Source: an optimization exercise on an open RTL-to-GDS flow (aim: small area and a short achievable clock period). Production flows keep margins and buffers that such runs may drop. RTL that was checked went through simulation tests only; none was proved equivalent to the original. Not every run is shown, and edits may drop behaviour that the tests do not exercise. For runs 1, 3 and 14, only the layout was checked, not whether the RTL still works. The flow treats the clock pin as an ideal source, which a real chip does not have. Power and IR drop assume default switching activity.

## constraint.sdc

```tcl
create_clock -name core_clock -period 7.0 [get_ports {clk}]
set_input_delay 1.4000 -clock core_clock [delete_from_list [all_inputs] [get_ports {clk}]]
set_output_delay 1.4000 -clock core_clock [all_outputs]
set_load 0.01 [all_outputs]
```

## config.mk

```make
export PLATFORM = sky130hd
export DESIGN_NAME = DSP
export DESIGN_NICKNAME = DSP
export VERILOG_FILES = /design/flow/design.v
export SDC_FILE = /design/flow/constraint.sdc
export NUM_CORES = 4
export LEC_CHECK = 0
export CAP_MARGIN = 20
export CORE_MARGIN = 2
export CORE_UTILIZATION = 60
export SETUP_SLACK_MARGIN = 4.3
export SLEW_MARGIN = 20
export SYNTH_HIERARCHICAL = 1
export SYNTH_MINIMUM_KEEP_SIZE = 0
```

## standard.sh

```bash
#!/bin/bash
# synth_recipe.tcl (not shown) runs the flow's synth.tcl, then flattens the netlist and writes it again
# the make line also repeats each setting of config.mk as NAME=value (left out here)
make -C /OpenROAD-flow-scripts/flow DESIGN_CONFIG=/design/flow/config.mk WORK_HOME=/design/flow/orfs CLKGATE_MAP_FILE= SYNTH_SCRIPT=/design/flow/synth_recipe.tcl "${@:-finish}"
```

## design.v

```verilog
module fa (input a, input b, input c, output s, output co);
    assign s  = a ^ b ^ c;
    assign co = (a & b) | (a & c) | (b & c);
endmodule
module fa1 (input a, input b, output s, output co);
    assign s  = ~(a ^ b);
    assign co = a | b;
endmodule
module ha (input a, input b, output s, output co);
    assign s  = a ^ b;
    assign co = a & b;
endmodule
module ks18 (input [17:0] a, input [17:0] b, output [17:0] s);
    localparam W = 18;
    localparam L = $clog2(W);
    wire [W-1:0] g [0:L];
    wire [W-1:0] p [0:L];
    assign g[0] = a & b;
    assign p[0] = a ^ b;
    genvar l, i;
    generate for (l = 0; l < L; l = l + 1) begin : g_l
        for (i = 0; i < W; i = i + 1) begin : g_i
            if (i >= (1 << l)) begin : g_m
                assign g[l+1][i] = g[l][i] | (p[l][i] & g[l][i-(1<<l)]);
                assign p[l+1][i] = p[l][i] & p[l][i-(1<<l)];
            end else begin : g_k
                assign g[l+1][i] = g[l][i];
                assign p[l+1][i] = p[l][i];
            end
        end
    end endgenerate
    assign s = p[0] ^ {g[L][W-2:0], 1'b0};
endmodule
module DSP (a,b,c,d,clk,rst_n,p);
    parameter OPERATION = "ADD" ;
    input [17:0] a,b,d;
    input [47:0] c;
    input clk,rst_n;
    output reg [47:0] p;
    wire [19:0] ax = {2'b00, a};
        reg [8:0] bo, bt, bn;
    reg bz;
    reg [17:0] s1;
    wire [17:0] s0;
    ks18 u_pre (.a(b), .b(d), .s(s0));
    reg [116:0] x;
    reg [47:0] r0, r1;
    wire [116:0] xn;
    wire [8:0] nn = ~bn;
    wire [18:0] sx = {1'b0, s1};
    wire [18:0] sy = {s1, 1'b0};
    wire [17:0] pz = {18{bz}} & s1;
    wire [18:0] pp0 = (({19{bo[0]}} & sx) | ({19{bt[0]}} & sy)) ^ {19{bn[0]}};
    wire [18:0] pp1 = (({19{bo[1]}} & sx) | ({19{bt[1]}} & sy)) ^ {19{bn[1]}};
    wire [18:0] pp2 = (({19{bo[2]}} & sx) | ({19{bt[2]}} & sy)) ^ {19{bn[2]}};
    wire [18:0] pp3 = (({19{bo[3]}} & sx) | ({19{bt[3]}} & sy)) ^ {19{bn[3]}};
    wire [18:0] pp4 = (({19{bo[4]}} & sx) | ({19{bt[4]}} & sy)) ^ {19{bn[4]}};
    wire [18:0] pp5 = (({19{bo[5]}} & sx) | ({19{bt[5]}} & sy)) ^ {19{bn[5]}};
    wire [18:0] pp6 = (({19{bo[6]}} & sx) | ({19{bt[6]}} & sy)) ^ {19{bn[6]}};
    wire [18:0] pp7 = (({19{bo[7]}} & sx) | ({19{bt[7]}} & sy)) ^ {19{bn[7]}};
    wire [18:0] pp8 = (({19{bo[8]}} & sx) | ({19{bt[8]}} & sy)) ^ {19{bn[8]}};
    wire hs1, hk1;
    wire fs1, fk1;
    wire hs2, hk2;
    wire fs2, fk2;
    wire fs3, fk3;
    wire fs4, fk4;
    wire hs3, hk3;
    wire fs5, fk5;
    wire fs6, fk6;
    wire fs7, fk7;
    wire fs8, fk8;
    wire hs4, hk4;
    wire fs9, fk9;
    wire fs10, fk10;
    wire fs11, fk11;
    wire fs12, fk12;
    wire fs13, fk13;
    wire fs14, fk14;
    wire hs5, hk5;
    wire fs15, fk15;
    wire fs16, fk16;
    wire fs17, fk17;
    wire fs18, fk18;
    wire fs19, fk19;
    wire fs20, fk20;
    wire fs21, fk21;
    wire hs6, hk6;
    wire fs22, fk22;
    wire fs23, fk23;
    wire fs24, fk24;
    wire fs25, fk25;
    wire fs26, fk26;
    wire fs27, fk27;
    wire fs28, fk28;
    wire fs29, fk29;
    wire fs30, fk30;
    wire gs1, gk1;
    wire fs31, fk31;
    wire fs32, fk32;
    wire hs7, hk7;
    wire gs2, gk2;
    wire fs33, fk33;
    wire fs34, fk34;
    wire fs35, fk35;
    wire fs36, fk36;
    wire fs37, fk37;
    wire gs3, gk3;
    wire fs38, fk38;
    wire fs39, fk39;
    wire fs40, fk40;
    wire fs41, fk41;
    wire hs8, hk8;
    wire gs4, gk4;
    wire fs42, fk42;
    wire hs9, hk9;
    wire fs43, fk43;
    wire fs44, fk44;
    wire gs5, gk5;
    wire fs45, fk45;
    wire fs46, fk46;
    wire fs47, fk47;
    wire gs6, gk6;
    wire fs48, fk48;
    wire fs49, fk49;
    wire hs10, hk10;
    wire gs7, gk7;
    wire hs11, hk11;
    wire fs50, fk50;
    wire gs8, gk8;
    wire fs51, fk51;
    wire gs9, gk9;
    wire hs12, hk12;
    wire hs13, hk13;
    wire hs14, hk14;
    wire fs52, fk52;
    wire hs15, hk15;
    wire fs53, fk53;
    wire fs54, fk54;
    wire fs55, fk55;
    wire fs56, fk56;
    wire fs57, fk57;
    wire hs16, hk16;
    wire fs58, fk58;
    wire fs59, fk59;
    wire hs17, hk17;
    wire fs60, fk60;
    wire fs61, fk61;
    wire fs62, fk62;
    wire hs18, hk18;
    wire fs63, fk63;
    wire fs64, fk64;
    wire fs65, fk65;
    wire fs66, fk66;
    wire fs67, fk67;
    wire fs68, fk68;
    wire fs69, fk69;
    wire fs70, fk70;
    wire fs71, fk71;
    wire fs72, fk72;
    wire fs73, fk73;
    wire fs74, fk74;
    wire hs19, hk19;
    wire fs75, fk75;
    wire fs76, fk76;
    wire fs77, fk77;
    wire fs78, fk78;
    wire fs79, fk79;
    wire fs80, fk80;
    wire fs81, fk81;
    wire fs82, fk82;
    wire fs83, fk83;
    wire fs84, fk84;
    wire fs85, fk85;
    wire hs20, hk20;
    wire fs86, fk86;
    wire fs87, fk87;
    wire fs88, fk88;
    wire fs89, fk89;
    wire fs90, fk90;
    wire fs91, fk91;
    wire hs21, hk21;
    wire hs22, hk22;
    wire hs23, hk23;
    wire ni1;
    wire hs24, hk24;
    wire hs25, hk25;
    wire fs92, fk92;
    wire fs93, fk93;
    wire fs94, fk94;
    wire fs95, fk95;
    wire hs26, hk26;
    wire hs27, hk27;
    wire hs28, hk28;
    wire hs29, hk29;
    wire hs30, hk30;
    wire hs31, hk31;
    wire hs32, hk32;
    wire hs33, hk33;
    wire fs96, fk96;
    wire fs97, fk97;
    wire fs98, fk98;
    wire fs99, fk99;
    wire fs100, fk100;
    wire fs101, fk101;
    wire fs102, fk102;
    wire fs103, fk103;
    wire fs104, fk104;
    wire fs105, fk105;
    wire fs106, fk106;
    wire fs107, fk107;
    wire fs108, fk108;
    wire fs109, fk109;
    wire fs110, fk110;
    wire fs111, fk111;
    wire hs34, hk34;
    wire hs35, hk35;
    wire hs36, hk36;
    wire hs37, hk37;
    wire hs38, hk38;
    wire fs112, fk112;
    wire fs113, fk113;
    wire fs114, fk114;
    wire fs115, fk115;
    wire fs116, fk116;
    wire fs117, fk117;
    wire fs118, fk118;
    wire fs119, fk119;
    wire fs120, fk120;
    wire fs121, fk121;
    wire fs122, fk122;
    wire fs123, fk123;
    wire fs124, fk124;
    wire fs125, fk125;
    wire fs126, fk126;
    wire fs127, fk127;
    wire fs128, fk128;
    wire fs129, fk129;
    wire fs130, fk130;
    wire fs131, fk131;
    wire fs132, fk132;
    wire fs133, fk133;
    wire fs134, fk134;
    wire fs135, fk135;
    wire hs39, hk39;
    wire hs40, hk40;
    wire hs41, hk41;
    wire hs42, hk42;
    wire ni2;
    wire hs43, hk43;
    wire hs44, hk44;
    wire fs136, fk136;
    wire hs45, hk45;
    wire fs137, fk137;
    wire fs138, fk138;
    wire fs139, fk139;
    wire fs140, fk140;
    wire fs141, fk141;
    wire fs142, fk142;
    wire fs143, fk143;
    wire fs144, fk144;
    wire fs145, fk145;
    wire fs146, fk146;
    wire fs147, fk147;
    wire fs148, fk148;
    wire fs149, fk149;
    wire fs150, fk150;
    wire fs151, fk151;
    wire fs152, fk152;
    wire fs153, fk153;
    wire fs154, fk154;
    wire fs155, fk155;
    wire fs156, fk156;
    wire fs157, fk157;
    wire fs158, fk158;
    wire fs159, fk159;
    wire fs160, fk160;
    wire fs161, fk161;
    wire fs162, fk162;
    wire fs163, fk163;
    wire fs164, fk164;
    wire fs165, fk165;
    wire fs166, fk166;
    wire fs167, fk167;
    wire fs168, fk168;
    wire fs169, fk169;
    wire fs170, fk170;
    wire gs10, gk10;
    wire ni3;
    wire ni4;
    wire ni5;
    wire ni6;
    wire ni7;
    wire ni8;
    wire ni9;
    wire ni10;
    wire ni11;
    ha h1 (.a(pp0[0]), .b(bn[0]), .s(hs1), .co(hk1));
    fa u1 (.a(pp0[2]), .b(pp1[0]), .c(bn[1]), .s(fs1), .co(fk1));
    ha h2 (.a(pp0[3]), .b(pp1[1]), .s(hs2), .co(hk2));
    fa u2 (.a(pp0[4]), .b(pp1[2]), .c(pp2[0]), .s(fs2), .co(fk2));
    fa u3 (.a(pp0[5]), .b(pp1[3]), .c(pp2[1]), .s(fs3), .co(fk3));
    fa u4 (.a(pp0[6]), .b(pp1[4]), .c(pp2[2]), .s(fs4), .co(fk4));
    ha h3 (.a(pp3[0]), .b(bn[3]), .s(hs3), .co(hk3));
    fa u5 (.a(pp0[7]), .b(pp1[5]), .c(pp2[3]), .s(fs5), .co(fk5));
    fa u6 (.a(pp0[8]), .b(pp1[6]), .c(pp2[4]), .s(fs6), .co(fk6));
    fa u7 (.a(pp3[2]), .b(pp4[0]), .c(bn[4]), .s(fs7), .co(fk7));
    fa u8 (.a(pp0[9]), .b(pp1[7]), .c(pp2[5]), .s(fs8), .co(fk8));
    ha h4 (.a(pp3[3]), .b(pp4[1]), .s(hs4), .co(hk4));
    fa u9 (.a(pp0[10]), .b(pp1[8]), .c(pp2[6]), .s(fs9), .co(fk9));
    fa u10 (.a(pp3[4]), .b(pp4[2]), .c(pp5[0]), .s(fs10), .co(fk10));
    fa u11 (.a(pp0[11]), .b(pp1[9]), .c(pp2[7]), .s(fs11), .co(fk11));
    fa u12 (.a(pp3[5]), .b(pp4[3]), .c(pp5[1]), .s(fs12), .co(fk12));
    fa u13 (.a(pp0[12]), .b(pp1[10]), .c(pp2[8]), .s(fs13), .co(fk13));
    fa u14 (.a(pp3[6]), .b(pp4[4]), .c(pp5[2]), .s(fs14), .co(fk14));
    ha h5 (.a(pp6[0]), .b(bn[6]), .s(hs5), .co(hk5));
    fa u15 (.a(pp0[13]), .b(pp1[11]), .c(pp2[9]), .s(fs15), .co(fk15));
    fa u16 (.a(pp3[7]), .b(pp4[5]), .c(pp5[3]), .s(fs16), .co(fk16));
    fa u17 (.a(pp0[14]), .b(pp1[12]), .c(pp2[10]), .s(fs17), .co(fk17));
    fa u18 (.a(pp3[8]), .b(pp4[6]), .c(pp5[4]), .s(fs18), .co(fk18));
    fa u19 (.a(pp6[2]), .b(pp7[0]), .c(bn[7]), .s(fs19), .co(fk19));
    fa u20 (.a(pp0[15]), .b(pp1[13]), .c(pp2[11]), .s(fs20), .co(fk20));
    fa u21 (.a(pp3[9]), .b(pp4[7]), .c(pp5[5]), .s(fs21), .co(fk21));
    ha h6 (.a(pp6[3]), .b(pp7[1]), .s(hs6), .co(hk6));
    fa u22 (.a(pp0[16]), .b(pp1[14]), .c(pp2[12]), .s(fs22), .co(fk22));
    fa u23 (.a(pp3[10]), .b(pp4[8]), .c(pp5[6]), .s(fs23), .co(fk23));
    fa u24 (.a(pp6[4]), .b(pp7[2]), .c(pp8[0]), .s(fs24), .co(fk24));
    fa u25 (.a(pp0[17]), .b(pp1[15]), .c(pp2[13]), .s(fs25), .co(fk25));
    fa u26 (.a(pp3[11]), .b(pp4[9]), .c(pp5[7]), .s(fs26), .co(fk26));
    fa u27 (.a(pp6[5]), .b(pp7[3]), .c(pp8[1]), .s(fs27), .co(fk27));
    fa u28 (.a(pp0[18]), .b(pp1[16]), .c(pp2[14]), .s(fs28), .co(fk28));
    fa u29 (.a(pp3[12]), .b(pp4[10]), .c(pp5[8]), .s(fs29), .co(fk29));
    fa u30 (.a(pp6[6]), .b(pp7[4]), .c(pp8[2]), .s(fs30), .co(fk30));
    fa1 v1 (.a(nn[0]), .b(pp1[17]), .s(gs1), .co(gk1));
    fa u31 (.a(pp2[15]), .b(pp3[13]), .c(pp4[11]), .s(fs31), .co(fk31));
    fa u32 (.a(pp5[9]), .b(pp6[7]), .c(pp7[5]), .s(fs32), .co(fk32));
    ha h7 (.a(pp8[3]), .b(pz[1]), .s(hs7), .co(hk7));
    fa1 v2 (.a(pp1[18]), .b(pp2[16]), .s(gs2), .co(gk2));
    fa u33 (.a(pp3[14]), .b(pp4[12]), .c(pp5[10]), .s(fs33), .co(fk33));
    fa u34 (.a(pp6[8]), .b(pp7[6]), .c(pp8[4]), .s(fs34), .co(fk34));
    fa u35 (.a(nn[1]), .b(pp2[17]), .c(pp3[15]), .s(fs35), .co(fk35));
    fa u36 (.a(pp4[13]), .b(pp5[11]), .c(pp6[9]), .s(fs36), .co(fk36));
    fa u37 (.a(pp7[7]), .b(pp8[5]), .c(pz[3]), .s(fs37), .co(fk37));
    fa1 v3 (.a(pp2[18]), .b(pp3[16]), .s(gs3), .co(gk3));
    fa u38 (.a(pp4[14]), .b(pp5[12]), .c(pp6[10]), .s(fs38), .co(fk38));
    fa u39 (.a(pp7[8]), .b(pp8[6]), .c(pz[4]), .s(fs39), .co(fk39));
    fa u40 (.a(nn[2]), .b(pp3[17]), .c(pp4[15]), .s(fs40), .co(fk40));
    fa u41 (.a(pp5[13]), .b(pp6[11]), .c(pp7[9]), .s(fs41), .co(fk41));
    ha h8 (.a(pp8[7]), .b(pz[5]), .s(hs8), .co(hk8));
    fa1 v4 (.a(pp3[18]), .b(pp4[16]), .s(gs4), .co(gk4));
    fa u42 (.a(pp5[14]), .b(pp6[12]), .c(pp7[10]), .s(fs42), .co(fk42));
    ha h9 (.a(pp8[8]), .b(pz[6]), .s(hs9), .co(hk9));
    fa u43 (.a(nn[3]), .b(pp4[17]), .c(pp5[15]), .s(fs43), .co(fk43));
    fa u44 (.a(pp6[13]), .b(pp7[11]), .c(pp8[9]), .s(fs44), .co(fk44));
    fa1 v5 (.a(pp4[18]), .b(pp5[16]), .s(gs5), .co(gk5));
    fa u45 (.a(pp6[14]), .b(pp7[12]), .c(pp8[10]), .s(fs45), .co(fk45));
    fa u46 (.a(nn[4]), .b(pp5[17]), .c(pp6[15]), .s(fs46), .co(fk46));
    fa u47 (.a(pp7[13]), .b(pp8[11]), .c(pz[9]), .s(fs47), .co(fk47));
    fa1 v6 (.a(pp5[18]), .b(pp6[16]), .s(gs6), .co(gk6));
    fa u48 (.a(pp7[14]), .b(pp8[12]), .c(pz[10]), .s(fs48), .co(fk48));
    fa u49 (.a(nn[5]), .b(pp6[17]), .c(pp7[15]), .s(fs49), .co(fk49));
    ha h10 (.a(pp8[13]), .b(pz[11]), .s(hs10), .co(hk10));
    fa1 v7 (.a(pp6[18]), .b(pp7[16]), .s(gs7), .co(gk7));
    ha h11 (.a(pp8[14]), .b(pz[12]), .s(hs11), .co(hk11));
    fa u50 (.a(nn[6]), .b(pp7[17]), .c(pp8[15]), .s(fs50), .co(fk50));
    fa1 v8 (.a(pp7[18]), .b(pp8[16]), .s(gs8), .co(gk8));
    fa u51 (.a(nn[7]), .b(pp8[17]), .c(pz[15]), .s(fs51), .co(fk51));
    fa1 v9 (.a(pp8[18]), .b(pz[16]), .s(gs9), .co(gk9));
    ha h12 (.a(nn[8]), .b(pz[17]), .s(hs12), .co(hk12));
    ha h13 (.a(hk1), .b(pp0[1]), .s(hs13), .co(hk13));
    ha h14 (.a(fk1), .b(hs2), .s(hs14), .co(hk14));
    fa u52 (.a(hk2), .b(fs2), .c(bn[2]), .s(fs52), .co(fk52));
    ha h15 (.a(fk2), .b(fs3), .s(hs15), .co(hk15));
    fa u53 (.a(fk3), .b(fs4), .c(hs3), .s(fs53), .co(fk53));
    fa u54 (.a(fk4), .b(hk3), .c(fs5), .s(fs54), .co(fk54));
    fa u55 (.a(fk5), .b(fs6), .c(fs7), .s(fs55), .co(fk55));
    fa u56 (.a(fk6), .b(fk7), .c(fs8), .s(fs56), .co(fk56));
    fa u57 (.a(fk8), .b(hk4), .c(fs9), .s(fs57), .co(fk57));
    ha h16 (.a(fs10), .b(bn[5]), .s(hs16), .co(hk16));
    fa u58 (.a(fk9), .b(fk10), .c(fs11), .s(fs58), .co(fk58));
    fa u59 (.a(fk11), .b(fk12), .c(fs13), .s(fs59), .co(fk59));
    ha h17 (.a(fs14), .b(hs5), .s(hs17), .co(hk17));
    fa u60 (.a(fk13), .b(fk14), .c(hk5), .s(fs60), .co(fk60));
    fa u61 (.a(fs15), .b(fs16), .c(pp6[1]), .s(fs61), .co(fk61));
    fa u62 (.a(fk15), .b(fk16), .c(fs17), .s(fs62), .co(fk62));
    ha h18 (.a(fs18), .b(fs19), .s(hs18), .co(hk18));
    fa u63 (.a(fk17), .b(fk18), .c(fk19), .s(fs63), .co(fk63));
    fa u64 (.a(fs20), .b(fs21), .c(hs6), .s(fs64), .co(fk64));
    fa u65 (.a(fk20), .b(fk21), .c(hk6), .s(fs65), .co(fk65));
    fa u66 (.a(fs22), .b(fs23), .c(fs24), .s(fs66), .co(fk66));
    fa u67 (.a(fk22), .b(fk23), .c(fk24), .s(fs67), .co(fk67));
    fa u68 (.a(fs25), .b(fs26), .c(fs27), .s(fs68), .co(fk68));
    fa u69 (.a(fk25), .b(fk26), .c(fk27), .s(fs69), .co(fk69));
    fa u70 (.a(fs28), .b(fs29), .c(fs30), .s(fs70), .co(fk70));
    fa u71 (.a(fk28), .b(fk29), .c(fk30), .s(fs71), .co(fk71));
    fa u72 (.a(gs1), .b(fs31), .c(fs32), .s(fs72), .co(fk72));
    fa u73 (.a(gk1), .b(fk31), .c(fk32), .s(fs73), .co(fk73));
    fa u74 (.a(hk7), .b(gs2), .c(fs33), .s(fs74), .co(fk74));
    ha h19 (.a(fs34), .b(pz[2]), .s(hs19), .co(hk19));
    fa u75 (.a(gk2), .b(fk33), .c(fk34), .s(fs75), .co(fk75));
    fa u76 (.a(fs35), .b(fs36), .c(fs37), .s(fs76), .co(fk76));
    fa u77 (.a(fk35), .b(fk36), .c(fk37), .s(fs77), .co(fk77));
    fa u78 (.a(gs3), .b(fs38), .c(fs39), .s(fs78), .co(fk78));
    fa u79 (.a(gk3), .b(fk38), .c(fk39), .s(fs79), .co(fk79));
    fa u80 (.a(fs40), .b(fs41), .c(hs8), .s(fs80), .co(fk80));
    fa u81 (.a(fk40), .b(fk41), .c(hk8), .s(fs81), .co(fk81));
    fa u82 (.a(gs4), .b(fs42), .c(hs9), .s(fs82), .co(fk82));
    fa u83 (.a(gk4), .b(fk42), .c(hk9), .s(fs83), .co(fk83));
    fa u84 (.a(fs43), .b(fs44), .c(pz[7]), .s(fs84), .co(fk84));
    fa u85 (.a(fk43), .b(fk44), .c(gs5), .s(fs85), .co(fk85));
    ha h20 (.a(fs45), .b(pz[8]), .s(hs20), .co(hk20));
    fa u86 (.a(gk5), .b(fk45), .c(fs46), .s(fs86), .co(fk86));
    fa u87 (.a(fk46), .b(fk47), .c(gs6), .s(fs87), .co(fk87));
    fa u88 (.a(gk6), .b(fk48), .c(fs49), .s(fs88), .co(fk88));
    fa u89 (.a(fk49), .b(hk10), .c(gs7), .s(fs89), .co(fk89));
    fa u90 (.a(gk7), .b(hk11), .c(fs50), .s(fs90), .co(fk90));
    fa u91 (.a(fk50), .b(gs8), .c(pz[14]), .s(fs91), .co(fk91));
    ha h21 (.a(gk8), .b(fs51), .s(hs21), .co(hk21));
    ha h22 (.a(fk51), .b(gs9), .s(hs22), .co(hk22));
    ha h23 (.a(gk9), .b(hs12), .s(hs23), .co(hk23));
    assign ni1 = ~hk12;
    ha h24 (.a(x[41]), .b(x[42]), .s(hs24), .co(hk24));
    ha h25 (.a(x[46]), .b(x[47]), .s(hs25), .co(hk25));
    fa u92 (.a(x[50]), .b(x[51]), .c(x[52]), .s(fs92), .co(fk92));
    fa u93 (.a(x[55]), .b(x[56]), .c(x[57]), .s(fs93), .co(fk93));
    fa u94 (.a(x[60]), .b(x[61]), .c(x[62]), .s(fs94), .co(fk94));
    fa u95 (.a(x[65]), .b(x[66]), .c(x[67]), .s(fs95), .co(fk95));
    ha h26 (.a(x[70]), .b(x[71]), .s(hs26), .co(hk26));
    ha h27 (.a(x[74]), .b(x[75]), .s(hs27), .co(hk27));
    ha h28 (.a(x[78]), .b(x[79]), .s(hs28), .co(hk28));
    ha h29 (.a(x[82]), .b(x[83]), .s(hs29), .co(hk29));
    ha h30 (.a(x[86]), .b(x[87]), .s(hs30), .co(hk30));
    ha h31 (.a(x[90]), .b(x[91]), .s(hs31), .co(hk31));
    ha h32 (.a(x[22]), .b(x[23]), .s(hs32), .co(hk32));
    ha h33 (.a(x[26]), .b(x[27]), .s(hs33), .co(hk33));
    fa u96 (.a(x[29]), .b(x[30]), .c(x[31]), .s(fs96), .co(fk96));
    fa u97 (.a(x[33]), .b(x[34]), .c(x[35]), .s(fs97), .co(fk97));
    fa u98 (.a(x[37]), .b(x[38]), .c(x[39]), .s(fs98), .co(fk98));
    fa u99 (.a(x[43]), .b(x[44]), .c(x[45]), .s(fs99), .co(fk99));
    fa u100 (.a(x[48]), .b(x[49]), .c(hk24), .s(fs100), .co(fk100));
    fa u101 (.a(x[53]), .b(x[54]), .c(hk25), .s(fs101), .co(fk101));
    fa u102 (.a(x[58]), .b(x[59]), .c(fk92), .s(fs102), .co(fk102));
    fa u103 (.a(x[63]), .b(x[64]), .c(fk93), .s(fs103), .co(fk103));
    fa u104 (.a(x[68]), .b(x[69]), .c(fk94), .s(fs104), .co(fk104));
    fa u105 (.a(x[72]), .b(x[73]), .c(fk95), .s(fs105), .co(fk105));
    fa u106 (.a(x[76]), .b(x[77]), .c(hk26), .s(fs106), .co(fk106));
    fa u107 (.a(x[80]), .b(x[81]), .c(hk27), .s(fs107), .co(fk107));
    fa u108 (.a(x[84]), .b(x[85]), .c(hk28), .s(fs108), .co(fk108));
    fa u109 (.a(x[88]), .b(x[89]), .c(hk29), .s(fs109), .co(fk109));
    fa u110 (.a(x[92]), .b(x[93]), .c(hk30), .s(fs110), .co(fk110));
    fa u111 (.a(x[94]), .b(x[95]), .c(x[96]), .s(fs111), .co(fk111));
    ha h34 (.a(x[97]), .b(x[98]), .s(hs34), .co(hk34));
    ha h35 (.a(x[100]), .b(x[101]), .s(hs35), .co(hk35));
    ha h36 (.a(x[103]), .b(x[104]), .s(hs36), .co(hk36));
    ha h37 (.a(x[11]), .b(x[12]), .s(hs37), .co(hk37));
    ha h38 (.a(x[14]), .b(x[15]), .s(hs38), .co(hk38));
    fa u112 (.a(x[16]), .b(x[17]), .c(x[18]), .s(fs112), .co(fk112));
    fa u113 (.a(x[19]), .b(x[20]), .c(x[21]), .s(fs113), .co(fk113));
    fa u114 (.a(x[24]), .b(x[25]), .c(hs32), .s(fs114), .co(fk114));
    fa u115 (.a(x[28]), .b(hk32), .c(hs33), .s(fs115), .co(fk115));
    fa u116 (.a(x[32]), .b(hk33), .c(fs96), .s(fs116), .co(fk116));
    fa u117 (.a(x[36]), .b(fk96), .c(fs97), .s(fs117), .co(fk117));
    fa u118 (.a(x[40]), .b(fk97), .c(fs98), .s(fs118), .co(fk118));
    fa u119 (.a(hs24), .b(fk98), .c(fs99), .s(fs119), .co(fk119));
    fa u120 (.a(hs25), .b(fk99), .c(fs100), .s(fs120), .co(fk120));
    fa u121 (.a(fs92), .b(fk100), .c(fs101), .s(fs121), .co(fk121));
    fa u122 (.a(fs93), .b(fk101), .c(fs102), .s(fs122), .co(fk122));
    fa u123 (.a(fs94), .b(fk102), .c(fs103), .s(fs123), .co(fk123));
    fa u124 (.a(fs95), .b(fk103), .c(fs104), .s(fs124), .co(fk124));
    fa u125 (.a(hs26), .b(fk104), .c(fs105), .s(fs125), .co(fk125));
    fa u126 (.a(hs27), .b(fk105), .c(fs106), .s(fs126), .co(fk126));
    fa u127 (.a(hs28), .b(fk106), .c(fs107), .s(fs127), .co(fk127));
    fa u128 (.a(hs29), .b(fk107), .c(fs108), .s(fs128), .co(fk128));
    fa u129 (.a(hs30), .b(fk108), .c(fs109), .s(fs129), .co(fk129));
    fa u130 (.a(hs31), .b(fk109), .c(fs110), .s(fs130), .co(fk130));
    fa u131 (.a(hk31), .b(fk110), .c(fs111), .s(fs131), .co(fk131));
    fa u132 (.a(x[99]), .b(fk111), .c(hs34), .s(fs132), .co(fk132));
    fa u133 (.a(x[102]), .b(hk34), .c(hs35), .s(fs133), .co(fk133));
    fa u134 (.a(x[105]), .b(hk35), .c(hs36), .s(fs134), .co(fk134));
    fa u135 (.a(x[106]), .b(x[107]), .c(hk36), .s(fs135), .co(fk135));
    ha h39 (.a(x[108]), .b(x[109]), .s(hs39), .co(hk39));
    ha h40 (.a(x[110]), .b(x[111]), .s(hs40), .co(hk40));
    ha h41 (.a(x[112]), .b(x[113]), .s(hs41), .co(hk41));
    ha h42 (.a(x[114]), .b(x[115]), .s(hs42), .co(hk42));
    assign ni2 = ~x[116];
    ha h43 (.a(x[0]), .b(c[0]), .s(hs43), .co(hk43));
    ha h44 (.a(x[1]), .b(c[1]), .s(hs44), .co(hk44));
    fa u136 (.a(x[2]), .b(x[3]), .c(c[2]), .s(fs136), .co(fk136));
    ha h45 (.a(x[4]), .b(c[3]), .s(hs45), .co(hk45));
    fa u137 (.a(x[5]), .b(x[6]), .c(c[4]), .s(fs137), .co(fk137));
    fa u138 (.a(x[7]), .b(x[8]), .c(c[5]), .s(fs138), .co(fk138));
    fa u139 (.a(x[9]), .b(x[10]), .c(c[6]), .s(fs139), .co(fk139));
    fa u140 (.a(x[13]), .b(hs37), .c(c[7]), .s(fs140), .co(fk140));
    fa u141 (.a(hk37), .b(hs38), .c(c[8]), .s(fs141), .co(fk141));
    fa u142 (.a(hk38), .b(fs112), .c(c[9]), .s(fs142), .co(fk142));
    fa u143 (.a(fk112), .b(fs113), .c(c[10]), .s(fs143), .co(fk143));
    fa u144 (.a(fk113), .b(fs114), .c(c[11]), .s(fs144), .co(fk144));
    fa u145 (.a(fk114), .b(fs115), .c(c[12]), .s(fs145), .co(fk145));
    fa u146 (.a(fk115), .b(fs116), .c(c[13]), .s(fs146), .co(fk146));
    fa u147 (.a(fk116), .b(fs117), .c(c[14]), .s(fs147), .co(fk147));
    fa u148 (.a(fk117), .b(fs118), .c(c[15]), .s(fs148), .co(fk148));
    fa u149 (.a(fk118), .b(fs119), .c(c[16]), .s(fs149), .co(fk149));
    fa u150 (.a(fk119), .b(fs120), .c(c[17]), .s(fs150), .co(fk150));
    fa u151 (.a(fk120), .b(fs121), .c(c[18]), .s(fs151), .co(fk151));
    fa u152 (.a(fk121), .b(fs122), .c(c[19]), .s(fs152), .co(fk152));
    fa u153 (.a(fk122), .b(fs123), .c(c[20]), .s(fs153), .co(fk153));
    fa u154 (.a(fk123), .b(fs124), .c(c[21]), .s(fs154), .co(fk154));
    fa u155 (.a(fk124), .b(fs125), .c(c[22]), .s(fs155), .co(fk155));
    fa u156 (.a(fk125), .b(fs126), .c(c[23]), .s(fs156), .co(fk156));
    fa u157 (.a(fk126), .b(fs127), .c(c[24]), .s(fs157), .co(fk157));
    fa u158 (.a(fk127), .b(fs128), .c(c[25]), .s(fs158), .co(fk158));
    fa u159 (.a(fk128), .b(fs129), .c(c[26]), .s(fs159), .co(fk159));
    fa u160 (.a(fk129), .b(fs130), .c(c[27]), .s(fs160), .co(fk160));
    fa u161 (.a(fk130), .b(fs131), .c(c[28]), .s(fs161), .co(fk161));
    fa u162 (.a(fk131), .b(fs132), .c(c[29]), .s(fs162), .co(fk162));
    fa u163 (.a(fk132), .b(fs133), .c(c[30]), .s(fs163), .co(fk163));
    fa u164 (.a(fk133), .b(fs134), .c(c[31]), .s(fs164), .co(fk164));
    fa u165 (.a(fk134), .b(fs135), .c(c[32]), .s(fs165), .co(fk165));
    fa u166 (.a(fk135), .b(hs39), .c(c[33]), .s(fs166), .co(fk166));
    fa u167 (.a(hk39), .b(hs40), .c(c[34]), .s(fs167), .co(fk167));
    fa u168 (.a(hk40), .b(hs41), .c(c[35]), .s(fs168), .co(fk168));
    fa u169 (.a(hk41), .b(hs42), .c(c[36]), .s(fs169), .co(fk169));
    fa u170 (.a(hk42), .b(ni2), .c(c[37]), .s(fs170), .co(fk170));
    fa1 v10 (.a(x[116]), .b(c[38]), .s(gs10), .co(gk10));
    assign ni3 = ~c[39];
    assign ni4 = ~c[40];
    assign ni5 = ~c[41];
    assign ni6 = ~c[42];
    assign ni7 = ~c[43];
    assign ni8 = ~c[44];
    assign ni9 = ~c[45];
    assign ni10 = ~c[46];
    assign ni11 = ~c[47];
    assign xn[0] = hs1;
    assign xn[1] = hs13;
    assign xn[2] = hk13;
    assign xn[3] = fs1;
    assign xn[4] = hs14;
    assign xn[5] = hk14;
    assign xn[6] = fs52;
    assign xn[7] = fk52;
    assign xn[8] = hs15;
    assign xn[9] = hk15;
    assign xn[10] = fs53;
    assign xn[11] = fk53;
    assign xn[12] = fs54;
    assign xn[13] = pp3[1];
    assign xn[14] = fk54;
    assign xn[15] = fs55;
    assign xn[16] = fk55;
    assign xn[17] = fs56;
    assign xn[18] = hs4;
    assign xn[19] = fk56;
    assign xn[20] = fs57;
    assign xn[21] = hs16;
    assign xn[22] = fk57;
    assign xn[23] = hk16;
    assign xn[24] = fs58;
    assign xn[25] = fs12;
    assign xn[26] = fk58;
    assign xn[27] = fs59;
    assign xn[28] = hs17;
    assign xn[29] = fk59;
    assign xn[30] = hk17;
    assign xn[31] = fs60;
    assign xn[32] = fs61;
    assign xn[33] = fk60;
    assign xn[34] = fk61;
    assign xn[35] = fs62;
    assign xn[36] = hs18;
    assign xn[37] = fk62;
    assign xn[38] = hk18;
    assign xn[39] = fs63;
    assign xn[40] = fs64;
    assign xn[41] = fk63;
    assign xn[42] = fk64;
    assign xn[43] = fs65;
    assign xn[44] = fs66;
    assign xn[45] = bn[8];
    assign xn[46] = fk65;
    assign xn[47] = fk66;
    assign xn[48] = fs67;
    assign xn[49] = fs68;
    assign xn[50] = fk67;
    assign xn[51] = fk68;
    assign xn[52] = fs69;
    assign xn[53] = fs70;
    assign xn[54] = pz[0];
    assign xn[55] = fk69;
    assign xn[56] = fk70;
    assign xn[57] = fs71;
    assign xn[58] = fs72;
    assign xn[59] = hs7;
    assign xn[60] = fk71;
    assign xn[61] = fk72;
    assign xn[62] = fs73;
    assign xn[63] = fs74;
    assign xn[64] = hs19;
    assign xn[65] = fk73;
    assign xn[66] = fk74;
    assign xn[67] = hk19;
    assign xn[68] = fs75;
    assign xn[69] = fs76;
    assign xn[70] = fk75;
    assign xn[71] = fk76;
    assign xn[72] = fs77;
    assign xn[73] = fs78;
    assign xn[74] = fk77;
    assign xn[75] = fk78;
    assign xn[76] = fs79;
    assign xn[77] = fs80;
    assign xn[78] = fk79;
    assign xn[79] = fk80;
    assign xn[80] = fs81;
    assign xn[81] = fs82;
    assign xn[82] = fk81;
    assign xn[83] = fk82;
    assign xn[84] = fs83;
    assign xn[85] = fs84;
    assign xn[86] = fk83;
    assign xn[87] = fk84;
    assign xn[88] = fs85;
    assign xn[89] = hs20;
    assign xn[90] = fk85;
    assign xn[91] = hk20;
    assign xn[92] = fs86;
    assign xn[93] = fs47;
    assign xn[94] = fk86;
    assign xn[95] = fs87;
    assign xn[96] = fs48;
    assign xn[97] = fk87;
    assign xn[98] = fs88;
    assign xn[99] = hs10;
    assign xn[100] = fk88;
    assign xn[101] = fs89;
    assign xn[102] = hs11;
    assign xn[103] = fk89;
    assign xn[104] = fs90;
    assign xn[105] = pz[13];
    assign xn[106] = fk90;
    assign xn[107] = fs91;
    assign xn[108] = fk91;
    assign xn[109] = hs21;
    assign xn[110] = hk21;
    assign xn[111] = hs22;
    assign xn[112] = hk22;
    assign xn[113] = hs23;
    assign xn[114] = hk23;
    assign xn[115] = ni1;
    assign xn[116] = hk12;
    wire [47:0] r0n = {c[46], c[45], c[44], c[43], c[42], c[41], c[40], c[39], gk10, fk170, fk169, fk168, fk167, fk166, fk165, fk164, fk163, fk162, fk161, fk160, fk159, fk158, fk157, fk156, fk155, fk154, fk153, fk152, fk151, fk150, fk149, fk148, fk147, fk146, fk145, fk144, fk143, fk142, fk141, fk140, fk139, fk138, fk137, hk45, fk136, hk44, hk43, hs43};
    wire [47:0] r1n = {ni11, ni10, ni9, ni8, ni7, ni6, ni5, ni4, ni3, gs10, fs170, fs169, fs168, fs167, fs166, fs165, fs164, fs163, fs162, fs161, fs160, fs159, fs158, fs157, fs156, fs155, fs154, fs153, fs152, fs151, fs150, fs149, fs148, fs147, fs146, fs145, fs144, fs143, fs142, fs141, fs140, fs139, fs138, fs137, hs45, fs136, hs44, 1'b0};
    always @(posedge clk or negedge rst_n) begin
        if (!rst_n) begin
            bo <= 0; bt <= 0; bn <= 0; bz <= 0;
            s1 <= 0; x <= 117'b010101010100100100100100100010010001000100010001000001100000000000000000000000000000000000000000000000000000000000000; r0 <= 0; r1 <= 0; p <= 0;
        end else begin
            bo[0] <= ax[0] ^ 1'b0;
            bt[0] <= (ax[1] & ~ax[0] & ~1'b0) | (~ax[1] & ax[0] & 1'b0);
            bn[0] <= ax[1];
            bo[1] <= ax[2] ^ ax[1];
            bt[1] <= (ax[3] & ~ax[2] & ~ax[1]) | (~ax[3] & ax[2] & ax[1]);
            bn[1] <= ax[3];
            bo[2] <= ax[4] ^ ax[3];
            bt[2] <= (ax[5] & ~ax[4] & ~ax[3]) | (~ax[5] & ax[4] & ax[3]);
            bn[2] <= ax[5];
            bo[3] <= ax[6] ^ ax[5];
            bt[3] <= (ax[7] & ~ax[6] & ~ax[5]) | (~ax[7] & ax[6] & ax[5]);
            bn[3] <= ax[7];
            bo[4] <= ax[8] ^ ax[7];
            bt[4] <= (ax[9] & ~ax[8] & ~ax[7]) | (~ax[9] & ax[8] & ax[7]);
            bn[4] <= ax[9];
            bo[5] <= ax[10] ^ ax[9];
            bt[5] <= (ax[11] & ~ax[10] & ~ax[9]) | (~ax[11] & ax[10] & ax[9]);
            bn[5] <= ax[11];
            bo[6] <= ax[12] ^ ax[11];
            bt[6] <= (ax[13] & ~ax[12] & ~ax[11]) | (~ax[13] & ax[12] & ax[11]);
            bn[6] <= ax[13];
            bo[7] <= ax[14] ^ ax[13];
            bt[7] <= (ax[15] & ~ax[14] & ~ax[13]) | (~ax[15] & ax[14] & ax[13]);
            bn[7] <= ax[15];
            bo[8] <= ax[16] ^ ax[15];
            bt[8] <= (ax[17] & ~ax[16] & ~ax[15]) | (~ax[17] & ax[16] & ax[15]);
            bn[8] <= ax[17];
            bz <= a[17];
            s1 <= s0;
            x  <= xn;
            r0 <= r0n;
            r1 <= r1n;
            p  <= r0 + r1;
        end
    end
endmodule
```

## flow/run.sh

```bash
#!/bin/bash
# Standard ORFS layout (standard.sh, unchanged synthesis), except that the
# input and output ports are buffered with a plain buffer cell instead of the
# delay-type buffer that buffer_ports picks by default.
set -euo pipefail
bash standard.sh "BUFFER_PORTS_ARGS=-buffer_cell sky130_fd_sc_hd__buf_2" finish > orfs_make.log 2>&1
```

**Run 1: I/O nets highlighted**

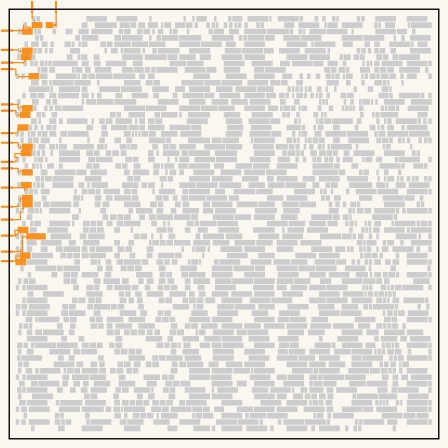
[orange] b | direction: input | end cells: 19 | wire: 186 um

**Run 1: met3 routing**

Bar = 50 um.
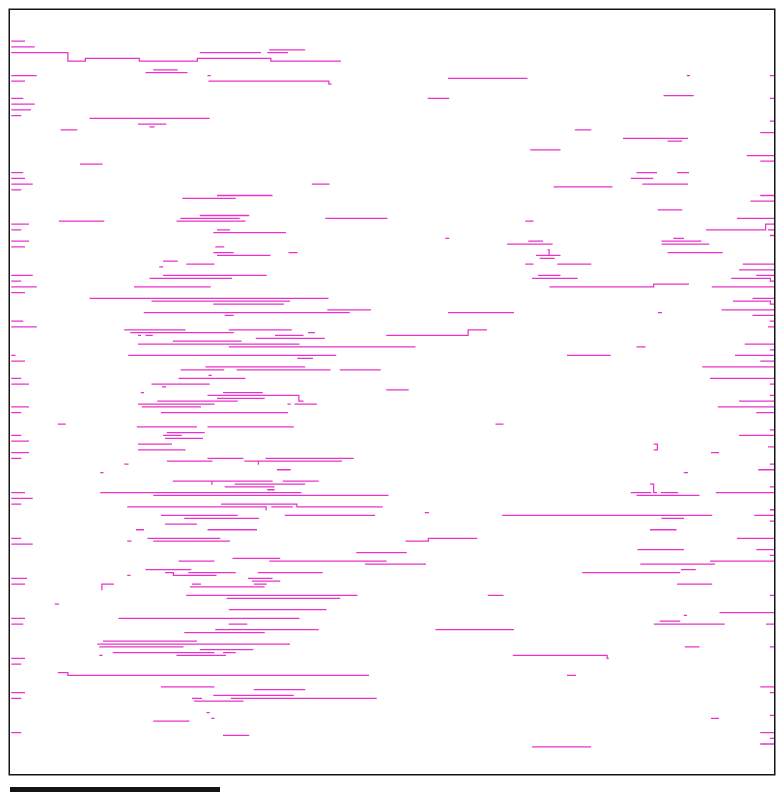
longest straight run: 71.5 um
wire length on this layer: 3,170 um

**Run 1: clock wires, drivers and flops**

Bar = 50 um.
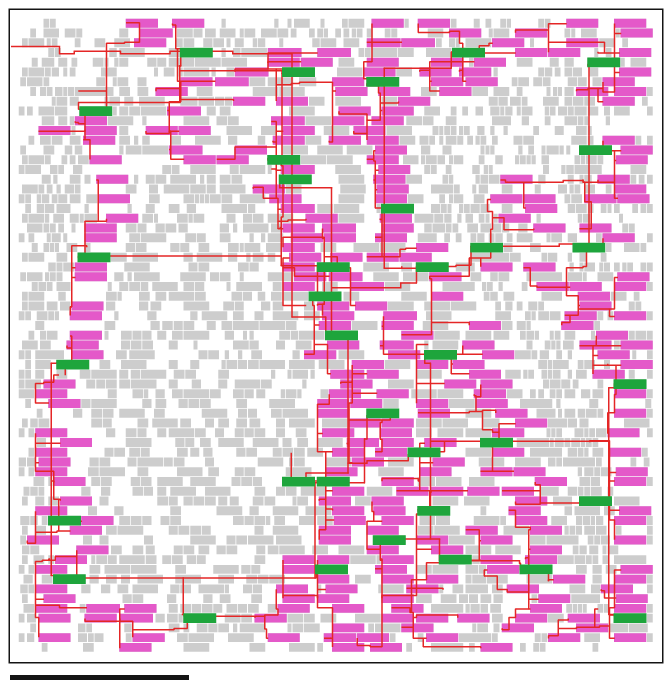
[red] clock wires | length: 3,500 um
[green] clock-net drivers | count: 35
[magenta] flip-flops | count: 305
routed clock nets: 36

==> run summary, run 1 <==
Most used DFF post-synth dfrtp_1; beginning of the worst hold path r0[0]$_DFF_PN0_; Hold/Removal Path Class reg -> reg; die area 33,100 um2; setup bufs post-CTS 3; most common cell after layout, fill and taps aside dfrtp_1; cell area after synthesis 19,000 um2; Worst Tran Pin Value 0.925 ns; Setup Skew 0.0143 ns; Avg Inst Size Synth 11.9 um2; critical setup path kind reg -> reg; number of H-tree branching levels 2; synthesized-area fraction occupied by adder cells 0.259; via count 12,500; All-Layer GR Usage 0.269; reg-to-reg startpoint r1[5]$_DFF_PN0_; CP delay by family, top compound AO/OA/AOI/OAI gates; largest family of logic cells by synthesized area adder cells; max reg flops 117; critical path data required time 7.42 ns; Comb power 6.01 mW; total CTS buffers 35; Met3 Routed Length 3170 um; Post-DRT Antenna Nets 0; die height 182 um; Final TNS setup 0 ns; Non-CTS inverters 78; first-pass detailed-route iteration total 6; tap cells 402; share of layout cells above drive strength 1 0.170; Synth Instances 1,600; hpwl dp 30,200 um; Clock buf/inv share 0.0517; outcome timing/DRC/antenna clean; met3 GRT Util 0.0485; worst hold stages 0; CP cell instances ha_4, a21o_1, a31o_4, o21ai_4, o31a_1, a211o_1, o31a_4, o211a_1, a211oi_2; CP bufs+invs 0; Syn-to-layout area delta 12.6%; Sw Share 0.410; Worst path depth 9; signal buffers share of area 0.0435; XOR/XNOR Fraction of Synth Area 0.109; Placer Congestion 0.875; multiplexer share of the synthesized area 0.00165; top flop regs x (117), p (48), r0 (48); fill cell count 2,346; Final Cycle Share 0.378; post-place instance area 19,900 um2; setup violators final 0; Clock Latency Late Sink 0.52 ns; asr flop ratio synth 1.00; most frequent cell after synthesis dfrtp_1; RSZ-0062 raised after global routing true; max-capacitance violation count 0; Arr. time, crit path 3.07 ns; fraction of area in multi-input gates 0.509; Finished Core Util 0.683; total congestion overflow 0; Clock power frac 0.159; post-synth top area share 0.378; Ys Warns 8; max-slew violations 0; routed wl met2 19,900 um; Final #Nets 2,090; hold_ws 0.360 ns; reg2reg path depth 9; Residual DRC 0; Clock Power 1.73 mW; Startpoint Class flop; FP Rows 65; post-place setup slack 3.94 ns; Seq cells post-synth 305; fin cells 2,124; final hold viol count 0; largest net degree at the start of global routing 137; Max VDD drop 0.000216 V; CTS tree done; Root Buffer clkbuf_16; post-CTS resize count 12; Net Sw Power 4.48 mW; P_int 6.44 mW; core area 31,300 um2; clkbuf count 50; FF-to-FF End p[42]$_DFF_PN0_; vias in the first global route 12,800; Slew Limit Headroom 0.383; P per Cell Area 510 nW/um2; synth unique cells 64; vias per cell 5.90; post-synth net total 1,994; grt peak-use layer met2; P_leak 9.33 nW; io pins 152; Top Consumer combinational cells; final WL 43,500 um; Starting Density 0.606; CP max FO 5; r2r setup slk 4.35 ns; fin area 21,400 um2; register share of the cell area 0.358; initial antenna violation count 1; nonclk buf count 169; Sequential Area 7660 um2; Pwr Total 10.9 mW; Max Root-Sink Buffers 3; number of synthesized flops with an enable pin 0; post-route minimum period 2.65 ns; final setup margin 4.35 ns; # diodes 0; met1 usage 0.394; CP max stage cell dfrtp_1; WHS Endpoint p[0]$_DFF_PN0_; multi-input logic cell count 1,107; sequential power 3.17 mW; FFs & Latches 305; dpl cells 2,052; Seq/Total Area, Yosys 0.403; IO Port Bufs 151; biggest area consumer among synthesized cells dfrtp_1; cell type taking the most area multi-input combinational cells; top cells by count, synth 287 x dfrtp_1, 201 x xnor2_1, 172 x fa_1, 154 x a22oi_1, 118 x ha_1; start point of the critical path r1[5]$_DFF_PN0_; Peak Freq 0.378 GHz; DRT iter0 DRCs 1,153
==> run 1 -> run 2 <==
--- a/design.v
+++ b/design.v
@@ -14,3 +14,3 @@
     localparam W = 18;
-    localparam L = $clog2(W);
+    localparam L = 5;
     wire [W-1:0] g [0:L];
--- a/config.mk
+++ b/config.mk
@@ -10,3 +10,3 @@
 export CORE_UTILIZATION = 60
-export SETUP_SLACK_MARGIN = 4.3
+export SETUP_SLACK_MARGIN = 4.5
 export SLEW_MARGIN = 20
**Run 2: clock wires, drivers and flops**

Bar = 50 um.
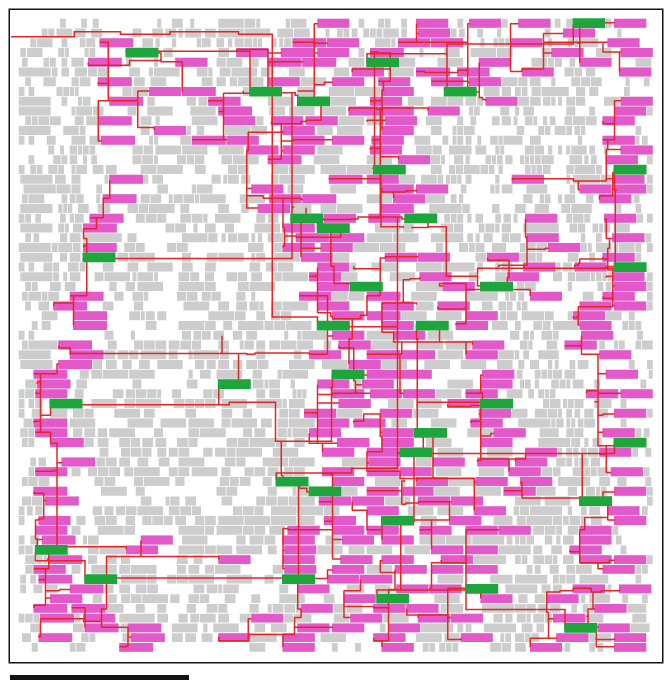
[red] clock wires | length: 3,710 um
[magenta] flip-flops | count: 305
[green] clock-net drivers | count: 34
flops lie: all over the die
Clock Power: 1.73 mW
Setup Skew: 0.0221 ns

**Run 2: sequential cells grouped by signal name**

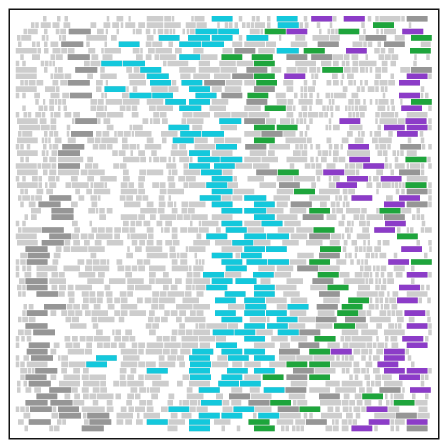
[purple] p | flops: 48 | where: a column on the right
[cyan] x | flops: 117
[green] r1 | flops: 47
Sequential Area: 7700 um2
register share of the cell area: 0.353
Finished Core Util: 0.697
sequential power: 3.20 mW

==> run 2 against run 1 <==
Clock skew rose by 0.0078 ns; global-route usage rose by 0.84 points; via count rose by 1.5%; die area did not move; final cell count rose by 0.33%; count of clock-buffer cells in the layout did not move; utilization rose by 1.4 points; sequential share of layout area fell by 0.53 points; critical path type unchanged; critical endpoint unchanged; largest cell class unchanged; largest power group unchanged; highest routed layer unchanged.
==> run summary, run 2 <==
FF-to-FF End p[42]$_DFF_PN0_ (unchanged); FFs & Latches 305 (unchanged); Pwr Total 11.1 mW (was 10.9 mW); initial antenna violation count 1 (unchanged); RSZ-0062 raised after global routing true (unchanged); Most used DFF post-synth dfrtp_1 (unchanged); IO Port Bufs 151 (unchanged); post-synth net total 1,994 (unchanged); fin area 21,800 um2 (was 21,400 um2); # diodes 0 (unchanged); tap cells 402 (unchanged); post-synth top area share 0.378 (unchanged); beginning of the worst hold path r0[0]$_DFF_PN0_ (unchanged); worst hold stages 0 (unchanged); die area 33,100 um2 (unchanged); Post-DRT Antenna Nets 0 (unchanged); Comb power 6.13 mW (was 6.01 mW); clkbuf count 50 (unchanged); critical path data required time 7.42 ns (about the same); Synth Instances 1,600 (unchanged); Max VDD drop 0.000237 V (was 0.000216 V); WHS Endpoint p[0]$_DFF_PN0_ (unchanged); total congestion overflow 0 (unchanged); vias per cell 5.97 (was 5.90); Residual DRC 0 (unchanged); CP bufs+invs 0 (unchanged); top cells by count, synth 287 x dfrtp_1, 201 x xnor2_1, 172 x fa_1, 154 x a22oi_1, 118 x ha_1 (unchanged); max reg flops 117 (unchanged); max-capacitance violation count 0 (unchanged); final hold viol count 0 (unchanged); start point of the critical path r1[4]$_DFF_PN0_ (was r1[5]$_DFF_PN0_); Worst Tran Pin Value 0.817 ns (was 0.925 ns); number of synthesized flops with an enable pin 0 (unchanged); fill cell count 2,302 (was 2,346); total CTS buffers 34 (was 35); routed wl met2 19,900 um (about the same); Root Buffer clkbuf_16 (unchanged); CP max FO 5 (unchanged); critical setup path kind reg -> reg (unchanged); post-route minimum period 2.58 ns (was 2.65 ns); io pins 152 (unchanged); vias in the first global route 13,400 (was 12,800); Seq cells post-synth 305 (unchanged); Max Root-Sink Buffers 3 (unchanged); Final Cycle Share 0.369 (was 0.378); Syn-to-layout area delta 15.0% (was 12.6%); CP delay by family, top compound AO/OA/AOI/OAI gates (unchanged); Arr. time, crit path 3.01 ns (was 3.07 ns); post-place setup slack 4.02 ns (was 3.94 ns); multi-input logic cell count 1,107 (unchanged); Startpoint Class flop (unchanged); CP max stage cell dfrtp_1 (unchanged); post-place instance area 20,100 um2 (was 19,900 um2); largest net degree at the start of global routing 95 (was 137); first-pass detailed-route iteration total 5 (was 6); max-slew violations 0 (unchanged); outcome timing/DRC/antenna clean (unchanged); P_leak 9.37 nW (was 9.33 nW); DRT iter0 DRCs 1,048 (was 1,153); multiplexer share of the synthesized area 0.00165 (unchanged); Starting Density 0.606 (unchanged); reg2reg path depth 9 (unchanged); nonclk buf count 181 (was 169); Clock buf/inv share 0.0499 (was 0.0517); die height 182 um (unchanged); Non-CTS inverters 78 (unchanged); setup violators final 0 (unchanged); met3 GRT Util 0.0606 (was 0.0485); FP Rows 65 (unchanged); Sw Share 0.408 (was 0.410); CTS tree done (unchanged); CP cell instances ha_4, nand3_1, nor2_2, o21ai_2, o31a_1, a211o_4, o31a_4, o211a_1, a211oi_2 (was ha_4, a21o_1, a31o_4, o21ai_4, o31a_1, a211o_1, o31a_4, o211a_1, a211oi_2); reg-to-reg startpoint r1[4]$_DFF_PN0_ (was r1[5]$_DFF_PN0_); synthesized-area fraction occupied by adder cells 0.259 (unchanged); Hold/Removal Path Class reg -> reg (unchanged); via count 12,700 (was 12,500); Final TNS setup 0 ns (unchanged); largest family of logic cells by synthesized area adder cells (unchanged); most common cell after layout, fill and taps aside dfrtp_1 (unchanged); final WL 44,300 um (was 43,500 um); Ys Warns 8 (unchanged); All-Layer GR Usage 0.278 (was 0.269); cell type taking the most area multi-input combinational cells (unchanged); hpwl dp 30,600 um (was 30,200 um); biggest area consumer among synthesized cells dfrtp_1 (unchanged); Slew Limit Headroom 0.455 (was 0.383); Avg Inst Size Synth 11.9 um2 (unchanged); Placer Congestion 0.882 (was 0.875); hold_ws 0.351 ns (was 0.360 ns); fin cells 2,131 (was 2,124); asr flop ratio synth 1.00 (unchanged); P per Cell Area 507 nW/um2 (was 510 nW/um2); top flop regs x (117), p (48), r0 (48) (unchanged); met1 usage 0.401 (was 0.394); Met3 Routed Length 3690 um (was 3170 um); setup bufs post-CTS 14 (was 3); synth unique cells 64 (unchanged)
==> run 3: a larger rewrite; changed files in full <==
==> design.v <==
module fa (input a, input b, input c, output s, output co);
    assign s  = a ^ b ^ c;
    assign co = (a & b) | (a & c) | (b & c);
endmodule
module fa1 (input a, input b, output s, output co);
    assign s  = ~(a ^ b);
    assign co = a | b;
endmodule
module ha (input a, input b, output s, output co);
    assign s  = a ^ b;
    assign co = a & b;
endmodule
module ks18 (input [17:0] a, input [17:0] b, output [17:0] s);
    localparam W = 18;
    localparam L = 5;
    wire [W-1:0] g [0:L];
    wire [W-1:0] p [0:L];
    assign g[0] = a & b;
    assign p[0] = a ^ b;
    genvar l, i;
    generate for (l = 0; l < L; l = l + 1) begin : g_l
        for (i = 0; i < W; i = i + 1) begin : g_i
            if (i >= (1 << l)) begin : g_m
                assign g[l+1][i] = g[l][i] | (p[l][i] & g[l][i-(1<<l)]);
                assign p[l+1][i] = p[l][i] & p[l][i-(1<<l)];
            end else begin : g_k
                assign g[l+1][i] = g[l][i];
                assign p[l+1][i] = p[l][i];
            end
        end
    end endgenerate
    assign s = p[0] ^ {g[L][W-2:0], 1'b0};
endmodule
module DSP (a,b,c,d,clk,rst_n,p);
    parameter OPERATION = "ADD" ;
    input [17:0] a,b,d;
    input [47:0] c;
    input clk,rst_n;
    output reg [47:0] p;
    wire [19:0] ax = {2'b00, a};
        reg [8:0] bo, bt, bn;
    reg bz;
    reg [17:0] s1;
    wire [17:0] s0;
    ks18 u_pre (.a(b), .b(d), .s(s0));
    reg [115:0] x;
    reg [47:0] r0, r1;
    wire [115:0] xn;
    wire [8:0] nn = ~bn;
    wire [18:0] sx = {1'b0, s1};
    wire [18:0] sy = {s1, 1'b0};
    wire [17:0] pz = {18{bz}} & s1;
    wire [18:0] pp0 = (({19{bo[0]}} & sx) | ({19{bt[0]}} & sy)) ^ {19{bn[0]}};
    wire [18:0] pp1 = (({19{bo[1]}} & sx) | ({19{bt[1]}} & sy)) ^ {19{bn[1]}};
    wire [18:0] pp2 = (({19{bo[2]}} & sx) | ({19{bt[2]}} & sy)) ^ {19{bn[2]}};
    wire [18:0] pp3 = (({19{bo[3]}} & sx) | ({19{bt[3]}} & sy)) ^ {19{bn[3]}};
    wire [18:0] pp4 = (({19{bo[4]}} & sx) | ({19{bt[4]}} & sy)) ^ {19{bn[4]}};
    wire [18:0] pp5 = (({19{bo[5]}} & sx) | ({19{bt[5]}} & sy)) ^ {19{bn[5]}};
    wire [18:0] pp6 = (({19{bo[6]}} & sx) | ({19{bt[6]}} & sy)) ^ {19{bn[6]}};
    wire [18:0] pp7 = (({19{bo[7]}} & sx) | ({19{bt[7]}} & sy)) ^ {19{bn[7]}};
    wire [18:0] pp8 = (({19{bo[8]}} & sx) | ({19{bt[8]}} & sy)) ^ {19{bn[8]}};
    wire fs1, fk1;
    wire fs2, fk2;
    wire fs3, fk3;
    wire fs4, fk4;
    wire fs5, fk5;
    wire fs6, fk6;
    wire fs7, fk7;
    wire fs8, fk8;
    wire fs9, fk9;
    wire fs10, fk10;
    wire fs11, fk11;
    wire fs12, fk12;
    wire fs13, fk13;
    wire fs14, fk14;
    wire fs15, fk15;
    wire fs16, fk16;
    wire fs17, fk17;
    wire fs18, fk18;
    wire fs19, fk19;
    wire fs20, fk20;
    wire fs21, fk21;
    wire fs22, fk22;
    wire fs23, fk23;
    wire fs24, fk24;
    wire fs25, fk25;
    wire fs26, fk26;
    wire fs27, fk27;
    wire fs28, fk28;
    wire fs29, fk29;
    wire fs30, fk30;
    wire gs1, gk1;
    wire fs31, fk31;
    wire fs32, fk32;
    wire gs2, gk2;
    wire fs33, fk33;
    wire fs34, fk34;
    wire fs35, fk35;
    wire fs36, fk36;
    wire fs37, fk37;
    wire gs3, gk3;
    wire fs38, fk38;
    wire fs39, fk39;
    wire fs40, fk40;
    wire fs41, fk41;
    wire gs4, gk4;
    wire fs42, fk42;
    wire fs43, fk43;
    wire fs44, fk44;
    wire gs5, gk5;
    wire fs45, fk45;
    wire fs46, fk46;
    wire fs47, fk47;
    wire gs6, gk6;
    wire fs48, fk48;
    wire fs49, fk49;
    wire gs7, gk7;
    wire fs50, fk50;
    wire gs8, gk8;
    wire fs51, fk51;
    wire gs9, gk9;
    wire fs52, fk52;
    wire fs53, fk53;
    wire fs54, fk54;
    wire fs55, fk55;
    wire fs56, fk56;
    wire fs57, fk57;
    wire fs58, fk58;
    wire fs59, fk59;
    wire fs60, fk60;
    wire fs61, fk61;
    wire fs62, fk62;
    wire fs63, fk63;
    wire fs64, fk64;
    wire fs65, fk65;
    wire fs66, fk66;
    wire fs67, fk67;
    wire fs68, fk68;
    wire fs69, fk69;
    wire fs70, fk70;
    wire fs71, fk71;
    wire fs72, fk72;
    wire fs73, fk73;
    wire fs74, fk74;
    wire fs75, fk75;
    wire fs76, fk76;
    wire fs77, fk77;
    wire fs78, fk78;
    wire fs79, fk79;
    wire fs80, fk80;
    wire fs81, fk81;
    wire fs82, fk82;
    wire fs83, fk83;
    wire fs84, fk84;
    wire fs85, fk85;
    wire fs86, fk86;
    wire fs87, fk87;
    wire fs88, fk88;
    wire fs89, fk89;
    wire fs90, fk90;
    wire fs91, fk91;
    wire hs1, hk1;
    wire hs2, hk2;
    wire hs3, hk3;
    wire hs4, hk4;
    wire hs5, hk5;
    wire fs92, fk92;
    wire fs93, fk93;
    wire hs6, hk6;
    wire fs94, fk94;
    wire hs7, hk7;
    wire fs95, fk95;
    wire hs8, hk8;
    wire fs96, fk96;
    wire hs9, hk9;
    wire fs97, fk97;
    wire hs10, hk10;
    wire hs11, hk11;
    wire hs12, hk12;
    wire hs13, hk13;
    wire hs14, hk14;
    wire fs98, fk98;
    wire fs99, fk99;
    wire fs100, fk100;
    wire fs101, fk101;
    wire fs102, fk102;
    wire fs103, fk103;
    wire fs104, fk104;
    wire fs105, fk105;
    wire fs106, fk106;
    wire fs107, fk107;
    wire fs108, fk108;
    wire fs109, fk109;
    wire fs110, fk110;
    wire fs111, fk111;
    wire fs112, fk112;
    wire hs15, hk15;
    wire fs113, fk113;
    wire hs16, hk16;
    wire hs17, hk17;
    wire hs18, hk18;
    wire hs19, hk19;
    wire hs20, hk20;
    wire hs21, hk21;
    wire fs114, fk114;
    wire fs115, fk115;
    wire fs116, fk116;
    wire fs117, fk117;
    wire fs118, fk118;
    wire fs119, fk119;
    wire fs120, fk120;
    wire fs121, fk121;
    wire fs122, fk122;
    wire fs123, fk123;
    wire fs124, fk124;
    wire fs125, fk125;
    wire fs126, fk126;
    wire fs127, fk127;
    wire fs128, fk128;
    wire fs129, fk129;
    wire fs130, fk130;
    wire fs131, fk131;
    wire fs132, fk132;
    wire fs133, fk133;
    wire fs134, fk134;
    wire fs135, fk135;
    wire fs136, fk136;
    wire hs22, hk22;
    wire fs137, fk137;
    wire hs23, hk23;
    wire fs138, fk138;
    wire hs24, hk24;
    wire hs25, hk25;
    wire hs26, hk26;
    wire fs139, fk139;
    wire fs140, fk140;
    wire fs141, fk141;
    wire fs142, fk142;
    wire fs143, fk143;
    wire fs144, fk144;
    wire fs145, fk145;
    wire fs146, fk146;
    wire fs147, fk147;
    wire fs148, fk148;
    wire fs149, fk149;
    wire fs150, fk150;
    wire fs151, fk151;
    wire fs152, fk152;
    wire fs153, fk153;
    wire fs154, fk154;
    wire fs155, fk155;
    wire fs156, fk156;
    wire fs157, fk157;
    wire fs158, fk158;
    wire fs159, fk159;
    wire fs160, fk160;
    wire fs161, fk161;
    wire fs162, fk162;
    wire fs163, fk163;
    wire fs164, fk164;
    wire fs165, fk165;
    wire fs166, fk166;
    wire fs167, fk167;
    wire fs168, fk168;
    wire fs169, fk169;
    wire fs170, fk170;
    wire gs10, gk10;
    wire ni1;
    wire ni2;
    wire ni3;
    wire ni4;
    wire ni5;
    wire ni6;
    wire ni7;
    wire ni8;
    wire ni9;
    wire ni10;
    wire ni11;
    fa u1 (.a(pp0[2]), .b(pp1[0]), .c(bn[1]), .s(fs1), .co(fk1));
    fa u2 (.a(pp0[4]), .b(pp1[2]), .c(pp2[0]), .s(fs2), .co(fk2));
    fa u3 (.a(pp0[5]), .b(pp1[3]), .c(pp2[1]), .s(fs3), .co(fk3));
    fa u4 (.a(pp0[6]), .b(pp1[4]), .c(pp2[2]), .s(fs4), .co(fk4));
    fa u5 (.a(pp0[7]), .b(pp1[5]), .c(pp2[3]), .s(fs5), .co(fk5));
    fa u6 (.a(pp0[8]), .b(pp1[6]), .c(pp2[4]), .s(fs6), .co(fk6));
    fa u7 (.a(pp3[2]), .b(pp4[0]), .c(bn[4]), .s(fs7), .co(fk7));
    fa u8 (.a(pp0[9]), .b(pp1[7]), .c(pp2[5]), .s(fs8), .co(fk8));
    fa u9 (.a(pp0[10]), .b(pp1[8]), .c(pp2[6]), .s(fs9), .co(fk9));
    fa u10 (.a(pp3[4]), .b(pp4[2]), .c(pp5[0]), .s(fs10), .co(fk10));
    fa u11 (.a(pp0[11]), .b(pp1[9]), .c(pp2[7]), .s(fs11), .co(fk11));
    fa u12 (.a(pp3[5]), .b(pp4[3]), .c(pp5[1]), .s(fs12), .co(fk12));
    fa u13 (.a(pp0[12]), .b(pp1[10]), .c(pp2[8]), .s(fs13), .co(fk13));
    fa u14 (.a(pp3[6]), .b(pp4[4]), .c(pp5[2]), .s(fs14), .co(fk14));
    fa u15 (.a(pp0[13]), .b(pp1[11]), .c(pp2[9]), .s(fs15), .co(fk15));
    fa u16 (.a(pp3[7]), .b(pp4[5]), .c(pp5[3]), .s(fs16), .co(fk16));
    fa u17 (.a(pp0[14]), .b(pp1[12]), .c(pp2[10]), .s(fs17), .co(fk17));
    fa u18 (.a(pp3[8]), .b(pp4[6]), .c(pp5[4]), .s(fs18), .co(fk18));
    fa u19 (.a(pp6[2]), .b(pp7[0]), .c(bn[7]), .s(fs19), .co(fk19));
    fa u20 (.a(pp0[15]), .b(pp1[13]), .c(pp2[11]), .s(fs20), .co(fk20));
    fa u21 (.a(pp3[9]), .b(pp4[7]), .c(pp5[5]), .s(fs21), .co(fk21));
    fa u22 (.a(pp0[16]), .b(pp1[14]), .c(pp2[12]), .s(fs22), .co(fk22));
    fa u23 (.a(pp3[10]), .b(pp4[8]), .c(pp5[6]), .s(fs23), .co(fk23));
    fa u24 (.a(pp6[4]), .b(pp7[2]), .c(pp8[0]), .s(fs24), .co(fk24));
    fa u25 (.a(pp0[17]), .b(pp1[15]), .c(pp2[13]), .s(fs25), .co(fk25));
    fa u26 (.a(pp3[11]), .b(pp4[9]), .c(pp5[7]), .s(fs26), .co(fk26));
    fa u27 (.a(pp6[5]), .b(pp7[3]), .c(pp8[1]), .s(fs27), .co(fk27));
    fa u28 (.a(pp0[18]), .b(pp1[16]), .c(pp2[14]), .s(fs28), .co(fk28));
    fa u29 (.a(pp3[12]), .b(pp4[10]), .c(pp5[8]), .s(fs29), .co(fk29));
    fa u30 (.a(pp6[6]), .b(pp7[4]), .c(pp8[2]), .s(fs30), .co(fk30));
    fa1 v1 (.a(nn[0]), .b(pp1[17]), .s(gs1), .co(gk1));
    fa u31 (.a(pp2[15]), .b(pp3[13]), .c(pp4[11]), .s(fs31), .co(fk31));
    fa u32 (.a(pp5[9]), .b(pp6[7]), .c(pp7[5]), .s(fs32), .co(fk32));
    fa1 v2 (.a(pp1[18]), .b(pp2[16]), .s(gs2), .co(gk2));
    fa u33 (.a(pp3[14]), .b(pp4[12]), .c(pp5[10]), .s(fs33), .co(fk33));
    fa u34 (.a(pp6[8]), .b(pp7[6]), .c(pp8[4]), .s(fs34), .co(fk34));
    fa u35 (.a(nn[1]), .b(pp2[17]), .c(pp3[15]), .s(fs35), .co(fk35));
    fa u36 (.a(pp4[13]), .b(pp5[11]), .c(pp6[9]), .s(fs36), .co(fk36));
    fa u37 (.a(pp7[7]), .b(pp8[5]), .c(pz[3]), .s(fs37), .co(fk37));
    fa1 v3 (.a(pp2[18]), .b(pp3[16]), .s(gs3), .co(gk3));
    fa u38 (.a(pp4[14]), .b(pp5[12]), .c(pp6[10]), .s(fs38), .co(fk38));
    fa u39 (.a(pp7[8]), .b(pp8[6]), .c(pz[4]), .s(fs39), .co(fk39));
    fa u40 (.a(nn[2]), .b(pp3[17]), .c(pp4[15]), .s(fs40), .co(fk40));
    fa u41 (.a(pp5[13]), .b(pp6[11]), .c(pp7[9]), .s(fs41), .co(fk41));
    fa1 v4 (.a(pp3[18]), .b(pp4[16]), .s(gs4), .co(gk4));
    fa u42 (.a(pp5[14]), .b(pp6[12]), .c(pp7[10]), .s(fs42), .co(fk42));
    fa u43 (.a(nn[3]), .b(pp4[17]), .c(pp5[15]), .s(fs43), .co(fk43));
    fa u44 (.a(pp6[13]), .b(pp7[11]), .c(pp8[9]), .s(fs44), .co(fk44));
    fa1 v5 (.a(pp4[18]), .b(pp5[16]), .s(gs5), .co(gk5));
    fa u45 (.a(pp6[14]), .b(pp7[12]), .c(pp8[10]), .s(fs45), .co(fk45));
    fa u46 (.a(nn[4]), .b(pp5[17]), .c(pp6[15]), .s(fs46), .co(fk46));
    fa u47 (.a(pp7[13]), .b(pp8[11]), .c(pz[9]), .s(fs47), .co(fk47));
    fa1 v6 (.a(pp5[18]), .b(pp6[16]), .s(gs6), .co(gk6));
    fa u48 (.a(pp7[14]), .b(pp8[12]), .c(pz[10]), .s(fs48), .co(fk48));
    fa u49 (.a(nn[5]), .b(pp6[17]), .c(pp7[15]), .s(fs49), .co(fk49));
    fa1 v7 (.a(pp6[18]), .b(pp7[16]), .s(gs7), .co(gk7));
    fa u50 (.a(nn[6]), .b(pp7[17]), .c(pp8[15]), .s(fs50), .co(fk50));
    fa1 v8 (.a(pp7[18]), .b(pp8[16]), .s(gs8), .co(gk8));
    fa u51 (.a(nn[7]), .b(pp8[17]), .c(pz[15]), .s(fs51), .co(fk51));
    fa1 v9 (.a(pp8[18]), .b(pz[16]), .s(gs9), .co(gk9));
    fa u52 (.a(fk1), .b(pp0[3]), .c(pp1[1]), .s(fs52), .co(fk52));
    fa u53 (.a(fk3), .b(fs4), .c(pp3[0]), .s(fs53), .co(fk53));
    fa u54 (.a(fk4), .b(fs5), .c(pp3[1]), .s(fs54), .co(fk54));
    fa u55 (.a(fk5), .b(fs6), .c(fs7), .s(fs55), .co(fk55));
    fa u56 (.a(fk6), .b(fk7), .c(fs8), .s(fs56), .co(fk56));
    fa u57 (.a(fk8), .b(fs9), .c(fs10), .s(fs57), .co(fk57));
    fa u58 (.a(fk9), .b(fk10), .c(fs11), .s(fs58), .co(fk58));
    fa u59 (.a(fk11), .b(fk12), .c(fs13), .s(fs59), .co(fk59));
    fa u60 (.a(fs14), .b(pp6[0]), .c(bn[6]), .s(fs60), .co(fk60));
    fa u61 (.a(fk13), .b(fk14), .c(fs15), .s(fs61), .co(fk61));
    fa u62 (.a(fk15), .b(fk16), .c(fs17), .s(fs62), .co(fk62));
    fa u63 (.a(fk17), .b(fk18), .c(fk19), .s(fs63), .co(fk63));
    fa u64 (.a(fs20), .b(fs21), .c(pp6[3]), .s(fs64), .co(fk64));
    fa u65 (.a(fk20), .b(fk21), .c(fs22), .s(fs65), .co(fk65));
    fa u66 (.a(fs23), .b(fs24), .c(bn[8]), .s(fs66), .co(fk66));
    fa u67 (.a(fk22), .b(fk23), .c(fk24), .s(fs67), .co(fk67));
    fa u68 (.a(fs25), .b(fs26), .c(fs27), .s(fs68), .co(fk68));
    fa u69 (.a(fk25), .b(fk26), .c(fk27), .s(fs69), .co(fk69));
    fa u70 (.a(fs28), .b(fs29), .c(fs30), .s(fs70), .co(fk70));
    fa u71 (.a(fk28), .b(fk29), .c(fk30), .s(fs71), .co(fk71));
    fa u72 (.a(gs1), .b(fs31), .c(fs32), .s(fs72), .co(fk72));
    fa u73 (.a(gk1), .b(fk31), .c(fk32), .s(fs73), .co(fk73));
    fa u74 (.a(gs2), .b(fs33), .c(fs34), .s(fs74), .co(fk74));
    fa u75 (.a(gk2), .b(fk33), .c(fk34), .s(fs75), .co(fk75));
    fa u76 (.a(fs35), .b(fs36), .c(fs37), .s(fs76), .co(fk76));
    fa u77 (.a(fk35), .b(fk36), .c(fk37), .s(fs77), .co(fk77));
    fa u78 (.a(gs3), .b(fs38), .c(fs39), .s(fs78), .co(fk78));
    fa u79 (.a(gk3), .b(fk38), .c(fk39), .s(fs79), .co(fk79));
    fa u80 (.a(fs40), .b(fs41), .c(pp8[7]), .s(fs80), .co(fk80));
    fa u81 (.a(fk40), .b(fk41), .c(gs4), .s(fs81), .co(fk81));
    fa u82 (.a(fs42), .b(pp8[8]), .c(pz[6]), .s(fs82), .co(fk82));
    fa u83 (.a(gk4), .b(fk42), .c(fs43), .s(fs83), .co(fk83));
    fa u84 (.a(fk43), .b(fk44), .c(gs5), .s(fs84), .co(fk84));
    fa u85 (.a(gk5), .b(fk45), .c(fs46), .s(fs85), .co(fk85));
    fa u86 (.a(fk46), .b(fk47), .c(gs6), .s(fs86), .co(fk86));
    fa u87 (.a(gk6), .b(fk48), .c(fs49), .s(fs87), .co(fk87));
    fa u88 (.a(fk49), .b(gs7), .c(pp8[14]), .s(fs88), .co(fk88));
    fa u89 (.a(gk7), .b(fs50), .c(pz[13]), .s(fs89), .co(fk89));
    fa u90 (.a(fk50), .b(gs8), .c(pz[14]), .s(fs90), .co(fk90));
    fa u91 (.a(gk9), .b(nn[8]), .c(pz[17]), .s(fs91), .co(fk91));
    ha h1 (.a(x[29]), .b(x[30]), .s(hs1), .co(hk1));
    ha h2 (.a(x[34]), .b(x[35]), .s(hs2), .co(hk2));
    ha h3 (.a(x[38]), .b(x[39]), .s(hs3), .co(hk3));
    ha h4 (.a(x[42]), .b(x[43]), .s(hs4), .co(hk4));
    ha h5 (.a(x[46]), .b(x[47]), .s(hs5), .co(hk5));
    fa u92 (.a(x[50]), .b(x[51]), .c(x[52]), .s(fs92), .co(fk92));
    fa u93 (.a(x[55]), .b(x[56]), .c(x[57]), .s(fs93), .co(fk93));
    ha h6 (.a(x[58]), .b(x[59]), .s(hs6), .co(hk6));
    fa u94 (.a(x[61]), .b(x[62]), .c(x[63]), .s(fs94), .co(fk94));
    ha h7 (.a(x[64]), .b(x[65]), .s(hs7), .co(hk7));
    fa u95 (.a(x[66]), .b(x[67]), .c(x[68]), .s(fs95), .co(fk95));
    ha h8 (.a(x[70]), .b(x[71]), .s(hs8), .co(hk8));
    fa u96 (.a(x[74]), .b(x[75]), .c(x[76]), .s(fs96), .co(fk96));
    ha h9 (.a(x[79]), .b(x[80]), .s(hs9), .co(hk9));
    fa u97 (.a(x[83]), .b(x[84]), .c(x[85]), .s(fs97), .co(fk97));
    ha h10 (.a(x[88]), .b(x[89]), .s(hs10), .co(hk10));
    ha h11 (.a(x[16]), .b(x[17]), .s(hs11), .co(hk11));
    ha h12 (.a(x[20]), .b(x[21]), .s(hs12), .co(hk12));
    ha h13 (.a(x[23]), .b(x[24]), .s(hs13), .co(hk13));
    ha h14 (.a(x[26]), .b(x[27]), .s(hs14), .co(hk14));
    fa u98 (.a(x[31]), .b(x[32]), .c(x[33]), .s(fs98), .co(fk98));
    fa u99 (.a(x[36]), .b(x[37]), .c(hk1), .s(fs99), .co(fk99));
    fa u100 (.a(x[40]), .b(x[41]), .c(hk2), .s(fs100), .co(fk100));
    fa u101 (.a(x[44]), .b(x[45]), .c(hk3), .s(fs101), .co(fk101));
    fa u102 (.a(x[48]), .b(x[49]), .c(hk4), .s(fs102), .co(fk102));
    fa u103 (.a(x[53]), .b(x[54]), .c(hk5), .s(fs103), .co(fk103));
    fa u104 (.a(x[60]), .b(fk92), .c(fs93), .s(fs104), .co(fk104));
    fa u105 (.a(fk93), .b(hk6), .c(fs94), .s(fs105), .co(fk105));
    fa u106 (.a(x[69]), .b(fk94), .c(hk7), .s(fs106), .co(fk106));
    fa u107 (.a(x[72]), .b(x[73]), .c(fk95), .s(fs107), .co(fk107));
    fa u108 (.a(x[77]), .b(x[78]), .c(hk8), .s(fs108), .co(fk108));
    fa u109 (.a(x[81]), .b(x[82]), .c(fk96), .s(fs109), .co(fk109));
    fa u110 (.a(x[86]), .b(x[87]), .c(hk9), .s(fs110), .co(fk110));
    fa u111 (.a(x[90]), .b(x[91]), .c(fk97), .s(fs111), .co(fk111));
    fa u112 (.a(x[92]), .b(x[93]), .c(x[94]), .s(fs112), .co(fk112));
    ha h15 (.a(x[95]), .b(x[96]), .s(hs15), .co(hk15));
    fa u113 (.a(x[98]), .b(x[99]), .c(x[100]), .s(fs113), .co(fk113));
    ha h16 (.a(x[102]), .b(x[103]), .s(hs16), .co(hk16));
    ha h17 (.a(x[5]), .b(x[6]), .s(hs17), .co(hk17));
    ha h18 (.a(x[8]), .b(x[9]), .s(hs18), .co(hk18));
    ha h19 (.a(x[10]), .b(x[11]), .s(hs19), .co(hk19));
    ha h20 (.a(x[12]), .b(x[13]), .s(hs20), .co(hk20));
    ha h21 (.a(x[14]), .b(x[15]), .s(hs21), .co(hk21));
    fa u114 (.a(x[18]), .b(x[19]), .c(hs11), .s(fs114), .co(fk114));
    fa u115 (.a(x[22]), .b(hk11), .c(hs12), .s(fs115), .co(fk115));
    fa u116 (.a(x[25]), .b(hk12), .c(hs13), .s(fs116), .co(fk116));
    fa u117 (.a(x[28]), .b(hk13), .c(hs14), .s(fs117), .co(fk117));
    fa u118 (.a(hs1), .b(hk14), .c(fs98), .s(fs118), .co(fk118));
    fa u119 (.a(hs2), .b(fk98), .c(fs99), .s(fs119), .co(fk119));
    fa u120 (.a(hs3), .b(fk99), .c(fs100), .s(fs120), .co(fk120));
    fa u121 (.a(hs4), .b(fk100), .c(fs101), .s(fs121), .co(fk121));
    fa u122 (.a(hs5), .b(fk101), .c(fs102), .s(fs122), .co(fk122));
    fa u123 (.a(fs92), .b(fk102), .c(fs103), .s(fs123), .co(fk123));
    fa u124 (.a(hs6), .b(fk103), .c(fs104), .s(fs124), .co(fk124));
    fa u125 (.a(hs7), .b(fk104), .c(fs105), .s(fs125), .co(fk125));
    fa u126 (.a(fs95), .b(fk105), .c(fs106), .s(fs126), .co(fk126));
    fa u127 (.a(hs8), .b(fk106), .c(fs107), .s(fs127), .co(fk127));
    fa u128 (.a(fs96), .b(fk107), .c(fs108), .s(fs128), .co(fk128));
    fa u129 (.a(hs9), .b(fk108), .c(fs109), .s(fs129), .co(fk129));
    fa u130 (.a(fs97), .b(fk109), .c(fs110), .s(fs130), .co(fk130));
    fa u131 (.a(hs10), .b(fk110), .c(fs111), .s(fs131), .co(fk131));
    fa u132 (.a(hk10), .b(fk111), .c(fs112), .s(fs132), .co(fk132));
    fa u133 (.a(x[97]), .b(fk112), .c(hs15), .s(fs133), .co(fk133));
    fa u134 (.a(x[101]), .b(hk15), .c(fs113), .s(fs134), .co(fk134));
    fa u135 (.a(x[104]), .b(fk113), .c(hs16), .s(fs135), .co(fk135));
    fa u136 (.a(x[105]), .b(x[106]), .c(hk16), .s(fs136), .co(fk136));
    ha h22 (.a(x[107]), .b(x[108]), .s(hs22), .co(hk22));
    fa u137 (.a(x[109]), .b(x[110]), .c(x[111]), .s(fs137), .co(fk137));
    ha h23 (.a(x[112]), .b(x[113]), .s(hs23), .co(hk23));
    fa u138 (.a(x[0]), .b(x[1]), .c(c[0]), .s(fs138), .co(fk138));
    ha h24 (.a(x[2]), .b(c[1]), .s(hs24), .co(hk24));
    ha h25 (.a(x[3]), .b(c[2]), .s(hs25), .co(hk25));
    ha h26 (.a(x[4]), .b(c[3]), .s(hs26), .co(hk26));
    fa u139 (.a(x[7]), .b(hs17), .c(c[4]), .s(fs139), .co(fk139));
    fa u140 (.a(hk17), .b(hs18), .c(c[5]), .s(fs140), .co(fk140));
    fa u141 (.a(hk18), .b(hs19), .c(c[6]), .s(fs141), .co(fk141));
    fa u142 (.a(hk19), .b(hs20), .c(c[7]), .s(fs142), .co(fk142));
    fa u143 (.a(hk20), .b(hs21), .c(c[8]), .s(fs143), .co(fk143));
    fa u144 (.a(hk21), .b(fs114), .c(c[9]), .s(fs144), .co(fk144));
    fa u145 (.a(fk114), .b(fs115), .c(c[10]), .s(fs145), .co(fk145));
    fa u146 (.a(fk115), .b(fs116), .c(c[11]), .s(fs146), .co(fk146));
    fa u147 (.a(fk116), .b(fs117), .c(c[12]), .s(fs147), .co(fk147));
    fa u148 (.a(fk117), .b(fs118), .c(c[13]), .s(fs148), .co(fk148));
    fa u149 (.a(fk118), .b(fs119), .c(c[14]), .s(fs149), .co(fk149));
    fa u150 (.a(fk119), .b(fs120), .c(c[15]), .s(fs150), .co(fk150));
    fa u151 (.a(fk120), .b(fs121), .c(c[16]), .s(fs151), .co(fk151));
    fa u152 (.a(fk121), .b(fs122), .c(c[17]), .s(fs152), .co(fk152));
    fa u153 (.a(fk122), .b(fs123), .c(c[18]), .s(fs153), .co(fk153));
    fa u154 (.a(fk123), .b(fs124), .c(c[19]), .s(fs154), .co(fk154));
    fa u155 (.a(fk124), .b(fs125), .c(c[20]), .s(fs155), .co(fk155));
    fa u156 (.a(fk125), .b(fs126), .c(c[21]), .s(fs156), .co(fk156));
    fa u157 (.a(fk126), .b(fs127), .c(c[22]), .s(fs157), .co(fk157));
    fa u158 (.a(fk127), .b(fs128), .c(c[23]), .s(fs158), .co(fk158));
    fa u159 (.a(fk128), .b(fs129), .c(c[24]), .s(fs159), .co(fk159));
    fa u160 (.a(fk129), .b(fs130), .c(c[25]), .s(fs160), .co(fk160));
    fa u161 (.a(fk130), .b(fs131), .c(c[26]), .s(fs161), .co(fk161));
    fa u162 (.a(fk131), .b(fs132), .c(c[27]), .s(fs162), .co(fk162));
    fa u163 (.a(fk132), .b(fs133), .c(c[28]), .s(fs163), .co(fk163));
    fa u164 (.a(fk133), .b(fs134), .c(c[29]), .s(fs164), .co(fk164));
    fa u165 (.a(fk134), .b(fs135), .c(c[30]), .s(fs165), .co(fk165));
    fa u166 (.a(fk135), .b(fs136), .c(c[31]), .s(fs166), .co(fk166));
    fa u167 (.a(fk136), .b(hs22), .c(c[32]), .s(fs167), .co(fk167));
    fa u168 (.a(hk22), .b(fs137), .c(c[33]), .s(fs168), .co(fk168));
    fa u169 (.a(fk137), .b(hs23), .c(c[34]), .s(fs169), .co(fk169));
    fa u170 (.a(x[114]), .b(hk23), .c(c[35]), .s(fs170), .co(fk170));
    fa1 v10 (.a(x[115]), .b(c[36]), .s(gs10), .co(gk10));
    assign ni1 = ~c[37];
    assign ni2 = ~c[38];
    assign ni3 = ~c[39];
    assign ni4 = ~c[40];
    assign ni5 = ~c[41];
    assign ni6 = ~c[42];
    assign ni7 = ~c[43];
    assign ni8 = ~c[44];
    assign ni9 = ~c[45];
    assign ni10 = ~c[46];
    assign ni11 = ~c[47];
    assign xn[0] = pp0[0];
    assign xn[1] = bn[0];
    assign xn[2] = pp0[1];
    assign xn[3] = fs1;
    assign xn[4] = fs52;
    assign xn[5] = fk52;
    assign xn[6] = fs2;
    assign xn[7] = bn[2];
    assign xn[8] = fk2;
    assign xn[9] = fs3;
    assign xn[10] = fs53;
    assign xn[11] = bn[3];
    assign xn[12] = fk53;
    assign xn[13] = fs54;
    assign xn[14] = fk54;
    assign xn[15] = fs55;
    assign xn[16] = fk55;
    assign xn[17] = fs56;
    assign xn[18] = pp3[3];
    assign xn[19] = pp4[1];
    assign xn[20] = fk56;
    assign xn[21] = fs57;
    assign xn[22] = bn[5];
    assign xn[23] = fk57;
    assign xn[24] = fs58;
    assign xn[25] = fs12;
    assign xn[26] = fk58;
    assign xn[27] = fs59;
    assign xn[28] = fs60;
    assign xn[29] = fk59;
    assign xn[30] = fk60;
    assign xn[31] = fs61;
    assign xn[32] = fs16;
    assign xn[33] = pp6[1];
    assign xn[34] = fk61;
    assign xn[35] = fs62;
    assign xn[36] = fs18;
    assign xn[37] = fs19;
    assign xn[38] = fk62;
    assign xn[39] = fs63;
    assign xn[40] = fs64;
    assign xn[41] = pp7[1];
    assign xn[42] = fk63;
    assign xn[43] = fk64;
    assign xn[44] = fs65;
    assign xn[45] = fs66;
    assign xn[46] = fk65;
    assign xn[47] = fk66;
    assign xn[48] = fs67;
    assign xn[49] = fs68;
    assign xn[50] = fk67;
    assign xn[51] = fk68;
    assign xn[52] = fs69;
    assign xn[53] = fs70;
    assign xn[54] = pz[0];
    assign xn[55] = fk69;
    assign xn[56] = fk70;
    assign xn[57] = fs71;
    assign xn[58] = fs72;
    assign xn[59] = pp8[3];
    assign xn[60] = pz[1];
    assign xn[61] = fk71;
    assign xn[62] = fk72;
    assign xn[63] = fs73;
    assign xn[64] = fs74;
    assign xn[65] = pz[2];
    assign xn[66] = fk73;
    assign xn[67] = fk74;
    assign xn[68] = fs75;
    assign xn[69] = fs76;
    assign xn[70] = fk75;
    assign xn[71] = fk76;
    assign xn[72] = fs77;
    assign xn[73] = fs78;
    assign xn[74] = fk77;
    assign xn[75] = fk78;
    assign xn[76] = fs79;
    assign xn[77] = fs80;
    assign xn[78] = pz[5];
    assign xn[79] = fk79;
    assign xn[80] = fk80;
    assign xn[81] = fs81;
    assign xn[82] = fs82;
    assign xn[83] = fk81;
    assign xn[84] = fk82;
    assign xn[85] = fs83;
    assign xn[86] = fs44;
    assign xn[87] = pz[7];
    assign xn[88] = fk83;
    assign xn[89] = fs84;
    assign xn[90] = fs45;
    assign xn[91] = pz[8];
    assign xn[92] = fk84;
    assign xn[93] = fs85;
    assign xn[94] = fs47;
    assign xn[95] = fk85;
    assign xn[96] = fs86;
    assign xn[97] = fs48;
    assign xn[98] = fk86;
    assign xn[99] = fs87;
    assign xn[100] = pp8[13];
    assign xn[101] = pz[11];
    assign xn[102] = fk87;
    assign xn[103] = fs88;
    assign xn[104] = pz[12];
    assign xn[105] = fk88;
    assign xn[106] = fs89;
    assign xn[107] = fk89;
    assign xn[108] = fs90;
    assign xn[109] = fk90;
    assign xn[110] = gk8;
    assign xn[111] = fs51;
    assign xn[112] = fk51;
    assign xn[113] = gs9;
    assign xn[114] = fs91;
    assign xn[115] = fk91;
    wire [47:0] r0n = {c[46], c[45], c[44], c[43], c[42], c[41], c[40], c[39], c[38], c[37], gk10, fk170, fk169, fk168, fk167, fk166, fk165, fk164, fk163, fk162, fk161, fk160, fk159, fk158, fk157, fk156, fk155, fk154, fk153, fk152, fk151, fk150, fk149, fk148, fk147, fk146, fk145, fk144, fk143, fk142, fk141, fk140, fk139, hk26, hk25, hk24, fk138, fs138};
    wire [47:0] r1n = {ni11, ni10, ni9, ni8, ni7, ni6, ni5, ni4, ni3, ni2, ni1, gs10, fs170, fs169, fs168, fs167, fs166, fs165, fs164, fs163, fs162, fs161, fs160, fs159, fs158, fs157, fs156, fs155, fs154, fs153, fs152, fs151, fs150, fs149, fs148, fs147, fs146, fs145, fs144, fs143, fs142, fs141, fs140, fs139, hs26, hs25, hs24, 1'b0};
    always @(posedge clk or negedge rst_n) begin
        if (!rst_n) begin
            bo <= 0; bt <= 0; bn <= 0; bz <= 0;
            s1 <= 0; x <= 116'b01101001010010001001001000100010001000100010001000011000000000000000000000000000000000000000000000000000000000000000; r0 <= 0; r1 <= 0; p <= 0;
        end else begin
            bo[0] <= ax[0] ^ 1'b0;
            bt[0] <= (ax[1] & ~ax[0] & ~1'b0) | (~ax[1] & ax[0] & 1'b0);
            bn[0] <= ax[1];
            bo[1] <= ax[2] ^ ax[1];
            bt[1] <= (ax[3] & ~ax[2] & ~ax[1]) | (~ax[3] & ax[2] & ax[1]);
            bn[1] <= ax[3];
            bo[2] <= ax[4] ^ ax[3];
            bt[2] <= (ax[5] & ~ax[4] & ~ax[3]) | (~ax[5] & ax[4] & ax[3]);
            bn[2] <= ax[5];
            bo[3] <= ax[6] ^ ax[5];
            bt[3] <= (ax[7] & ~ax[6] & ~ax[5]) | (~ax[7] & ax[6] & ax[5]);
            bn[3] <= ax[7];
            bo[4] <= ax[8] ^ ax[7];
            bt[4] <= (ax[9] & ~ax[8] & ~ax[7]) | (~ax[9] & ax[8] & ax[7]);
            bn[4] <= ax[9];
            bo[5] <= ax[10] ^ ax[9];
            bt[5] <= (ax[11] & ~ax[10] & ~ax[9]) | (~ax[11] & ax[10] & ax[9]);
            bn[5] <= ax[11];
            bo[6] <= ax[12] ^ ax[11];
            bt[6] <= (ax[13] & ~ax[12] & ~ax[11]) | (~ax[13] & ax[12] & ax[11]);
            bn[6] <= ax[13];
            bo[7] <= ax[14] ^ ax[13];
            bt[7] <= (ax[15] & ~ax[14] & ~ax[13]) | (~ax[15] & ax[14] & ax[13]);
            bn[7] <= ax[15];
            bo[8] <= ax[16] ^ ax[15];
            bt[8] <= (ax[17] & ~ax[16] & ~ax[15]) | (~ax[17] & ax[16] & ax[15]);
            bn[8] <= ax[17];
            bz <= a[17];
            s1 <= s0;
            x  <= xn;
            r0 <= r0n;
            r1 <= r1n;
            p  <= r0 + r1;
        end
    end
endmodule
==> config.mk <==
export PLATFORM = sky130hd
export DESIGN_NAME = DSP
export DESIGN_NICKNAME = DSP
export VERILOG_FILES = /design/flow/design.v
export SDC_FILE = /design/flow/constraint.sdc
export NUM_CORES = 4
export LEC_CHECK = 0
export CAP_MARGIN = 20
export CORE_MARGIN = 2
export CORE_UTILIZATION = 60
export CTS_BUF_LIST = sky130_fd_sc_hd__clkbuf_8
export CTS_CLUSTER_DIAMETER = 60
export CTS_CLUSTER_SIZE = 30
export SETUP_SLACK_MARGIN = 4.5
export SLEW_MARGIN = 20
export SYNTH_HIERARCHICAL = 1
export SYNTH_MINIMUM_KEEP_SIZE = 0
**Run 3: met3 routing**

Bar = 50 um.
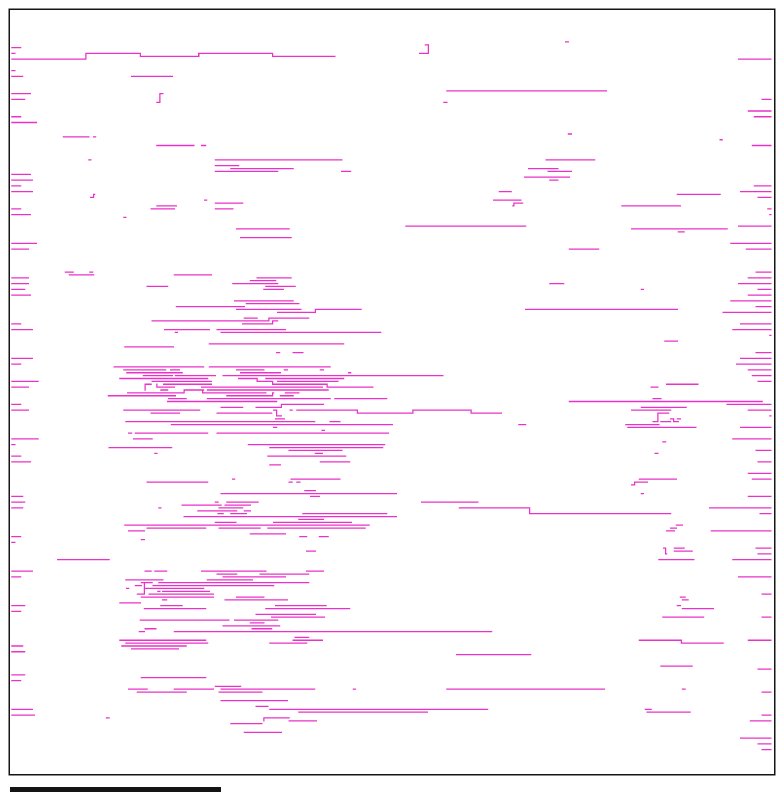
main direction: horizontal
wire length on this layer: 3,470 um
longest straight run: 75.0 um
nets with wire on the layer: 225
share of all routed wire: 8.0%

**Run 3: I/O nets highlighted**

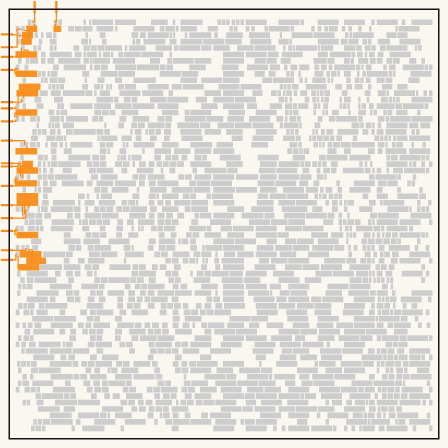
[orange] b | direction: input | end cells: 19 | wire: 226 um

==> run 3 against run 2 <==
Still clean; die area decreased by 1.4%; worst hold slack improved by 0.041 ns; final cell count is 1.2% lower; clock power down 33%; wire length shrank 2.1%; sequential cell count fell by 1; register-to-register slack worse by 0.05 ns.
==> run summary, run 3 <==
setup violators final 0 (unchanged); FFs & Latches 304 (was 305); share of layout cells above drive strength 1 0.226 (was 0.213); Post-DRT Antenna Nets 0 (unchanged); io pins 152 (unchanged); multi-input logic cell count 1,088 (was 1,107); fin area 21,200 um2 (was 21,800 um2); nonclk buf count 189 (was 181); vias per cell 6.00 (was 5.97); signal buffers share of area 0.0516 (was 0.0473); Starting Density 0.610 (was 0.606); Finished Core Util 0.690 (was 0.697); post-synth top area share 0.384 (was 0.378); first-pass detailed-route iteration total 5 (unchanged); core area 30,700 um2 (was 31,300 um2); Max VDD drop 0.000224 V (was 0.000237 V); start point of the critical path r0[9]$_DFF_PN0_ (was r1[4]$_DFF_PN0_); number of synthesized flops with an enable pin 0 (unchanged); Most used DFF post-synth dfrtp_1 (unchanged); largest family of logic cells by synthesized area adder cells (unchanged); tap cells 396 (was 402); max-capacitance violation count 0 (unchanged); grt peak-use layer met2 (unchanged); clkbuf count 30 (was 50); post-synth net total 1,955 (was 1,994); total CTS buffers 27 (was 34); Arr. time, crit path 3.16 ns (was 3.01 ns); most common cell after layout, fill and taps aside dfrtp_1 (unchanged); Synth Instances 1,580 (was 1,600); DRT iter0 DRCs 965 (was 1,048); Residual DRC 0 (unchanged); routed wl met2 19,600 um (was 19,900 um); # diodes 0 (unchanged); P per Cell Area 500 nW/um2 (was 507 nW/um2); via count 12,600 (was 12,700); reg2reg path depth 8 (was 9); P_int 6.06 mW (was 6.54 mW); Non-CTS inverters 78 (unchanged); max reg flops 116 (was 117); Placer Congestion 0.896 (was 0.882); CP cell instances ha_4, and3_4, nand2_1, o31a_1, a211o_1, o31a_4, o31ai_4, xor2_1 (was ha_4, nand3_1, nor2_2, o21ai_2, o31a_1, a211o_4, o31a_4, o211a_1, a211oi_2); fin cells 2,105 (was 2,131); beginning of the worst hold path r0[0]$_DFF_PN0_ (unchanged); FP Rows 64 (was 65); Clock Latency Late Sink 0.63 ns (was 0.52 ns); vias in the first global route 13,100 (was 13,400); Top Consumer combinational cells (unchanged); initial antenna violation count 1 (unchanged); Slew Limit Headroom 0.446 (was 0.455); critical setup path kind reg -> reg (unchanged); IO Port Bufs 151 (unchanged); CP bufs+invs 0 (unchanged); total congestion overflow 0 (unchanged); CP delay by family, top compound AO/OA/AOI/OAI gates (unchanged); die area 32,600 um2 (was 33,100 um2); Clock buf/inv share 0.0298 (was 0.0499); Sw Share 0.428 (was 0.408); top cells by count, synth 287 x dfrtp_1, 201 x xnor2_1, 172 x fa_1, 154 x a22oi_1, 99 x ha_1 (was 287 x dfrtp_1, 201 x xnor2_1, 172 x fa_1, 154 x a22oi_1, 118 x ha_1); outcome timing/DRC/antenna clean (unchanged); CP max FO 5 (unchanged); asr flop ratio synth 1.00 (unchanged); Peak Freq 0.380 GHz (was 0.387 GHz); Sequential Area 7670 um2 (was 7700 um2); post-place instance area 19,900 um2 (was 20,100 um2); final WL 43,400 um (was 44,300 um); post-route minimum period 2.63 ns (was 2.58 ns); critical path data required time 7.53 ns (was 7.42 ns); worst hold stages 0 (unchanged); setup bufs post-CTS 12 (was 14); synth unique cells 64 (unchanged); Seq cells post-synth 304 (was 305); cell area after synthesis 18,700 um2 (was 19,000 um2); largest net degree at the start of global routing 147 (was 95); met3 GRT Util 0.0530 (was 0.0606); Setup Skew 0.0283 ns (was 0.0221 ns); Net Sw Power 4.53 mW (was 4.51 mW); Final TNS setup 0 ns (unchanged); cell type taking the most area multi-input combinational cells (unchanged); reg-to-reg startpoint r0[9]$_DFF_PN0_ (was r1[4]$_DFF_PN0_); Comb power 6.31 mW (was 6.13 mW); All-Layer GR Usage 0.267 (was 0.278); Worst Tran Pin Value 0.831 ns (was 0.817 ns); P_leak 9.00 nW (was 9.37 nW); Final #Nets 2,063 (was 2,101); Clock Power 1.16 mW (was 1.73 mW); final setup margin 4.37 ns (was 4.42 ns); register share of the cell area 0.362 (was 0.353); post-CTS resize count 62 (was 59); multiplexer share of the synthesized area 0.00167 (was 0.00165); synthesized-area fraction occupied by adder cells 0.250 (was 0.259); Root Buffer clkbuf_8 (was clkbuf_16); biggest area consumer among synthesized cells dfrtp_1 (unchanged); hpwl dp 29,700 um (was 30,600 um)
==> run 3 -> run 4 <==
--- a/design.v
+++ b/design.v
@@ -46,3 +46,6 @@
     reg [115:0] x;
-    reg [47:0] r0, r1;
+    reg [47:0] r0;
+    reg [47:8] r1;
+    reg rc;
+    wire [47:0] cd = {c[47:36] - 12'd1, c[35:0]};
     wire [115:0] xn;
@@ -266,14 +269,3 @@
     wire fs170, fk170;
-    wire gs10, gk10;
-    wire ni1;
-    wire ni2;
-    wire ni3;
-    wire ni4;
-    wire ni5;
-    wire ni6;
-    wire ni7;
-    wire ni8;
-    wire ni9;
-    wire ni10;
-    wire ni11;
+    wire hs27, hk27;
     fa u1 (.a(pp0[2]), .b(pp1[0]), .c(bn[1]), .s(fs1), .co(fk1));
@@ -447,50 +439,39 @@
     ha h23 (.a(x[112]), .b(x[113]), .s(hs23), .co(hk23));
-    fa u138 (.a(x[0]), .b(x[1]), .c(c[0]), .s(fs138), .co(fk138));
-    ha h24 (.a(x[2]), .b(c[1]), .s(hs24), .co(hk24));
-    ha h25 (.a(x[3]), .b(c[2]), .s(hs25), .co(hk25));
-    ha h26 (.a(x[4]), .b(c[3]), .s(hs26), .co(hk26));
-    fa u139 (.a(x[7]), .b(hs17), .c(c[4]), .s(fs139), .co(fk139));
-    fa u140 (.a(hk17), .b(hs18), .c(c[5]), .s(fs140), .co(fk140));
-    fa u141 (.a(hk18), .b(hs19), .c(c[6]), .s(fs141), .co(fk141));
-    fa u142 (.a(hk19), .b(hs20), .c(c[7]), .s(fs142), .co(fk142));
-    fa u143 (.a(hk20), .b(hs21), .c(c[8]), .s(fs143), .co(fk143));
-    fa u144 (.a(hk21), .b(fs114), .c(c[9]), .s(fs144), .co(fk144));
-    fa u145 (.a(fk114), .b(fs115), .c(c[10]), .s(fs145), .co(fk145));
-    fa u146 (.a(fk115), .b(fs116), .c(c[11]), .s(fs146), .co(fk146));
-    fa u147 (.a(fk116), .b(fs117), .c(c[12]), .s(fs147), .co(fk147));
-    fa u148 (.a(fk117), .b(fs118), .c(c[13]), .s(fs148), .co(fk148));
-    fa u149 (.a(fk118), .b(fs119), .c(c[14]), .s(fs149), .co(fk149));
-    fa u150 (.a(fk119), .b(fs120), .c(c[15]), .s(fs150), .co(fk150));
-    fa u151 (.a(fk120), .b(fs121), .c(c[16]), .s(fs151), .co(fk151));
-    fa u152 (.a(fk121), .b(fs122), .c(c[17]), .s(fs152), .co(fk152));
-    fa u153 (.a(fk122), .b(fs123), .c(c[18]), .s(fs153), .co(fk153));
-    fa u154 (.a(fk123), .b(fs124), .c(c[19]), .s(fs154), .co(fk154));
-    fa u155 (.a(fk124), .b(fs125), .c(c[20]), .s(fs155), .co(fk155));
-    fa u156 (.a(fk125), .b(fs126), .c(c[21]), .s(fs156), .co(fk156));
-    fa u157 (.a(fk126), .b(fs127), .c(c[22]), .s(fs157), .co(fk157));
-    fa u158 (.a(fk127), .b(fs128), .c(c[23]), .s(fs158), .co(fk158));
-    fa u159 (.a(fk128), .b(fs129), .c(c[24]), .s(fs159), .co(fk159));
-    fa u160 (.a(fk129), .b(fs130), .c(c[25]), .s(fs160), .co(fk160));
-    fa u161 (.a(fk130), .b(fs131), .c(c[26]), .s(fs161), .co(fk161));
-    fa u162 (.a(fk131), .b(fs132), .c(c[27]), .s(fs162), .co(fk162));
-    fa u163 (.a(fk132), .b(fs133), .c(c[28]), .s(fs163), .co(fk163));
-    fa u164 (.a(fk133), .b(fs134), .c(c[29]), .s(fs164), .co(fk164));
-    fa u165 (.a(fk134), .b(fs135), .c(c[30]), .s(fs165), .co(fk165));
-    fa u166 (.a(fk135), .b(fs136), .c(c[31]), .s(fs166), .co(fk166));
-    fa u167 (.a(fk136), .b(hs22), .c(c[32]), .s(fs167), .co(fk167));
-    fa u168 (.a(hk22), .b(fs137), .c(c[33]), .s(fs168), .co(fk168));
-    fa u169 (.a(fk137), .b(hs23), .c(c[34]), .s(fs169), .co(fk169));
-    fa u170 (.a(x[114]), .b(hk23), .c(c[35]), .s(fs170), .co(fk170));
-    fa1 v10 (.a(x[115]), .b(c[36]), .s(gs10), .co(gk10));
-    assign ni1 = ~c[37];
-    assign ni2 = ~c[38];
-    assign ni3 = ~c[39];
-    assign ni4 = ~c[40];
-    assign ni5 = ~c[41];
-    assign ni6 = ~c[42];
-    assign ni7 = ~c[43];
-    assign ni8 = ~c[44];
-    assign ni9 = ~c[45];
-    assign ni10 = ~c[46];
-    assign ni11 = ~c[47];
+    fa u138 (.a(x[0]), .b(x[1]), .c(cd[0]), .s(fs138), .co(fk138));
+    ha h24 (.a(x[2]), .b(cd[1]), .s(hs24), .co(hk24));
+    ha h25 (.a(x[3]), .b(cd[2]), .s(hs25), .co(hk25));
+    ha h26 (.a(x[4]), .b(cd[3]), .s(hs26), .co(hk26));
+    fa u139 (.a(x[7]), .b(hs17), .c(cd[4]), .s(fs139), .co(fk139));
+    fa u140 (.a(hk17), .b(hs18), .c(cd[5]), .s(fs140), .co(fk140));
+    fa u141 (.a(hk18), .b(hs19), .c(cd[6]), .s(fs141), .co(fk141));
+    fa u142 (.a(hk19), .b(hs20), .c(cd[7]), .s(fs142), .co(fk142));
+    fa u143 (.a(hk20), .b(hs21), .c(cd[8]), .s(fs143), .co(fk143));
+    fa u144 (.a(hk21), .b(fs114), .c(cd[9]), .s(fs144), .co(fk144));
+    fa u145 (.a(fk114), .b(fs115), .c(cd[10]), .s(fs145), .co(fk145));
+    fa u146 (.a(fk115), .b(fs116), .c(cd[11]), .s(fs146), .co(fk146));
+    fa u147 (.a(fk116), .b(fs117), .c(cd[12]), .s(fs147), .co(fk147));
+    fa u148 (.a(fk117), .b(fs118), .c(cd[13]), .s(fs148), .co(fk148));
+    fa u149 (.a(fk118), .b(fs119), .c(cd[14]), .s(fs149), .co(fk149));
+    fa u150 (.a(fk119), .b(fs120), .c(cd[15]), .s(fs150), .co(fk150));
+    fa u151 (.a(fk120), .b(fs121), .c(cd[16]), .s(fs151), .co(fk151));
+    fa u152 (.a(fk121), .b(fs122), .c(cd[17]), .s(fs152), .co(fk152));
+    fa u153 (.a(fk122), .b(fs123), .c(cd[18]), .s(fs153), .co(fk153));
+    fa u154 (.a(fk123), .b(fs124), .c(cd[19]), .s(fs154), .co(fk154));
+    fa u155 (.a(fk124), .b(fs125), .c(cd[20]), .s(fs155), .co(fk155));
+    fa u156 (.a(fk125), .b(fs126), .c(cd[21]), .s(fs156), .co(fk156));
+    fa u157 (.a(fk126), .b(fs127), .c(cd[22]), .s(fs157), .co(fk157));
+    fa u158 (.a(fk127), .b(fs128), .c(cd[23]), .s(fs158), .co(fk158));
+    fa u159 (.a(fk128), .b(fs129), .c(cd[24]), .s(fs159), .co(fk159));
+    fa u160 (.a(fk129), .b(fs130), .c(cd[25]), .s(fs160), .co(fk160));
+    fa u161 (.a(fk130), .b(fs131), .c(cd[26]), .s(fs161), .co(fk161));
+    fa u162 (.a(fk131), .b(fs132), .c(cd[27]), .s(fs162), .co(fk162));
+    fa u163 (.a(fk132), .b(fs133), .c(cd[28]), .s(fs163), .co(fk163));
+    fa u164 (.a(fk133), .b(fs134), .c(cd[29]), .s(fs164), .co(fk164));
+    fa u165 (.a(fk134), .b(fs135), .c(cd[30]), .s(fs165), .co(fk165));
+    fa u166 (.a(fk135), .b(fs136), .c(cd[31]), .s(fs166), .co(fk166));
+    fa u167 (.a(fk136), .b(hs22), .c(cd[32]), .s(fs167), .co(fk167));
+    fa u168 (.a(hk22), .b(fs137), .c(cd[33]), .s(fs168), .co(fk168));
+    fa u169 (.a(fk137), .b(hs23), .c(cd[34]), .s(fs169), .co(fk169));
+    fa u170 (.a(x[114]), .b(hk23), .c(cd[35]), .s(fs170), .co(fk170));
+    ha h27 (.a(x[115]), .b(cd[36]), .s(hs27), .co(hk27));
     assign xn[0] = pp0[0];
@@ -611,4 +592,6 @@
     assign xn[115] = fk91;
-    wire [47:0] r0n = {c[46], c[45], c[44], c[43], c[42], c[41], c[40], c[39], c[38], c[37], gk10, fk170, fk169, fk168, fk167, fk166, fk165, fk164, fk163, fk162, fk161, fk160, fk159, fk158, fk157, fk156, fk155, fk154, fk153, fk152, fk151, fk150, fk149, fk148, fk147, fk146, fk145, fk144, fk143, fk142, fk141, fk140, fk139, hk26, hk25, hk24, fk138, fs138};
-    wire [47:0] r1n = {ni11, ni10, ni9, ni8, ni7, ni6, ni5, ni4, ni3, ni2, ni1, gs10, fs170, fs169, fs168, fs167, fs166, fs165, fs164, fs163, fs162, fs161, fs160, fs159, fs158, fs157, fs156, fs155, fs154, fs153, fs152, fs151, fs150, fs149, fs148, fs147, fs146, fs145, fs144, fs143, fs142, fs141, fs140, fs139, hs26, hs25, hs24, 1'b0};
+    wire [47:0] r0n = {cd[47], cd[46], cd[45], cd[44], cd[43], cd[42], cd[41], cd[40], cd[39], cd[38], hk27, fk170, fk169, fk168, fk167, fk166, fk165, fk164, fk163, fk162, fk161, fk160, fk159, fk158, fk157, fk156, fk155, fk154, fk153, fk152, fk151, fk150, fk149, fk148, fk147, fk146, fk145, fk144, fk143, fk142, fk141, fk140, fk139, hk26, hk25, hk24, fk138, fs138};
+    wire [47:0] r1n = {1'b0, 1'b0, 1'b0, 1'b0, 1'b0, 1'b0, 1'b0, 1'b0, 1'b0, 1'b0, cd[37], hs27, fs170, fs169, fs168, fs167, fs166, fs165, fs164, fs163, fs162, fs161, fs160, fs159, fs158, fs157, fs156, fs155, fs154, fs153, fs152, fs151, fs150, fs149, fs148, fs147, fs146, fs145, fs144, fs143, fs142, fs141, fs140, fs139, hs26, hs25, hs24, 1'b0};
+    wire [8:0] lo = r0n[7:0] + r1n[7:0];
+    wire [40:0] hi = {r0[47:8], 1'b1} + {r1[47:8], rc};
     always @(posedge clk or negedge rst_n) begin
@@ -616,3 +599,3 @@
             bo <= 0; bt <= 0; bn <= 0; bz <= 0;
-            s1 <= 0; x <= 116'b01101001010010001001001000100010001000100010001000011000000000000000000000000000000000000000000000000000000000000000; r0 <= 0; r1 <= 0; p <= 0;
+            s1 <= 0; x <= 116'b01101001010010001001001000100010001000100010001000011000000000000000000000000000000000000000000000000000000000000000; r0 <= 0; r1 <= 0; rc <= 0; p <= 0;
         end else begin
@@ -648,5 +631,6 @@
             x  <= xn;
-            r0 <= r0n;
-            r1 <= r1n;
-            p  <= r0 + r1;
+            r0 <= {r0n[47:8], lo[7:0]};
+            r1 <= r1n[47:8];
+            rc <= lo[8];
+            p  <= {hi[40:1], r0[7:0]};
         end
--- a/config.mk
+++ b/config.mk
@@ -10,5 +10,2 @@
 export CORE_UTILIZATION = 60
-export CTS_BUF_LIST = sky130_fd_sc_hd__clkbuf_8
-export CTS_CLUSTER_DIAMETER = 60
-export CTS_CLUSTER_SIZE = 30
 export SETUP_SLACK_MARGIN = 4.5
**Run 4: met3 routing**

Bar = 50 um.
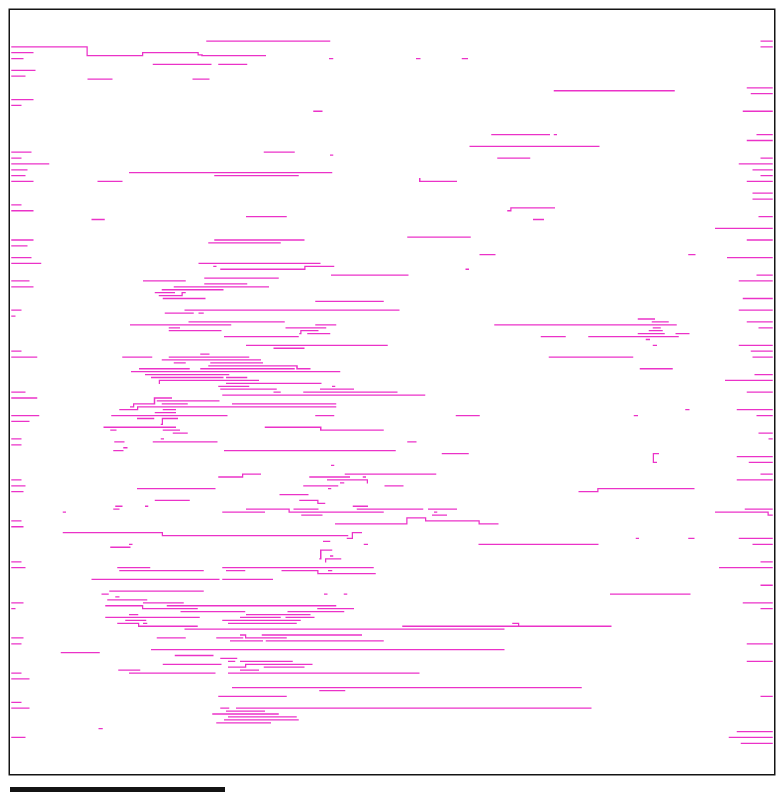
share of all routed wire: 8.2%
wire length on this layer: 3,430 um
main direction: horizontal
final WL: 42,000 um
via count: 12,100
met3 GRT Util: 0.0598

**Run 4: congestion heat map**

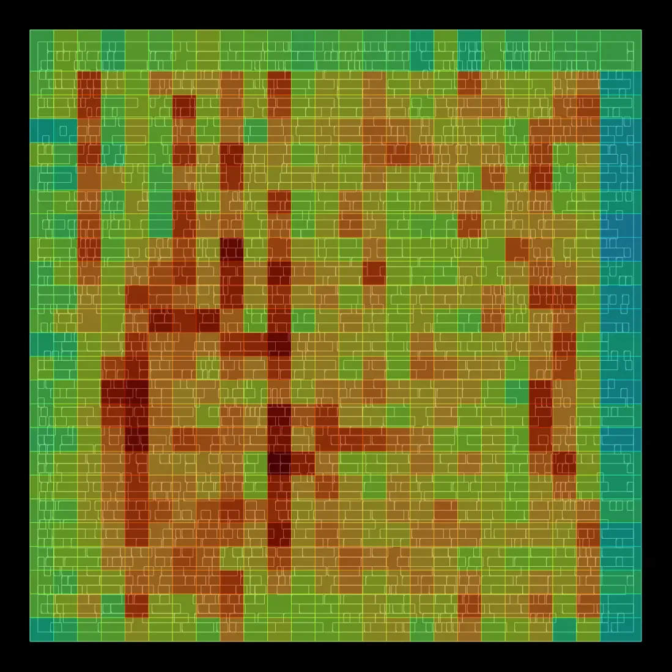
met1 usage: 0.392
Avg WL per Cell: 20.7 um
Finished Core Util: 0.697

==> run 4 against run 3 <==
Combinational power fell by 8.6%; count of clock-buffer cells in the layout rose by 14; sequential power fell by 4%.
==> run summary, run 4 <==
number of H-tree branching levels 2 (was 1); Clock Latency Late Sink 0.51 ns (was 0.63 ns); cell area after synthesis 18,100 um2 (was 18,700 um2); Worst Tran Pin Value 0.847 ns (was 0.831 ns); largest family of logic cells by synthesized area adder cells (unchanged); Sw Share 0.408 (was 0.428); # diodes 0 (unchanged); reg-to-reg startpoint x[63]$_DFF_PN1_ (was r0[9]$_DFF_PN0_); Root Buffer clkbuf_16 (was clkbuf_8); post-synth top area share 0.375 (was 0.384); synth unique cells 58 (was 64); Hold/Removal Path Class reg -> reg (unchanged); tap cells 390 (was 396); core area 29,600 um2 (was 30,700 um2); IO Port Bufs 151 (unchanged); number of synthesized flops with an enable pin 0 (unchanged); Non-CTS inverters 68 (was 78); post-route minimum period 2.57 ns (was 2.63 ns); multi-input logic cell count 1,048 (was 1,088); r2r setup slk 4.44 ns (was 4.37 ns); clkbuf count 44 (was 30); most common cell after layout, fill and taps aside dfrtp_1 (unchanged); total CTS buffers 34 (was 27); Final #Nets 1,979 (was 2,063); initial antenna violation count 0 (was 1); Reg power frac 0.281 (was 0.295); grt peak-use layer met2 (unchanged); Synth Instances 1,515 (was 1,580); Setup Skew 0.0112 ns (was 0.0283 ns); io pins 152 (unchanged); top cells by count, synth 271 x dfrtp_1, 205 x xnor2_1, 173 x fa_1, 154 x a22oi_1, 91 x ha_1 (was 287 x dfrtp_1, 201 x xnor2_1, 172 x fa_1, 154 x a22oi_1, 99 x ha_1); Peak Freq 0.389 GHz (was 0.380 GHz); Clock power frac 0.174 (was 0.109); P_int 6.27 mW (was 6.06 mW); Final TNS setup 0 ns (unchanged); die height 178 um (was 181 um); multiplexer share of the synthesized area 0.00166 (was 0.00167); start point of the critical path c[0] (was r0[9]$_DFF_PN0_); Sequential Area 7270 um2 (was 7670 um2); XOR/XNOR Fraction of Synth Area 0.117 (was 0.110); vias in the first global route 12,700 (was 13,100); CP bufs+invs 3 (was 0); max reg flops 116 (unchanged); final setup margin 4.43 ns (was 4.37 ns); largest net degree at the start of global routing 162 (was 147); signal buffers share of area 0.0460 (was 0.0516); Seq cells post-synth 288 (was 304); fin area 20,700 um2 (was 21,200 um2); outcome timing/DRC/antenna clean (unchanged); Top Consumer combinational cells (unchanged); Startpoint Class input port (was flop); total congestion overflow 0 (unchanged); max-capacitance violation count 0 (unchanged); RSZ-0062 raised after global routing true (unchanged); Most used DFF post-synth dfrtp_1 (unchanged); cell type taking the most area multi-input combinational cells (unchanged); dpl cells 1,953 (was 2,026); hold_ws 0.347 ns (was 0.392 ns); most frequent cell after synthesis dfrtp_1 (unchanged); Avg Inst Size Synth 11.9 um2 (was 11.8 um2); post-CTS resize count 23 (was 62); Max VDD drop 0.000221 V (was 0.000224 V); synthesized-area fraction occupied by adder cells 0.255 (was 0.250); Ys Warns 8 (unchanged); post-place instance area 19,200 um2 (was 19,900 um2); die area 31,500 um2 (was 32,600 um2); Post-DRT Antenna Nets 0 (unchanged); max-slew violations 0 (unchanged); worst hold stages 0 (unchanged); post-place setup slack 3.85 ns (was 4.01 ns); Clock buf/inv share 0.0576 (was 0.0298); critical setup path kind in -> reg (was reg -> reg); CTS tree done (unchanged); setup violators final 0 (unchanged); Seq/Total Area, Yosys 0.400 (was 0.408); FFs & Latches 288 (was 304); top flop regs x (116), p (48), r0 (48) (unchanged); hpwl dp 29,100 um (was 29,700 um); Residual DRC 0 (unchanged); post-synth net total 1,883 (was 1,955); biggest area consumer among synthesized cells dfrtp_1 (unchanged); routed wl met2 19,300 um (was 19,600 um); Net Sw Power 4.32 mW (was 4.53 mW); FP Rows 63 (was 64); reg2reg path depth 4 (was 8); Arr. time, crit path 3.00 ns (was 3.16 ns); vias per cell 5.95 (was 6.00); Comb power 5.77 mW (was 6.31 mW); Pwr Total 10.6 mW (about the same); Final Cycle Share 0.367 (was 0.376); first-pass detailed-route iteration total 6 (was 5); setup bufs post-CTS 8 (was 12); CP max FO 2 (was 5); Starting Density 0.610 (about the same); fin cells 2,026 (was 2,105); final hold viol count 0 (unchanged); P per Cell Area 512 nW/um2 (was 500 nW/um2); fill cell count 2,161 (was 2,314); CP cell instances buf_6, fa_2, ha_4, inv_2, fa_2, inv_2, a21oi_2, o21bai_1, a21o_1, a21oi_2, xnor2_1 (was ha_4, and3_4, nand2_1, o31a_1, a211o_1, o31a_4, o31ai_4, xor2_1); asr flop ratio synth 1.00 (unchanged); WHS Endpoint p[4]$_DFF_PN0_ (was p[0]$_DFF_PN0_); nonclk buf count 171 (was 189); Placer Congestion 0.849 (was 0.896); Met3 Routed Length 3430 um (was 3470 um); register share of the cell area 0.352 (was 0.362); Worst path depth 11 (was 8); sequential power 2.98 mW (was 3.12 mW); FF-to-FF End r1[12]$_DFF_PN0_ (was p[46]$_DFF_PN0_); CP delay by family, top adder cells (was compound AO/OA/AOI/OAI gates); share of layout cells above drive strength 1 0.210 (was 0.226); P_leak 8.71 nW (was 9.00 nW); fraction of area in multi-input gates 0.508 (was 0.519); Slew Limit Headroom 0.435 (was 0.446); All-Layer GR Usage 0.275 (was 0.267); Syn-to-layout area delta 14.4% (was 13.1%); CP max stage cell fa_2 (was dfrtp_1); Clock Power 1.84 mW (was 1.16 mW); Max Root-Sink Buffers 3 (unchanged); critical path data required time 7.43 ns (was 7.53 ns); DRT iter0 DRCs 977 (was 965)
==> run 4 -> run 5 <==
--- a/config.mk
+++ b/config.mk
@@ -10,2 +10,3 @@
 export CORE_UTILIZATION = 60
+export CTS_BUF_LIST = sky130_fd_sc_hd__clkbuf_8
 export SETUP_SLACK_MARGIN = 4.5
**Run 5: I/O nets highlighted**

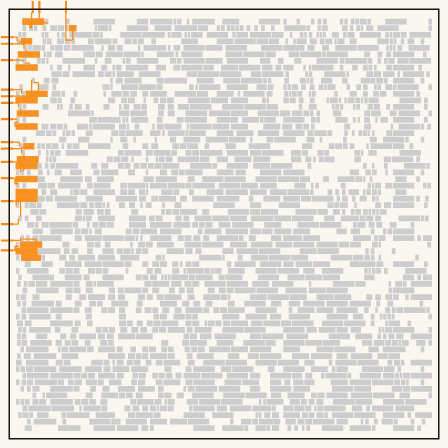
[orange] b | direction: input | end cells: 19 | wire: 229 um

**Run 5: met3 routing**

Bar = 50 um.
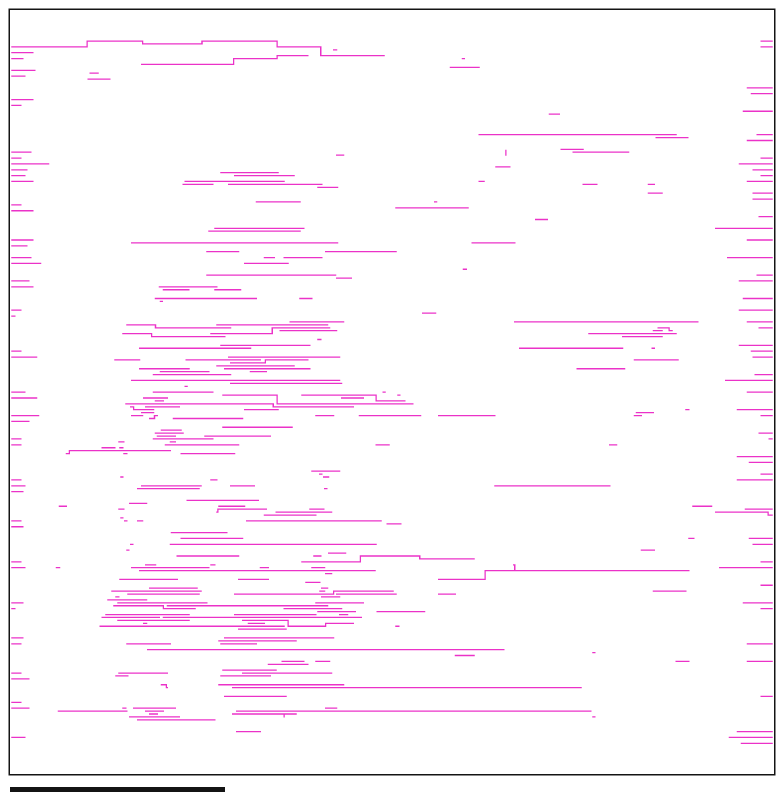
nets with wire on the layer: 199
share of all routed wire: 8.2%
longest straight run: 82.8 um
main direction: horizontal
final WL: 41,200 um
met3 GRT Util: 0.0542

==> run 5 against run 4 <==
Non-clock buffer count shrank 2; setup slack better by 0.017 ns; synthesized cell count unchanged; register-to-register slack hardly changed.
==> run summary, run 5 <==
die height 178 um (unchanged); hold_ws 0.339 ns (was 0.347 ns); top cells by count, synth 271 x dfrtp_1, 205 x xnor2_1, 173 x fa_1, 154 x a22oi_1, 91 x ha_1 (unchanged); number of synthesized flops with an enable pin 0 (unchanged); synthesized-area fraction occupied by adder cells 0.255 (unchanged); Most used DFF post-synth dfrtp_1 (unchanged); outcome timing/DRC/antenna clean (unchanged); Max Root-Sink Buffers 3 (unchanged); Reg power frac 0.293 (was 0.281); critical path data required time 7.44 ns (was 7.43 ns); asr flop ratio synth 1.00 (unchanged); FP Rows 63 (unchanged); most frequent cell after synthesis dfrtp_1 (unchanged); dpl cells 1,953 (unchanged); Syn-to-layout area delta 13.1% (was 14.4%); reg2reg path depth 4 (unchanged); register share of the cell area 0.356 (was 0.352); Comb power 5.73 mW (was 5.77 mW); share of layout cells above drive strength 1 0.214 (was 0.210); P_leak 8.68 nW (was 8.71 nW); vias per cell 5.90 (was 5.95); CP cell instances fa_1, fa_1, fa_2, fa_1 (was buf_6, fa_2, ha_4, inv_2, fa_2, inv_2, a21oi_2, o21bai_1, a21o_1, a21oi_2, xnor2_1); Final Cycle Share 0.365 (was 0.367); Residual DRC 0 (unchanged); biggest area consumer among synthesized cells dfrtp_1 (unchanged); Clock Power 1.45 mW (was 1.84 mW); Top Consumer combinational cells (unchanged); core area 29,600 um2 (unchanged); setup bufs post-CTS 6 (was 8); DRT iter0 DRCs 978 (was 977); Post-DRT Antenna Nets 0 (unchanged); IO Port Bufs 151 (unchanged); Met3 Routed Length 3390 um (was 3430 um); Placer Congestion 0.849 (unchanged); CP bufs+invs 0 (was 3); Non-CTS inverters 68 (unchanged); P_int 5.89 mW (was 6.27 mW); Arr. time, crit path 2.99 ns (was 3.00 ns); CP max stage cell fa_2 (unchanged); Sw Share 0.419 (was 0.408); max-capacitance violation count 0 (unchanged); worst hold stages 0 (unchanged); Starting Density 0.610 (unchanged); Seq/Total Area, Yosys 0.400 (unchanged); post-place instance area 19,200 um2 (unchanged); post-CTS resize count 18 (was 23); Finished Core Util 0.690 (was 0.697); Worst path depth 4 (was 11); max reg flops 116 (unchanged); final setup margin 4.45 ns (was 4.43 ns); initial antenna violation count 0 (unchanged); post-synth net total 1,883 (unchanged); Worst Tran Pin Value 0.834 ns (was 0.847 ns); Setup Skew 0.0370 ns (was 0.0112 ns); Clock Latency Late Sink 0.59 ns (was 0.51 ns); top flop regs x (116), p (48), r0 (48) (unchanged); post-route minimum period 2.55 ns (was 2.57 ns); total CTS buffers 47 (was 34); start point of the critical path x[63]$_DFF_PN1_ (was c[0]); largest net degree at the start of global routing 162 (unchanged); Clock power frac 0.143 (was 0.174); largest family of logic cells by synthesized area adder cells (unchanged); multi-input logic cell count 1,048 (unchanged); FF-to-FF End r1[12]$_DFF_PN0_ (unchanged); max-slew violations 0 (unchanged); hpwl dp 29,100 um (unchanged); setup violators final 0 (unchanged); Ys Warns 8 (unchanged); final hold viol count 0 (unchanged); fin area 20,400 um2 (was 20,700 um2); Avg WL per Cell 20.1 um (was 20.7 um); beginning of the worst hold path r0[1]$_DFF_PN0_ (was r0[4]$_DFF_PN0_); XOR/XNOR Fraction of Synth Area 0.117 (unchanged); die area 31,500 um2 (unchanged); fraction of area in multi-input gates 0.514 (was 0.508); vias in the first global route 12,600 (was 12,700); Sequential Area 7270 um2 (unchanged); clkbuf count 58 (was 44); Max VDD drop 0.000200 V (was 0.000221 V); FFs & Latches 288 (unchanged); Seq cells post-synth 288 (unchanged); total congestion overflow 0 (unchanged); CP delay by family, top adder cells (unchanged); WHS Endpoint p[1]$_DFF_PN0_ (was p[4]$_DFF_PN0_); Clock buf/inv share 0.0468 (was 0.0576); Hold/Removal Path Class reg -> reg (unchanged); Pwr Total 10.1 mW (was 10.6 mW); critical setup path kind reg -> reg (was in -> reg)
==> run 5 -> run 6 <==
--- a/config.mk
+++ b/config.mk
@@ -9,3 +9,3 @@
 export CORE_MARGIN = 2
-export CORE_UTILIZATION = 60
+export CORE_UTILIZATION = 70
 export CTS_BUF_LIST = sky130_fd_sc_hd__clkbuf_8
**Run 6: met3 routing**

Bar = 50 um.
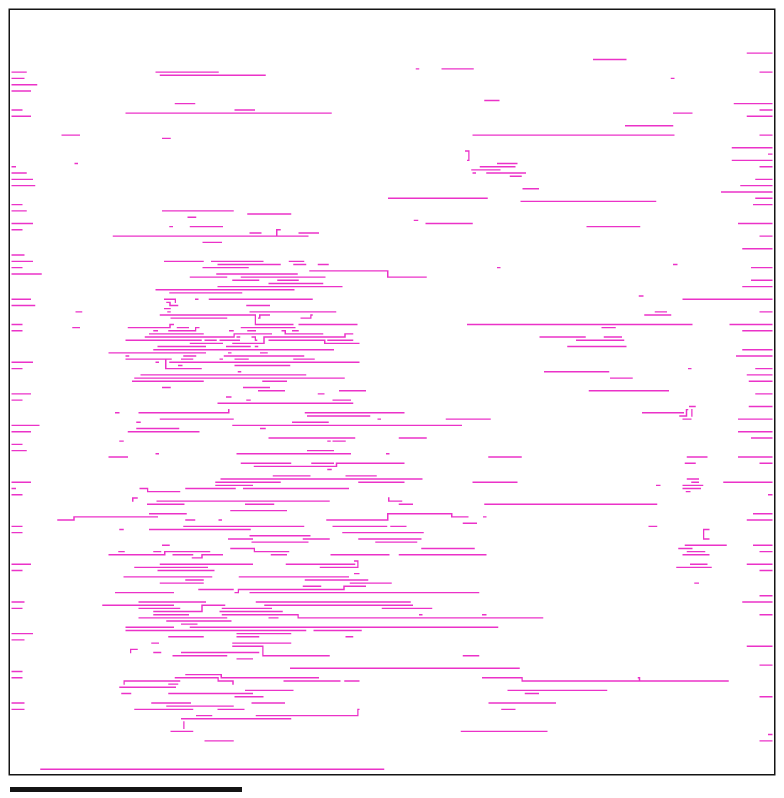
share of all routed wire: 9.1%
nets with wire on the layer: 248

**Run 6: congestion heat map**

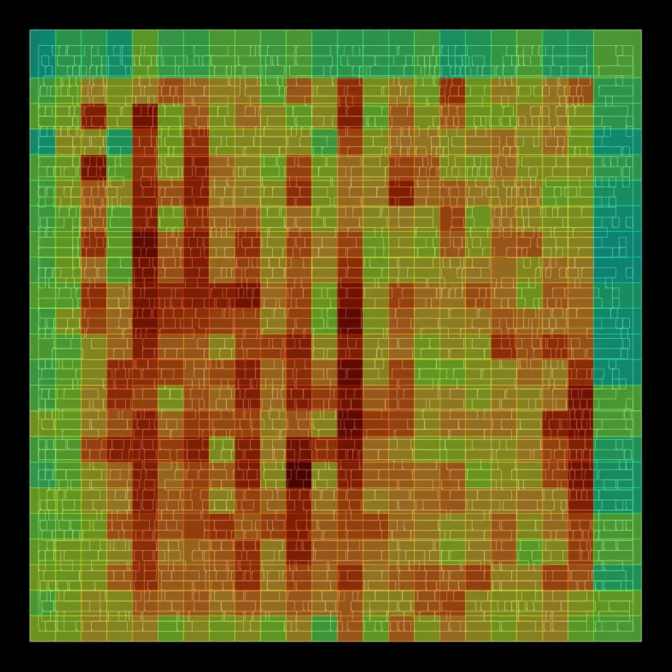
All-Layer GR Usage: 0.322
met3 GRT Util: 0.0650
Finished Core Util: 0.806
grt peak-use layer: met2

==> run 6 against run 5 <==
Sequential power barely moved; combinational power rose by 2%; utilization rose by 12 points; die area fell by 14%; synthesized cell count did not move; non-clock buffer count rose by 1; critical path type is now in -> reg; largest cell class unchanged; largest power group unchanged.
==> run summary, run 6 <==
r2r setup slk 4.46 ns (was 4.45 ns); fraction of area in multi-input gates 0.516 (was 0.514); met1 usage 0.459 (was 0.390); Setup Skew 0.0183 ns (was 0.0370 ns); Clock power frac 0.139 (was 0.143); biggest area consumer among synthesized cells dfrtp_1 (unchanged); number of H-tree branching levels 2 (unchanged); FP Rows 58 (was 63); setup bufs post-CTS 7 (was 6); Starting Density 0.716 (was 0.610); hold_ws 0.348 ns (was 0.339 ns); share of layout cells above drive strength 1 0.216 (was 0.214); Seq cells post-synth 288 (unchanged); signal buffers share of area 0.0484 (was 0.0467); via count 12,400 (was 12,100); reg-to-reg startpoint x[63]$_DFF_PN1_ (unchanged); CTS tree done (unchanged); largest family of logic cells by synthesized area adder cells (unchanged); Sequential Area 7270 um2 (unchanged); die area 27,100 um2 (was 31,500 um2); dpl cells 1,892 (was 1,953); reg2reg path depth 4 (unchanged); IO Port Bufs 151 (unchanged); final WL 42,300 um (was 41,200 um); vias in the first global route 13,000 (was 12,600); CP bufs+invs 3 (was 0); Net Sw Power 4.35 mW (was 4.25 mW); Worst Tran Pin Value 0.866 ns (was 0.834 ns); Peak Freq 0.371 GHz (was 0.392 GHz); Ys Warns 8 (unchanged); number of synthesized flops with an enable pin 0 (unchanged); Final TNS setup 0 ns (unchanged); Hold/Removal Path Class reg -> reg (unchanged); Most used DFF post-synth dfrtp_1 (unchanged); worst hold stages 0 (unchanged); fill cell count 1,501 (was 2,197); Startpoint Class input port (was flop); Synth Instances 1,515 (unchanged); post-route minimum period 2.70 ns (was 2.55 ns); nonclk buf count 170 (was 169); CP delay by family, top adder cells (unchanged); XOR/XNOR Fraction of Synth Area 0.117 (unchanged); CP max stage cell fa_2 (unchanged); P_leak 8.68 nW (about the same); initial antenna violation count 2 (was 0); die height 165 um (was 178 um); final hold viol count 0 (unchanged); Arr. time, crit path 3.18 ns (was 2.99 ns); Comb power 5.85 mW (was 5.73 mW); vias per cell 6.27 (was 5.90); Seq/Total Area, Yosys 0.400 (unchanged); clkbuf count 58 (unchanged); post-place instance area 19,100 um2 (was 19,200 um2); Clock Power 1.43 mW (was 1.45 mW); synth unique cells 58 (unchanged); Reg power frac 0.291 (was 0.293); DRT iter0 DRCs 1,512 (was 978); Pwr Total 10.3 mW (was 10.1 mW); register share of the cell area 0.357 (was 0.356); max-slew violations 0 (unchanged); setup violators final 0 (unchanged); first-pass detailed-route iteration total 5 (was 6); final setup margin 4.30 ns (was 4.45 ns); max-capacitance violation count 0 (unchanged); Top Consumer combinational cells (unchanged); Slew Limit Headroom 0.423 (was 0.444); RSZ-0062 raised after global routing true (unchanged); Worst path depth 11 (was 4); asr flop ratio synth 1.00 (unchanged); Avg WL per Cell 21.3 um (was 20.1 um); Post-DRT Antenna Nets 0 (unchanged); max reg flops 116 (unchanged); top flop regs x (116), p (48), r0 (48) (unchanged); Final #Nets 1,990 (unchanged); FFs & Latches 288 (unchanged); FF-to-FF End r1[12]$_DFF_PN0_ (unchanged); total CTS buffers 46 (was 47); Sw Share 0.423 (was 0.419); multi-input logic cell count 1,048 (unchanged); Met3 Routed Length 3840 um (was 3390 um); cell area after synthesis 18,100 um2 (unchanged); # diodes 0 (unchanged); beginning of the worst hold path r0[3]$_DFF_PN0_ (was r0[1]$_DFF_PN0_); outcome timing/DRC/antenna clean (unchanged); Residual DRC 0 (unchanged); top cells by count, synth 271 x dfrtp_1, 205 x xnor2_1, 173 x fa_1, 154 x a22oi_1, 91 x ha_1 (unchanged); Avg Inst Size Synth 11.9 um2 (unchanged); io pins 152 (unchanged); Placer Congestion 0.908 (was 0.849); Clock buf/inv share 0.0452 (was 0.0468); post-synth net total 1,883 (unchanged); most frequent cell after synthesis dfrtp_1 (unchanged); hpwl dp 29,000 um (was 29,100 um); critical path data required time 7.48 ns (was 7.44 ns); Syn-to-layout area delta 12.6% (was 13.1%); post-synth top area share 0.375 (unchanged); Clock Latency Late Sink 0.57 ns (was 0.59 ns); largest net degree at the start of global routing 171 (was 162); start point of the critical path c[0] (was x[63]$_DFF_PN1_); sequential power 3.00 mW (was 2.97 mW); Final Cycle Share 0.385 (was 0.365); core area 25,300 um2 (was 29,600 um2); routed metal-1 wirelength 17,300 um (was 18,100 um); post-place setup slack 3.82 ns (was 3.85 ns); tap cells 330 (was 390); WHS Endpoint p[3]$_DFF_PN0_ (was p[1]$_DFF_PN0_); Max VDD drop 0.000316 V (was 0.000200 V)
==> run 6 -> run 7 <==
--- a/config.mk
+++ b/config.mk
@@ -9,5 +9,5 @@
 export CORE_MARGIN = 2
-export CORE_UTILIZATION = 70
+export CORE_UTILIZATION = 60
 export CTS_BUF_LIST = sky130_fd_sc_hd__clkbuf_8
-export SETUP_SLACK_MARGIN = 4.5
+export SETUP_SLACK_MARGIN = 4.7
 export SLEW_MARGIN = 20
**Run 7: I/O nets highlighted**

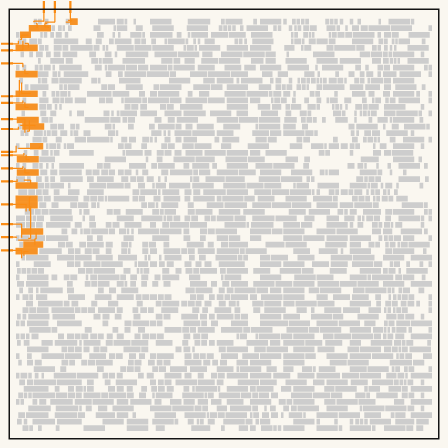
[orange] b | direction: input | end cells: 19 | wire: 223 um

**Run 7: sequential cells grouped by signal name**

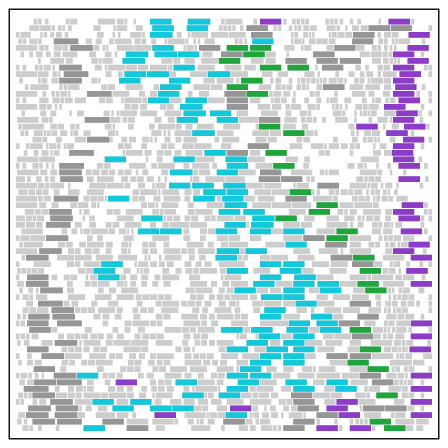
[cyan] x | flops: 116
[purple] p | flops: 48 | where: a column on the right
[green] r1 | flops: 30
register share of the cell area: 0.344
Sequential Area: 7310 um2
Finished Core Util: 0.717
sequential power: 3.02 mW

==> run 7 against run 6 <==
Non-clock buffer count up 29; utilization down 8.9 points; sequential share of layout area decreased by 1.4 points; design area rose by 4.4%; total power increased by 5.2%.
==> run summary, run 7 <==
Reg power frac 0.279 (was 0.291); Clock Power 1.48 mW (was 1.43 mW); post-synth top area share 0.375 (unchanged); DRT iter0 DRCs 1,038 (was 1,512); fin cells 2,082 (was 1,981); reg-to-reg startpoint x[63]$_DFF_PN1_ (unchanged); largest net degree at the start of global routing 122 (was 171); CP bufs+invs 0 (was 3); CTS tree done (unchanged); Clock buf/inv share 0.0464 (was 0.0452); Worst path depth 4 (was 11); final setup margin 4.46 ns (was 4.30 ns); final hold viol count 0 (unchanged); CP cell instances fa_2, fa_2, fa_2, fa_2 (was buf_6, fa_2, ha_4, inv_2, fa_2, inv_2, a21oi_4, o21bai_2, a21o_1, a21oi_2, xnor2_1); biggest area consumer among synthesized cells dfrtp_1 (unchanged); r2r setup slk 4.46 ns (about the same); Residual DRC 0 (unchanged); first-pass detailed-route iteration total 5 (unchanged); synthesized-area fraction occupied by adder cells 0.255 (unchanged); routed wl met2 20,300 um (was 20,100 um); Net Sw Power 4.53 mW (was 4.35 mW); Placer Congestion 0.859 (was 0.908); fin area 21,300 um2 (was 20,400 um2); max-capacitance violation count 0 (unchanged); XOR/XNOR Fraction of Synth Area 0.117 (unchanged); most frequent cell after synthesis dfrtp_1 (unchanged); routed metal-1 wirelength 18,300 um (was 17,300 um); max reg flops 116 (unchanged); critical path data required time 7.52 ns (was 7.48 ns); cell area after synthesis 18,100 um2 (unchanged); All-Layer GR Usage 0.279 (was 0.322); core area 29,600 um2 (was 25,300 um2); post-CTS resize count 84 (was 25); fill cell count 2,097 (was 1,501); start point of the critical path x[63]$_DFF_PN1_ (was c[0]); Final #Nets 2,021 (was 1,990); top flop regs x (116), p (48), r0 (48) (unchanged); cell type taking the most area multi-input combinational cells (unchanged); RSZ-0062 raised after global routing true (unchanged); Setup Skew 0.0299 ns (was 0.0183 ns); synth unique cells 58 (unchanged); post-route minimum period 2.54 ns (was 2.70 ns); P_int 6.29 mW (was 5.93 mW); post-place setup slack 3.87 ns (was 3.82 ns); nonclk buf count 199 (was 170); Arr. time, crit path 3.06 ns (was 3.18 ns); Hold/Removal Path Class reg -> reg (unchanged); Syn-to-layout area delta 17.6% (was 12.6%); Seq/Total Area, Yosys 0.400 (unchanged); Clock Latency Late Sink 0.59 ns (was 0.57 ns); Avg Inst Size Synth 11.9 um2 (unchanged); grt peak-use layer met2 (unchanged); die height 178 um (was 165 um); Clock power frac 0.137 (was 0.139); via count 12,500 (was 12,400); FFs & Latches 288 (unchanged); Most used DFF post-synth dfrtp_1 (unchanged); met1 usage 0.400 (was 0.459); fraction of area in multi-input gates 0.515 (was 0.516); Sw Share 0.419 (was 0.423); reg2reg path depth 4 (unchanged); number of H-tree branching levels 2 (unchanged); signal buffers share of area 0.0596 (was 0.0484); met3 GRT Util 0.0546 (was 0.0650); Worst Tran Pin Value 0.885 ns (was 0.866 ns); Starting Density 0.610 (was 0.716); max-slew violations 0 (unchanged); WHS Endpoint p[2]$_DFF_PN0_ (was p[3]$_DFF_PN0_); outcome timing/DRC/antenna clean (unchanged); asr flop ratio synth 1.00 (unchanged); Ys Warns 8 (unchanged); vias in the first global route 12,800 (was 13,000); initial antenna violation count 2 (unchanged); P_leak 8.93 nW (was 8.68 nW); number of synthesized flops with an enable pin 0 (unchanged); most common cell after layout, fill and taps aside dfrtp_1 (unchanged); CP max stage cell fa_2 (unchanged); post-place instance area 19,200 um2 (was 19,100 um2); setup bufs post-CTS 15 (was 7); Final TNS setup 0 ns (unchanged); CP max FO 1 (was 2); clkbuf count 59 (was 58); vias per cell 6.00 (was 6.27); hold_ws 0.355 ns (was 0.348 ns); Non-CTS inverters 68 (unchanged); Comb power 6.32 mW (was 5.85 mW); Slew Limit Headroom 0.410 (was 0.423); IO Port Bufs 151 (unchanged); hpwl dp 29,100 um (was 29,000 um); multi-input logic cell count 1,048 (unchanged); Pwr Total 10.8 mW (was 10.3 mW); Startpoint Class flop (was input port); CP delay by family, top adder cells (unchanged); Top Consumer combinational cells (unchanged); P per Cell Area 509 nW/um2 (was 505 nW/um2); critical setup path kind reg -> reg (was in -> reg); largest family of logic cells by synthesized area adder cells (unchanged); Max VDD drop 0.000215 V (was 0.000316 V); worst hold stages 0 (unchanged); multiplexer share of the synthesized area 0.00166 (unchanged); tap cells 390 (was 330); Seq cells post-synth 288 (unchanged); Final Cycle Share 0.363 (was 0.385)
==> run 7 -> run 8 <==
--- a/design.v
+++ b/design.v
@@ -4,5 +4,11 @@
 endmodule
+module xn2 (input a, input b, output y);
+    assign y = ~(a ^ b);
+endmodule
+module or2 (input a, input b, output y);
+    assign y = a | b;
+endmodule
 module fa1 (input a, input b, output s, output co);
-    assign s  = ~(a ^ b);
-    assign co = a | b;
+    xn2 u_s (.a(a), .b(b), .y(s));
+    or2 u_c (.a(a), .b(b), .y(co));
 endmodule
--- a/config.mk
+++ b/config.mk
@@ -7,2 +7,3 @@
 export LEC_CHECK = 0
+export ABC_AREA = 1
 export CAP_MARGIN = 20
@@ -11,3 +12,3 @@
 export CTS_BUF_LIST = sky130_fd_sc_hd__clkbuf_8
-export SETUP_SLACK_MARGIN = 4.7
+export SETUP_SLACK_MARGIN = 4.5
 export SLEW_MARGIN = 20
**Run 8: met3 routing**

Bar = 50 um.
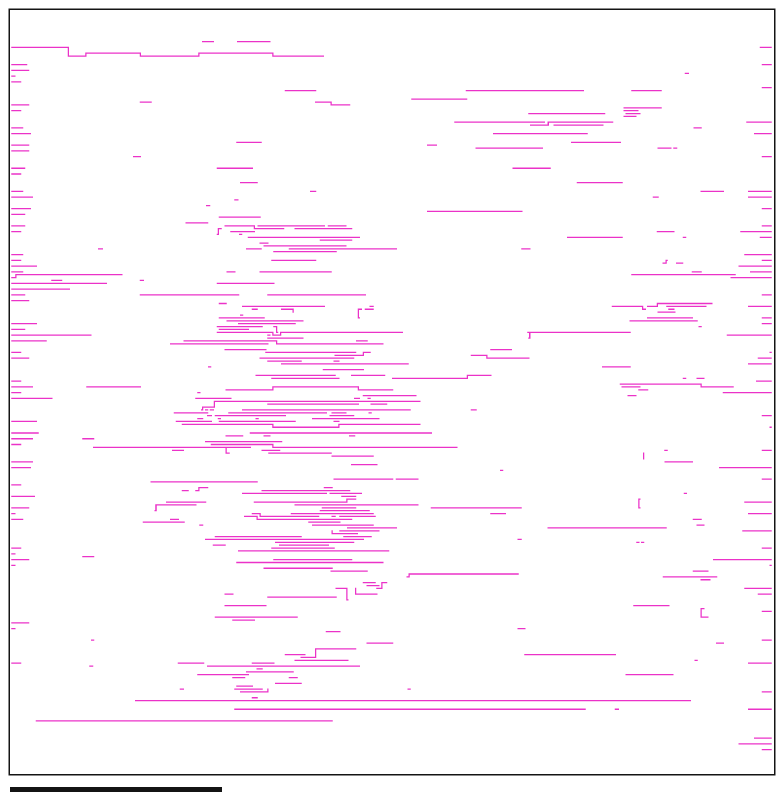
main direction: horizontal
nets with wire on the layer: 248
longest straight run: 131 um
share of all routed wire: 7.8%
wire length on this layer: 3,470 um

**Run 8: I/O nets highlighted**

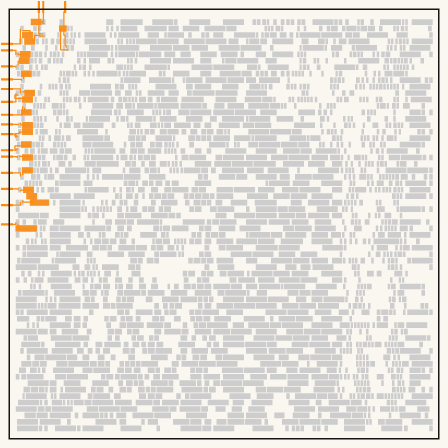
[orange] b | direction: input | end cells: 19 | wire: 216 um

==> run 8 against run 7 <==
Still clean on timing, DRC and antenna; via count increased by 8.0%; count of clock-buffer cells in the layout is 2 lower; global-route usage increased by 0.22 points; fmax grew 2.5%; sequential cell count did not move; setup slack improved by 0.062 ns; final cell count is 19% higher; register-to-register slack better by 0.07 ns; utilization is 3.4 points lower; sequential share of layout area is 0.15 points higher; critical path type is now reg -> out.
==> run summary, run 8 <==
number of synthesized flops with an enable pin 0 (unchanged); post-synth top area share 0.363 (was 0.375); signal buffers share of area 0.0396 (was 0.0596); Final #Nets 2,411 (was 2,021); Starting Density 0.610 (about the same); CP bufs+invs 1 (was 0); Setup Skew 0.0267 ns (was 0.0299 ns); die height 181 um (was 178 um); CTS tree done (unchanged); post-CTS resize count 33 (was 84); Seq cells post-synth 288 (unchanged); initial antenna violation count 0 (was 2); Hold/Removal Path Class reg -> reg (unchanged); cell type taking the most area multi-input combinational cells (unchanged); met3 GRT Util 0.0566 (was 0.0546); top cells by count, synth 404 x nand2_1, 271 x dfrtp_1, 228 x inv_1, 205 x xor2_1, 173 x fa_1 (was 271 x dfrtp_1, 205 x xnor2_1, 173 x fa_1, 154 x a22oi_1, 91 x ha_1); Ys Warns 8 (unchanged); Worst Tran Pin Value 0.927 ns (was 0.885 ns); critical setup path kind reg -> out (was reg -> reg); clkbuf count 57 (was 59); synthesized-area fraction occupied by adder cells 0.240 (was 0.255); reg-to-reg startpoint x[63]$_DFF_PN1_ (unchanged); start point of the critical path p[7]$_DFF_PN0_ (was x[63]$_DFF_PN1_); Worst path depth 1 (was 4); Clock Latency Late Sink 0.58 ns (was 0.59 ns); Reg power frac 0.277 (was 0.279); Max Root-Sink Buffers 3 (unchanged); P_int 5.61 mW (was 6.29 mW); die area 32,600 um2 (was 31,500 um2); share of layout cells above drive strength 1 0.167 (was 0.270); RSZ-0062 raised after global routing true (unchanged); dpl cells 2,396 (was 1,952); Non-CTS inverters 264 (was 68); XOR/XNOR Fraction of Synth Area 0.102 (was 0.117); Final Cycle Share 0.354 (was 0.363); number of H-tree branching levels 2 (unchanged); routed wl met2 20,600 um (was 20,300 um); vias per cell 5.43 (was 6.00); max-capacitance violation count 0 (unchanged); DRT iter0 DRCs 862 (was 1,038); beginning of the worst hold path r0[4]$_DFF_PN0_ (was r0[2]$_DFF_PN0_); fin area 21,000 um2 (was 21,300 um2); P_leak 10.6 nW (was 8.93 nW); final hold viol count 0 (unchanged); fin cells 2,486 (was 2,082); cell area after synthesis 18,700 um2 (was 18,100 um2); worst hold stages 0 (unchanged); fraction of area in multi-input gates 0.493 (was 0.515); IO Port Bufs 151 (unchanged); Most used DFF post-synth dfrtp_1 (unchanged); Seq/Total Area, Yosys 0.387 (was 0.400); nonclk buf count 159 (was 199); CP max stage cell dfrtp_1 (was fa_2); largest family of logic cells by synthesized area adder cells (unchanged); vias in the first global route 13,900 (was 12,800); io pins 152 (unchanged); Synth Instances 1,901 (was 1,515); Clock Power 1.50 mW (was 1.48 mW); Max VDD drop 0.000346 V (was 0.000215 V); reg2reg path depth 4 (unchanged); critical path data required time 5.60 ns (was 7.52 ns); hold_ws 0.351 ns (was 0.355 ns); Slew Limit Headroom 0.382 (was 0.410); Avg Inst Size Synth 9.84 um2 (was 11.9 um2); most frequent cell after synthesis nand2_1 (was dfrtp_1); Avg WL per Cell 17.9 um (was 20.7 um); tap cells 396 (was 390); Root Buffer clkbuf_8 (unchanged); post-place instance area 19,800 um2 (was 19,200 um2); setup bufs post-CTS 0 (was 15); Clock buf/inv share 0.0474 (was 0.0464); multiplexer share of the synthesized area 0.00482 (was 0.00166); Peak Freq 0.403 GHz (was 0.393 GHz); biggest area consumer among synthesized cells dfrtp_1 (unchanged); Finished Core Util 0.683 (was 0.717); outcome timing/DRC/antenna clean (unchanged); Top Consumer combinational cells (unchanged); P per Cell Area 477 nW/um2 (was 509 nW/um2); Placer Congestion 0.948 (was 0.859); All-Layer GR Usage 0.281 (was 0.279); first-pass detailed-route iteration total 6 (was 5); final WL 44,500 um (was 43,100 um); FP Rows 64 (was 63); Sw Share 0.438 (was 0.419); post-synth net total 2,260 (was 1,883); fill cell count 2,464 (was 2,097); setup violators final 0 (unchanged); met1 usage 0.388 (was 0.400); Net Sw Power 4.37 mW (was 4.53 mW); final setup margin 4.52 ns (was 4.46 ns); asr flop ratio synth 1.00 (unchanged); multi-input logic cell count 1,292 (was 1,048); CP delay by family, top flip-flops (was adder cells); Syn-to-layout area delta 12.1% (was 17.6%); total congestion overflow 0 (unchanged); Pwr Total 9.99 mW (was 10.8 mW)
==> run 8 -> run 9 <==
--- a/config.mk
+++ b/config.mk
@@ -7,3 +7,2 @@
 export LEC_CHECK = 0
-export ABC_AREA = 1
 export CAP_MARGIN = 20
**Run 9: sequential cells grouped by signal name**

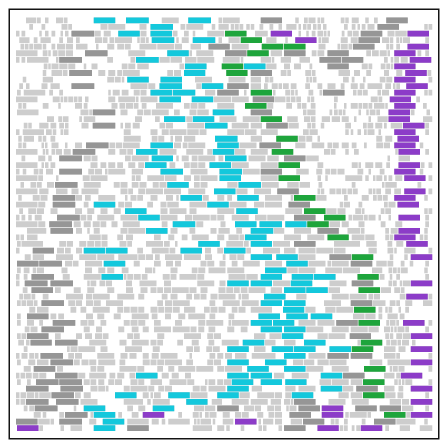
[green] r1 | flops: 30
[cyan] x | flops: 116
[purple] p | flops: 48 | where: a column on the right

**Run 9: I/O nets highlighted**

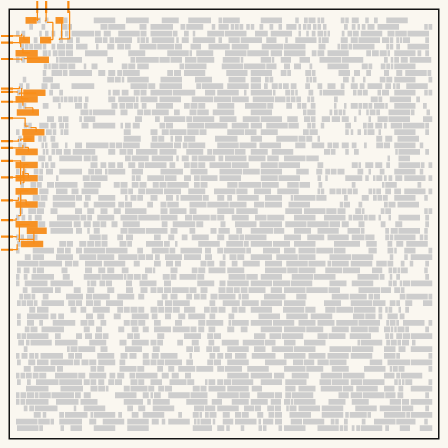
[orange] b | direction: input | end cells: 19 | wire: 235 um

==> run 9 against run 8 <==
Still clean; non-clock buffer count increased by 5; total power about the same; clock skew increased by 0.00097 ns; via count decreased by 10%; combinational power decreased by 3%; synthesized area decreased by 4.0%; fmax decreased by 2.4%; sequential cell count unchanged; worst hold slack got worse by 0.0052 ns; critical path type is now reg -> reg; critical endpoint is now r1[11]$_DFF_PN0_.
==> run summary, run 9 <==
Root Buffer clkbuf_8 (unchanged); Reg power frac 0.298 (was 0.277); RSZ-0062 raised after global routing true (unchanged); Startpoint Class flop (unchanged); synth unique cells 59 (was 35); final setup margin 4.46 ns (was 4.52 ns); routed wl met2 18,200 um (was 20,600 um); asr flop ratio synth 1.00 (unchanged); reg-to-reg startpoint x[55]$_DFF_PN0_ (was x[63]$_DFF_PN1_); Starting Density 0.608 (was 0.610); r2r setup slk 4.46 ns (was 4.53 ns); tap cells 390 (was 396); Comb power 5.56 mW (was 5.73 mW); Slew Limit Headroom 0.430 (was 0.382); number of H-tree branching levels 2 (unchanged); total congestion overflow 0 (unchanged); multiplexer share of the synthesized area 0.00167 (was 0.00482); nonclk buf count 164 (was 159); Final Cycle Share 0.363 (was 0.354); Ys Warns 8 (unchanged); Residual DRC 0 (unchanged); P per Cell Area 493 nW/um2 (was 477 nW/um2); Post-DRT Antenna Nets 0 (unchanged); Non-CTS inverters 32 (was 264); CP peak stage delay 0.62 ns (was 0.37 ns); IO Port Bufs 151 (unchanged); max reg flops 116 (unchanged); signal buffers share of area 0.0451 (was 0.0396); fin area 20,300 um2 (was 21,000 um2); reg2reg path depth 4 (unchanged); register share of the cell area 0.359 (was 0.345); FFs & Latches 288 (unchanged); setup bufs post-CTS 4 (was 0); critical path data required time 7.44 ns (was 5.60 ns); P_int 5.82 mW (was 5.61 mW); CP max FO 1 (unchanged); crit path capture type flop (was output pin); Seq/Total Area, Yosys 0.402 (was 0.387); multi-input logic cell count 1,057 (was 1,292); Peak Freq 0.394 GHz (was 0.403 GHz); Avg Inst Size Synth 12.1 um2 (was 9.84 um2); die area 31,300 um2 (was 32,600 um2); # diodes 0 (unchanged); share of layout cells above drive strength 1 0.218 (was 0.167); Seq cells post-synth 288 (unchanged); Clock power frac 0.146 (was 0.150); die height 177 um (was 181 um); Pwr Total 9.99 mW (about the same); XOR/XNOR Fraction of Synth Area 0.122 (was 0.102); WHS Endpoint p[5]$_DFF_PN0_ (was p[4]$_DFF_PN0_); hold_ws 0.345 ns (was 0.351 ns); sequential power 2.98 mW (was 2.76 mW); number of synthesized flops with an enable pin 0 (unchanged); met3 GRT Util 0.0629 (was 0.0566); Clock Latency Late Sink 0.58 ns (about the same); cell type taking the most area multi-input combinational cells (unchanged); post-synth net total 1,847 (was 2,260); Worst Tran Pin Value 0.854 ns (was 0.927 ns); Syn-to-layout area delta 12.8% (was 12.1%); CP bufs+invs 0 (was 1); dpl cells 1,925 (was 2,396); Met3 Routed Length 3600 um (was 3470 um); top flop regs x (116), p (48), r0 (48) (unchanged); Placer Congestion 0.843 (was 0.948); Max VDD drop 0.000252 V (was 0.000346 V); first-pass detailed-route iteration total 6 (unchanged); vias per cell 6.00 (was 5.43); biggest area consumer among synthesized cells dfrtp_1 (unchanged); hpwl dp 28,200 um (was 33,600 um); vias in the first global route 12,500 (was 13,900); fill cell count 2,241 (was 2,464); post-place setup slack 3.87 ns (was 3.96 ns); DRT iter0 DRCs 1,002 (was 862); setup violators final 0 (unchanged); post-synth top area share 0.378 (was 0.363); final WL 41,300 um (was 44,500 um); via count 12,100 (was 13,500); max-slew violations 0 (unchanged); post-CTS resize count 23 (was 33); total CTS buffers 47 (unchanged); Finished Core Util 0.685 (was 0.683); All-Layer GR Usage 0.273 (was 0.281); io pins 152 (unchanged); Top Consumer combinational cells (unchanged); post-place instance area 19,100 um2 (was 19,800 um2); Final TNS setup 0 ns (unchanged); Arr. time, crit path 2.98 ns (was 1.08 ns); Setup Skew 0.0277 ns (was 0.0267 ns); Worst path depth 4 (was 1); max-capacitance violation count 0 (unchanged); beginning of the worst hold path r0[5]$_DFF_PN0_ (was r0[4]$_DFF_PN0_); routed metal-1 wirelength 18,100 um (was 19,000 um); Synth Instances 1,488 (was 1,901); Hold/Removal Path Class reg -> reg (unchanged); fin cells 2,017 (was 2,486); core area 29,600 um2 (was 30,700 um2); most frequent cell after synthesis dfrtp_1 (was nand2_1); CP cell instances fa_2, fa_1, fa_1, fa_1 (was buf_2); Clock buf/inv share 0.0471 (was 0.0474); P_leak 8.45 nW (was 10.6 nW); start point of the critical path x[55]$_DFF_PN0_ (was p[7]$_DFF_PN0_); grt peak-use layer met2 (unchanged); fraction of area in multi-input gates 0.519 (was 0.493); outcome timing/DRC/antenna clean (unchanged); CTS tree done (unchanged); Final #Nets 1,949 (was 2,411); worst hold stages 0 (unchanged); initial antenna violation count 1 (was 0); FF-to-FF End r1[11]$_DFF_PN0_ (was r1[12]$_DFF_PN0_); Clock Power 1.45 mW (was 1.50 mW); critical setup path kind reg -> reg (was reg -> out); most common cell after layout, fill and taps aside dfrtp_1 (was nand2_1); Sw Share 0.418 (was 0.438); largest net degree at the start of global routing 174 (was 77); synthesized-area fraction occupied by adder cells 0.250 (was 0.240); Net Sw Power 4.18 mW (was 4.37 mW); CP delay by family, top adder cells (was flip-flops); Avg WL per Cell 20.5 um (was 17.9 um)
==> run 9 -> run 10 <==
--- a/config.mk
+++ b/config.mk
@@ -11,3 +11,3 @@
 export CTS_BUF_LIST = sky130_fd_sc_hd__clkbuf_8
-export SETUP_SLACK_MARGIN = 4.5
+export SETUP_SLACK_MARGIN = 4.4
 export SLEW_MARGIN = 20
**Run 10: I/O nets highlighted**

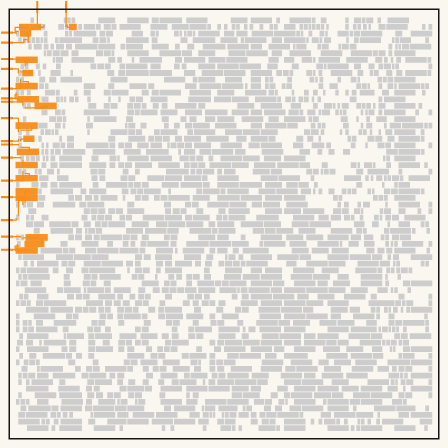
[orange] b | direction: input | end cells: 19 | wire: 218 um

**Run 10: sequential cells grouped by signal name**

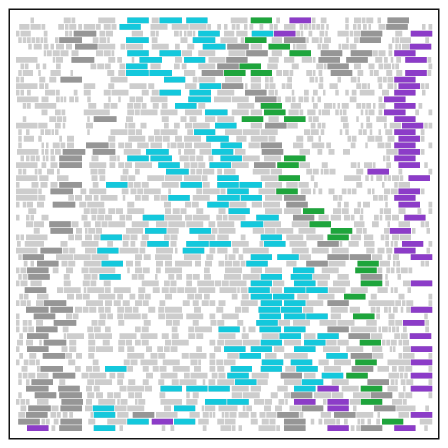
[cyan] x | flops: 116
[green] r1 | flops: 30
[purple] p | flops: 48 | where: a column on the right
not coloured: 94

==> run 10 against run 9 <==
Still clean; total power increased by 1.5%; combinational power about the same; wire length fell by 0.97%; via count is 1.8% lower; setup slack worse by 0.041 ns; clock power rose by 11%; design area about the same; sequential share of layout area shrank 0.065 points; register-to-register slack got worse by 0.04 ns; final cell count shrank 0.20%; critical path type unchanged; largest power group unchanged; highest routed layer is now met4.
==> run summary, run 10 <==
outcome timing/DRC/antenna clean (unchanged); WHS Endpoint p[6]$_DFF_PN0_ (was p[5]$_DFF_PN0_); FFs & Latches 288 (unchanged); hold_ws 0.348 ns (was 0.345 ns); multi-input logic cell count 1,057 (unchanged); Most common cell on crit path fa_1 (unchanged); dpl cells 1,925 (unchanged); total congestion overflow 0 (unchanged); core area 29,600 um2 (unchanged); Met3 Routed Length 3200 um (was 3600 um); Seq cells post-synth 288 (unchanged); post-route minimum period 2.58 ns (was 2.54 ns); first-pass detailed-route iteration total 6 (unchanged); reg-to-reg startpoint bt[5]$_DFF_PN0_ (was x[55]$_DFF_PN0_); Clock Power 1.61 mW (was 1.45 mW); post-place setup slack 3.89 ns (was 3.87 ns); start point of the critical path bt[5]$_DFF_PN0_ (was x[55]$_DFF_PN0_); Startpoint Class flop (unchanged); die area 31,300 um2 (unchanged); number of synthesized flops with an enable pin 0 (unchanged); Max Root-Sink Buffers 3 (unchanged); Starting Density 0.608 (unchanged); Seq/Total Area, Yosys 0.402 (unchanged); Slew Limit Headroom 0.400 (was 0.430); Peak Freq 0.387 GHz (was 0.394 GHz); reg2reg path depth 4 (unchanged); fill cell count 2,240 (was 2,241); first-pass GRT wire length 65,700 um (was 66,500 um); nonclk buf count 161 (was 164); Clock Latency Late Sink 0.59 ns (was 0.58 ns); Syn-to-layout area delta 12.7% (was 12.8%); critical setup path kind reg -> reg (unchanged); final hold viol count 0 (unchanged); fin area 20,200 um2 (was 20,300 um2); Worst Tran Pin Value 0.900 ns (was 0.854 ns); Worst path depth 4 (unchanged); critical path data required time 7.41 ns (was 7.44 ns); share of layout cells above drive strength 1 0.201 (was 0.218); Simple-Gate Fraction of Synth Area 0.0593 (unchanged); CP peak stage delay 0.93 ns (was 0.62 ns); number of H-tree branching levels 2 (unchanged); max-capacitance violation count 0 (unchanged); die height 177 um (unchanged); final setup margin 4.42 ns (was 4.46 ns); initial antenna violation count 1 (unchanged); dominant cells by area after synthesis dfrtp_1 38%, fa_1 19%, xnor2_1 10%, a22oi_1 6.4%, ha_1 5.7% (unchanged); met1 usage 0.394 (was 0.400); Synth Instances 1,488 (unchanged); r2r setup slk 4.42 ns (was 4.46 ns); crit path capture type flop (unchanged); top cells by count, synth 271 x dfrtp_1, 214 x xnor2_1, 173 x fa_1, 154 x a22oi_1, 90 x clkbuf_1 (unchanged); clkbuf count 59 (was 57); Worst-path clk slew 0.06 ns (about the same); largest family of logic cells by synthesized area adder cells (unchanged); max-slew violations 0 (unchanged); post-synth top area share 0.378 (unchanged); Max VDD drop 0.000187 V (was 0.000252 V); beginning of the worst hold path r0[6]$_DFF_PN0_ (was r0[5]$_DFF_PN0_); FF-to-FF End x[49]$_DFF_PN0_ (was r1[11]$_DFF_PN0_); vias per cell 5.91 (was 6.00); CTS tree done (unchanged); routed wl met2 18,500 um (was 18,200 um); multiplexer share of the synthesized area 0.00167 (unchanged); P per Cell Area 501 nW/um2 (was 493 nW/um2); Sequential Area 7260 um2 (was 7280 um2); All-Layer GR Usage 0.271 (was 0.273); Arr. time, crit path 2.99 ns (was 2.98 ns); post-place instance area 19,100 um2 (about the same); Reg power frac 0.293 (was 0.298); Root Buffer clkbuf_8 (unchanged); CP delay by family, top adder cells (unchanged); Finished Core Util 0.685 (about the same); worst hold stages 0 (unchanged); Placer Congestion 0.848 (was 0.843); setup bufs post-CTS 1 (was 4); biggest area consumer among synthesized cells dfrtp_1 (unchanged); routed metal-1 wirelength 18,300 um (was 18,100 um); Most flops, register x (unchanged); Net Sw Power 4.18 mW (about the same); cell area after synthesis 18,000 um2 (unchanged); DRT iter0 DRCs 1,043 (was 1,002); RSZ-0062 raised after global routing true (unchanged); FP Rows 63 (unchanged); post-synth net total 1,847 (unchanged); final WL 40,900 um (was 41,300 um); top flop regs x (116), p (48), r0 (48) (unchanged); Avg Inst Size Synth 12.1 um2 (unchanged); IO Port Bufs 151 (unchanged); vias in the first global route 12,400 (was 12,500); Avg WL per Cell 20.3 um (was 20.5 um); P_leak 8.49 nW (was 8.45 nW); Top Consumer combinational cells (unchanged); Residual DRC 0 (unchanged); XOR/XNOR Fraction of Synth Area 0.122 (unchanged); most common cell after layout, fill and taps aside dfrtp_1 (unchanged); Hold/Removal Path Class reg -> reg (unchanged); grt peak-use layer met2 (unchanged); Sw Share 0.412 (was 0.418); via count 11,900 (was 12,100); Most used DFF post-synth dfrtp_1 (unchanged); hpwl dp 28,400 um (was 28,200 um); asr flop ratio synth 1.00 (unchanged); # diodes 0 (unchanged); CP max FO 18 (was 1); largest net degree at the start of global routing 173 (was 174); io pins 152 (unchanged); combinational share of power 0.548 (was 0.556); Clock buf/inv share 0.0530 (was 0.0471); Comb power 5.56 mW (about the same); Final TNS setup 0 ns (unchanged); Pwr Total 10.1 mW (was 9.99 mW); Setup Skew 0.0316 ns (was 0.0277 ns); Final Cycle Share 0.369 (was 0.363); register share of the cell area 0.359 (about the same); setup violators final 0 (unchanged); total CTS buffers 47 (unchanged); synthesized-area fraction occupied by adder cells 0.250 (unchanged); Non-CTS inverters 32 (unchanged); post-CTS resize count 1 (was 23); synth unique cells 59 (unchanged); fraction of area in multi-input gates 0.516 (was 0.519); met2 usage 0.408 (was 0.406); fin cells 2,013 (was 2,017); CP bufs+invs 0 (unchanged); tap cells 390 (unchanged); Post-DRT Antenna Nets 0 (unchanged); Clock power frac 0.159 (was 0.146); cell type taking the most area multi-input combinational cells (unchanged); signal buffers share of area 0.0425 (was 0.0451); most frequent cell after synthesis dfrtp_1 (unchanged); sequential power 2.97 mW (was 2.98 mW); CP cell instances a22oi_1, xnor2_1, fa_1, fa_1 (was fa_2, fa_1, fa_1, fa_1); P_int 5.96 mW (was 5.82 mW); max reg flops 116 (unchanged); Ys Warns 8 (unchanged); most frequent cells in the layout 245 x dfrtp_1, 214 x xnor2_1, 168 x fa_1 (was 233 x dfrtp_1, 214 x xnor2_1, 168 x fa_1); Final #Nets 1,946 (was 1,949); met3 GRT Util 0.0621 (was 0.0629); CP max stage cell dfrtp_1 (was fa_2)
==> run 10 -> run 11 <==
--- a/flow/run.sh
+++ b/flow/run.sh
@@ -5,2 +5,2 @@
 set -euo pipefail
-bash standard.sh "BUFFER_PORTS_ARGS=-buffer_cell sky130_fd_sc_hd__buf_2" finish > orfs_make.log 2>&1
+bash standard.sh "BUFFER_PORTS_ARGS=-buffer_cell sky130_fd_sc_hd__buf_1" finish > orfs_make.log 2>&1
--- a/config.mk
+++ b/config.mk
@@ -11,3 +11,3 @@
 export CTS_BUF_LIST = sky130_fd_sc_hd__clkbuf_8
-export SETUP_SLACK_MARGIN = 4.4
+export SETUP_SLACK_MARGIN = 4.5
 export SLEW_MARGIN = 20
**Run 11: clock wires, drivers and flops**

Bar = 50 um.
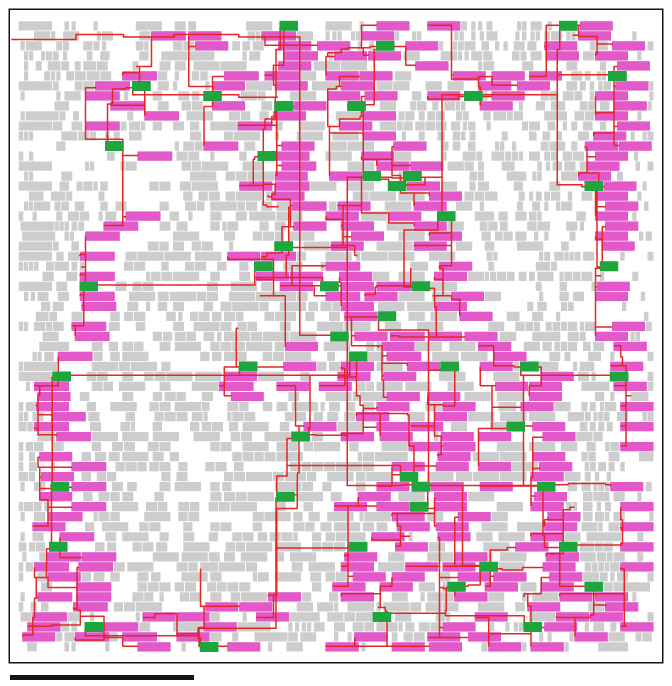
[magenta] flip-flops | count: 288
[green] clock-net drivers | count: 48
[red] clock wires | length: 3,730 um
flops lie: all over the die
routed clock nets: 49
Setup Skew: 0.0434 ns
Clock Latency Late Sink: 0.59 ns

**Run 11: sequential cells grouped by signal name**

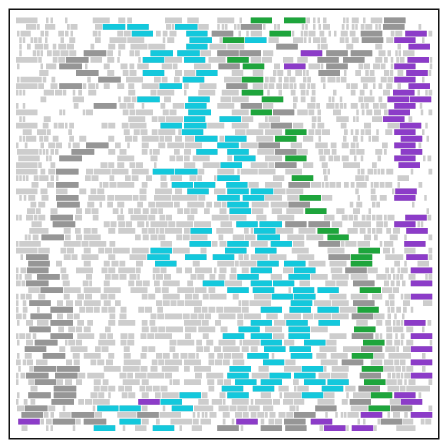
[purple] p | flops: 48 | where: a column on the right
[green] r1 | flops: 30
[cyan] x | flops: 116

==> run 11 against run 10 <==
Design area is 0.56% lower; sequential cell count unchanged; critical path type unchanged; combinational power rose by 1%; still clean on timing, DRC and antenna; sequential power hardly changed; largest power group unchanged; first-iteration DRC count shrank 9.3%; wire length rose by 0.48%; total power decreased by 1.2%.
==> run summary, run 11 <==
reg2reg path depth 4 (unchanged); final hold viol count 0 (unchanged); setup bufs post-CTS 4 (was 1); Hold/Removal Path Class reg -> reg (unchanged); critical setup path kind reg -> reg (unchanged); CP max stage cell dfstp_2 (was dfrtp_1); met1 usage 0.385 (was 0.394); CP delay by family, top adder cells (unchanged); Seq/Total Area, Yosys 0.402 (unchanged); met2 usage 0.397 (was 0.408); multi-input logic cell count 1,057 (unchanged); Sw Share 0.420 (was 0.412); Pwr Total 10.0 mW (was 10.1 mW); via count 11,900 (about the same); total congestion overflow 0 (unchanged); setup violators final 0 (unchanged); r2r setup slk 4.45 ns (was 4.42 ns); All-Layer GR Usage 0.266 (was 0.271); Starting Density 0.608 (unchanged); Top Consumer combinational cells (unchanged); Peak Freq 0.393 GHz (was 0.387 GHz); post-CTS resize count 17 (was 1); initial antenna violation count 1 (unchanged); Max Root-Sink Buffers 3 (unchanged); CP max FO 1 (was 18); max-capacitance violation count 0 (unchanged); Startpoint Class flop (unchanged); RSZ-0062 raised after global routing true (unchanged); Root Buffer clkbuf_8 (unchanged); # diodes 0 (unchanged); Clock buf/inv share 0.0465 (was 0.0530); Worst Tran Pin Value 0.851 ns (was 0.900 ns); number of H-tree branching levels 2 (unchanged); FFs & Latches 288 (unchanged); fill cell count 2,221 (was 2,240); Post-DRT Antenna Nets 0 (unchanged); Max VDD drop 0.000194 V (was 0.000187 V); outcome timing/DRC/antenna clean (unchanged); nonclk buf count 170 (was 161); critical path data required time 7.44 ns (was 7.41 ns); hold_ws 0.348 ns (about the same); post-synth net total 1,847 (unchanged); Slew Limit Headroom 0.432 (was 0.400); worst hold stages 0 (unchanged); post-synth top area share 0.378 (unchanged); FP Rows 63 (unchanged); Sequential Area 7280 um2 (was 7260 um2); register share of the cell area 0.361 (was 0.359); top cells by count, synth 271 x dfrtp_1, 214 x xnor2_1, 173 x fa_1, 154 x a22oi_1, 90 x clkbuf_1 (unchanged); post-place setup slack 3.89 ns (about the same); XOR/XNOR Fraction of Synth Area 0.122 (unchanged); Residual DRC 0 (unchanged); max reg flops 116 (unchanged); P_leak 8.15 nW (was 8.49 nW); sequential power 2.97 mW (about the same); Ys Warns 8 (unchanged); Worst path depth 4 (unchanged); Met3 Routed Length 3590 um (was 3200 um); P_int 5.81 mW (was 5.96 mW); routed wl met2 18,300 um (was 18,500 um); largest family of logic cells by synthesized area adder cells (unchanged); Clock Power 1.43 mW (was 1.61 mW); io pins 152 (unchanged); Avg WL per Cell 20.3 um (about the same); beginning of the worst hold path r0[3]$_DFF_PN0_ (was r0[6]$_DFF_PN0_); first-pass detailed-route iteration total 6 (unchanged); final WL 41,100 um (was 40,900 um); Finished Core Util 0.681 (was 0.685); most frequent cell after synthesis dfrtp_1 (unchanged); clkbuf count 56 (was 59); number of synthesized flops with an enable pin 0 (unchanged); Final Cycle Share 0.364 (was 0.369); combinational share of power 0.561 (was 0.548); routed metal-1 wirelength 18,100 um (was 18,300 um); DRT iter0 DRCs 946 (was 1,043); top flop regs x (116), p (48), r0 (48) (unchanged); Seq cells post-synth 288 (unchanged); Avg Inst Size Synth 12.1 um2 (unchanged); met3 GRT Util 0.0674 (was 0.0621); Comb power 5.63 mW (was 5.56 mW); crit path capture type flop (unchanged); dominant cells by area after synthesis dfrtp_1 38%, fa_1 19%, xnor2_1 10%, a22oi_1 6.4%, ha_1 5.7% (unchanged); synthesized-area fraction occupied by adder cells 0.250 (unchanged); Clock power frac 0.143 (was 0.159); fraction of area in multi-input gates 0.522 (was 0.516); Reg power frac 0.296 (was 0.293); signal buffers share of area 0.0395 (was 0.0425); WHS Endpoint p[3]$_DFF_PN0_ (was p[6]$_DFF_PN0_); FF-to-FF End r1[12]$_DFF_PN0_ (was x[49]$_DFF_PN0_); Synth Instances 1,488 (unchanged); IO Port Bufs 151 (unchanged); reg-to-reg startpoint x[63]$_DFF_PN1_ (was bt[5]$_DFF_PN0_); start point of the critical path x[63]$_DFF_PN1_ (was bt[5]$_DFF_PN0_); die area 31,300 um2 (unchanged); share of layout cells above drive strength 1 0.137 (was 0.201); cell area after synthesis 18,000 um2 (unchanged); first-pass GRT wire length 65,000 um (was 65,700 um); Placer Congestion 0.870 (was 0.848); hpwl dp 28,200 um (was 28,400 um)
==> run 11 -> run 12 <==
--- a/design.v
+++ b/design.v
@@ -600,2 +600,3 @@
     wire [47:0] r1n = {1'b0, 1'b0, 1'b0, 1'b0, 1'b0, 1'b0, 1'b0, 1'b0, 1'b0, 1'b0, cd[37], hs27, fs170, fs169, fs168, fs167, fs166, fs165, fs164, fs163, fs162, fs161, fs160, fs159, fs158, fs157, fs156, fs155, fs154, fs153, fs152, fs151, fs150, fs149, fs148, fs147, fs146, fs145, fs144, fs143, fs142, fs141, fs140, fs139, hs26, hs25, hs24, 1'b0};
+    always @(posedge clk) s1 <= s0;
     wire [8:0] lo = r0n[7:0] + r1n[7:0];
@@ -605,3 +606,3 @@
             bo <= 0; bt <= 0; bn <= 0; bz <= 0;
-            s1 <= 0; x <= 116'b01101001010010001001001000100010001000100010001000011000000000000000000000000000000000000000000000000000000000000000; r0 <= 0; r1 <= 0; rc <= 0; p <= 0;
+            x <= 116'b01101001010010001001001000100010001000100010001000011000000000000000000000000000000000000000000000000000000000000000; r0 <= 0; r1 <= 0; rc <= 0; p <= 0;
         end else begin
@@ -635,3 +636,2 @@
             bz <= a[17];
-            s1 <= s0;
             x  <= xn;
**Run 12: I/O nets highlighted**

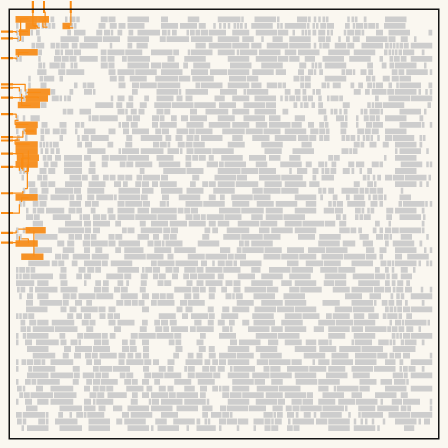
[orange] b | direction: input | end cells: 19 | wire: 232 um

**Run 12: met3 routing**

Bar = 50 um.
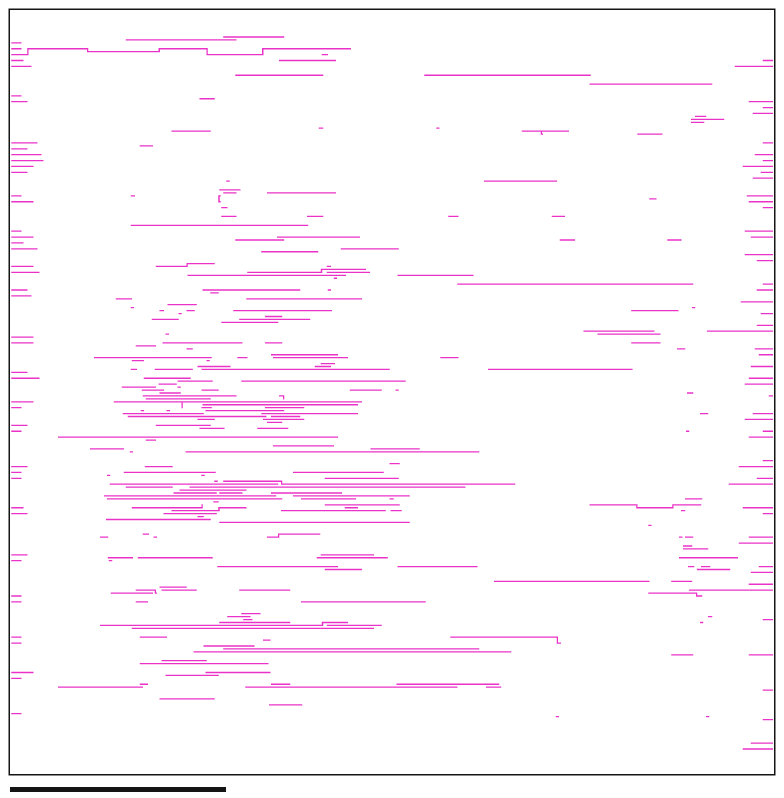
longest straight run: 73.1 um
share of all routed wire: 8.1%
nets with wire on the layer: 195
wire length on this layer: 3,310 um
main direction: horizontal

==> run 12 against run 11 <==
Count of clock-buffer cells in the layout rose by 2; still clean on timing, DRC and antenna; critical path depth did not move; critical path type unchanged; sequential power barely moved; non-clock buffer count rose by 2; first-iteration DRC count fell by 5.2%.
==> run summary, run 12 <==
dpl cells 1,929 (was 1,926); first-pass GRT wire length 66,900 um (was 65,000 um); start point of the critical path x[63]$_DFF_PN1_ (unchanged); Ys Warns 8 (unchanged); Avg Inst Size Synth 12.0 um2 (was 12.1 um2); Final #Nets 1,956 (unchanged); Top Consumer combinational cells (unchanged); Placer Congestion 0.852 (was 0.870); fin area 20,000 um2 (was 20,100 um2); core area 29,500 um2 (was 29,600 um2); Seq cells post-synth 288 (unchanged); max reg flops 116 (unchanged); Clock buf/inv share 0.0474 (was 0.0465); max-slew violations 0 (unchanged); setup violators final 0 (unchanged); share of layout cells above drive strength 1 0.128 (was 0.137); P per Cell Area 501 nW/um2 (was 498 nW/um2); Met3 Routed Length 3310 um (was 3590 um); routed wl met2 18,400 um (was 18,300 um); Worst-path clk slew 0.06 ns (about the same); most common cell after layout, fill and taps aside dfrtp_1 (unchanged); FF-to-FF End r1[12]$_DFF_PN0_ (unchanged); met2 usage 0.411 (was 0.397); first-pass detailed-route iteration total 5 (was 6); Synth Instances 1,488 (unchanged); Clock power frac 0.146 (was 0.143); worst hold stages 0 (unchanged); Setup Skew 0.0356 ns (was 0.0434 ns); signal buffers share of area 0.0377 (was 0.0395); critical setup path kind reg -> reg (unchanged); final WL 41,100 um (about the same); P_int 5.82 mW (was 5.81 mW); Sw Share 0.418 (was 0.420); hpwl dp 28,800 um (was 28,200 um); top sig layer met4 (unchanged); final setup margin 4.46 ns (was 4.45 ns); Worst path depth 4 (unchanged); multiplexer share of the synthesized area 0.00168 (was 0.00167); FFs & Latches 288 (unchanged); critical path data required time 7.43 ns (was 7.44 ns); final hold viol count 0 (unchanged); cell area after synthesis 17,900 um2 (was 18,000 um2); crit path capture type flop (unchanged); via count 12,000 (was 11,900); total CTS buffers 46 (was 48); number of synthesized flops with an enable pin 0 (unchanged); Non-CTS inverters 32 (unchanged); hold_ws 0.355 ns (was 0.348 ns); sequential power 2.98 mW (was 2.97 mW); post-place setup slack 3.84 ns (was 3.89 ns); dominant cells by area after synthesis dfrtp_1 35%, fa_1 19%, xnor2_1 10%, a22oi_1 6.5%, ha_1 5.7% (was dfrtp_1 38%, fa_1 19%, xnor2_1 10%, a22oi_1 6.4%, ha_1 5.7%); grt peak-use layer met2 (unchanged); fin cells 2,019 (was 2,023); WHS Endpoint p[2]$_DFF_PN0_ (was p[3]$_DFF_PN0_); tap cells 390 (unchanged); nonclk buf count 172 (was 170); Max VDD drop 0.000203 V (was 0.000194 V); Avg WL per Cell 20.4 um (was 20.3 um); DRT iter0 DRCs 897 (was 946); vias in the first global route 12,400 (was 12,100); register share of the cell area 0.359 (was 0.361); io pins 152 (unchanged); Pwr Total 10.0 mW (about the same); RSZ-0062 raised after global routing true (unchanged); Post-DRT Antenna Nets 0 (unchanged); top cells by count, synth 253 x dfrtp_1, 214 x xnor2_1, 173 x fa_1, 154 x a22oi_1, 82 x ha_1 (was 271 x dfrtp_1, 214 x xnor2_1, 173 x fa_1, 154 x a22oi_1, 90 x clkbuf_1); Final TNS setup 0 ns (unchanged); fraction of area in multi-input gates 0.525 (was 0.522); Most used DFF post-synth dfrtp_1 (unchanged); biggest area consumer among synthesized cells dfrtp_1 (unchanged); All-Layer GR Usage 0.276 (was 0.266); Clock Power 1.46 mW (was 1.43 mW); post-synth top area share 0.354 (was 0.378); Finished Core Util 0.678 (was 0.681); Reg power frac 0.298 (was 0.296); FP Rows 63 (unchanged); post-route minimum period 2.54 ns (was 2.55 ns); met1 usage 0.406 (was 0.385); Sequential Area 7190 um2 (was 7280 um2); post-place instance area 18,900 um2 (about the same); CP bufs+invs 0 (unchanged); asr flop ratio synth 0.938 (was 1.00); CP cell instances fa_1, fa_1, fa_1, fa_1 (unchanged); Most flops, register x (unchanged); reg2reg path depth 4 (unchanged); Syn-to-layout area delta 11.9% (was 12.1%); Comb power 5.57 mW (was 5.63 mW); Net Sw Power 4.19 mW (was 4.21 mW); Simple-Gate Fraction of Synth Area 0.0596 (was 0.0593); multi-input logic cell count 1,057 (unchanged); post-CTS resize count 27 (was 17); max-capacitance violation count 0 (unchanged); routed metal-1 wirelength 18,400 um (was 18,100 um); largest net degree at the start of global routing 69 (was 175); CP delay by family, top adder cells (unchanged); number of H-tree branching levels 2 (unchanged); initial antenna violation count 0 (was 1); most frequent cell after synthesis dfrtp_1 (unchanged); Slew Limit Headroom 0.414 (was 0.432); Root Buffer clkbuf_8 (unchanged); Clock Latency Late Sink 0.58 ns (was 0.59 ns); reg-to-reg startpoint x[63]$_DFF_PN1_ (unchanged); met3 GRT Util 0.0614 (was 0.0674); Final Cycle Share 0.363 (was 0.364); die height 177 um (about the same); largest family of logic cells by synthesized area adder cells (unchanged); Peak Freq 0.394 GHz (was 0.393 GHz); synth unique cells 60 (was 59); XOR/XNOR Fraction of Synth Area 0.123 (was 0.122); synthesized-area fraction occupied by adder cells 0.251 (was 0.250); CP peak stage delay 0.52 ns (was 0.53 ns); setup bufs post-CTS 3 (was 4); CP max FO 1 (unchanged); post-synth net total 1,847 (unchanged); outcome timing/DRC/antenna clean (unchanged); vias per cell 5.94 (was 5.87); Worst Tran Pin Value 0.878 ns (was 0.851 ns); CP max stage cell dfstp_2 (unchanged); Arr. time, crit path 2.97 ns (was 2.99 ns); top flop regs x (116), p (48), r0 (48) (unchanged); Starting Density 0.606 (was 0.608); most frequent cells in the layout 233 x dfrtp_1, 214 x xnor2_1, 168 x fa_1 (was 233 x dfrtp_1, 214 x xnor2_1, 169 x fa_1); Max Root-Sink Buffers 3 (unchanged); die area 31,200 um2 (was 31,300 um2); total congestion overflow 0 (unchanged); # diodes 0 (unchanged); beginning of the worst hold path r0[2]$_DFF_PN0_ (was r0[3]$_DFF_PN0_); Most common cell on crit path fa_1 (unchanged); combinational share of power 0.556 (was 0.561); P_leak 8.05 nW (was 8.15 nW)
==> run 12 -> run 13 <==
--- a/config.mk
+++ b/config.mk
@@ -11,2 +11,4 @@
 export CTS_BUF_LIST = sky130_fd_sc_hd__clkbuf_8
+export CTS_CLUSTER_DIAMETER = 60
+export CTS_CLUSTER_SIZE = 16
 export SETUP_SLACK_MARGIN = 4.5
**Run 13: sequential cells grouped by signal name**

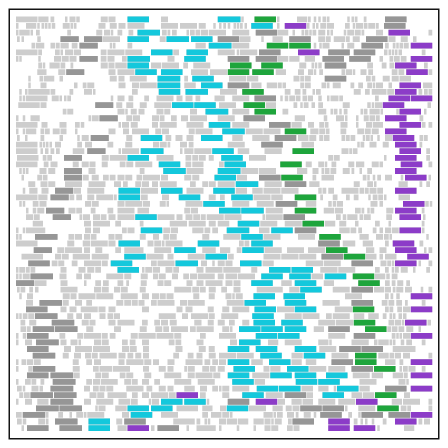
[green] r1 | flops: 30
[cyan] x | flops: 116
[purple] p | flops: 48 | where: a column on the right
not coloured: 94

**Run 13: clock wires, drivers and flops**

Bar = 50 um.
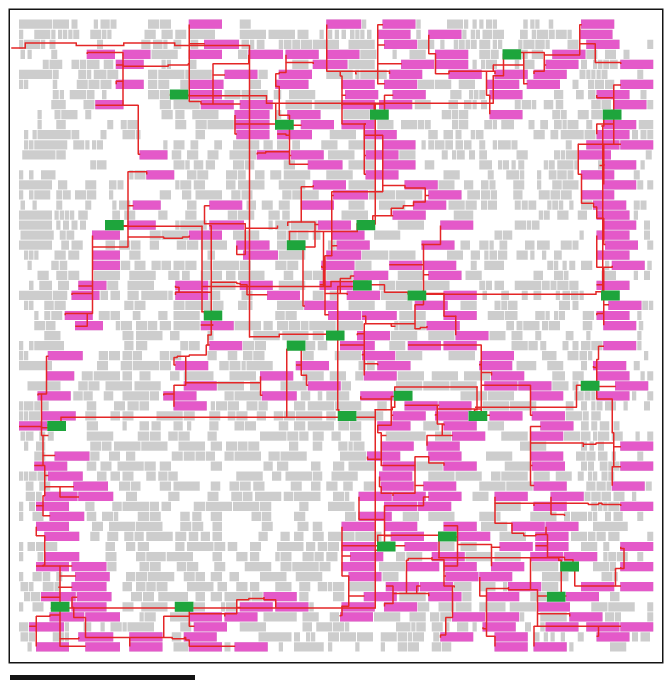
[magenta] flip-flops | count: 288
[red] clock wires | length: 3,190 um
[green] clock-net drivers | count: 25
routed clock nets: 26

==> run 13 against run 12 <==
Still clean; non-clock buffer count down 1; die area did not move; synthesized cell count is the same; clock power fell by 33%; total power decreased by 5.0%; register-to-register slack improved by 0.02 ns; first-iteration DRC count increased by 11%; fmax increased by 0.93%; clock skew down 0.0099 ns; count of clock-buffer cells in the layout down 31; sequential share of layout area is 0.80 points higher; critical path type unchanged; largest cell class unchanged.
==> run summary, run 13 <==
outcome timing/DRC/antenna clean (unchanged); Comb power 5.56 mW (was 5.57 mW); grt peak-use layer met2 (unchanged); core area 29,500 um2 (unchanged); Most flops, register x (unchanged); fill cell count 2,319 (was 2,302); max-slew violations 0 (unchanged); Pwr Total 9.51 mW (was 10.0 mW); asr flop ratio synth 0.938 (unchanged); FP Rows 63 (unchanged); final WL 40,500 um (was 41,100 um); top flop regs x (116), p (48), r0 (48) (unchanged); setup bufs post-CTS 3 (unchanged); final setup margin 4.48 ns (was 4.46 ns); CTS tree done (unchanged); RSZ-0062 raised after global routing true (unchanged); combinational share of power 0.584 (was 0.556); via count 11,800 (was 12,000); crit path capture type flop (unchanged); share of layout cells above drive strength 1 0.134 (was 0.128); number of H-tree branching levels 1 (was 2); register share of the cell area 0.367 (was 0.359); hold_ws 0.353 ns (was 0.355 ns); CP delay by family, top adder cells (unchanged); tap cells 390 (unchanged); IO Port Bufs 151 (unchanged); cell area after synthesis 17,900 um2 (unchanged); CP peak stage delay 0.54 ns (was 0.52 ns); Ys Warns 8 (unchanged); Arr. time, crit path 2.98 ns (was 2.97 ns); synth unique cells 60 (unchanged); Non-CTS inverters 32 (unchanged); met3 GRT Util 0.0547 (was 0.0614); critical setup path kind reg -> reg (unchanged); routed metal-1 wirelength 18,400 um (about the same); Starting Density 0.606 (unchanged); total congestion overflow 0 (unchanged); worst hold stages 0 (unchanged); Peak Freq 0.397 GHz (was 0.394 GHz); dpl cells 1,929 (unchanged); critical path data required time 7.46 ns (was 7.43 ns); Max Root-Sink Buffers 3 (unchanged); DRT iter0 DRCs 995 (was 897); biggest area consumer among synthesized cells dfrtp_1 (unchanged); post-synth top area share 0.354 (unchanged); Most common cell on crit path fa_1 (unchanged); met1 usage 0.403 (was 0.406); Sw Share 0.430 (was 0.418); Avg WL per Cell 20.5 um (was 20.4 um); max reg flops 116 (unchanged); P_int 5.42 mW (was 5.82 mW); CP max FO 1 (unchanged); most frequent cells in the layout 233 x dfrtp_1, 214 x xnor2_1, 169 x fa_1 (was 233 x dfrtp_1, 214 x xnor2_1, 168 x fa_1); Syn-to-layout area delta 9.49% (was 11.9%); Worst Tran Pin Value 0.869 ns (was 0.878 ns); FF-to-FF End r1[12]$_DFF_PN0_ (unchanged); Max VDD drop 0.000231 V (was 0.000203 V); Post-DRT Antenna Nets 0 (unchanged); fin area 19,600 um2 (was 20,000 um2); All-Layer GR Usage 0.271 (was 0.276); largest net degree at the start of global routing 69 (unchanged); Finished Core Util 0.664 (was 0.678); dominant cells by area after synthesis dfrtp_1 35%, fa_1 19%, xnor2_1 10%, a22oi_1 6.5%, ha_1 5.7% (unchanged); Clock Power 0.978 mW (was 1.46 mW); Startpoint Class flop (unchanged); Simple-Gate Fraction of Synth Area 0.0596 (unchanged); P_leak 7.88 nW (was 8.05 nW); signal buffers share of area 0.0405 (was 0.0377); CP bufs+invs 0 (unchanged); Final TNS setup 0 ns (unchanged); Clock power frac 0.103 (was 0.146); Hold/Removal Path Class reg -> reg (unchanged); reg2reg path depth 4 (unchanged); Net Sw Power 4.09 mW (was 4.19 mW); Most used DFF post-synth dfrtp_1 (unchanged); CP max stage cell dfstp_2 (unchanged); met2 usage 0.408 (was 0.411); first-pass detailed-route iteration total 7 (was 5); top sig layer met4 (unchanged); max-capacitance violation count 0 (unchanged); Sequential Area 7190 um2 (unchanged); Setup Skew 0.0258 ns (was 0.0356 ns); FFs & Latches 288 (unchanged); Met3 Routed Length 3260 um (was 3310 um); P per Cell Area 486 nW/um2 (was 501 nW/um2); post-CTS resize count 23 (was 27); Placer Congestion 0.852 (unchanged); total CTS buffers 25 (was 46); clkbuf count 27 (was 58); fin cells 1,981 (was 2,019); Final Cycle Share 0.359 (was 0.363); sequential power 2.98 mW (about the same); XOR/XNOR Fraction of Synth Area 0.123 (unchanged); synthesized-area fraction occupied by adder cells 0.251 (unchanged); initial antenna violation count 0 (unchanged); Seq/Total Area, Yosys 0.399 (unchanged); final hold viol count 0 (unchanged)
==> run 13 -> run 14 <==
--- a/design.v
+++ b/design.v
@@ -53,3 +53,3 @@
     reg [47:0] r0;
-    reg [47:8] r1;
+    reg [47:12] r1;
     reg rc;
@@ -601,4 +601,4 @@
     always @(posedge clk) s1 <= s0;
-    wire [8:0] lo = r0n[7:0] + r1n[7:0];
-    wire [40:0] hi = {r0[47:8], 1'b1} + {r1[47:8], rc};
+    wire [12:0] lo = r0n[11:0] + r1n[11:0];
+    wire [36:0] hi = {r0[47:12], 1'b1} + {r1[47:12], rc};
     always @(posedge clk or negedge rst_n) begin
@@ -637,6 +637,6 @@
             x  <= xn;
-            r0 <= {r0n[47:8], lo[7:0]};
-            r1 <= r1n[47:8];
-            rc <= lo[8];
-            p  <= {hi[40:1], r0[7:0]};
+            r0 <= {r0n[47:12], lo[11:0]};
+            r1 <= r1n[47:12];
+            rc <= lo[12];
+            p  <= {hi[36:1], r0[11:0]};
         end
--- a/config.mk
+++ b/config.mk
@@ -11,4 +11,2 @@
 export CTS_BUF_LIST = sky130_fd_sc_hd__clkbuf_8
-export CTS_CLUSTER_DIAMETER = 60
-export CTS_CLUSTER_SIZE = 16
 export SETUP_SLACK_MARGIN = 4.5
**Run 14: sequential cells grouped by signal name**

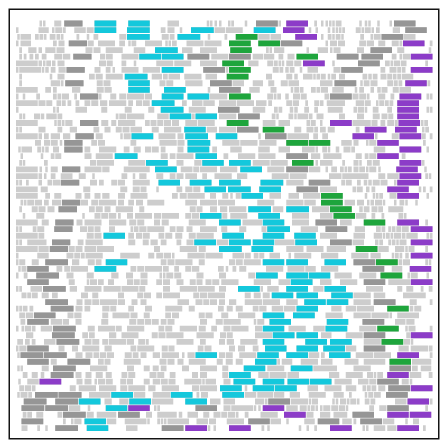
[purple] p | flops: 48
[green] r1 | flops: 26
[cyan] x | flops: 116
not coloured: 94

**Run 14: clock wires, drivers and flops**

Bar = 50 um.
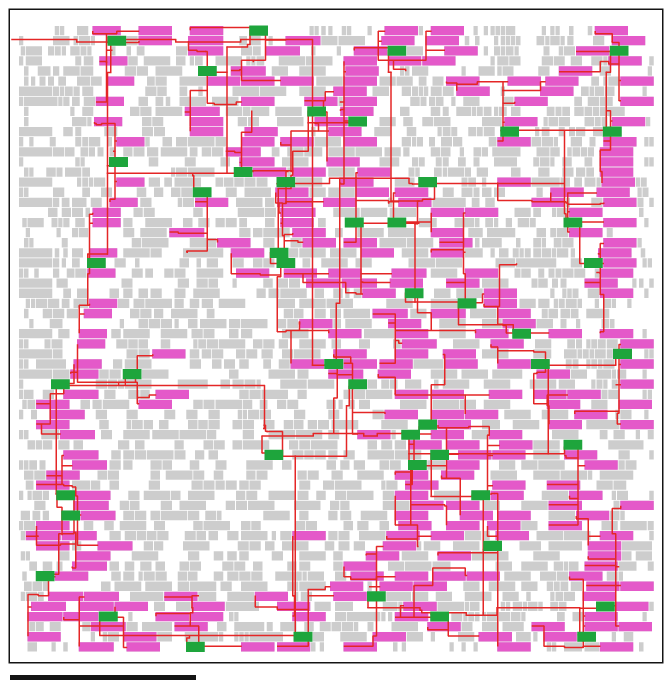
[red] clock wires | length: 3,640 um
[green] clock-net drivers | count: 48
[magenta] flip-flops | count: 284
flops lie: all over the die
routed clock nets: 49
Clock Power: 1.53 mW
Clock Latency Late Sink: 0.57 ns
Clock power frac: 0.144
Setup Skew: 0.0304 ns

==> run 14 against run 13 <==
Wire length decreased by 0.81%; first-iteration DRC count grew 15%; critical path depth rose by 6; total power rose by 12%; sequential share of layout area down 1.5 points; final cell count increased by 1.3%; synthesized cell count fell by 1.6%.
==> run summary, run 14 <==
fill cell count 2,145 (was 2,319); critical setup path kind in -> reg (was reg -> reg); Worst path depth 10 (was 4); Final TNS setup 0 ns (unchanged); RSZ-0062 raised after global routing true (unchanged); Startpoint Class input port (was flop); Root Buffer clkbuf_8 (unchanged); Hold/Removal Path Class reg -> reg (unchanged); routed wl met2 17,600 um (was 17,900 um); die area 30,800 um2 (was 31,200 um2); All-Layer GR Usage 0.271 (about the same); multi-input logic cell count 1,045 (was 1,057); Starting Density 0.612 (was 0.606); Simple-Gate Fraction of Synth Area 0.0650 (was 0.0596); CTS tree done (unchanged); beginning of the worst hold path r0[2]$_DFF_PN0_ (was r0[3]$_DFF_PN0_); Placer Congestion 0.876 (was 0.852); reg2reg path depth 8 (was 4); outcome timing/DRC/antenna clean (unchanged); synthesized-area fraction occupied by adder cells 0.254 (was 0.251); nonclk buf count 172 (was 171); hold_ws 0.340 ns (was 0.353 ns); routed metal-1 wirelength 17,800 um (was 18,400 um); top cells by count, synth 249 x dfrtp_1, 213 x xnor2_1, 173 x fa_1, 153 x a22oi_1, 82 x ha_1 (was 253 x dfrtp_1, 214 x xnor2_1, 173 x fa_1, 154 x a22oi_1, 82 x ha_1); multiplexer share of the synthesized area 0.00113 (was 0.00168); post-synth net total 1,823 (was 1,847); WHS Endpoint p[2]$_DFF_PN0_ (was p[3]$_DFF_PN0_); Avg Inst Size Synth 12.1 um2 (was 12.0 um2); number of H-tree branching levels 2 (was 1); Max VDD drop 0.000298 V (was 0.000231 V); Top Consumer combinational cells (unchanged); first-pass detailed-route iteration total 7 (unchanged); number of synthesized flops with an enable pin 0 (unchanged); final setup margin 4.13 ns (was 4.48 ns); most frequent cell after synthesis dfrtp_1 (unchanged); setup violators final 0 (unchanged); CP max stage cell fa_2 (was dfstp_2); grt peak-use layer met2 (unchanged); final hold viol count 0 (unchanged); XOR/XNOR Fraction of Synth Area 0.122 (was 0.123); CP delay by family, top compound AO/OA/AOI/OAI gates (was adder cells); FFs & Latches 284 (was 288); Net Sw Power 4.38 mW (was 4.09 mW); fin cells 2,007 (was 1,981); Final Cycle Share 0.410 (was 0.359); vias in the first global route 12,200 (was 12,300); Sw Share 0.413 (was 0.430); Comb power 6.11 mW (was 5.56 mW); P_leak 8.08 nW (was 7.88 nW); CP bufs+invs 1 (was 0); Reg power frac 0.280 (was 0.313); DRT iter0 DRCs 1,141 (was 995); met2 usage 0.404 (was 0.408); CP cell instances buf_6, fa_2, ha_4, a21o_1, a21oi_2, nand2b_4, a21boi_4, o41ai_4, o211ai_1, o31a_1 (was fa_1, fa_1, fa_1, fa_1); setup bufs post-CTS 4 (was 3); signal buffers share of area 0.0385 (was 0.0405); P_int 6.22 mW (was 5.42 mW); Synth Instances 1,464 (was 1,488); Pwr Total 10.6 mW (was 9.51 mW); tap cells 384 (was 390); Worst Tran Pin Value 0.760 ns (was 0.869 ns); Final #Nets 1,943 (was 1,934); core area 28,900 um2 (was 29,500 um2); critical path data required time 7.44 ns (was 7.46 ns); Non-CTS inverters 33 (was 32); max-slew violations 0 (unchanged); Max Root-Sink Buffers 3 (unchanged); total congestion overflow 0 (unchanged); post-route minimum period 2.87 ns (was 2.52 ns); post-place setup slack 3.37 ns (was 3.84 ns); register share of the cell area 0.352 (was 0.367); first-pass GRT wire length 65,600 um (was 66,000 um); most frequent cells in the layout 228 x dfrtp_1, 211 x xnor2_1, 165 x fa_1 (was 233 x dfrtp_1, 214 x xnor2_1, 169 x fa_1); met1 usage 0.401 (was 0.403); io pins 152 (unchanged); Residual DRC 0 (unchanged); FF-to-FF End r0[11]$_DFF_PN0_ (was r1[12]$_DFF_PN0_); IO Port Bufs 151 (unchanged); top flop regs x (116), p (48), r0 (48) (unchanged); worst hold stages 0 (unchanged); Most flops, register x (unchanged); post-CTS resize count 40 (was 23); crit path capture type flop (unchanged); cell type taking the most area multi-input combinational cells (unchanged); die height 176 um (was 177 um); r2r setup slk 4.19 ns (was 4.48 ns)
==> run 14 -> run 15 <==
--- a/design.v
+++ b/design.v
@@ -53,3 +53,3 @@
     reg [47:0] r0;
-    reg [47:12] r1;
+    reg [47:8] r1;
     reg rc;
@@ -601,4 +601,4 @@
     always @(posedge clk) s1 <= s0;
-    wire [12:0] lo = r0n[11:0] + r1n[11:0];
-    wire [36:0] hi = {r0[47:12], 1'b1} + {r1[47:12], rc};
+    wire [8:0] lo = r0n[7:0] + r1n[7:0];
+    wire [40:0] hi = {r0[47:8], 1'b1} + {r1[47:8], rc};
     always @(posedge clk or negedge rst_n) begin
@@ -637,6 +637,6 @@
             x  <= xn;
-            r0 <= {r0n[47:12], lo[11:0]};
-            r1 <= r1n[47:12];
-            rc <= lo[12];
-            p  <= {hi[36:1], r0[11:0]};
+            r0 <= {r0n[47:8], lo[7:0]};
+            r1 <= r1n[47:8];
+            rc <= lo[8];
+            p  <= {hi[40:1], r0[7:0]};
         end
==> flow/run.sh (replaced) <==
#!/bin/bash
# Standard ORFS layout (standard.sh, unchanged synthesis), except:
# - the input and output ports are buffered with a plain buf_1 instead of the
#   delay-type buffer that buffer_ports picks by default;
# - clock tree synthesis inserts no dummy load cells.
set -euo pipefail
bash standard.sh \
  "BUFFER_PORTS_ARGS=-buffer_cell sky130_fd_sc_hd__buf_1" \
  "CTS_ARGS=-sink_clustering_enable -repair_clock_nets -sink_clustering_size 16 -sink_clustering_max_diameter 60 -buf_list sky130_fd_sc_hd__clkbuf_8 -dont_use_dummy_load" \
  finish > orfs_make.log 2>&1
--- a/config.mk
+++ b/config.mk
@@ -11,3 +11,5 @@
 export CTS_BUF_LIST = sky130_fd_sc_hd__clkbuf_8
-export SETUP_SLACK_MARGIN = 4.5
+export CTS_CLUSTER_DIAMETER = 60
+export CTS_CLUSTER_SIZE = 16
+export SETUP_SLACK_MARGIN = 4.6
 export SLEW_MARGIN = 20
**Run 15: clock wires, drivers and flops**

Bar = 50 um.
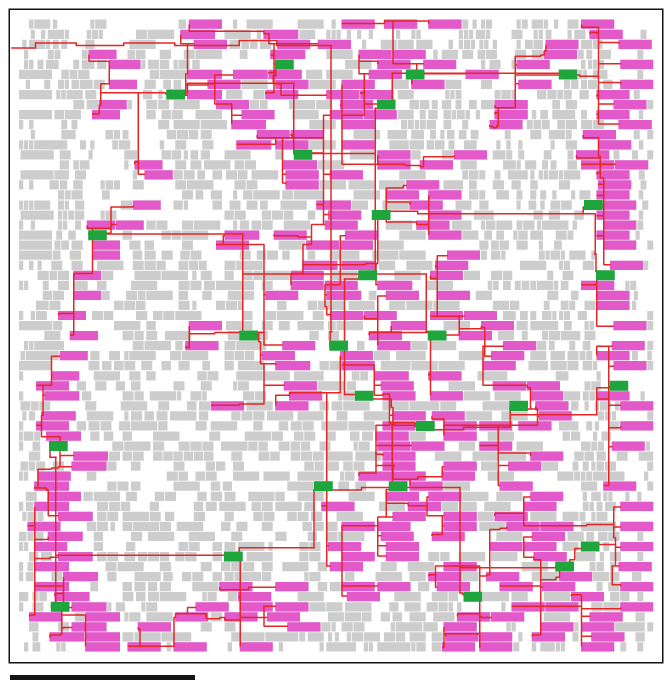
[magenta] flip-flops | count: 288
[red] clock wires | length: 3,140 um
[green] clock-net drivers | count: 26
routed clock nets: 27
flops lie: all over the die

**Run 15: sequential cells grouped by signal name**

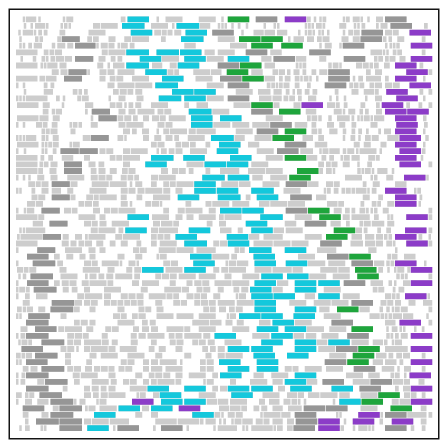
[purple] p | flops: 48 | where: a column on the right
[green] r1 | flops: 30
[cyan] x | flops: 116
sequential power: 2.97 mW
Finished Core Util: 0.665
register share of the cell area: 0.367

==> run 15 against run 14 <==
Still clean; design area down 2.6%; non-clock buffer count up 4; worst hold slack better by 0.010 ns; setup slack better by 0.34 ns; synthesized cell count up 1.6%; largest power group unchanged.
==> run summary, run 15 <==
Root Buffer clkbuf_8 (unchanged); Final #Nets 1,940 (was 1,943); P_int 5.49 mW (was 6.22 mW); Sw Share 0.427 (was 0.413); Ys Warns 8 (unchanged); Non-CTS inverters 32 (was 33); final WL 40,000 um (was 40,200 um); grt peak-use layer met2 (unchanged); CP max FO 1 (was 2); Met3 Routed Length 3280 um (was 3700 um); number of H-tree branching levels 1 (was 2); total CTS buffers 26 (was 48); Clock power frac 0.087 (was 0.144); cell type taking the most area multi-input combinational cells (unchanged); die height 177 um (was 176 um); Peak Freq 0.396 GHz (was 0.349 GHz); met3 GRT Util 0.0564 (was 0.0587); top cells by count, synth 253 x dfrtp_1, 214 x xnor2_1, 173 x fa_1, 154 x a22oi_1, 82 x ha_1 (was 249 x dfrtp_1, 213 x xnor2_1, 173 x fa_1, 153 x a22oi_1, 82 x ha_1); Syn-to-layout area delta 9.66% (was 13.9%); FF-to-FF End r1[12]$_DFF_PN0_ (was r0[11]$_DFF_PN0_); via count 11,600 (was 11,800); biggest area consumer among synthesized cells dfrtp_1 (unchanged); Most flops, register x (unchanged); Slew Limit Headroom 0.334 (was 0.493); clk sinks 288 (was 284); max-capacitance violation count 0 (unchanged); post-place setup slack 3.90 ns (was 3.37 ns); fill cell count 2,303 (was 2,145); met2 usage 0.396 (was 0.404); beginning of the worst hold path r0[3]$_DFF_PN0_ (was r0[2]$_DFF_PN0_); top flop regs x (116), p (48), r0 (48) (unchanged); Avg Inst Size Synth 12.0 um2 (was 12.1 um2); critical setup path kind reg -> reg (was in -> reg); CP Capture Point r1[12]$_DFF_PN0_ (was rc$_DFF_PN0_); worst hold stages 0 (unchanged); Top Consumer combinational cells (unchanged); post-synth top area share 0.354 (was 0.353); met1 usage 0.393 (was 0.401); routed wl met2 17,800 um (was 17,600 um); crit path capture type flop (unchanged); clkbuf count 26 (was 63); top sig layer met4 (unchanged); most common cell after layout, fill and taps aside dfrtp_1 (unchanged); FP Rows 63 (was 62); first-pass detailed-route iteration total 8 (was 7); nonclk buf count 176 (was 172); # diodes 0 (unchanged); Most common cell on crit path fa_2; setup violators final 0 (unchanged); fin area 19,600 um2 (was 20,100 um2); Hold/Removal Path Class reg -> reg (unchanged); vias in the first global route 12,000 (was 12,200); CP cell instances fa_2, fa_2, fa_2, fa_1 (was buf_6, fa_2, ha_4, a21o_1, a21oi_2, nand2b_4, a21boi_4, o41ai_4, o211ai_1, o31a_1); Sequential Area 7190 um2 (was 7090 um2); asr flop ratio synth 0.938 (was 0.937); fraction of area in multi-input gates 0.541 (was 0.528); post-place instance area 18,800 um2 (was 18,700 um2); Most used DFF post-synth dfrtp_1 (unchanged); Post-DRT Antenna Nets 0 (unchanged); P per Cell Area 489 nW/um2 (was 527 nW/um2); FFs & Latches 288 (was 284); r2r setup slk 4.48 ns (was 4.19 ns); synthesized-area fraction occupied by adder cells 0.251 (was 0.254); post-CTS resize count 42 (was 40); WHS Endpoint p[3]$_DFF_PN0_ (was p[2]$_DFF_PN0_); initial antenna violation count 2 (was 0); CP bufs+invs 0 (was 1); Final Cycle Share 0.361 (was 0.410); synth unique cells 60 (was 69); Setup Skew 0.0510 ns (was 0.0304 ns); max reg flops 116 (unchanged); setup bufs post-CTS 8 (was 4); Clock Power 0.829 mW (was 1.53 mW); critical path data required time 7.46 ns (was 7.44 ns); XOR/XNOR Fraction of Synth Area 0.123 (was 0.122); combinational share of power 0.603 (was 0.576); routed metal-1 wirelength 18,000 um (was 17,800 um); hold_ws 0.351 ns (was 0.340 ns); Final TNS setup 0 ns (unchanged); reg2reg path depth 4 (was 8); Net Sw Power 4.10 mW (was 4.38 mW); Simple-Gate Fraction of Synth Area 0.0596 (was 0.0650); Synth Instances 1,488 (was 1,464); IO Port Bufs 151 (unchanged); number of synthesized flops with an enable pin 0 (unchanged); hpwl dp 28,500 um (was 27,600 um); core area 29,500 um2 (was 28,900 um2); Pwr Total 9.58 mW (was 10.6 mW); final hold viol count 0 (unchanged); vias per cell 5.91 (was 5.88); CP peak stage delay 0.54 ns (was 0.34 ns); P_leak 7.80 nW (was 8.08 nW); dominant cells by area after synthesis dfrtp_1 35%, fa_1 19%, xnor2_1 10%, a22oi_1 6.5%, ha_1 5.7% (was dfrtp_1 35%, fa_1 20%, xnor2_1 11%, a22oi_1 6.5%, ha_1 5.8%); Max Root-Sink Buffers 3 (unchanged); Arr. time, crit path 2.99 ns (was 3.31 ns); Max VDD drop 0.000206 V (was 0.000298 V); CP max stage cell fa_2 (unchanged); Starting Density 0.606 (was 0.612); Placer Congestion 0.848 (was 0.876); start point of the critical path x[63]$_DFF_PN1_ (was c[0]); total congestion overflow 0 (unchanged); tap cells 390 (was 384); CTS tree done (unchanged); max-slew violations 0 (unchanged); All-Layer GR Usage 0.265 (was 0.271); Worst Tran Pin Value 0.999 ns (was 0.760 ns); final setup margin 4.48 ns (was 4.13 ns); largest net degree at the start of global routing 190 (was 147); DRT iter0 DRCs 834 (was 1,141); Residual DRC 0 (unchanged); RSZ-0062 raised after global routing true (unchanged); Seq cells post-synth 288 (was 284); fin cells 1,969 (was 2,007); Comb power 5.78 mW (was 6.11 mW); cell area after synthesis 17,900 um2 (was 17,700 um2); io pins 152 (unchanged); Worst path depth 4 (was 10); post-synth net total 1,847 (was 1,823); Worst-path clk slew 0.09 ns (was 0.06 ns); first-pass GRT wire length 64,500 um (was 65,600 um); multi-input logic cell count 1,057 (was 1,045); multiplexer share of the synthesized area 0.00168 (was 0.00113); Reg power frac 0.310 (was 0.280); CP delay by family, top adder cells (was compound AO/OA/AOI/OAI gates); Startpoint Class flop (was input port); most frequent cells in the layout 233 x dfrtp_1, 213 x xnor2_1, 161 x fa_1 (was 228 x dfrtp_1, 211 x xnor2_1, 165 x fa_1); reg-to-reg startpoint x[63]$_DFF_PN1_ (was x[23]$_DFF_PN0_); Avg WL per Cell 20.3 um (was 20.0 um); outcome timing/DRC/antenna clean (unchanged); largest family of logic cells by synthesized area adder cells (unchanged); most frequent cell after synthesis dfrtp_1 (unchanged); share of layout cells above drive strength 1 0.144 (was 0.153); Seq/Total Area, Yosys 0.399 (about the same); Clock buf/inv share 0.0183 (was 0.0512); Clock Latency Late Sink 0.58 ns (was 0.57 ns)
==> run 15 -> run 16 <==
--- a/config.mk
+++ b/config.mk
@@ -13,3 +13,3 @@
 export CTS_CLUSTER_SIZE = 16
-export SETUP_SLACK_MARGIN = 4.6
+export SETUP_SLACK_MARGIN = 4.5
 export SLEW_MARGIN = 20
**Run 16: clock wires, drivers and flops**

Bar = 50 um.
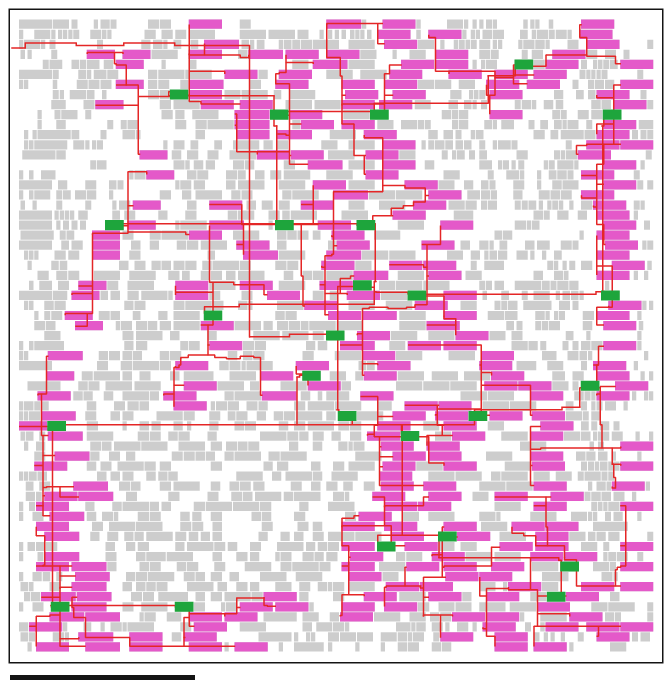
[magenta] flip-flops | count: 288
[green] clock-net drivers | count: 25
[red] clock wires | length: 3,070 um
routed clock nets: 26
flops lie: all over the die

**Run 16: congestion heat map**

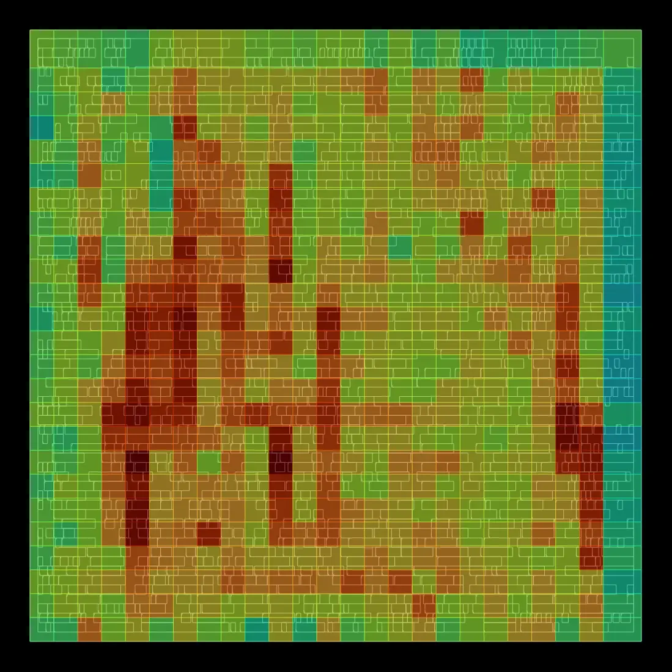
Finished Core Util: 0.659
met1 usage: 0.404
met3 GRT Util: 0.0519
met2 usage: 0.405
All-Layer GR Usage: 0.270

==> run 16 against run 15 <==
Still clean; sequential cell count unchanged; critical path type unchanged; critical endpoint unchanged; largest power group unchanged; worst hold slack better by 0.0078 ns; synthesized area did not move.
==> run summary, run 16 <==
Starting Density 0.606 (unchanged); Worst Tran Pin Value 0.876 ns (was 0.999 ns); CP bufs+invs 0 (unchanged); # diodes 0 (unchanged); io pins 152 (unchanged); Most used DFF post-synth dfrtp_1 (unchanged); P_int 5.33 mW (was 5.49 mW); Most flops, register x (unchanged); reg-to-reg startpoint x[63]$_DFF_PN1_ (unchanged); post-place setup slack 3.84 ns (was 3.90 ns); multi-input logic cell count 1,057 (unchanged); signal buffers share of area 0.0405 (was 0.0434); beginning of the worst hold path r0[4]$_DFF_PN0_ (was r0[3]$_DFF_PN0_); Slew Limit Headroom 0.416 (was 0.334); number of H-tree branching levels 1 (unchanged); total CTS buffers 25 (was 26); Seq cells post-synth 288 (unchanged); RSZ-0062 raised after global routing true (unchanged); nonclk buf count 172 (was 176); most frequent cell after synthesis dfrtp_1 (unchanged); Arr. time, crit path 2.97 ns (was 2.99 ns); cell type taking the most area multi-input combinational cells (unchanged); fin cells 1,964 (was 1,969); Comb power 5.57 mW (was 5.78 mW); sequential power 2.98 mW (was 2.97 mW); vias in the first global route 12,200 (was 12,000); Synth Instances 1,488 (unchanged); die height 177 um (unchanged); initial antenna violation count 0 (was 2); cell area after synthesis 17,900 um2 (unchanged); CTS tree done (unchanged); Clock buf/inv share 0.0177 (was 0.0183); fin area 19,400 um2 (was 19,600 um2); number of synthesized flops with an enable pin 0 (unchanged); CP max stage cell dfstp_2 (was fa_2); most common cell after layout, fill and taps aside dfrtp_1 (unchanged); Peak Freq 0.397 GHz (was 0.396 GHz); clkbuf count 25 (was 26); Max VDD drop 0.000221 V (was 0.000206 V); synth unique cells 60 (unchanged); clk sinks 288 (unchanged); Avg WL per Cell 20.6 um (was 20.3 um); FP Rows 63 (unchanged); Hold Buf Count CTS 0 (unchanged); top flop regs x (116), p (48), r0 (48) (unchanged); worst hold stages 0 (unchanged); top sig layer met4 (unchanged); post-place instance area 18,900 um2 (was 18,800 um2); Simple-Gate Fraction of Synth Area 0.0596 (unchanged); die area 31,200 um2 (unchanged); Syn-to-layout area delta 8.70% (was 9.66%); Max Root-Sink Buffers 3 (unchanged); top cells by count, synth 253 x dfrtp_1, 214 x xnor2_1, 173 x fa_1, 154 x a22oi_1, 82 x ha_1 (unchanged); core area 29,500 um2 (unchanged); Final Cycle Share 0.360 (was 0.361); critical path data required time 7.45 ns (was 7.46 ns); grt peak-use layer met2 (unchanged); synthesized-area fraction occupied by adder cells 0.251 (unchanged); Setup Skew 0.0648 ns (was 0.0510 ns); max reg flops 116 (unchanged); FFs & Latches 288 (unchanged); Pwr Total 9.36 mW (was 9.58 mW); P_leak 7.75 nW (was 7.80 nW); IO Port Bufs 151 (unchanged); Avg Inst Size Synth 12.0 um2 (unchanged); Root Buffer clkbuf_8 (unchanged); hpwl dp 28,800 um (was 28,500 um); max-capacitance violation count 0 (unchanged); Clock Power 0.813 mW (was 0.829 mW); routed wl met2 17,800 um (about the same); post-route minimum period 2.52 ns (about the same); most frequent cells in the layout 234 x dfrtp_1, 214 x xnor2_1, 169 x fa_1 (was 233 x dfrtp_1, 213 x xnor2_1, 161 x fa_1); Sw Share 0.431 (was 0.427); Sequential Area 7180 um2 (was 7190 um2); largest net degree at the start of global routing 69 (was 190); Non-CTS inverters 32 (unchanged); Reg power frac 0.318 (was 0.310); Seq/Total Area, Yosys 0.399 (unchanged); DRT iter0 DRCs 965 (was 834); post-synth net total 1,847 (unchanged); Met3 Routed Length 3260 um (was 3280 um); FF-to-FF End r1[12]$_DFF_PN0_ (unchanged); largest family of logic cells by synthesized area adder cells (unchanged); Clock power frac 0.087 (about the same); WHS Endpoint p[4]$_DFF_PN0_ (was p[3]$_DFF_PN0_); multiplexer share of the synthesized area 0.00168 (unchanged); final hold viol count 0 (unchanged); CP cell instances fa_1, fa_1, fa_1, fa_1 (was fa_2, fa_2, fa_2, fa_1); Die Wd 177 um (unchanged); Worst-path clk slew 0.09 ns (about the same); first-pass GRT wire length 65,800 um (was 64,500 um); Residual DRC 0 (unchanged); fill cell count 2,337 (was 2,303); final setup margin 4.48 ns (about the same); hold_ws 0.358 ns (was 0.351 ns); crit path capture type flop (unchanged); Final #Nets 1,935 (was 1,940); asr flop ratio synth 0.938 (unchanged); setup bufs post-CTS 3 (was 8); Post-DRT Antenna Nets 0 (unchanged); Worst path depth 4 (unchanged); biggest area consumer among synthesized cells dfrtp_1 (unchanged); post-CTS resize count 21 (was 42); Top Consumer combinational cells (unchanged); dominant cells by area after synthesis dfrtp_1 35%, fa_1 19%, xnor2_1 10%, a22oi_1 6.5%, ha_1 5.7% (unchanged); outcome timing/DRC/antenna clean (unchanged); XOR/XNOR Fraction of Synth Area 0.123 (unchanged); setup violators final 0 (unchanged); CP delay by family, top adder cells (unchanged); Final TNS setup 0 ns (unchanged); Startpoint Class flop (unchanged); total congestion overflow 0 (unchanged); share of layout cells above drive strength 1 0.119 (was 0.144); max-slew violations 0 (unchanged); Placer Congestion 0.852 (was 0.848); start point of the critical path x[63]$_DFF_PN1_ (unchanged); routed metal-1 wirelength 18,300 um (was 18,000 um); post-synth top area share 0.354 (unchanged); r2r setup slk 4.48 ns (about the same); Most common cell on crit path fa_1 (was fa_2); first-pass detailed-route iteration total 5 (was 8); critical setup path kind reg -> reg (unchanged); final WL 40,500 um (was 40,000 um); P per Cell Area 482 nW/um2 (was 489 nW/um2); Synth Area in Compound Gates 0.135 (unchanged); Hold/Removal Path Class reg -> reg (unchanged); combinational share of power 0.595 (was 0.603); reg2reg path depth 4 (unchanged); area of the multi-input gates 10,500 um2 (was 10,600 um2); Clock Latency Late Sink 0.57 ns (was 0.58 ns); dpl cells 1,929 (was 1,927); Ys Warns 8 (unchanged); Net Sw Power 4.03 mW (was 4.10 mW); CP max FO 1 (unchanged); via count 11,800 (was 11,600); register share of the cell area 0.370 (was 0.367); tap cells 390 (unchanged); CP Capture Point r1[12]$_DFF_PN0_ (unchanged); CP peak stage delay 0.53 ns (was 0.54 ns); vias per cell 6.02 (was 5.91); fraction of area in multi-input gates 0.541 (about the same)
==> run 16 -> run 17 <==
--- a/config.mk
+++ b/config.mk
@@ -13,2 +13,3 @@
 export CTS_CLUSTER_SIZE = 16
+export PLACE_DENSITY = 0.75
 export SETUP_SLACK_MARGIN = 4.5
**Run 17: I/O nets highlighted**

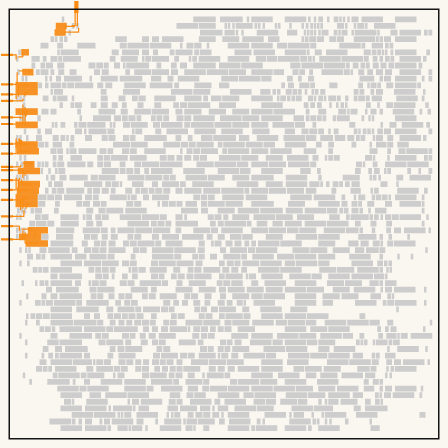
[orange] b | direction: input | end cells: 19 | wire: 230 um

**Run 17: congestion heat map**

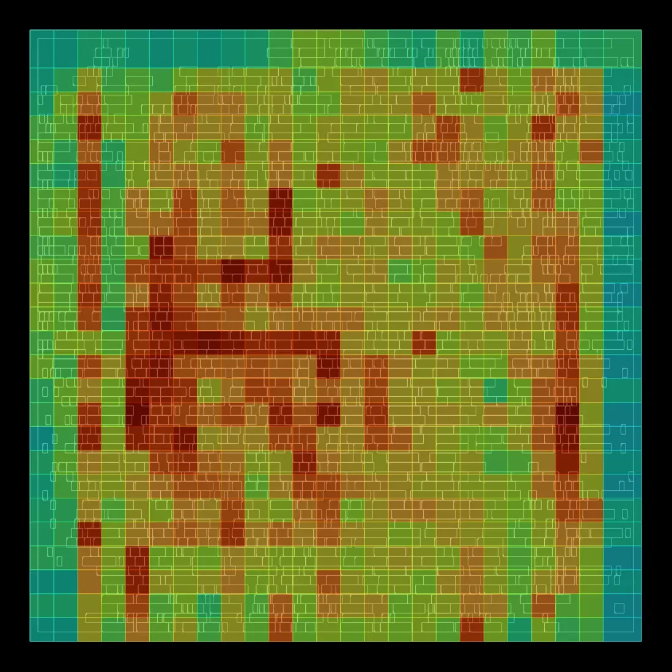
met3 GRT Util: 0.0482
Finished Core Util: 0.661
met2 usage: 0.403
met1 usage: 0.379
Avg WL per Cell: 20.1 um

==> run 17 against run 16 <==
Still clean on timing, DRC and antenna; worst hold slack lost 0.035 ns; wire length shrank 2.4%; synthesized area unchanged; synthesized cell count stayed put; design area grew 0.26%; combinational power is essentially flat; sequential power about the same; critical path depth stayed put; die area did not move; clock skew fell by 0.014 ns; fmax down 1.3%; critical endpoint is now r1[11]$_DFF_PN0_.
==> run summary, run 17 <==
outcome timing/DRC/antenna clean (unchanged); CP delay by family, top adder cells (unchanged); biggest area consumer among synthesized cells dfrtp_1 (unchanged); DRT iter0 DRCs 1,084 (was 965); top sig layer met5 (was met4); post-route minimum period 2.55 ns (was 2.52 ns); dpl cells 1,927 (was 1,929); CTS tree done (unchanged); CP Capture Point r1[11]$_DFF_PN0_ (was r1[12]$_DFF_PN0_); Most flops, register x (unchanged); CP cell instances fa_1, fa_1, fa_1, fa_1 (unchanged); FF-to-FF End r1[11]$_DFF_PN0_ (was r1[12]$_DFF_PN0_); Synth Area in Compound Gates 0.135 (unchanged); # diodes 0 (unchanged); total congestion overflow 0 (unchanged); core area 29,500 um2 (unchanged); via count 11,800 (about the same); share of layout cells above drive strength 1 0.118 (was 0.119); dominant cells by area after synthesis dfrtp_1 35%, fa_1 19%, xnor2_1 10%, a22oi_1 6.5%, ha_1 5.7% (unchanged); die height 177 um (unchanged); routed wl met2 18,000 um (was 17,800 um); most frequent cells in the layout 239 x dfrtp_1, 214 x xnor2_1, 169 x fa_1 (was 234 x dfrtp_1, 214 x xnor2_1, 169 x fa_1); Max VDD drop 0.000226 V (was 0.000221 V); Hold Buf Count CTS 0 (unchanged); multiplexer share of the synthesized area 0.00168 (unchanged); routed metal-1 wirelength 17,100 um (was 18,300 um); max reg flops 116 (unchanged); Final TNS setup 0 ns (unchanged); first-pass detailed-route iteration total 6 (was 5); grt peak-use layer met2 (unchanged); synthesized-area fraction occupied by adder cells 0.251 (unchanged); fin cells 1,963 (was 1,964); signal buffers share of area 0.0404 (was 0.0405); Arr. time, crit path 2.97 ns (about the same); clk sinks 288 (unchanged); P_leak 7.74 nW (was 7.75 nW); P per Cell Area 482 nW/um2 (about the same); Pwr Total 9.39 mW (was 9.36 mW); Comb power 5.58 mW (was 5.57 mW); number of H-tree branching levels 1 (unchanged); vias per cell 6.00 (was 6.02); Final Cycle Share 0.365 (was 0.360); largest net degree at the start of global routing 133 (was 69); Worst Tran Pin Value 0.898 ns (was 0.876 ns); XOR/XNOR Fraction of Synth Area 0.123 (unchanged); cell area after synthesis 17,900 um2 (unchanged); hold_ws 0.323 ns (was 0.358 ns); cell type taking the most area multi-input combinational cells (unchanged); Worst-path clk slew 0.10 ns (was 0.09 ns); post-CTS resize count 23 (was 21); Setup Skew 0.0503 ns (was 0.0648 ns); Post-DRT Antenna Nets 0 (unchanged); Syn-to-layout area delta 8.98% (was 8.70%); setup bufs post-CTS 4 (was 3); Final #Nets 1,934 (was 1,935); most common cell after layout, fill and taps aside dfrtp_1 (unchanged); top cells by count, synth 253 x dfrtp_1, 214 x xnor2_1, 173 x fa_1, 154 x a22oi_1, 82 x ha_1 (unchanged); nonclk buf count 170 (was 172); crit path capture type flop (unchanged); Seq/Total Area, Yosys 0.399 (unchanged); Sw Share 0.428 (was 0.431); Seq cells post-synth 288 (unchanged); Hold/Removal Path Class reg -> reg (unchanged); Startpoint Class flop (unchanged); clkbuf count 26 (was 25); Most common cell on crit path fa_1 (unchanged); beginning of the worst hold path r0[4]$_DFF_PN0_ (unchanged); post-place setup slack 3.84 ns (about the same); synth unique cells 60 (unchanged); start point of the critical path x[57]$_DFF_PN0_ (was x[63]$_DFF_PN1_); worst hold stages 0 (unchanged); tap cells 390 (unchanged); Starting Density 0.606 (unchanged); Clock buf/inv share 0.0184 (was 0.0177); critical path data required time 7.41 ns (was 7.45 ns); largest family of logic cells by synthesized area adder cells (unchanged); fraction of area in multi-input gates 0.541 (about the same); reg2reg path depth 4 (unchanged); IO Port Bufs 151 (unchanged); sequential power 2.97 mW (was 2.98 mW); Clock Latency Late Sink 0.59 ns (was 0.57 ns); asr flop ratio synth 0.938 (unchanged); Reg power frac 0.316 (was 0.318); die area 31,200 um2 (unchanged); Clock Power 0.836 mW (was 0.813 mW); setup violators final 0 (unchanged); most frequent cell after synthesis dfrtp_1 (unchanged); Non-CTS inverters 32 (unchanged); multi-input logic cell count 1,057 (unchanged); Net Sw Power 4.02 mW (was 4.03 mW); final setup margin 4.45 ns (was 4.48 ns); max-slew violations 0 (unchanged); max-capacitance violation count 0 (unchanged); CP max FO 1 (unchanged); final hold viol count 0 (unchanged); All-Layer GR Usage 0.260 (was 0.270); CP bufs+invs 0 (unchanged); Avg Inst Size Synth 12.0 um2 (unchanged); FFs & Latches 288 (unchanged); total CTS buffers 26 (was 25); post-synth net total 1,847 (unchanged); final WL 39,500 um (was 40,500 um); Simple-Gate Fraction of Synth Area 0.0596 (unchanged); Worst path depth 4 (unchanged); fin area 19,500 um2 (was 19,400 um2); Synth Instances 1,488 (unchanged); Ys Warns 8 (unchanged); critical setup path kind reg -> reg (unchanged); Clock power frac 0.089 (was 0.087); Slew Limit Headroom 0.400 (was 0.416); area of the multi-input gates 10,500 um2 (about the same); Placer Congestion 0.874 (was 0.852); combinational share of power 0.595 (about the same); reg-to-reg startpoint x[57]$_DFF_PN0_ (was x[63]$_DFF_PN1_); Max Root-Sink Buffers 3 (unchanged); io pins 152 (unchanged); WHS Endpoint p[4]$_DFF_PN0_ (unchanged); P_int 5.36 mW (was 5.33 mW); RSZ-0062 raised after global routing true (unchanged); Top Consumer combinational cells (unchanged); CP max stage cell fa_1 (was dfstp_2); post-place instance area 18,900 um2 (about the same); Root Buffer clkbuf_8 (unchanged); Peak Freq 0.392 GHz (was 0.397 GHz); fill cell count 2,291 (was 2,337); vias in the first global route 12,200 (about the same); FP Rows 63 (unchanged); initial antenna violation count 1 (was 0); CP peak stage delay 0.60 ns (was 0.53 ns); number of synthesized flops with an enable pin 0 (unchanged); post-synth top area share 0.354 (unchanged); register share of the cell area 0.369 (was 0.370); r2r setup slk 4.45 ns (was 4.48 ns); hpwl dp 27,700 um (was 28,800 um); Die Wd 177 um (unchanged); first-pass GRT wire length 63,800 um (was 65,800 um)
==> run 17 -> run 18 <==
--- a/config.mk
+++ b/config.mk
@@ -9,3 +9,3 @@
 export CORE_MARGIN = 2
-export CORE_UTILIZATION = 60
+export CORE_UTILIZATION = 50
 export CTS_BUF_LIST = sky130_fd_sc_hd__clkbuf_8
@@ -13,3 +13,2 @@
 export CTS_CLUSTER_SIZE = 16
-export PLACE_DENSITY = 0.75
 export SETUP_SLACK_MARGIN = 4.5
**Run 18: sequential cells grouped by signal name**

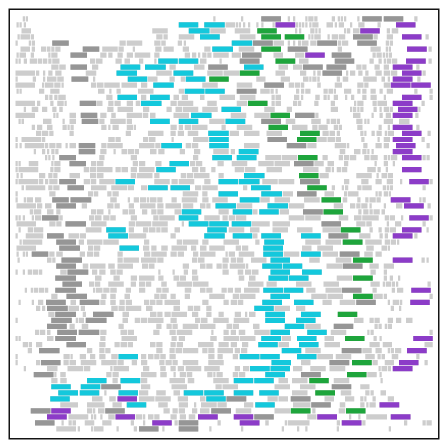
[green] r1 | flops: 30
[cyan] x | flops: 116
[purple] p | flops: 48
not coloured: 94
Sequential Area: 7180 um2
register share of the cell area: 0.367

**Run 18: clock wires, drivers and flops**

Bar = 50 um.
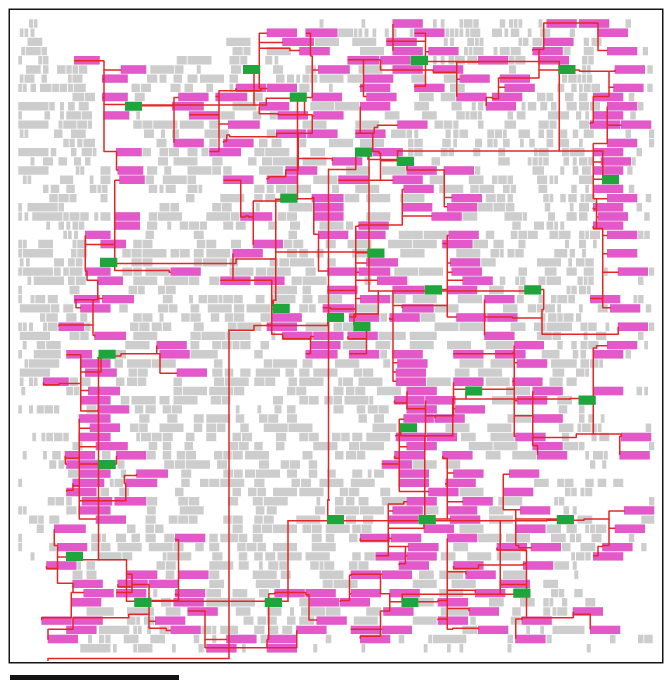
[magenta] flip-flops | count: 288
[green] clock-net drivers | count: 29
[red] clock wires | length: 3,520 um
routed clock nets: 30
flops lie: all over the die
Setup Skew: 0.0675 ns
Clock Power: 0.890 mW
Clock power frac: 0.094

==> run 18 against run 17 <==
Via count shrank 0.87%; design area grew 0.48%; sequential cell count is the same; sequential share of layout area shrank 0.16 points; critical path type unchanged; clock power grew 6.5%; global-route usage shrank 2.8 points; synthesized cell count is the same; combinational power is essentially flat; sequential power is essentially flat; clock skew grew 0.017 ns; non-clock buffer count shrank 5; final cell count grew 3.5%.
==> run summary, run 18 <==
max reg flops 116 (unchanged); reg2reg path depth 4 (unchanged); top cells by count, synth 253 x dfrtp_1, 214 x xnor2_1, 173 x fa_1, 154 x a22oi_1, 82 x ha_1 (unchanged); fraction of area in multi-input gates 0.538 (was 0.541); Comb power 5.55 mW (was 5.58 mW); CTS tree done (unchanged); clk sinks 288 (unchanged); sequential power 2.99 mW (was 2.97 mW); clkbuf count 29 (was 26); cell area after synthesis 17,900 um2 (unchanged); Residual DRC 0 (unchanged); core area 35,400 um2 (was 29,500 um2); Peak Freq 0.389 GHz (was 0.392 GHz); fin area 19,600 um2 (was 19,500 um2); RSZ-0062 raised after global routing true (unchanged); routed wl met2 18,500 um (was 18,000 um); IO Port Bufs 151 (unchanged); met2 usage 0.347 (was 0.403); Post-DRT Antenna Nets 0 (unchanged); FFs & Latches 288 (unchanged); crit path capture type flop (unchanged); Synth Instances 1,488 (unchanged); final setup margin 4.43 ns (was 4.45 ns); total CTS buffers 29 (was 26); outcome timing/DRC/antenna clean (unchanged); Met3 Routed Length 3350 um (was 3560 um); number of H-tree branching levels 1 (unchanged); start point of the critical path x[63]$_DFF_PN1_ (was x[57]$_DFF_PN0_); total congestion overflow 0 (unchanged); die area 37,300 um2 (was 31,200 um2); synth unique cells 60 (unchanged); Top Consumer combinational cells (unchanged); final WL 41,900 um (was 39,500 um); fin cells 2,032 (was 1,963); Net Sw Power 4.04 mW (was 4.02 mW); reg-to-reg startpoint x[63]$_DFF_PN1_ (was x[57]$_DFF_PN0_); DRT iter0 DRCs 905 (was 1,084); CP Capture Point r1[12]$_DFF_PN0_ (was r1[11]$_DFF_PN0_); Worst path depth 4 (unchanged); Seq cells post-synth 288 (unchanged); Final #Nets 1,932 (was 1,934); initial antenna violation count 0 (was 1); Startpoint Class flop (unchanged); P_leak 7.80 nW (was 7.74 nW); die height 193 um (was 177 um); Arr. time, crit path 3.10 ns (was 2.97 ns); Ys Warns 8 (unchanged); Final Cycle Share 0.367 (was 0.365); vias per cell 5.74 (was 6.00); Final TNS setup 0 ns (unchanged); Max VDD drop 0.000219 V (was 0.000226 V); beginning of the worst hold path r0[0]$_DFF_PN0_ (was r0[4]$_DFF_PN0_); CP peak stage delay 0.55 ns (was 0.60 ns); CP cell instances fa_1, fa_2, fa_2, fa_2 (was fa_1, fa_1, fa_1, fa_1); signal buffers share of area 0.0390 (was 0.0404); number of synthesized flops with an enable pin 0 (unchanged); Finished Core Util 0.553 (was 0.661); # diodes 0 (unchanged); FF-to-FF End r1[12]$_DFF_PN0_ (was r1[11]$_DFF_PN0_); nonclk buf count 165 (was 170); asr flop ratio synth 0.938 (unchanged); Syn-to-layout area delta 9.50% (was 8.98%); combinational share of power 0.589 (was 0.595); CP max FO 1 (unchanged); top sig layer met4 (was met5); Starting Density 0.505 (was 0.606); r2r setup slk 4.43 ns (was 4.45 ns); Most used DFF post-synth dfrtp_1 (unchanged); Seq/Total Area, Yosys 0.399 (unchanged); most frequent cell after synthesis dfrtp_1 (unchanged); multi-input logic cell count 1,057 (unchanged); Non-CTS inverters 32 (unchanged); top flop regs x (116), p (48), r0 (48) (unchanged); Avg Inst Size Synth 12.0 um2 (unchanged); Root Buffer clkbuf_8 (unchanged); multiplexer share of the synthesized area 0.00168 (unchanged); post-place setup slack 3.85 ns (was 3.84 ns); critical path data required time 7.53 ns (was 7.41 ns); Synth Area in Compound Gates 0.135 (unchanged); routed metal-1 wirelength 19,000 um (was 17,100 um); post-place instance area 18,900 um2 (about the same); io pins 152 (unchanged); vias in the first global route 12,300 (was 12,200); cell type taking the most area multi-input combinational cells (unchanged); Worst-path clk slew 0.09 ns (was 0.10 ns); synthesized-area fraction occupied by adder cells 0.251 (unchanged); dominant cells by area after synthesis dfrtp_1 35%, fa_1 19%, xnor2_1 10%, a22oi_1 6.5%, ha_1 5.7% (unchanged); grt peak-use layer met2 (unchanged); post-synth net total 1,847 (unchanged); Sw Share 0.429 (was 0.428); CP bufs+invs 0 (unchanged); XOR/XNOR Fraction of Synth Area 0.123 (unchanged); Pwr Total 9.43 mW (was 9.39 mW); fill cell count 3,072 (was 2,291); CP max stage cell fa_2 (was fa_1); Reg power frac 0.317 (was 0.316)
==> run 18 -> run 19 <==
--- a/config.mk
+++ b/config.mk
@@ -9,3 +9,3 @@
 export CORE_MARGIN = 2
-export CORE_UTILIZATION = 50
+export CORE_UTILIZATION = 67
 export CTS_BUF_LIST = sky130_fd_sc_hd__clkbuf_8
**Run 19: I/O nets highlighted**

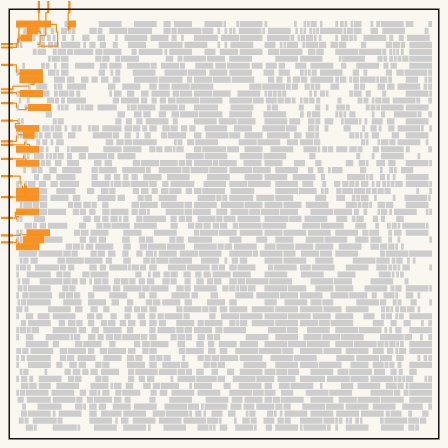
[orange] b | direction: input | end cells: 19 | wire: 229 um
io pins: 152
IO Port Bufs: 151

**Run 19: congestion heat map**

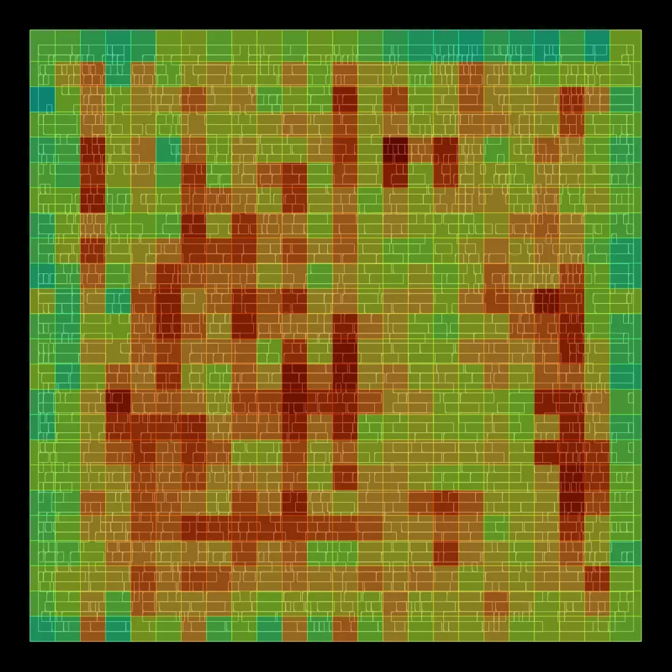
met2 usage: 0.459
met3 GRT Util: 0.0610

==> run 19 against run 18 <==
Still clean; synthesized area stayed put; sequential cell count is the same; fmax increased by 2.7%; critical path depth up 7; sequential share of layout area up 0.50 points; global-route usage increased by 6.0 points; critical endpoint is now r0[7]$_DFF_PN0_; largest cell class unchanged.
==> run summary, run 19 <==
setup bufs post-CTS 4 (was 3); Non-CTS inverters 32 (unchanged); Seq/Total Area, Yosys 0.399 (unchanged); All-Layer GR Usage 0.291 (was 0.231); critical setup path kind in -> reg (was reg -> reg); Final Cycle Share 0.357 (was 0.367); Setup Skew 0.0617 ns (was 0.0675 ns); asr flop ratio synth 0.938 (unchanged); fraction of area in multi-input gates 0.545 (was 0.538); XOR/XNOR Fraction of Synth Area 0.123 (unchanged); hold_ws 0.356 ns (was 0.316 ns); CP Capture Point r0[7]$_DFF_PN0_ (was r1[12]$_DFF_PN0_); final setup margin 4.50 ns (was 4.43 ns); multi-input logic cell count 1,057 (unchanged); sequential power 2.97 mW (was 2.99 mW); outcome timing/DRC/antenna clean (unchanged); Reg power frac 0.315 (was 0.317); most frequent cell after synthesis dfrtp_1 (unchanged); Peak Freq 0.400 GHz (was 0.389 GHz); fill cell count 1,800 (was 3,072); post-place instance area 18,800 um2 (was 18,900 um2); Startpoint Class input port (was flop); Met3 Routed Length 3380 um (was 3350 um); Clock Power 0.785 mW (was 0.890 mW); biggest area consumer among synthesized cells dfrtp_1 (unchanged); register share of the cell area 0.372 (was 0.367); final WL 39,500 um (was 41,900 um); hpwl dp 28,600 um (was 29,300 um); FP Rows 59 (was 69); Clock power frac 0.083 (was 0.094); number of H-tree branching levels 1 (unchanged); Avg Inst Size Synth 12.0 um2 (unchanged); P_leak 7.71 nW (was 7.80 nW); reg2reg path depth 4 (unchanged); number of synthesized flops with an enable pin 0 (unchanged); vias per cell 6.20 (was 5.74); P per Cell Area 488 nW/um2 (was 482 nW/um2); setup violators final 0 (unchanged); Root Buffer clkbuf_8 (unchanged); grt peak-use layer met2 (unchanged); core area 26,100 um2 (was 35,400 um2); post-place setup slack 3.85 ns (about the same); top flop regs x (116), p (48), r0 (48) (unchanged); reg-to-reg startpoint s1[3]$_DFF_P_ (was x[63]$_DFF_PN1_); total CTS buffers 23 (was 29); Hold/Removal Path Class reg -> reg (unchanged); Starting Density 0.684 (was 0.505); Residual DRC 0 (unchanged); Net Sw Power 4.07 mW (was 4.04 mW); max-slew violations 0 (unchanged); Most flops, register x (unchanged); Simple-Gate Fraction of Synth Area 0.0596 (unchanged); max reg flops 116 (unchanged); Worst Tran Pin Value 0.889 ns (was 0.818 ns); most frequent cells in the layout 242 x dfrtp_1, 214 x xnor2_1, 169 x fa_1 (was 237 x dfrtp_1, 214 x xnor2_1, 165 x fa_1); clk sinks 288 (unchanged); top cells by count, synth 253 x dfrtp_1, 214 x xnor2_1, 173 x fa_1, 154 x a22oi_1, 82 x ha_1 (unchanged); crit path capture type flop (unchanged); initial antenna violation count 1 (was 0); Finished Core Util 0.737 (was 0.553); beginning of the worst hold path r0[5]$_DFF_PN0_ (was r0[0]$_DFF_PN0_); dominant cells by area after synthesis dfrtp_1 35%, fa_1 19%, xnor2_1 10%, a22oi_1 6.5%, ha_1 5.7% (unchanged); Worst-path clk slew 0.09 ns (about the same); Sequential Area 7170 um2 (was 7180 um2); Synth Instances 1,488 (unchanged); Sw Share 0.433 (was 0.429); Pwr Total 9.41 mW (was 9.43 mW); RSZ-0062 raised after global routing true (unchanged); start point of the critical path c[1] (was x[63]$_DFF_PN1_); Max Root-Sink Buffers 3 (unchanged); worst hold stages 0 (unchanged); dpl cells 1,871 (was 1,998); synthesized-area fraction occupied by adder cells 0.251 (unchanged); post-CTS resize count 4 (was 28); cell type taking the most area multi-input combinational cells (unchanged); CP bufs+invs 3 (was 0); P_int 5.33 mW (was 5.39 mW); Worst path depth 11 (was 4); signal buffers share of area 0.0390 (about the same); routed wl met2 18,700 um (was 18,500 um); total congestion overflow 0 (unchanged); via count 11,800 (was 11,700); Syn-to-layout area delta 7.85% (was 9.50%); CP peak stage delay 0.38 ns (was 0.55 ns); Seq cells post-synth 288 (unchanged); cell area after synthesis 17,900 um2 (unchanged); Arr. time, crit path 3.01 ns (was 3.10 ns); post-synth net total 1,847 (unchanged); clkbuf count 23 (was 29); first-pass detailed-route iteration total 17 (was 5); synth unique cells 60 (unchanged); area of the multi-input gates 10,500 um2 (about the same); Most used DFF post-synth dfrtp_1 (unchanged); Synth Area in Compound Gates 0.135 (unchanged)
==> run 19 -> run 20 <==
--- a/config.mk
+++ b/config.mk
@@ -9,3 +9,3 @@
 export CORE_MARGIN = 2
-export CORE_UTILIZATION = 67
+export CORE_UTILIZATION = 60
 export CTS_BUF_LIST = sky130_fd_sc_hd__clkbuf_8
@@ -13,3 +13,3 @@
 export CTS_CLUSTER_SIZE = 16
-export SETUP_SLACK_MARGIN = 4.5
+export SETUP_SLACK_MARGIN = 4.55
 export SLEW_MARGIN = 20
**Run 20: clock wires, drivers and flops**

Bar = 50 um.
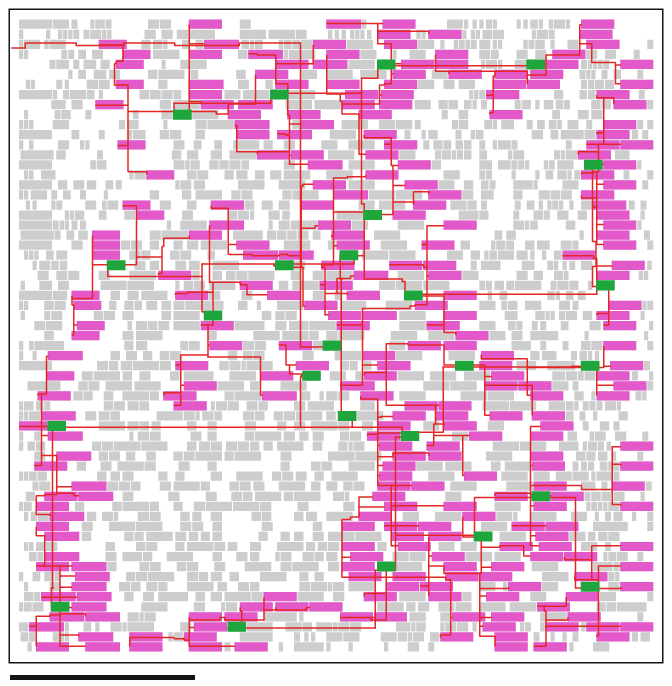
[magenta] flip-flops | count: 288
[red] clock wires | length: 3,210 um
[green] clock-net drivers | count: 25
flops lie: all over the die

**Run 20: sequential cells grouped by signal name**

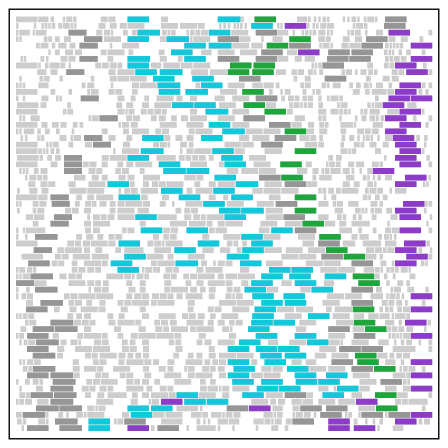
[purple] p | flops: 48 | where: a column on the right
[green] r1 | flops: 30
[cyan] x | flops: 116
not coloured: 94

==> run 20 against run 19 <==
Worst hold slack better by 0.00061 ns; final cell count increased by 3.2%; critical endpoint unchanged; total power is 0.27% higher; count of clock-buffer cells in the layout rose by 2; sequential power is essentially flat; largest power group unchanged; still clean; die area is 11% higher; wire length grew 3.6%; fmax is 1.1% lower; clock power grew 5.1%; synthesized area unchanged.
==> run summary, run 20 <==
Worst-path clk slew 0.10 ns (was 0.09 ns); vias per cell 5.98 (was 6.20); CP cell instances buf_1, fa_2, ha_4, inv_2, fa_2, inv_1, a21oi_2, o21bai_2, a21o_1, a21oi_2, xnor2_1 (was buf_1, ha_4, ha_4, inv_2, fa_2, inv_2, a21oi_2, o21bai_1, a21o_1, a21oi_2, xnor2_1); FF-to-FF End r1[12]$_DFF_PN0_ (was x[13]$_DFF_PN0_); Clock Latency Late Sink 0.58 ns (about the same); Max VDD drop 0.000237 V (was 0.000217 V); Sw Share 0.431 (was 0.433); combinational share of power 0.596 (was 0.601); beginning of the worst hold path r0[3]$_DFF_PN0_ (was r0[5]$_DFF_PN0_); Simple-Gate Fraction of Synth Area 0.0596 (unchanged); clkbuf count 25 (was 23); Hold Buf Count CTS 0 (unchanged); Clock Power 0.825 mW (was 0.785 mW); Arr. time, crit path 3.04 ns (was 3.01 ns); met3 GRT Util 0.0495 (was 0.0610); sequential power 2.98 mW (was 2.97 mW); post-synth top area share 0.354 (unchanged); post-place setup slack 3.85 ns (about the same); Final #Nets 1,935 (was 1,929); dpl cells 1,929 (was 1,871); asr flop ratio synth 0.938 (unchanged); via count 11,700 (was 11,800); DRT iter0 DRCs 891 (was 1,251); Avg Inst Size Synth 12.0 um2 (unchanged); max reg flops 116 (unchanged); Worst Tran Pin Value 0.805 ns (was 0.889 ns); post-synth net total 1,847 (unchanged); post-place instance area 18,900 um2 (was 18,800 um2); io pins 152 (unchanged); Pwr Total 9.43 mW (was 9.41 mW); Non-CTS inverters 32 (unchanged); share of layout cells above drive strength 1 0.135 (was 0.108); Die Wd 177 um (was 167 um); die area 31,200 um2 (was 28,000 um2); largest family of logic cells by synthesized area adder cells (unchanged); Startpoint Class input port (unchanged); multi-input logic cell count 1,057 (unchanged); grt peak-use layer met2 (unchanged); cell area after synthesis 17,900 um2 (unchanged); FFs & Latches 288 (unchanged); biggest area consumer among synthesized cells dfrtp_1 (unchanged); vias in the first global route 12,200 (about the same); Final Cycle Share 0.361 (was 0.357); Clock buf/inv share 0.0177 (was 0.0164); max-slew violations 0 (unchanged); Placer Congestion 0.852 (was 0.887); Most flops, register x (unchanged); Avg WL per Cell 20.8 um (about the same); crit path capture type flop (unchanged); CP bufs+invs 3 (unchanged); fill cell count 2,287 (was 1,800); Hold/Removal Path Class reg -> reg (unchanged); outcome timing/DRC/antenna clean (unchanged); Synth Instances 1,488 (unchanged); routed metal-1 wirelength 18,500 um (was 16,600 um); CP max FO 2 (unchanged); Most used DFF post-synth dfrtp_1 (unchanged); IO Port Bufs 151 (unchanged); synthesized-area fraction occupied by adder cells 0.251 (unchanged); setup bufs post-CTS 5 (was 4); Root Buffer clkbuf_8 (unchanged); P per Cell Area 484 nW/um2 (was 488 nW/um2); critical setup path kind in -> reg (unchanged); synth unique cells 60 (unchanged); final hold viol count 0 (unchanged); reg-to-reg startpoint x[63]$_DFF_PN1_ (was s1[3]$_DFF_P_)
==> run 20 -> run 21 <==
--- a/flow/run.sh
+++ b/flow/run.sh
@@ -8,3 +8,3 @@
   "BUFFER_PORTS_ARGS=-buffer_cell sky130_fd_sc_hd__buf_1" \
-  "CTS_ARGS=-sink_clustering_enable -repair_clock_nets -sink_clustering_size 16 -sink_clustering_max_diameter 60 -buf_list sky130_fd_sc_hd__clkbuf_8 -dont_use_dummy_load" \
+  "CTS_ARGS=-sink_clustering_enable -repair_clock_nets -sink_clustering_size 30 -sink_clustering_max_diameter 80 -buf_list sky130_fd_sc_hd__clkbuf_16 -dont_use_dummy_load" \
   finish > orfs_make.log 2>&1
--- a/config.mk
+++ b/config.mk
@@ -10,6 +10,6 @@
 export CORE_UTILIZATION = 60
-export CTS_BUF_LIST = sky130_fd_sc_hd__clkbuf_8
-export CTS_CLUSTER_DIAMETER = 60
-export CTS_CLUSTER_SIZE = 16
-export SETUP_SLACK_MARGIN = 4.55
+export CTS_BUF_LIST = sky130_fd_sc_hd__clkbuf_16
+export CTS_CLUSTER_DIAMETER = 80
+export CTS_CLUSTER_SIZE = 30
+export SETUP_SLACK_MARGIN = 4.5
 export SLEW_MARGIN = 20
**Run 21: congestion heat map**

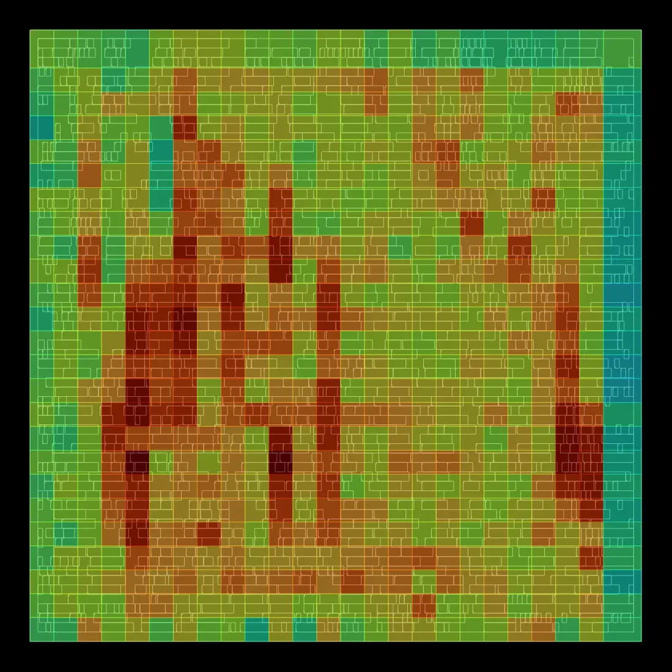
Finished Core Util: 0.660
met2 usage: 0.409
Avg WL per Cell: 20.7 um
met1 usage: 0.404

**Run 21: I/O nets highlighted**

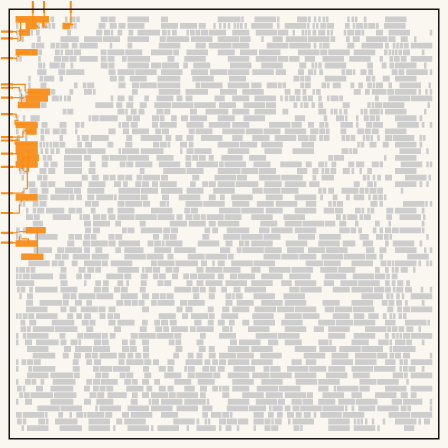
[orange] b | direction: input | end cells: 19 | wire: 232 um

==> run 21 against run 20 <==
Combinational power is 1% lower; clock skew is 0.0088 ns lower; sequential cell count did not move; wire length decreased by 0.97%; first-iteration DRC count shrank 0.34%; critical path type unchanged.
==> run summary, run 21 <==
max reg flops 116 (unchanged); fin area 19,500 um2 (about the same); CP max stage cell fa_2 (unchanged); signal buffers share of area 0.0387 (was 0.0410); Post-DRT Antenna Nets 0 (unchanged); RSZ-0062 raised after global routing true (unchanged); total CTS buffers 16 (was 25); Sequential Area 7180 um2 (was 7190 um2); vias in the first global route 12,200 (about the same); post-synth top area share 0.354 (unchanged); Starting Density 0.606 (unchanged); CTS tree done (unchanged); Arr. time, crit path 3.01 ns (was 3.04 ns); Most used DFF post-synth dfrtp_1 (unchanged); P_leak 7.68 nW (was 7.77 nW); reg-to-reg startpoint x[63]$_DFF_PN1_ (unchanged); most frequent cell after synthesis dfrtp_1 (unchanged); post-route minimum period 2.56 ns (was 2.53 ns); Avg Inst Size Synth 12.0 um2 (unchanged); Clock buf/inv share 0.0206 (was 0.0177); Peak Freq 0.390 GHz (was 0.396 GHz); post-CTS resize count 13 (was 33); Synth Area in Compound Gates 0.135 (unchanged); Met3 Routed Length 3130 um (was 3070 um); Seq cells post-synth 288 (unchanged); DRT iter0 DRCs 888 (was 891); dominant cells by area after synthesis dfrtp_1 35%, fa_1 19%, xnor2_1 10%, a22oi_1 6.5%, ha_1 5.7% (unchanged); IO Port Bufs 151 (unchanged); sequential power 2.98 mW (about the same); cell type taking the most area multi-input combinational cells (unchanged); CP Capture Point r0[7]$_DFF_PN0_ (unchanged); start point of the critical path c[0] (unchanged); Worst Tran Pin Value 0.877 ns (was 0.805 ns); final setup margin 4.44 ns (was 4.47 ns); largest family of logic cells by synthesized area adder cells (unchanged); Residual DRC 0 (unchanged); met3 GRT Util 0.0530 (was 0.0495); Max Root-Sink Buffers 3 (unchanged); synthesized-area fraction occupied by adder cells 0.251 (unchanged); P_int 5.40 mW (was 5.36 mW); Top Consumer combinational cells (unchanged); FP Rows 63 (unchanged); most frequent cells in the layout 235 x dfrtp_1, 214 x xnor2_1, 168 x fa_1 (was 233 x dfrtp_1, 214 x xnor2_1, 166 x fa_1); Setup Skew 0.0553 ns (was 0.0641 ns); CP cell instances buf_1, fa_2, ha_4, inv_2, fa_2, inv_1, a21oi_2, o21bai_1, a21o_1, a21oi_2, xnor2_1 (was buf_1, fa_2, ha_4, inv_2, fa_2, inv_1, a21oi_2, o21bai_2, a21o_1, a21oi_2, xnor2_1); hold_ws 0.359 ns (was 0.357 ns); tap cells 390 (unchanged); Synth Instances 1,488 (unchanged); vias per cell 6.01 (was 5.98); Reg power frac 0.315 (was 0.316); CP peak stage delay 0.38 ns (about the same); routed wl met2 18,100 um (was 18,400 um); Seq/Total Area, Yosys 0.399 (unchanged); post-synth net total 1,847 (unchanged); Final Cycle Share 0.366 (was 0.361); top sig layer met5 (was met4); XOR/XNOR Fraction of Synth Area 0.123 (unchanged); Worst-path clk slew 0.10 ns (about the same); Hold/Removal Path Class reg -> reg (unchanged); register share of the cell area 0.369 (about the same); combinational share of power 0.589 (was 0.596); Slew Limit Headroom 0.415 (was 0.464); Pwr Total 9.43 mW (about the same); max-slew violations 0 (unchanged); die area 31,200 um2 (unchanged); WHS Endpoint p[0]$_DFF_PN0_ (was p[3]$_DFF_PN0_); area of the multi-input gates 10,500 um2 (was 10,600 um2); setup bufs post-CTS 9 (was 5); hpwl dp 28,800 um (about the same); post-place instance area 18,900 um2 (unchanged); # diodes 0 (unchanged); Clock power frac 0.096 (was 0.087); synth unique cells 60 (unchanged); nonclk buf count 173 (was 172); asr flop ratio synth 0.938 (unchanged); reg2reg path depth 4 (unchanged); Final #Nets 1,927 (was 1,935); max-capacitance violation count 0 (unchanged); Root Buffer clkbuf_16 (was clkbuf_8); Hold Buf Count CTS 0 (unchanged); Clock Power 0.902 mW (was 0.825 mW); io pins 152 (unchanged); P per Cell Area 485 nW/um2 (was 484 nW/um2); die height 177 um (unchanged); top cells by count, synth 253 x dfrtp_1, 214 x xnor2_1, 173 x fa_1, 154 x a22oi_1, 82 x ha_1 (unchanged); Non-CTS inverters 32 (unchanged); Ys Warns 8 (unchanged); FF-to-FF End r1[12]$_DFF_PN0_ (unchanged); fin cells 1,956 (was 1,964); core area 29,500 um2 (unchanged); multi-input logic cell count 1,057 (unchanged); grt peak-use layer met2 (unchanged); final WL 40,500 um (was 40,900 um); dpl cells 1,929 (unchanged); Startpoint Class input port (unchanged); top flop regs x (116), p (48), r0 (48) (unchanged); first-pass GRT wire length 66,000 um (was 66,600 um); CP bufs+invs 3 (unchanged); CP max FO 2 (unchanged); total congestion overflow 0 (unchanged); Sw Share 0.427 (was 0.431); beginning of the worst hold path r0[0]$_DFF_PN0_ (was r0[3]$_DFF_PN0_); via count 11,800 (was 11,700); Syn-to-layout area delta 8.85% (was 9.07%); largest net degree at the start of global routing 69 (unchanged); Simple-Gate Fraction of Synth Area 0.0596 (unchanged); Worst path depth 11 (unchanged); critical setup path kind in -> reg (unchanged); FFs & Latches 288 (unchanged); Comb power 5.56 mW (was 5.63 mW); Final TNS setup 0 ns (unchanged); multiplexer share of the synthesized area 0.00168 (unchanged); Die Wd 177 um (unchanged); fraction of area in multi-input gates 0.540 (was 0.541); post-place setup slack 3.84 ns (was 3.85 ns); All-Layer GR Usage 0.271 (was 0.272); Max VDD drop 0.000232 V (was 0.000237 V); number of synthesized flops with an enable pin 0 (unchanged); Most flops, register x (unchanged); most common cell after layout, fill and taps aside dfrtp_1 (unchanged); share of layout cells above drive strength 1 0.0983 (was 0.135); Clock Latency Late Sink 0.51 ns (was 0.58 ns); routed metal-1 wirelength 18,300 um (was 18,500 um); cell area after synthesis 17,900 um2 (unchanged); outcome timing/DRC/antenna clean (unchanged); critical path data required time 7.45 ns (was 7.51 ns); clkbuf count 16 (was 25); crit path capture type flop (unchanged); final hold viol count 0 (unchanged); worst hold stages 0 (unchanged); fill cell count 2,342 (was 2,287); number of H-tree branching levels 1 (unchanged); CP delay by family, top adder cells (unchanged); r2r setup slk 4.54 ns (was 4.48 ns); Placer Congestion 0.852 (about the same); setup violators final 0 (unchanged); Net Sw Power 4.03 mW (was 4.07 mW); biggest area consumer among synthesized cells dfrtp_1 (unchanged); first-pass detailed-route iteration total 5 (unchanged); clk sinks 288 (unchanged); initial antenna violation count 1 (was 0)
==> run 21 -> run 22 <==
==> flow/run.sh (replaced) <==
#!/bin/bash
# Standard ORFS layout (standard.sh, unchanged synthesis), except:
# - the input and output ports are buffered with a plain buf_1 instead of the
#   delay-type buffer that buffer_ports picks by default;
# - clock tree synthesis inserts no dummy load cells;
# - after clock tree synthesis, skew.tcl delays the clock of the internal
#   stage-2 registers by one buffer (useful skew between internal stages).
set -euo pipefail
VARS=("BUFFER_PORTS_ARGS=-buffer_cell sky130_fd_sc_hd__buf_1"
      "CTS_ARGS=-sink_clustering_enable -repair_clock_nets -sink_clustering_size 16 -sink_clustering_max_diameter 60 -buf_list sky130_fd_sc_hd__clkbuf_8 -dont_use_dummy_load")
bash standard.sh "${VARS[@]}" cts > orfs_make_cts.log 2>&1
SKEW_ODB=orfs/results/sky130hd/DSP/base/4_cts.odb SKEW_CELL=sky130_fd_sc_hd__clkbuf_16 \
  openroad -no_init -exit flow/skew.tcl > skew.log 2>&1
bash standard.sh "${VARS[@]}" finish > orfs_make.log 2>&1
==> flow/skew.tcl (new file) <==
# Useful skew between internal pipeline stages: the stage-2 registers (r0, r1,
# rc) get their clock through one more buffer, which moves time from the
# stage-3 paths (r -> p) to the stage-2 paths (x -> r). Only internal
# register-to-register paths change: r registers neither take inputs from
# nor drive ports.
read_db $::env(SKEW_ODB)
set block [ord::get_db_block]
set master [[ord::get_db] findMaster $::env(SKEW_CELL)]
array set groups {}
foreach inst [$block getInsts] {
  set name [$inst getName]
  if {[regexp {^(r0|r1)\\?\[} $name] || [regexp {^rc\\?\$} $name]} {
    set it [$inst findITerm CLK]
    lappend groups([[$it getNet] getName]) $inst
  }
}
set n 0
foreach netname [lsort [array names groups]] {
  set net [$block findNet $netname]
  set insts $groups($netname)
  set sx 0; set sy 0
  foreach i $insts {
    set loc [$i getLocation]
    set sx [expr {$sx + [lindex $loc 0]}]
    set sy [expr {$sy + [lindex $loc 1]}]
  }
  set cx [expr {$sx / [llength $insts]}]
  set cy [expr {$sy / [llength $insts]}]
  set buf [odb::dbInst_create $block $master "skewbuf_$n"]
  set nn [odb::dbNet_create $block "skewnet_$n"]
  $nn setSigType CLOCK
  [$buf findITerm A] connect $net
  [$buf findITerm X] connect $nn
  foreach i $insts {
    set it [$i findITerm CLK]
    $it disconnect
    $it connect $nn
  }
  $buf setLocation $cx $cy
  $buf setPlacementStatus PLACED
  puts "skewbuf_$n: [llength $insts] registers from $netname"
  incr n
}
global_connect
detailed_placement
check_placement -verbose
write_db $::env(SKEW_ODB)
--- a/config.mk
+++ b/config.mk
@@ -10,5 +10,5 @@
 export CORE_UTILIZATION = 60
-export CTS_BUF_LIST = sky130_fd_sc_hd__clkbuf_16
-export CTS_CLUSTER_DIAMETER = 80
-export CTS_CLUSTER_SIZE = 30
+export CTS_BUF_LIST = sky130_fd_sc_hd__clkbuf_8
+export CTS_CLUSTER_DIAMETER = 60
+export CTS_CLUSTER_SIZE = 16
 export SETUP_SLACK_MARGIN = 4.5
**Run 22: sequential cells grouped by signal name**

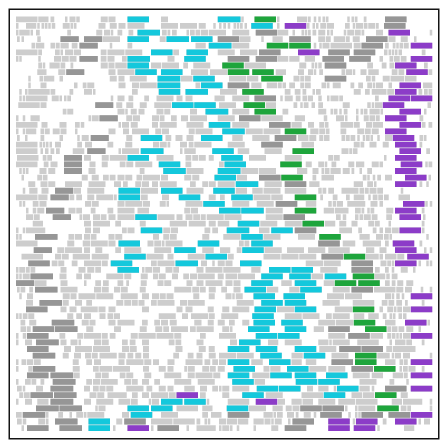
[green] r1 | flops: 30
[cyan] x | flops: 116
[purple] p | flops: 48 | where: a column on the right

**Run 22: I/O nets highlighted**

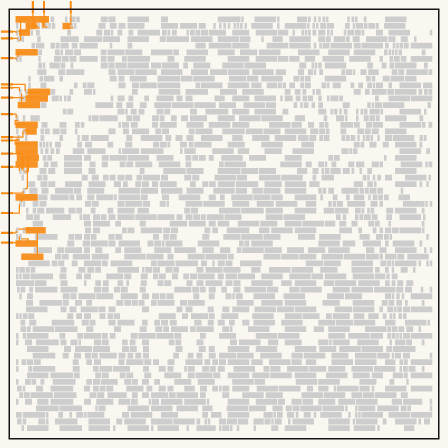
[orange] b | direction: input | end cells: 19 | wire: 232 um

==> run 22 against run 21 <==
Clock power rose by 27%; sequential share of layout area fell by 0.58 points; synthesized cell count did not move; count of clock-buffer cells in the layout rose by 9; via count rose by 0.91%; combinational power rose by 3%; clock skew rose by 0.13 ns; register-to-register slack got worse by 0.07 ns; sequential cell count did not move; first-iteration DRC count rose by 5.5%; critical path depth fell by 4; sequential power barely moved; largest power group unchanged.
==> run summary, run 22 <==
# diodes 0 (unchanged); Avg Inst Size Synth 12.0 um2 (unchanged); Finished Core Util 0.671 (was 0.660); RSZ-0062 raised after global routing true (unchanged); nonclk buf count 183 (was 173); Sequential Area 7190 um2 (was 7180 um2); Max Root-Sink Buffers 3 (unchanged); fill cell count 2,294 (was 2,342); fin cells 1,975 (was 1,956); Final TNS setup 0 ns (unchanged); post-route minimum period 2.53 ns (was 2.56 ns); final setup margin 4.47 ns (was 4.44 ns); XOR/XNOR Fraction of Synth Area 0.123 (unchanged); CP max FO 3 (was 2); CP bufs+invs 0 (was 3); routed metal-1 wirelength 18,500 um (was 18,300 um); post-place instance area 18,900 um2 (unchanged); most frequent cell after synthesis dfrtp_1 (unchanged); largest net degree at the start of global routing 69 (unchanged); multi-input logic cell count 1,057 (unchanged); outcome timing/DRC/antenna clean (unchanged); clkbuf count 25 (was 16); Final #Nets 1,946 (was 1,927); Clock Latency Late Sink 0.69 ns (was 0.51 ns); tap cells 390 (unchanged); max-slew violations 0 (unchanged); DRT iter0 DRCs 937 (was 888); multiplexer share of the synthesized area 0.00168 (unchanged); FP Rows 63 (unchanged); vias per cell 6.01 (about the same); Syn-to-layout area delta 10.6% (was 8.85%); CP max stage cell or4_1 (was fa_2); Reg power frac 0.303 (was 0.315); All-Layer GR Usage 0.273 (was 0.271); met3 GRT Util 0.0508 (was 0.0530); final hold viol count 0 (unchanged); WHS Endpoint r0[37]$_DFF_PN0_ (was p[0]$_DFF_PN0_); Net Sw Power 4.17 mW (was 4.03 mW); post-synth net total 1,847 (unchanged); post-synth top area share 0.354 (unchanged); reg2reg path depth 7 (was 4); Worst-path clk slew 0.06 ns (was 0.10 ns); synthesized-area fraction occupied by adder cells 0.251 (unchanged); Die Wd 177 um (unchanged); Residual DRC 0 (unchanged); most frequent cells in the layout 233 x dfrtp_1, 213 x xnor2_1, 169 x fa_1 (was 235 x dfrtp_1, 214 x xnor2_1, 168 x fa_1); clk sinks 288 (unchanged); Comb power 5.71 mW (was 5.56 mW); Setup Skew 0.183 ns (was 0.0553 ns); combinational share of power 0.580 (was 0.589); largest family of logic cells by synthesized area adder cells (unchanged); Peak Freq 0.395 GHz (was 0.390 GHz); P per Cell Area 498 nW/um2 (was 485 nW/um2); fin area 19,800 um2 (was 19,500 um2); Clock power frac 0.116 (was 0.096); share of layout cells above drive strength 1 0.127 (was 0.0983); Synth Instances 1,488 (unchanged); setup bufs post-CTS 3 (was 9); biggest area consumer among synthesized cells dfrtp_1 (unchanged); first-pass GRT wire length 66,400 um (was 66,000 um); initial antenna violation count 0 (was 1); Final Cycle Share 0.361 (was 0.366)

## Gallery

Congestion heat map.
(a)
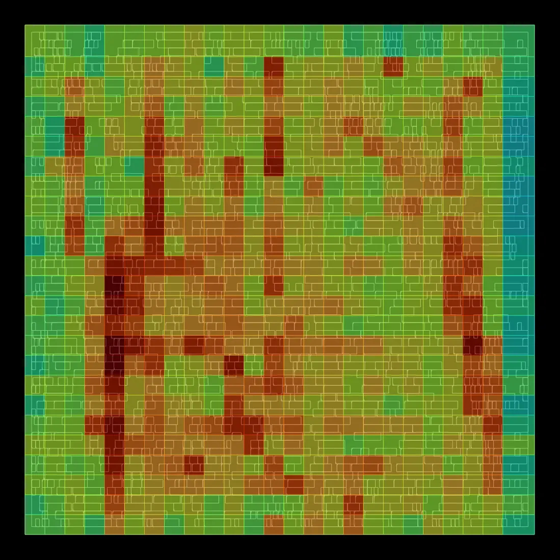
(b)
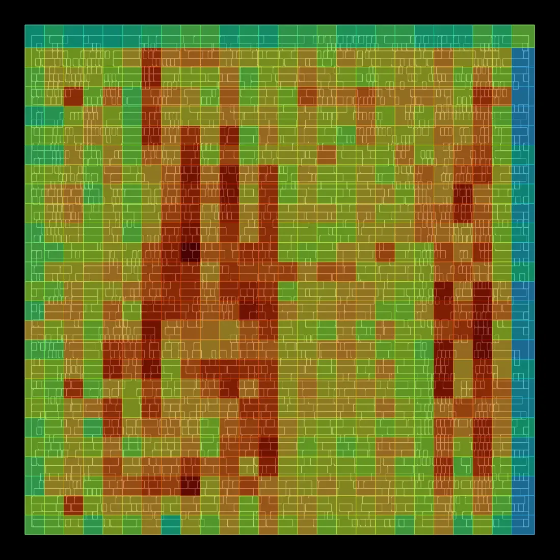
(c)
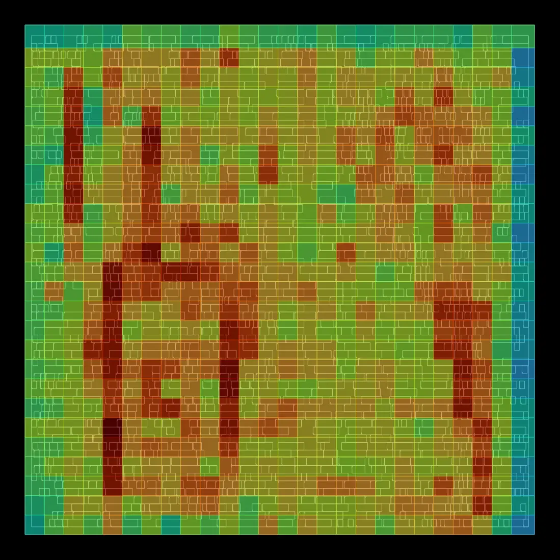
(d)
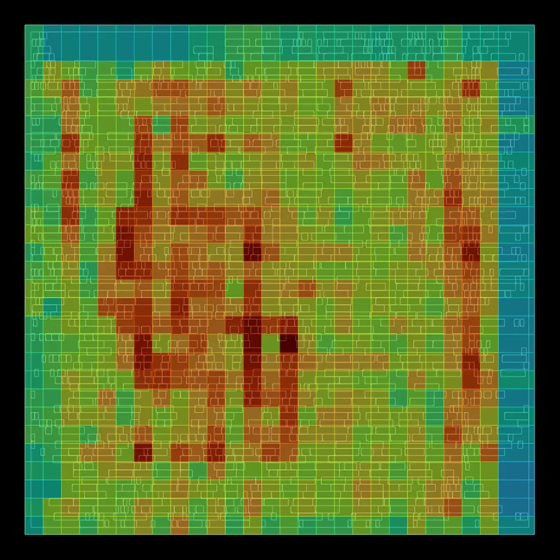
The one with the lowest utilization is (d).
Run 3 is (c).
Run 8 is (b).
Run 18 is (d).
Run 15 is (a).

## afterwards: timing with drivers on the ports
In the flow no input, the clock included, has a driving cell. The finished layouts below were timed again as built, in two steps. Step 1, drivers: a clkbuf_16 drives clk and a buf_2 each remaining input, both assumed. Step 2 moves the port delays by t, midway between the first and last clock arrival at a register: inputs arrive t later, outputs are due t later. That takes back most of the time a late clock gives input paths. a / b / c = no drivers / after step 1 / after step 2; a / b = the first two.
run	shift t [ns]	setup WS [ns]	hold WS [ns]	pins driven straight from the clock port
run 1	0.561	4.352 / 4.352 / 3.903	0.360 / 0.360 / 0.360	1
run 2	0.563	4.415 / 4.415 / 4.081	0.351 / 0.351 / 0.351	1
run 3	0.661	4.368 / 4.368 / 3.961	0.392 / 0.392 / 0.392	1
run 4	0.565	4.430 / 4.437 / 3.889	0.347 / 0.347 / 0.347	1
run 5	0.619	4.447 / 4.447 / 3.851	0.339 / 0.339 / 0.339	1
run 6	0.603	4.302 / 4.311 / 3.708	0.348 / 0.348 / 0.348	1
run 7	0.624	4.457 / 4.449 / 3.917	0.355 / 0.355 / 0.355	1
run 8	0.615	4.519 / 4.472 / 3.973	0.351 / 0.351 / 0.351	1
run 9	0.619	4.459 / 4.459 / 3.917	0.345 / 0.345 / 0.345	1
run 10	0.621	4.419 / 4.419 / 3.887	0.348 / 0.348 / 0.348	1
run 11	0.619	4.454 / 4.454 / 3.908	0.348 / 0.348 / 0.348	1
run 12	0.611	4.460 / 4.460 / 3.873	0.355 / 0.355 / 0.355	1
run 13	0.619	4.484 / 4.469 / 3.903	0.353 / 0.353 / 0.353	1
run 14	0.603	4.132 / 4.150 / 3.547	0.340 / 0.340 / 0.340	1
run 15	0.603	4.476 / 4.467 / 3.919	0.351 / 0.351 / 0.351	1
run 16	0.592	4.479 / 4.475 / 3.916	0.358 / 0.358 / 0.358	1
run 17	0.607	4.446 / 4.446 / 3.905	0.323 / 0.323 / 0.323	1
run 18	0.639	4.432 / 4.418 / 3.880	0.316 / 0.316 / 0.316	1
run 19	0.598	4.500 / 4.466 / 3.920	0.356 / 0.356 / 0.356	1
run 20	0.601	4.472 / 4.466 / 3.899	0.357 / 0.357 / 0.357	1
run 21	0.539	4.437 / 4.468 / 3.929	0.359 / 0.359 / 0.359	1
run 22	0.652	4.471 / 4.471 / 3.934	0.335 / 0.335 / 0.335	1
After both steps every run listed still meets setup and hold. For run 5, which loses most, drivers alone change the setup slack by 0.000 ns; drivers and shift together by -0.596 ns.
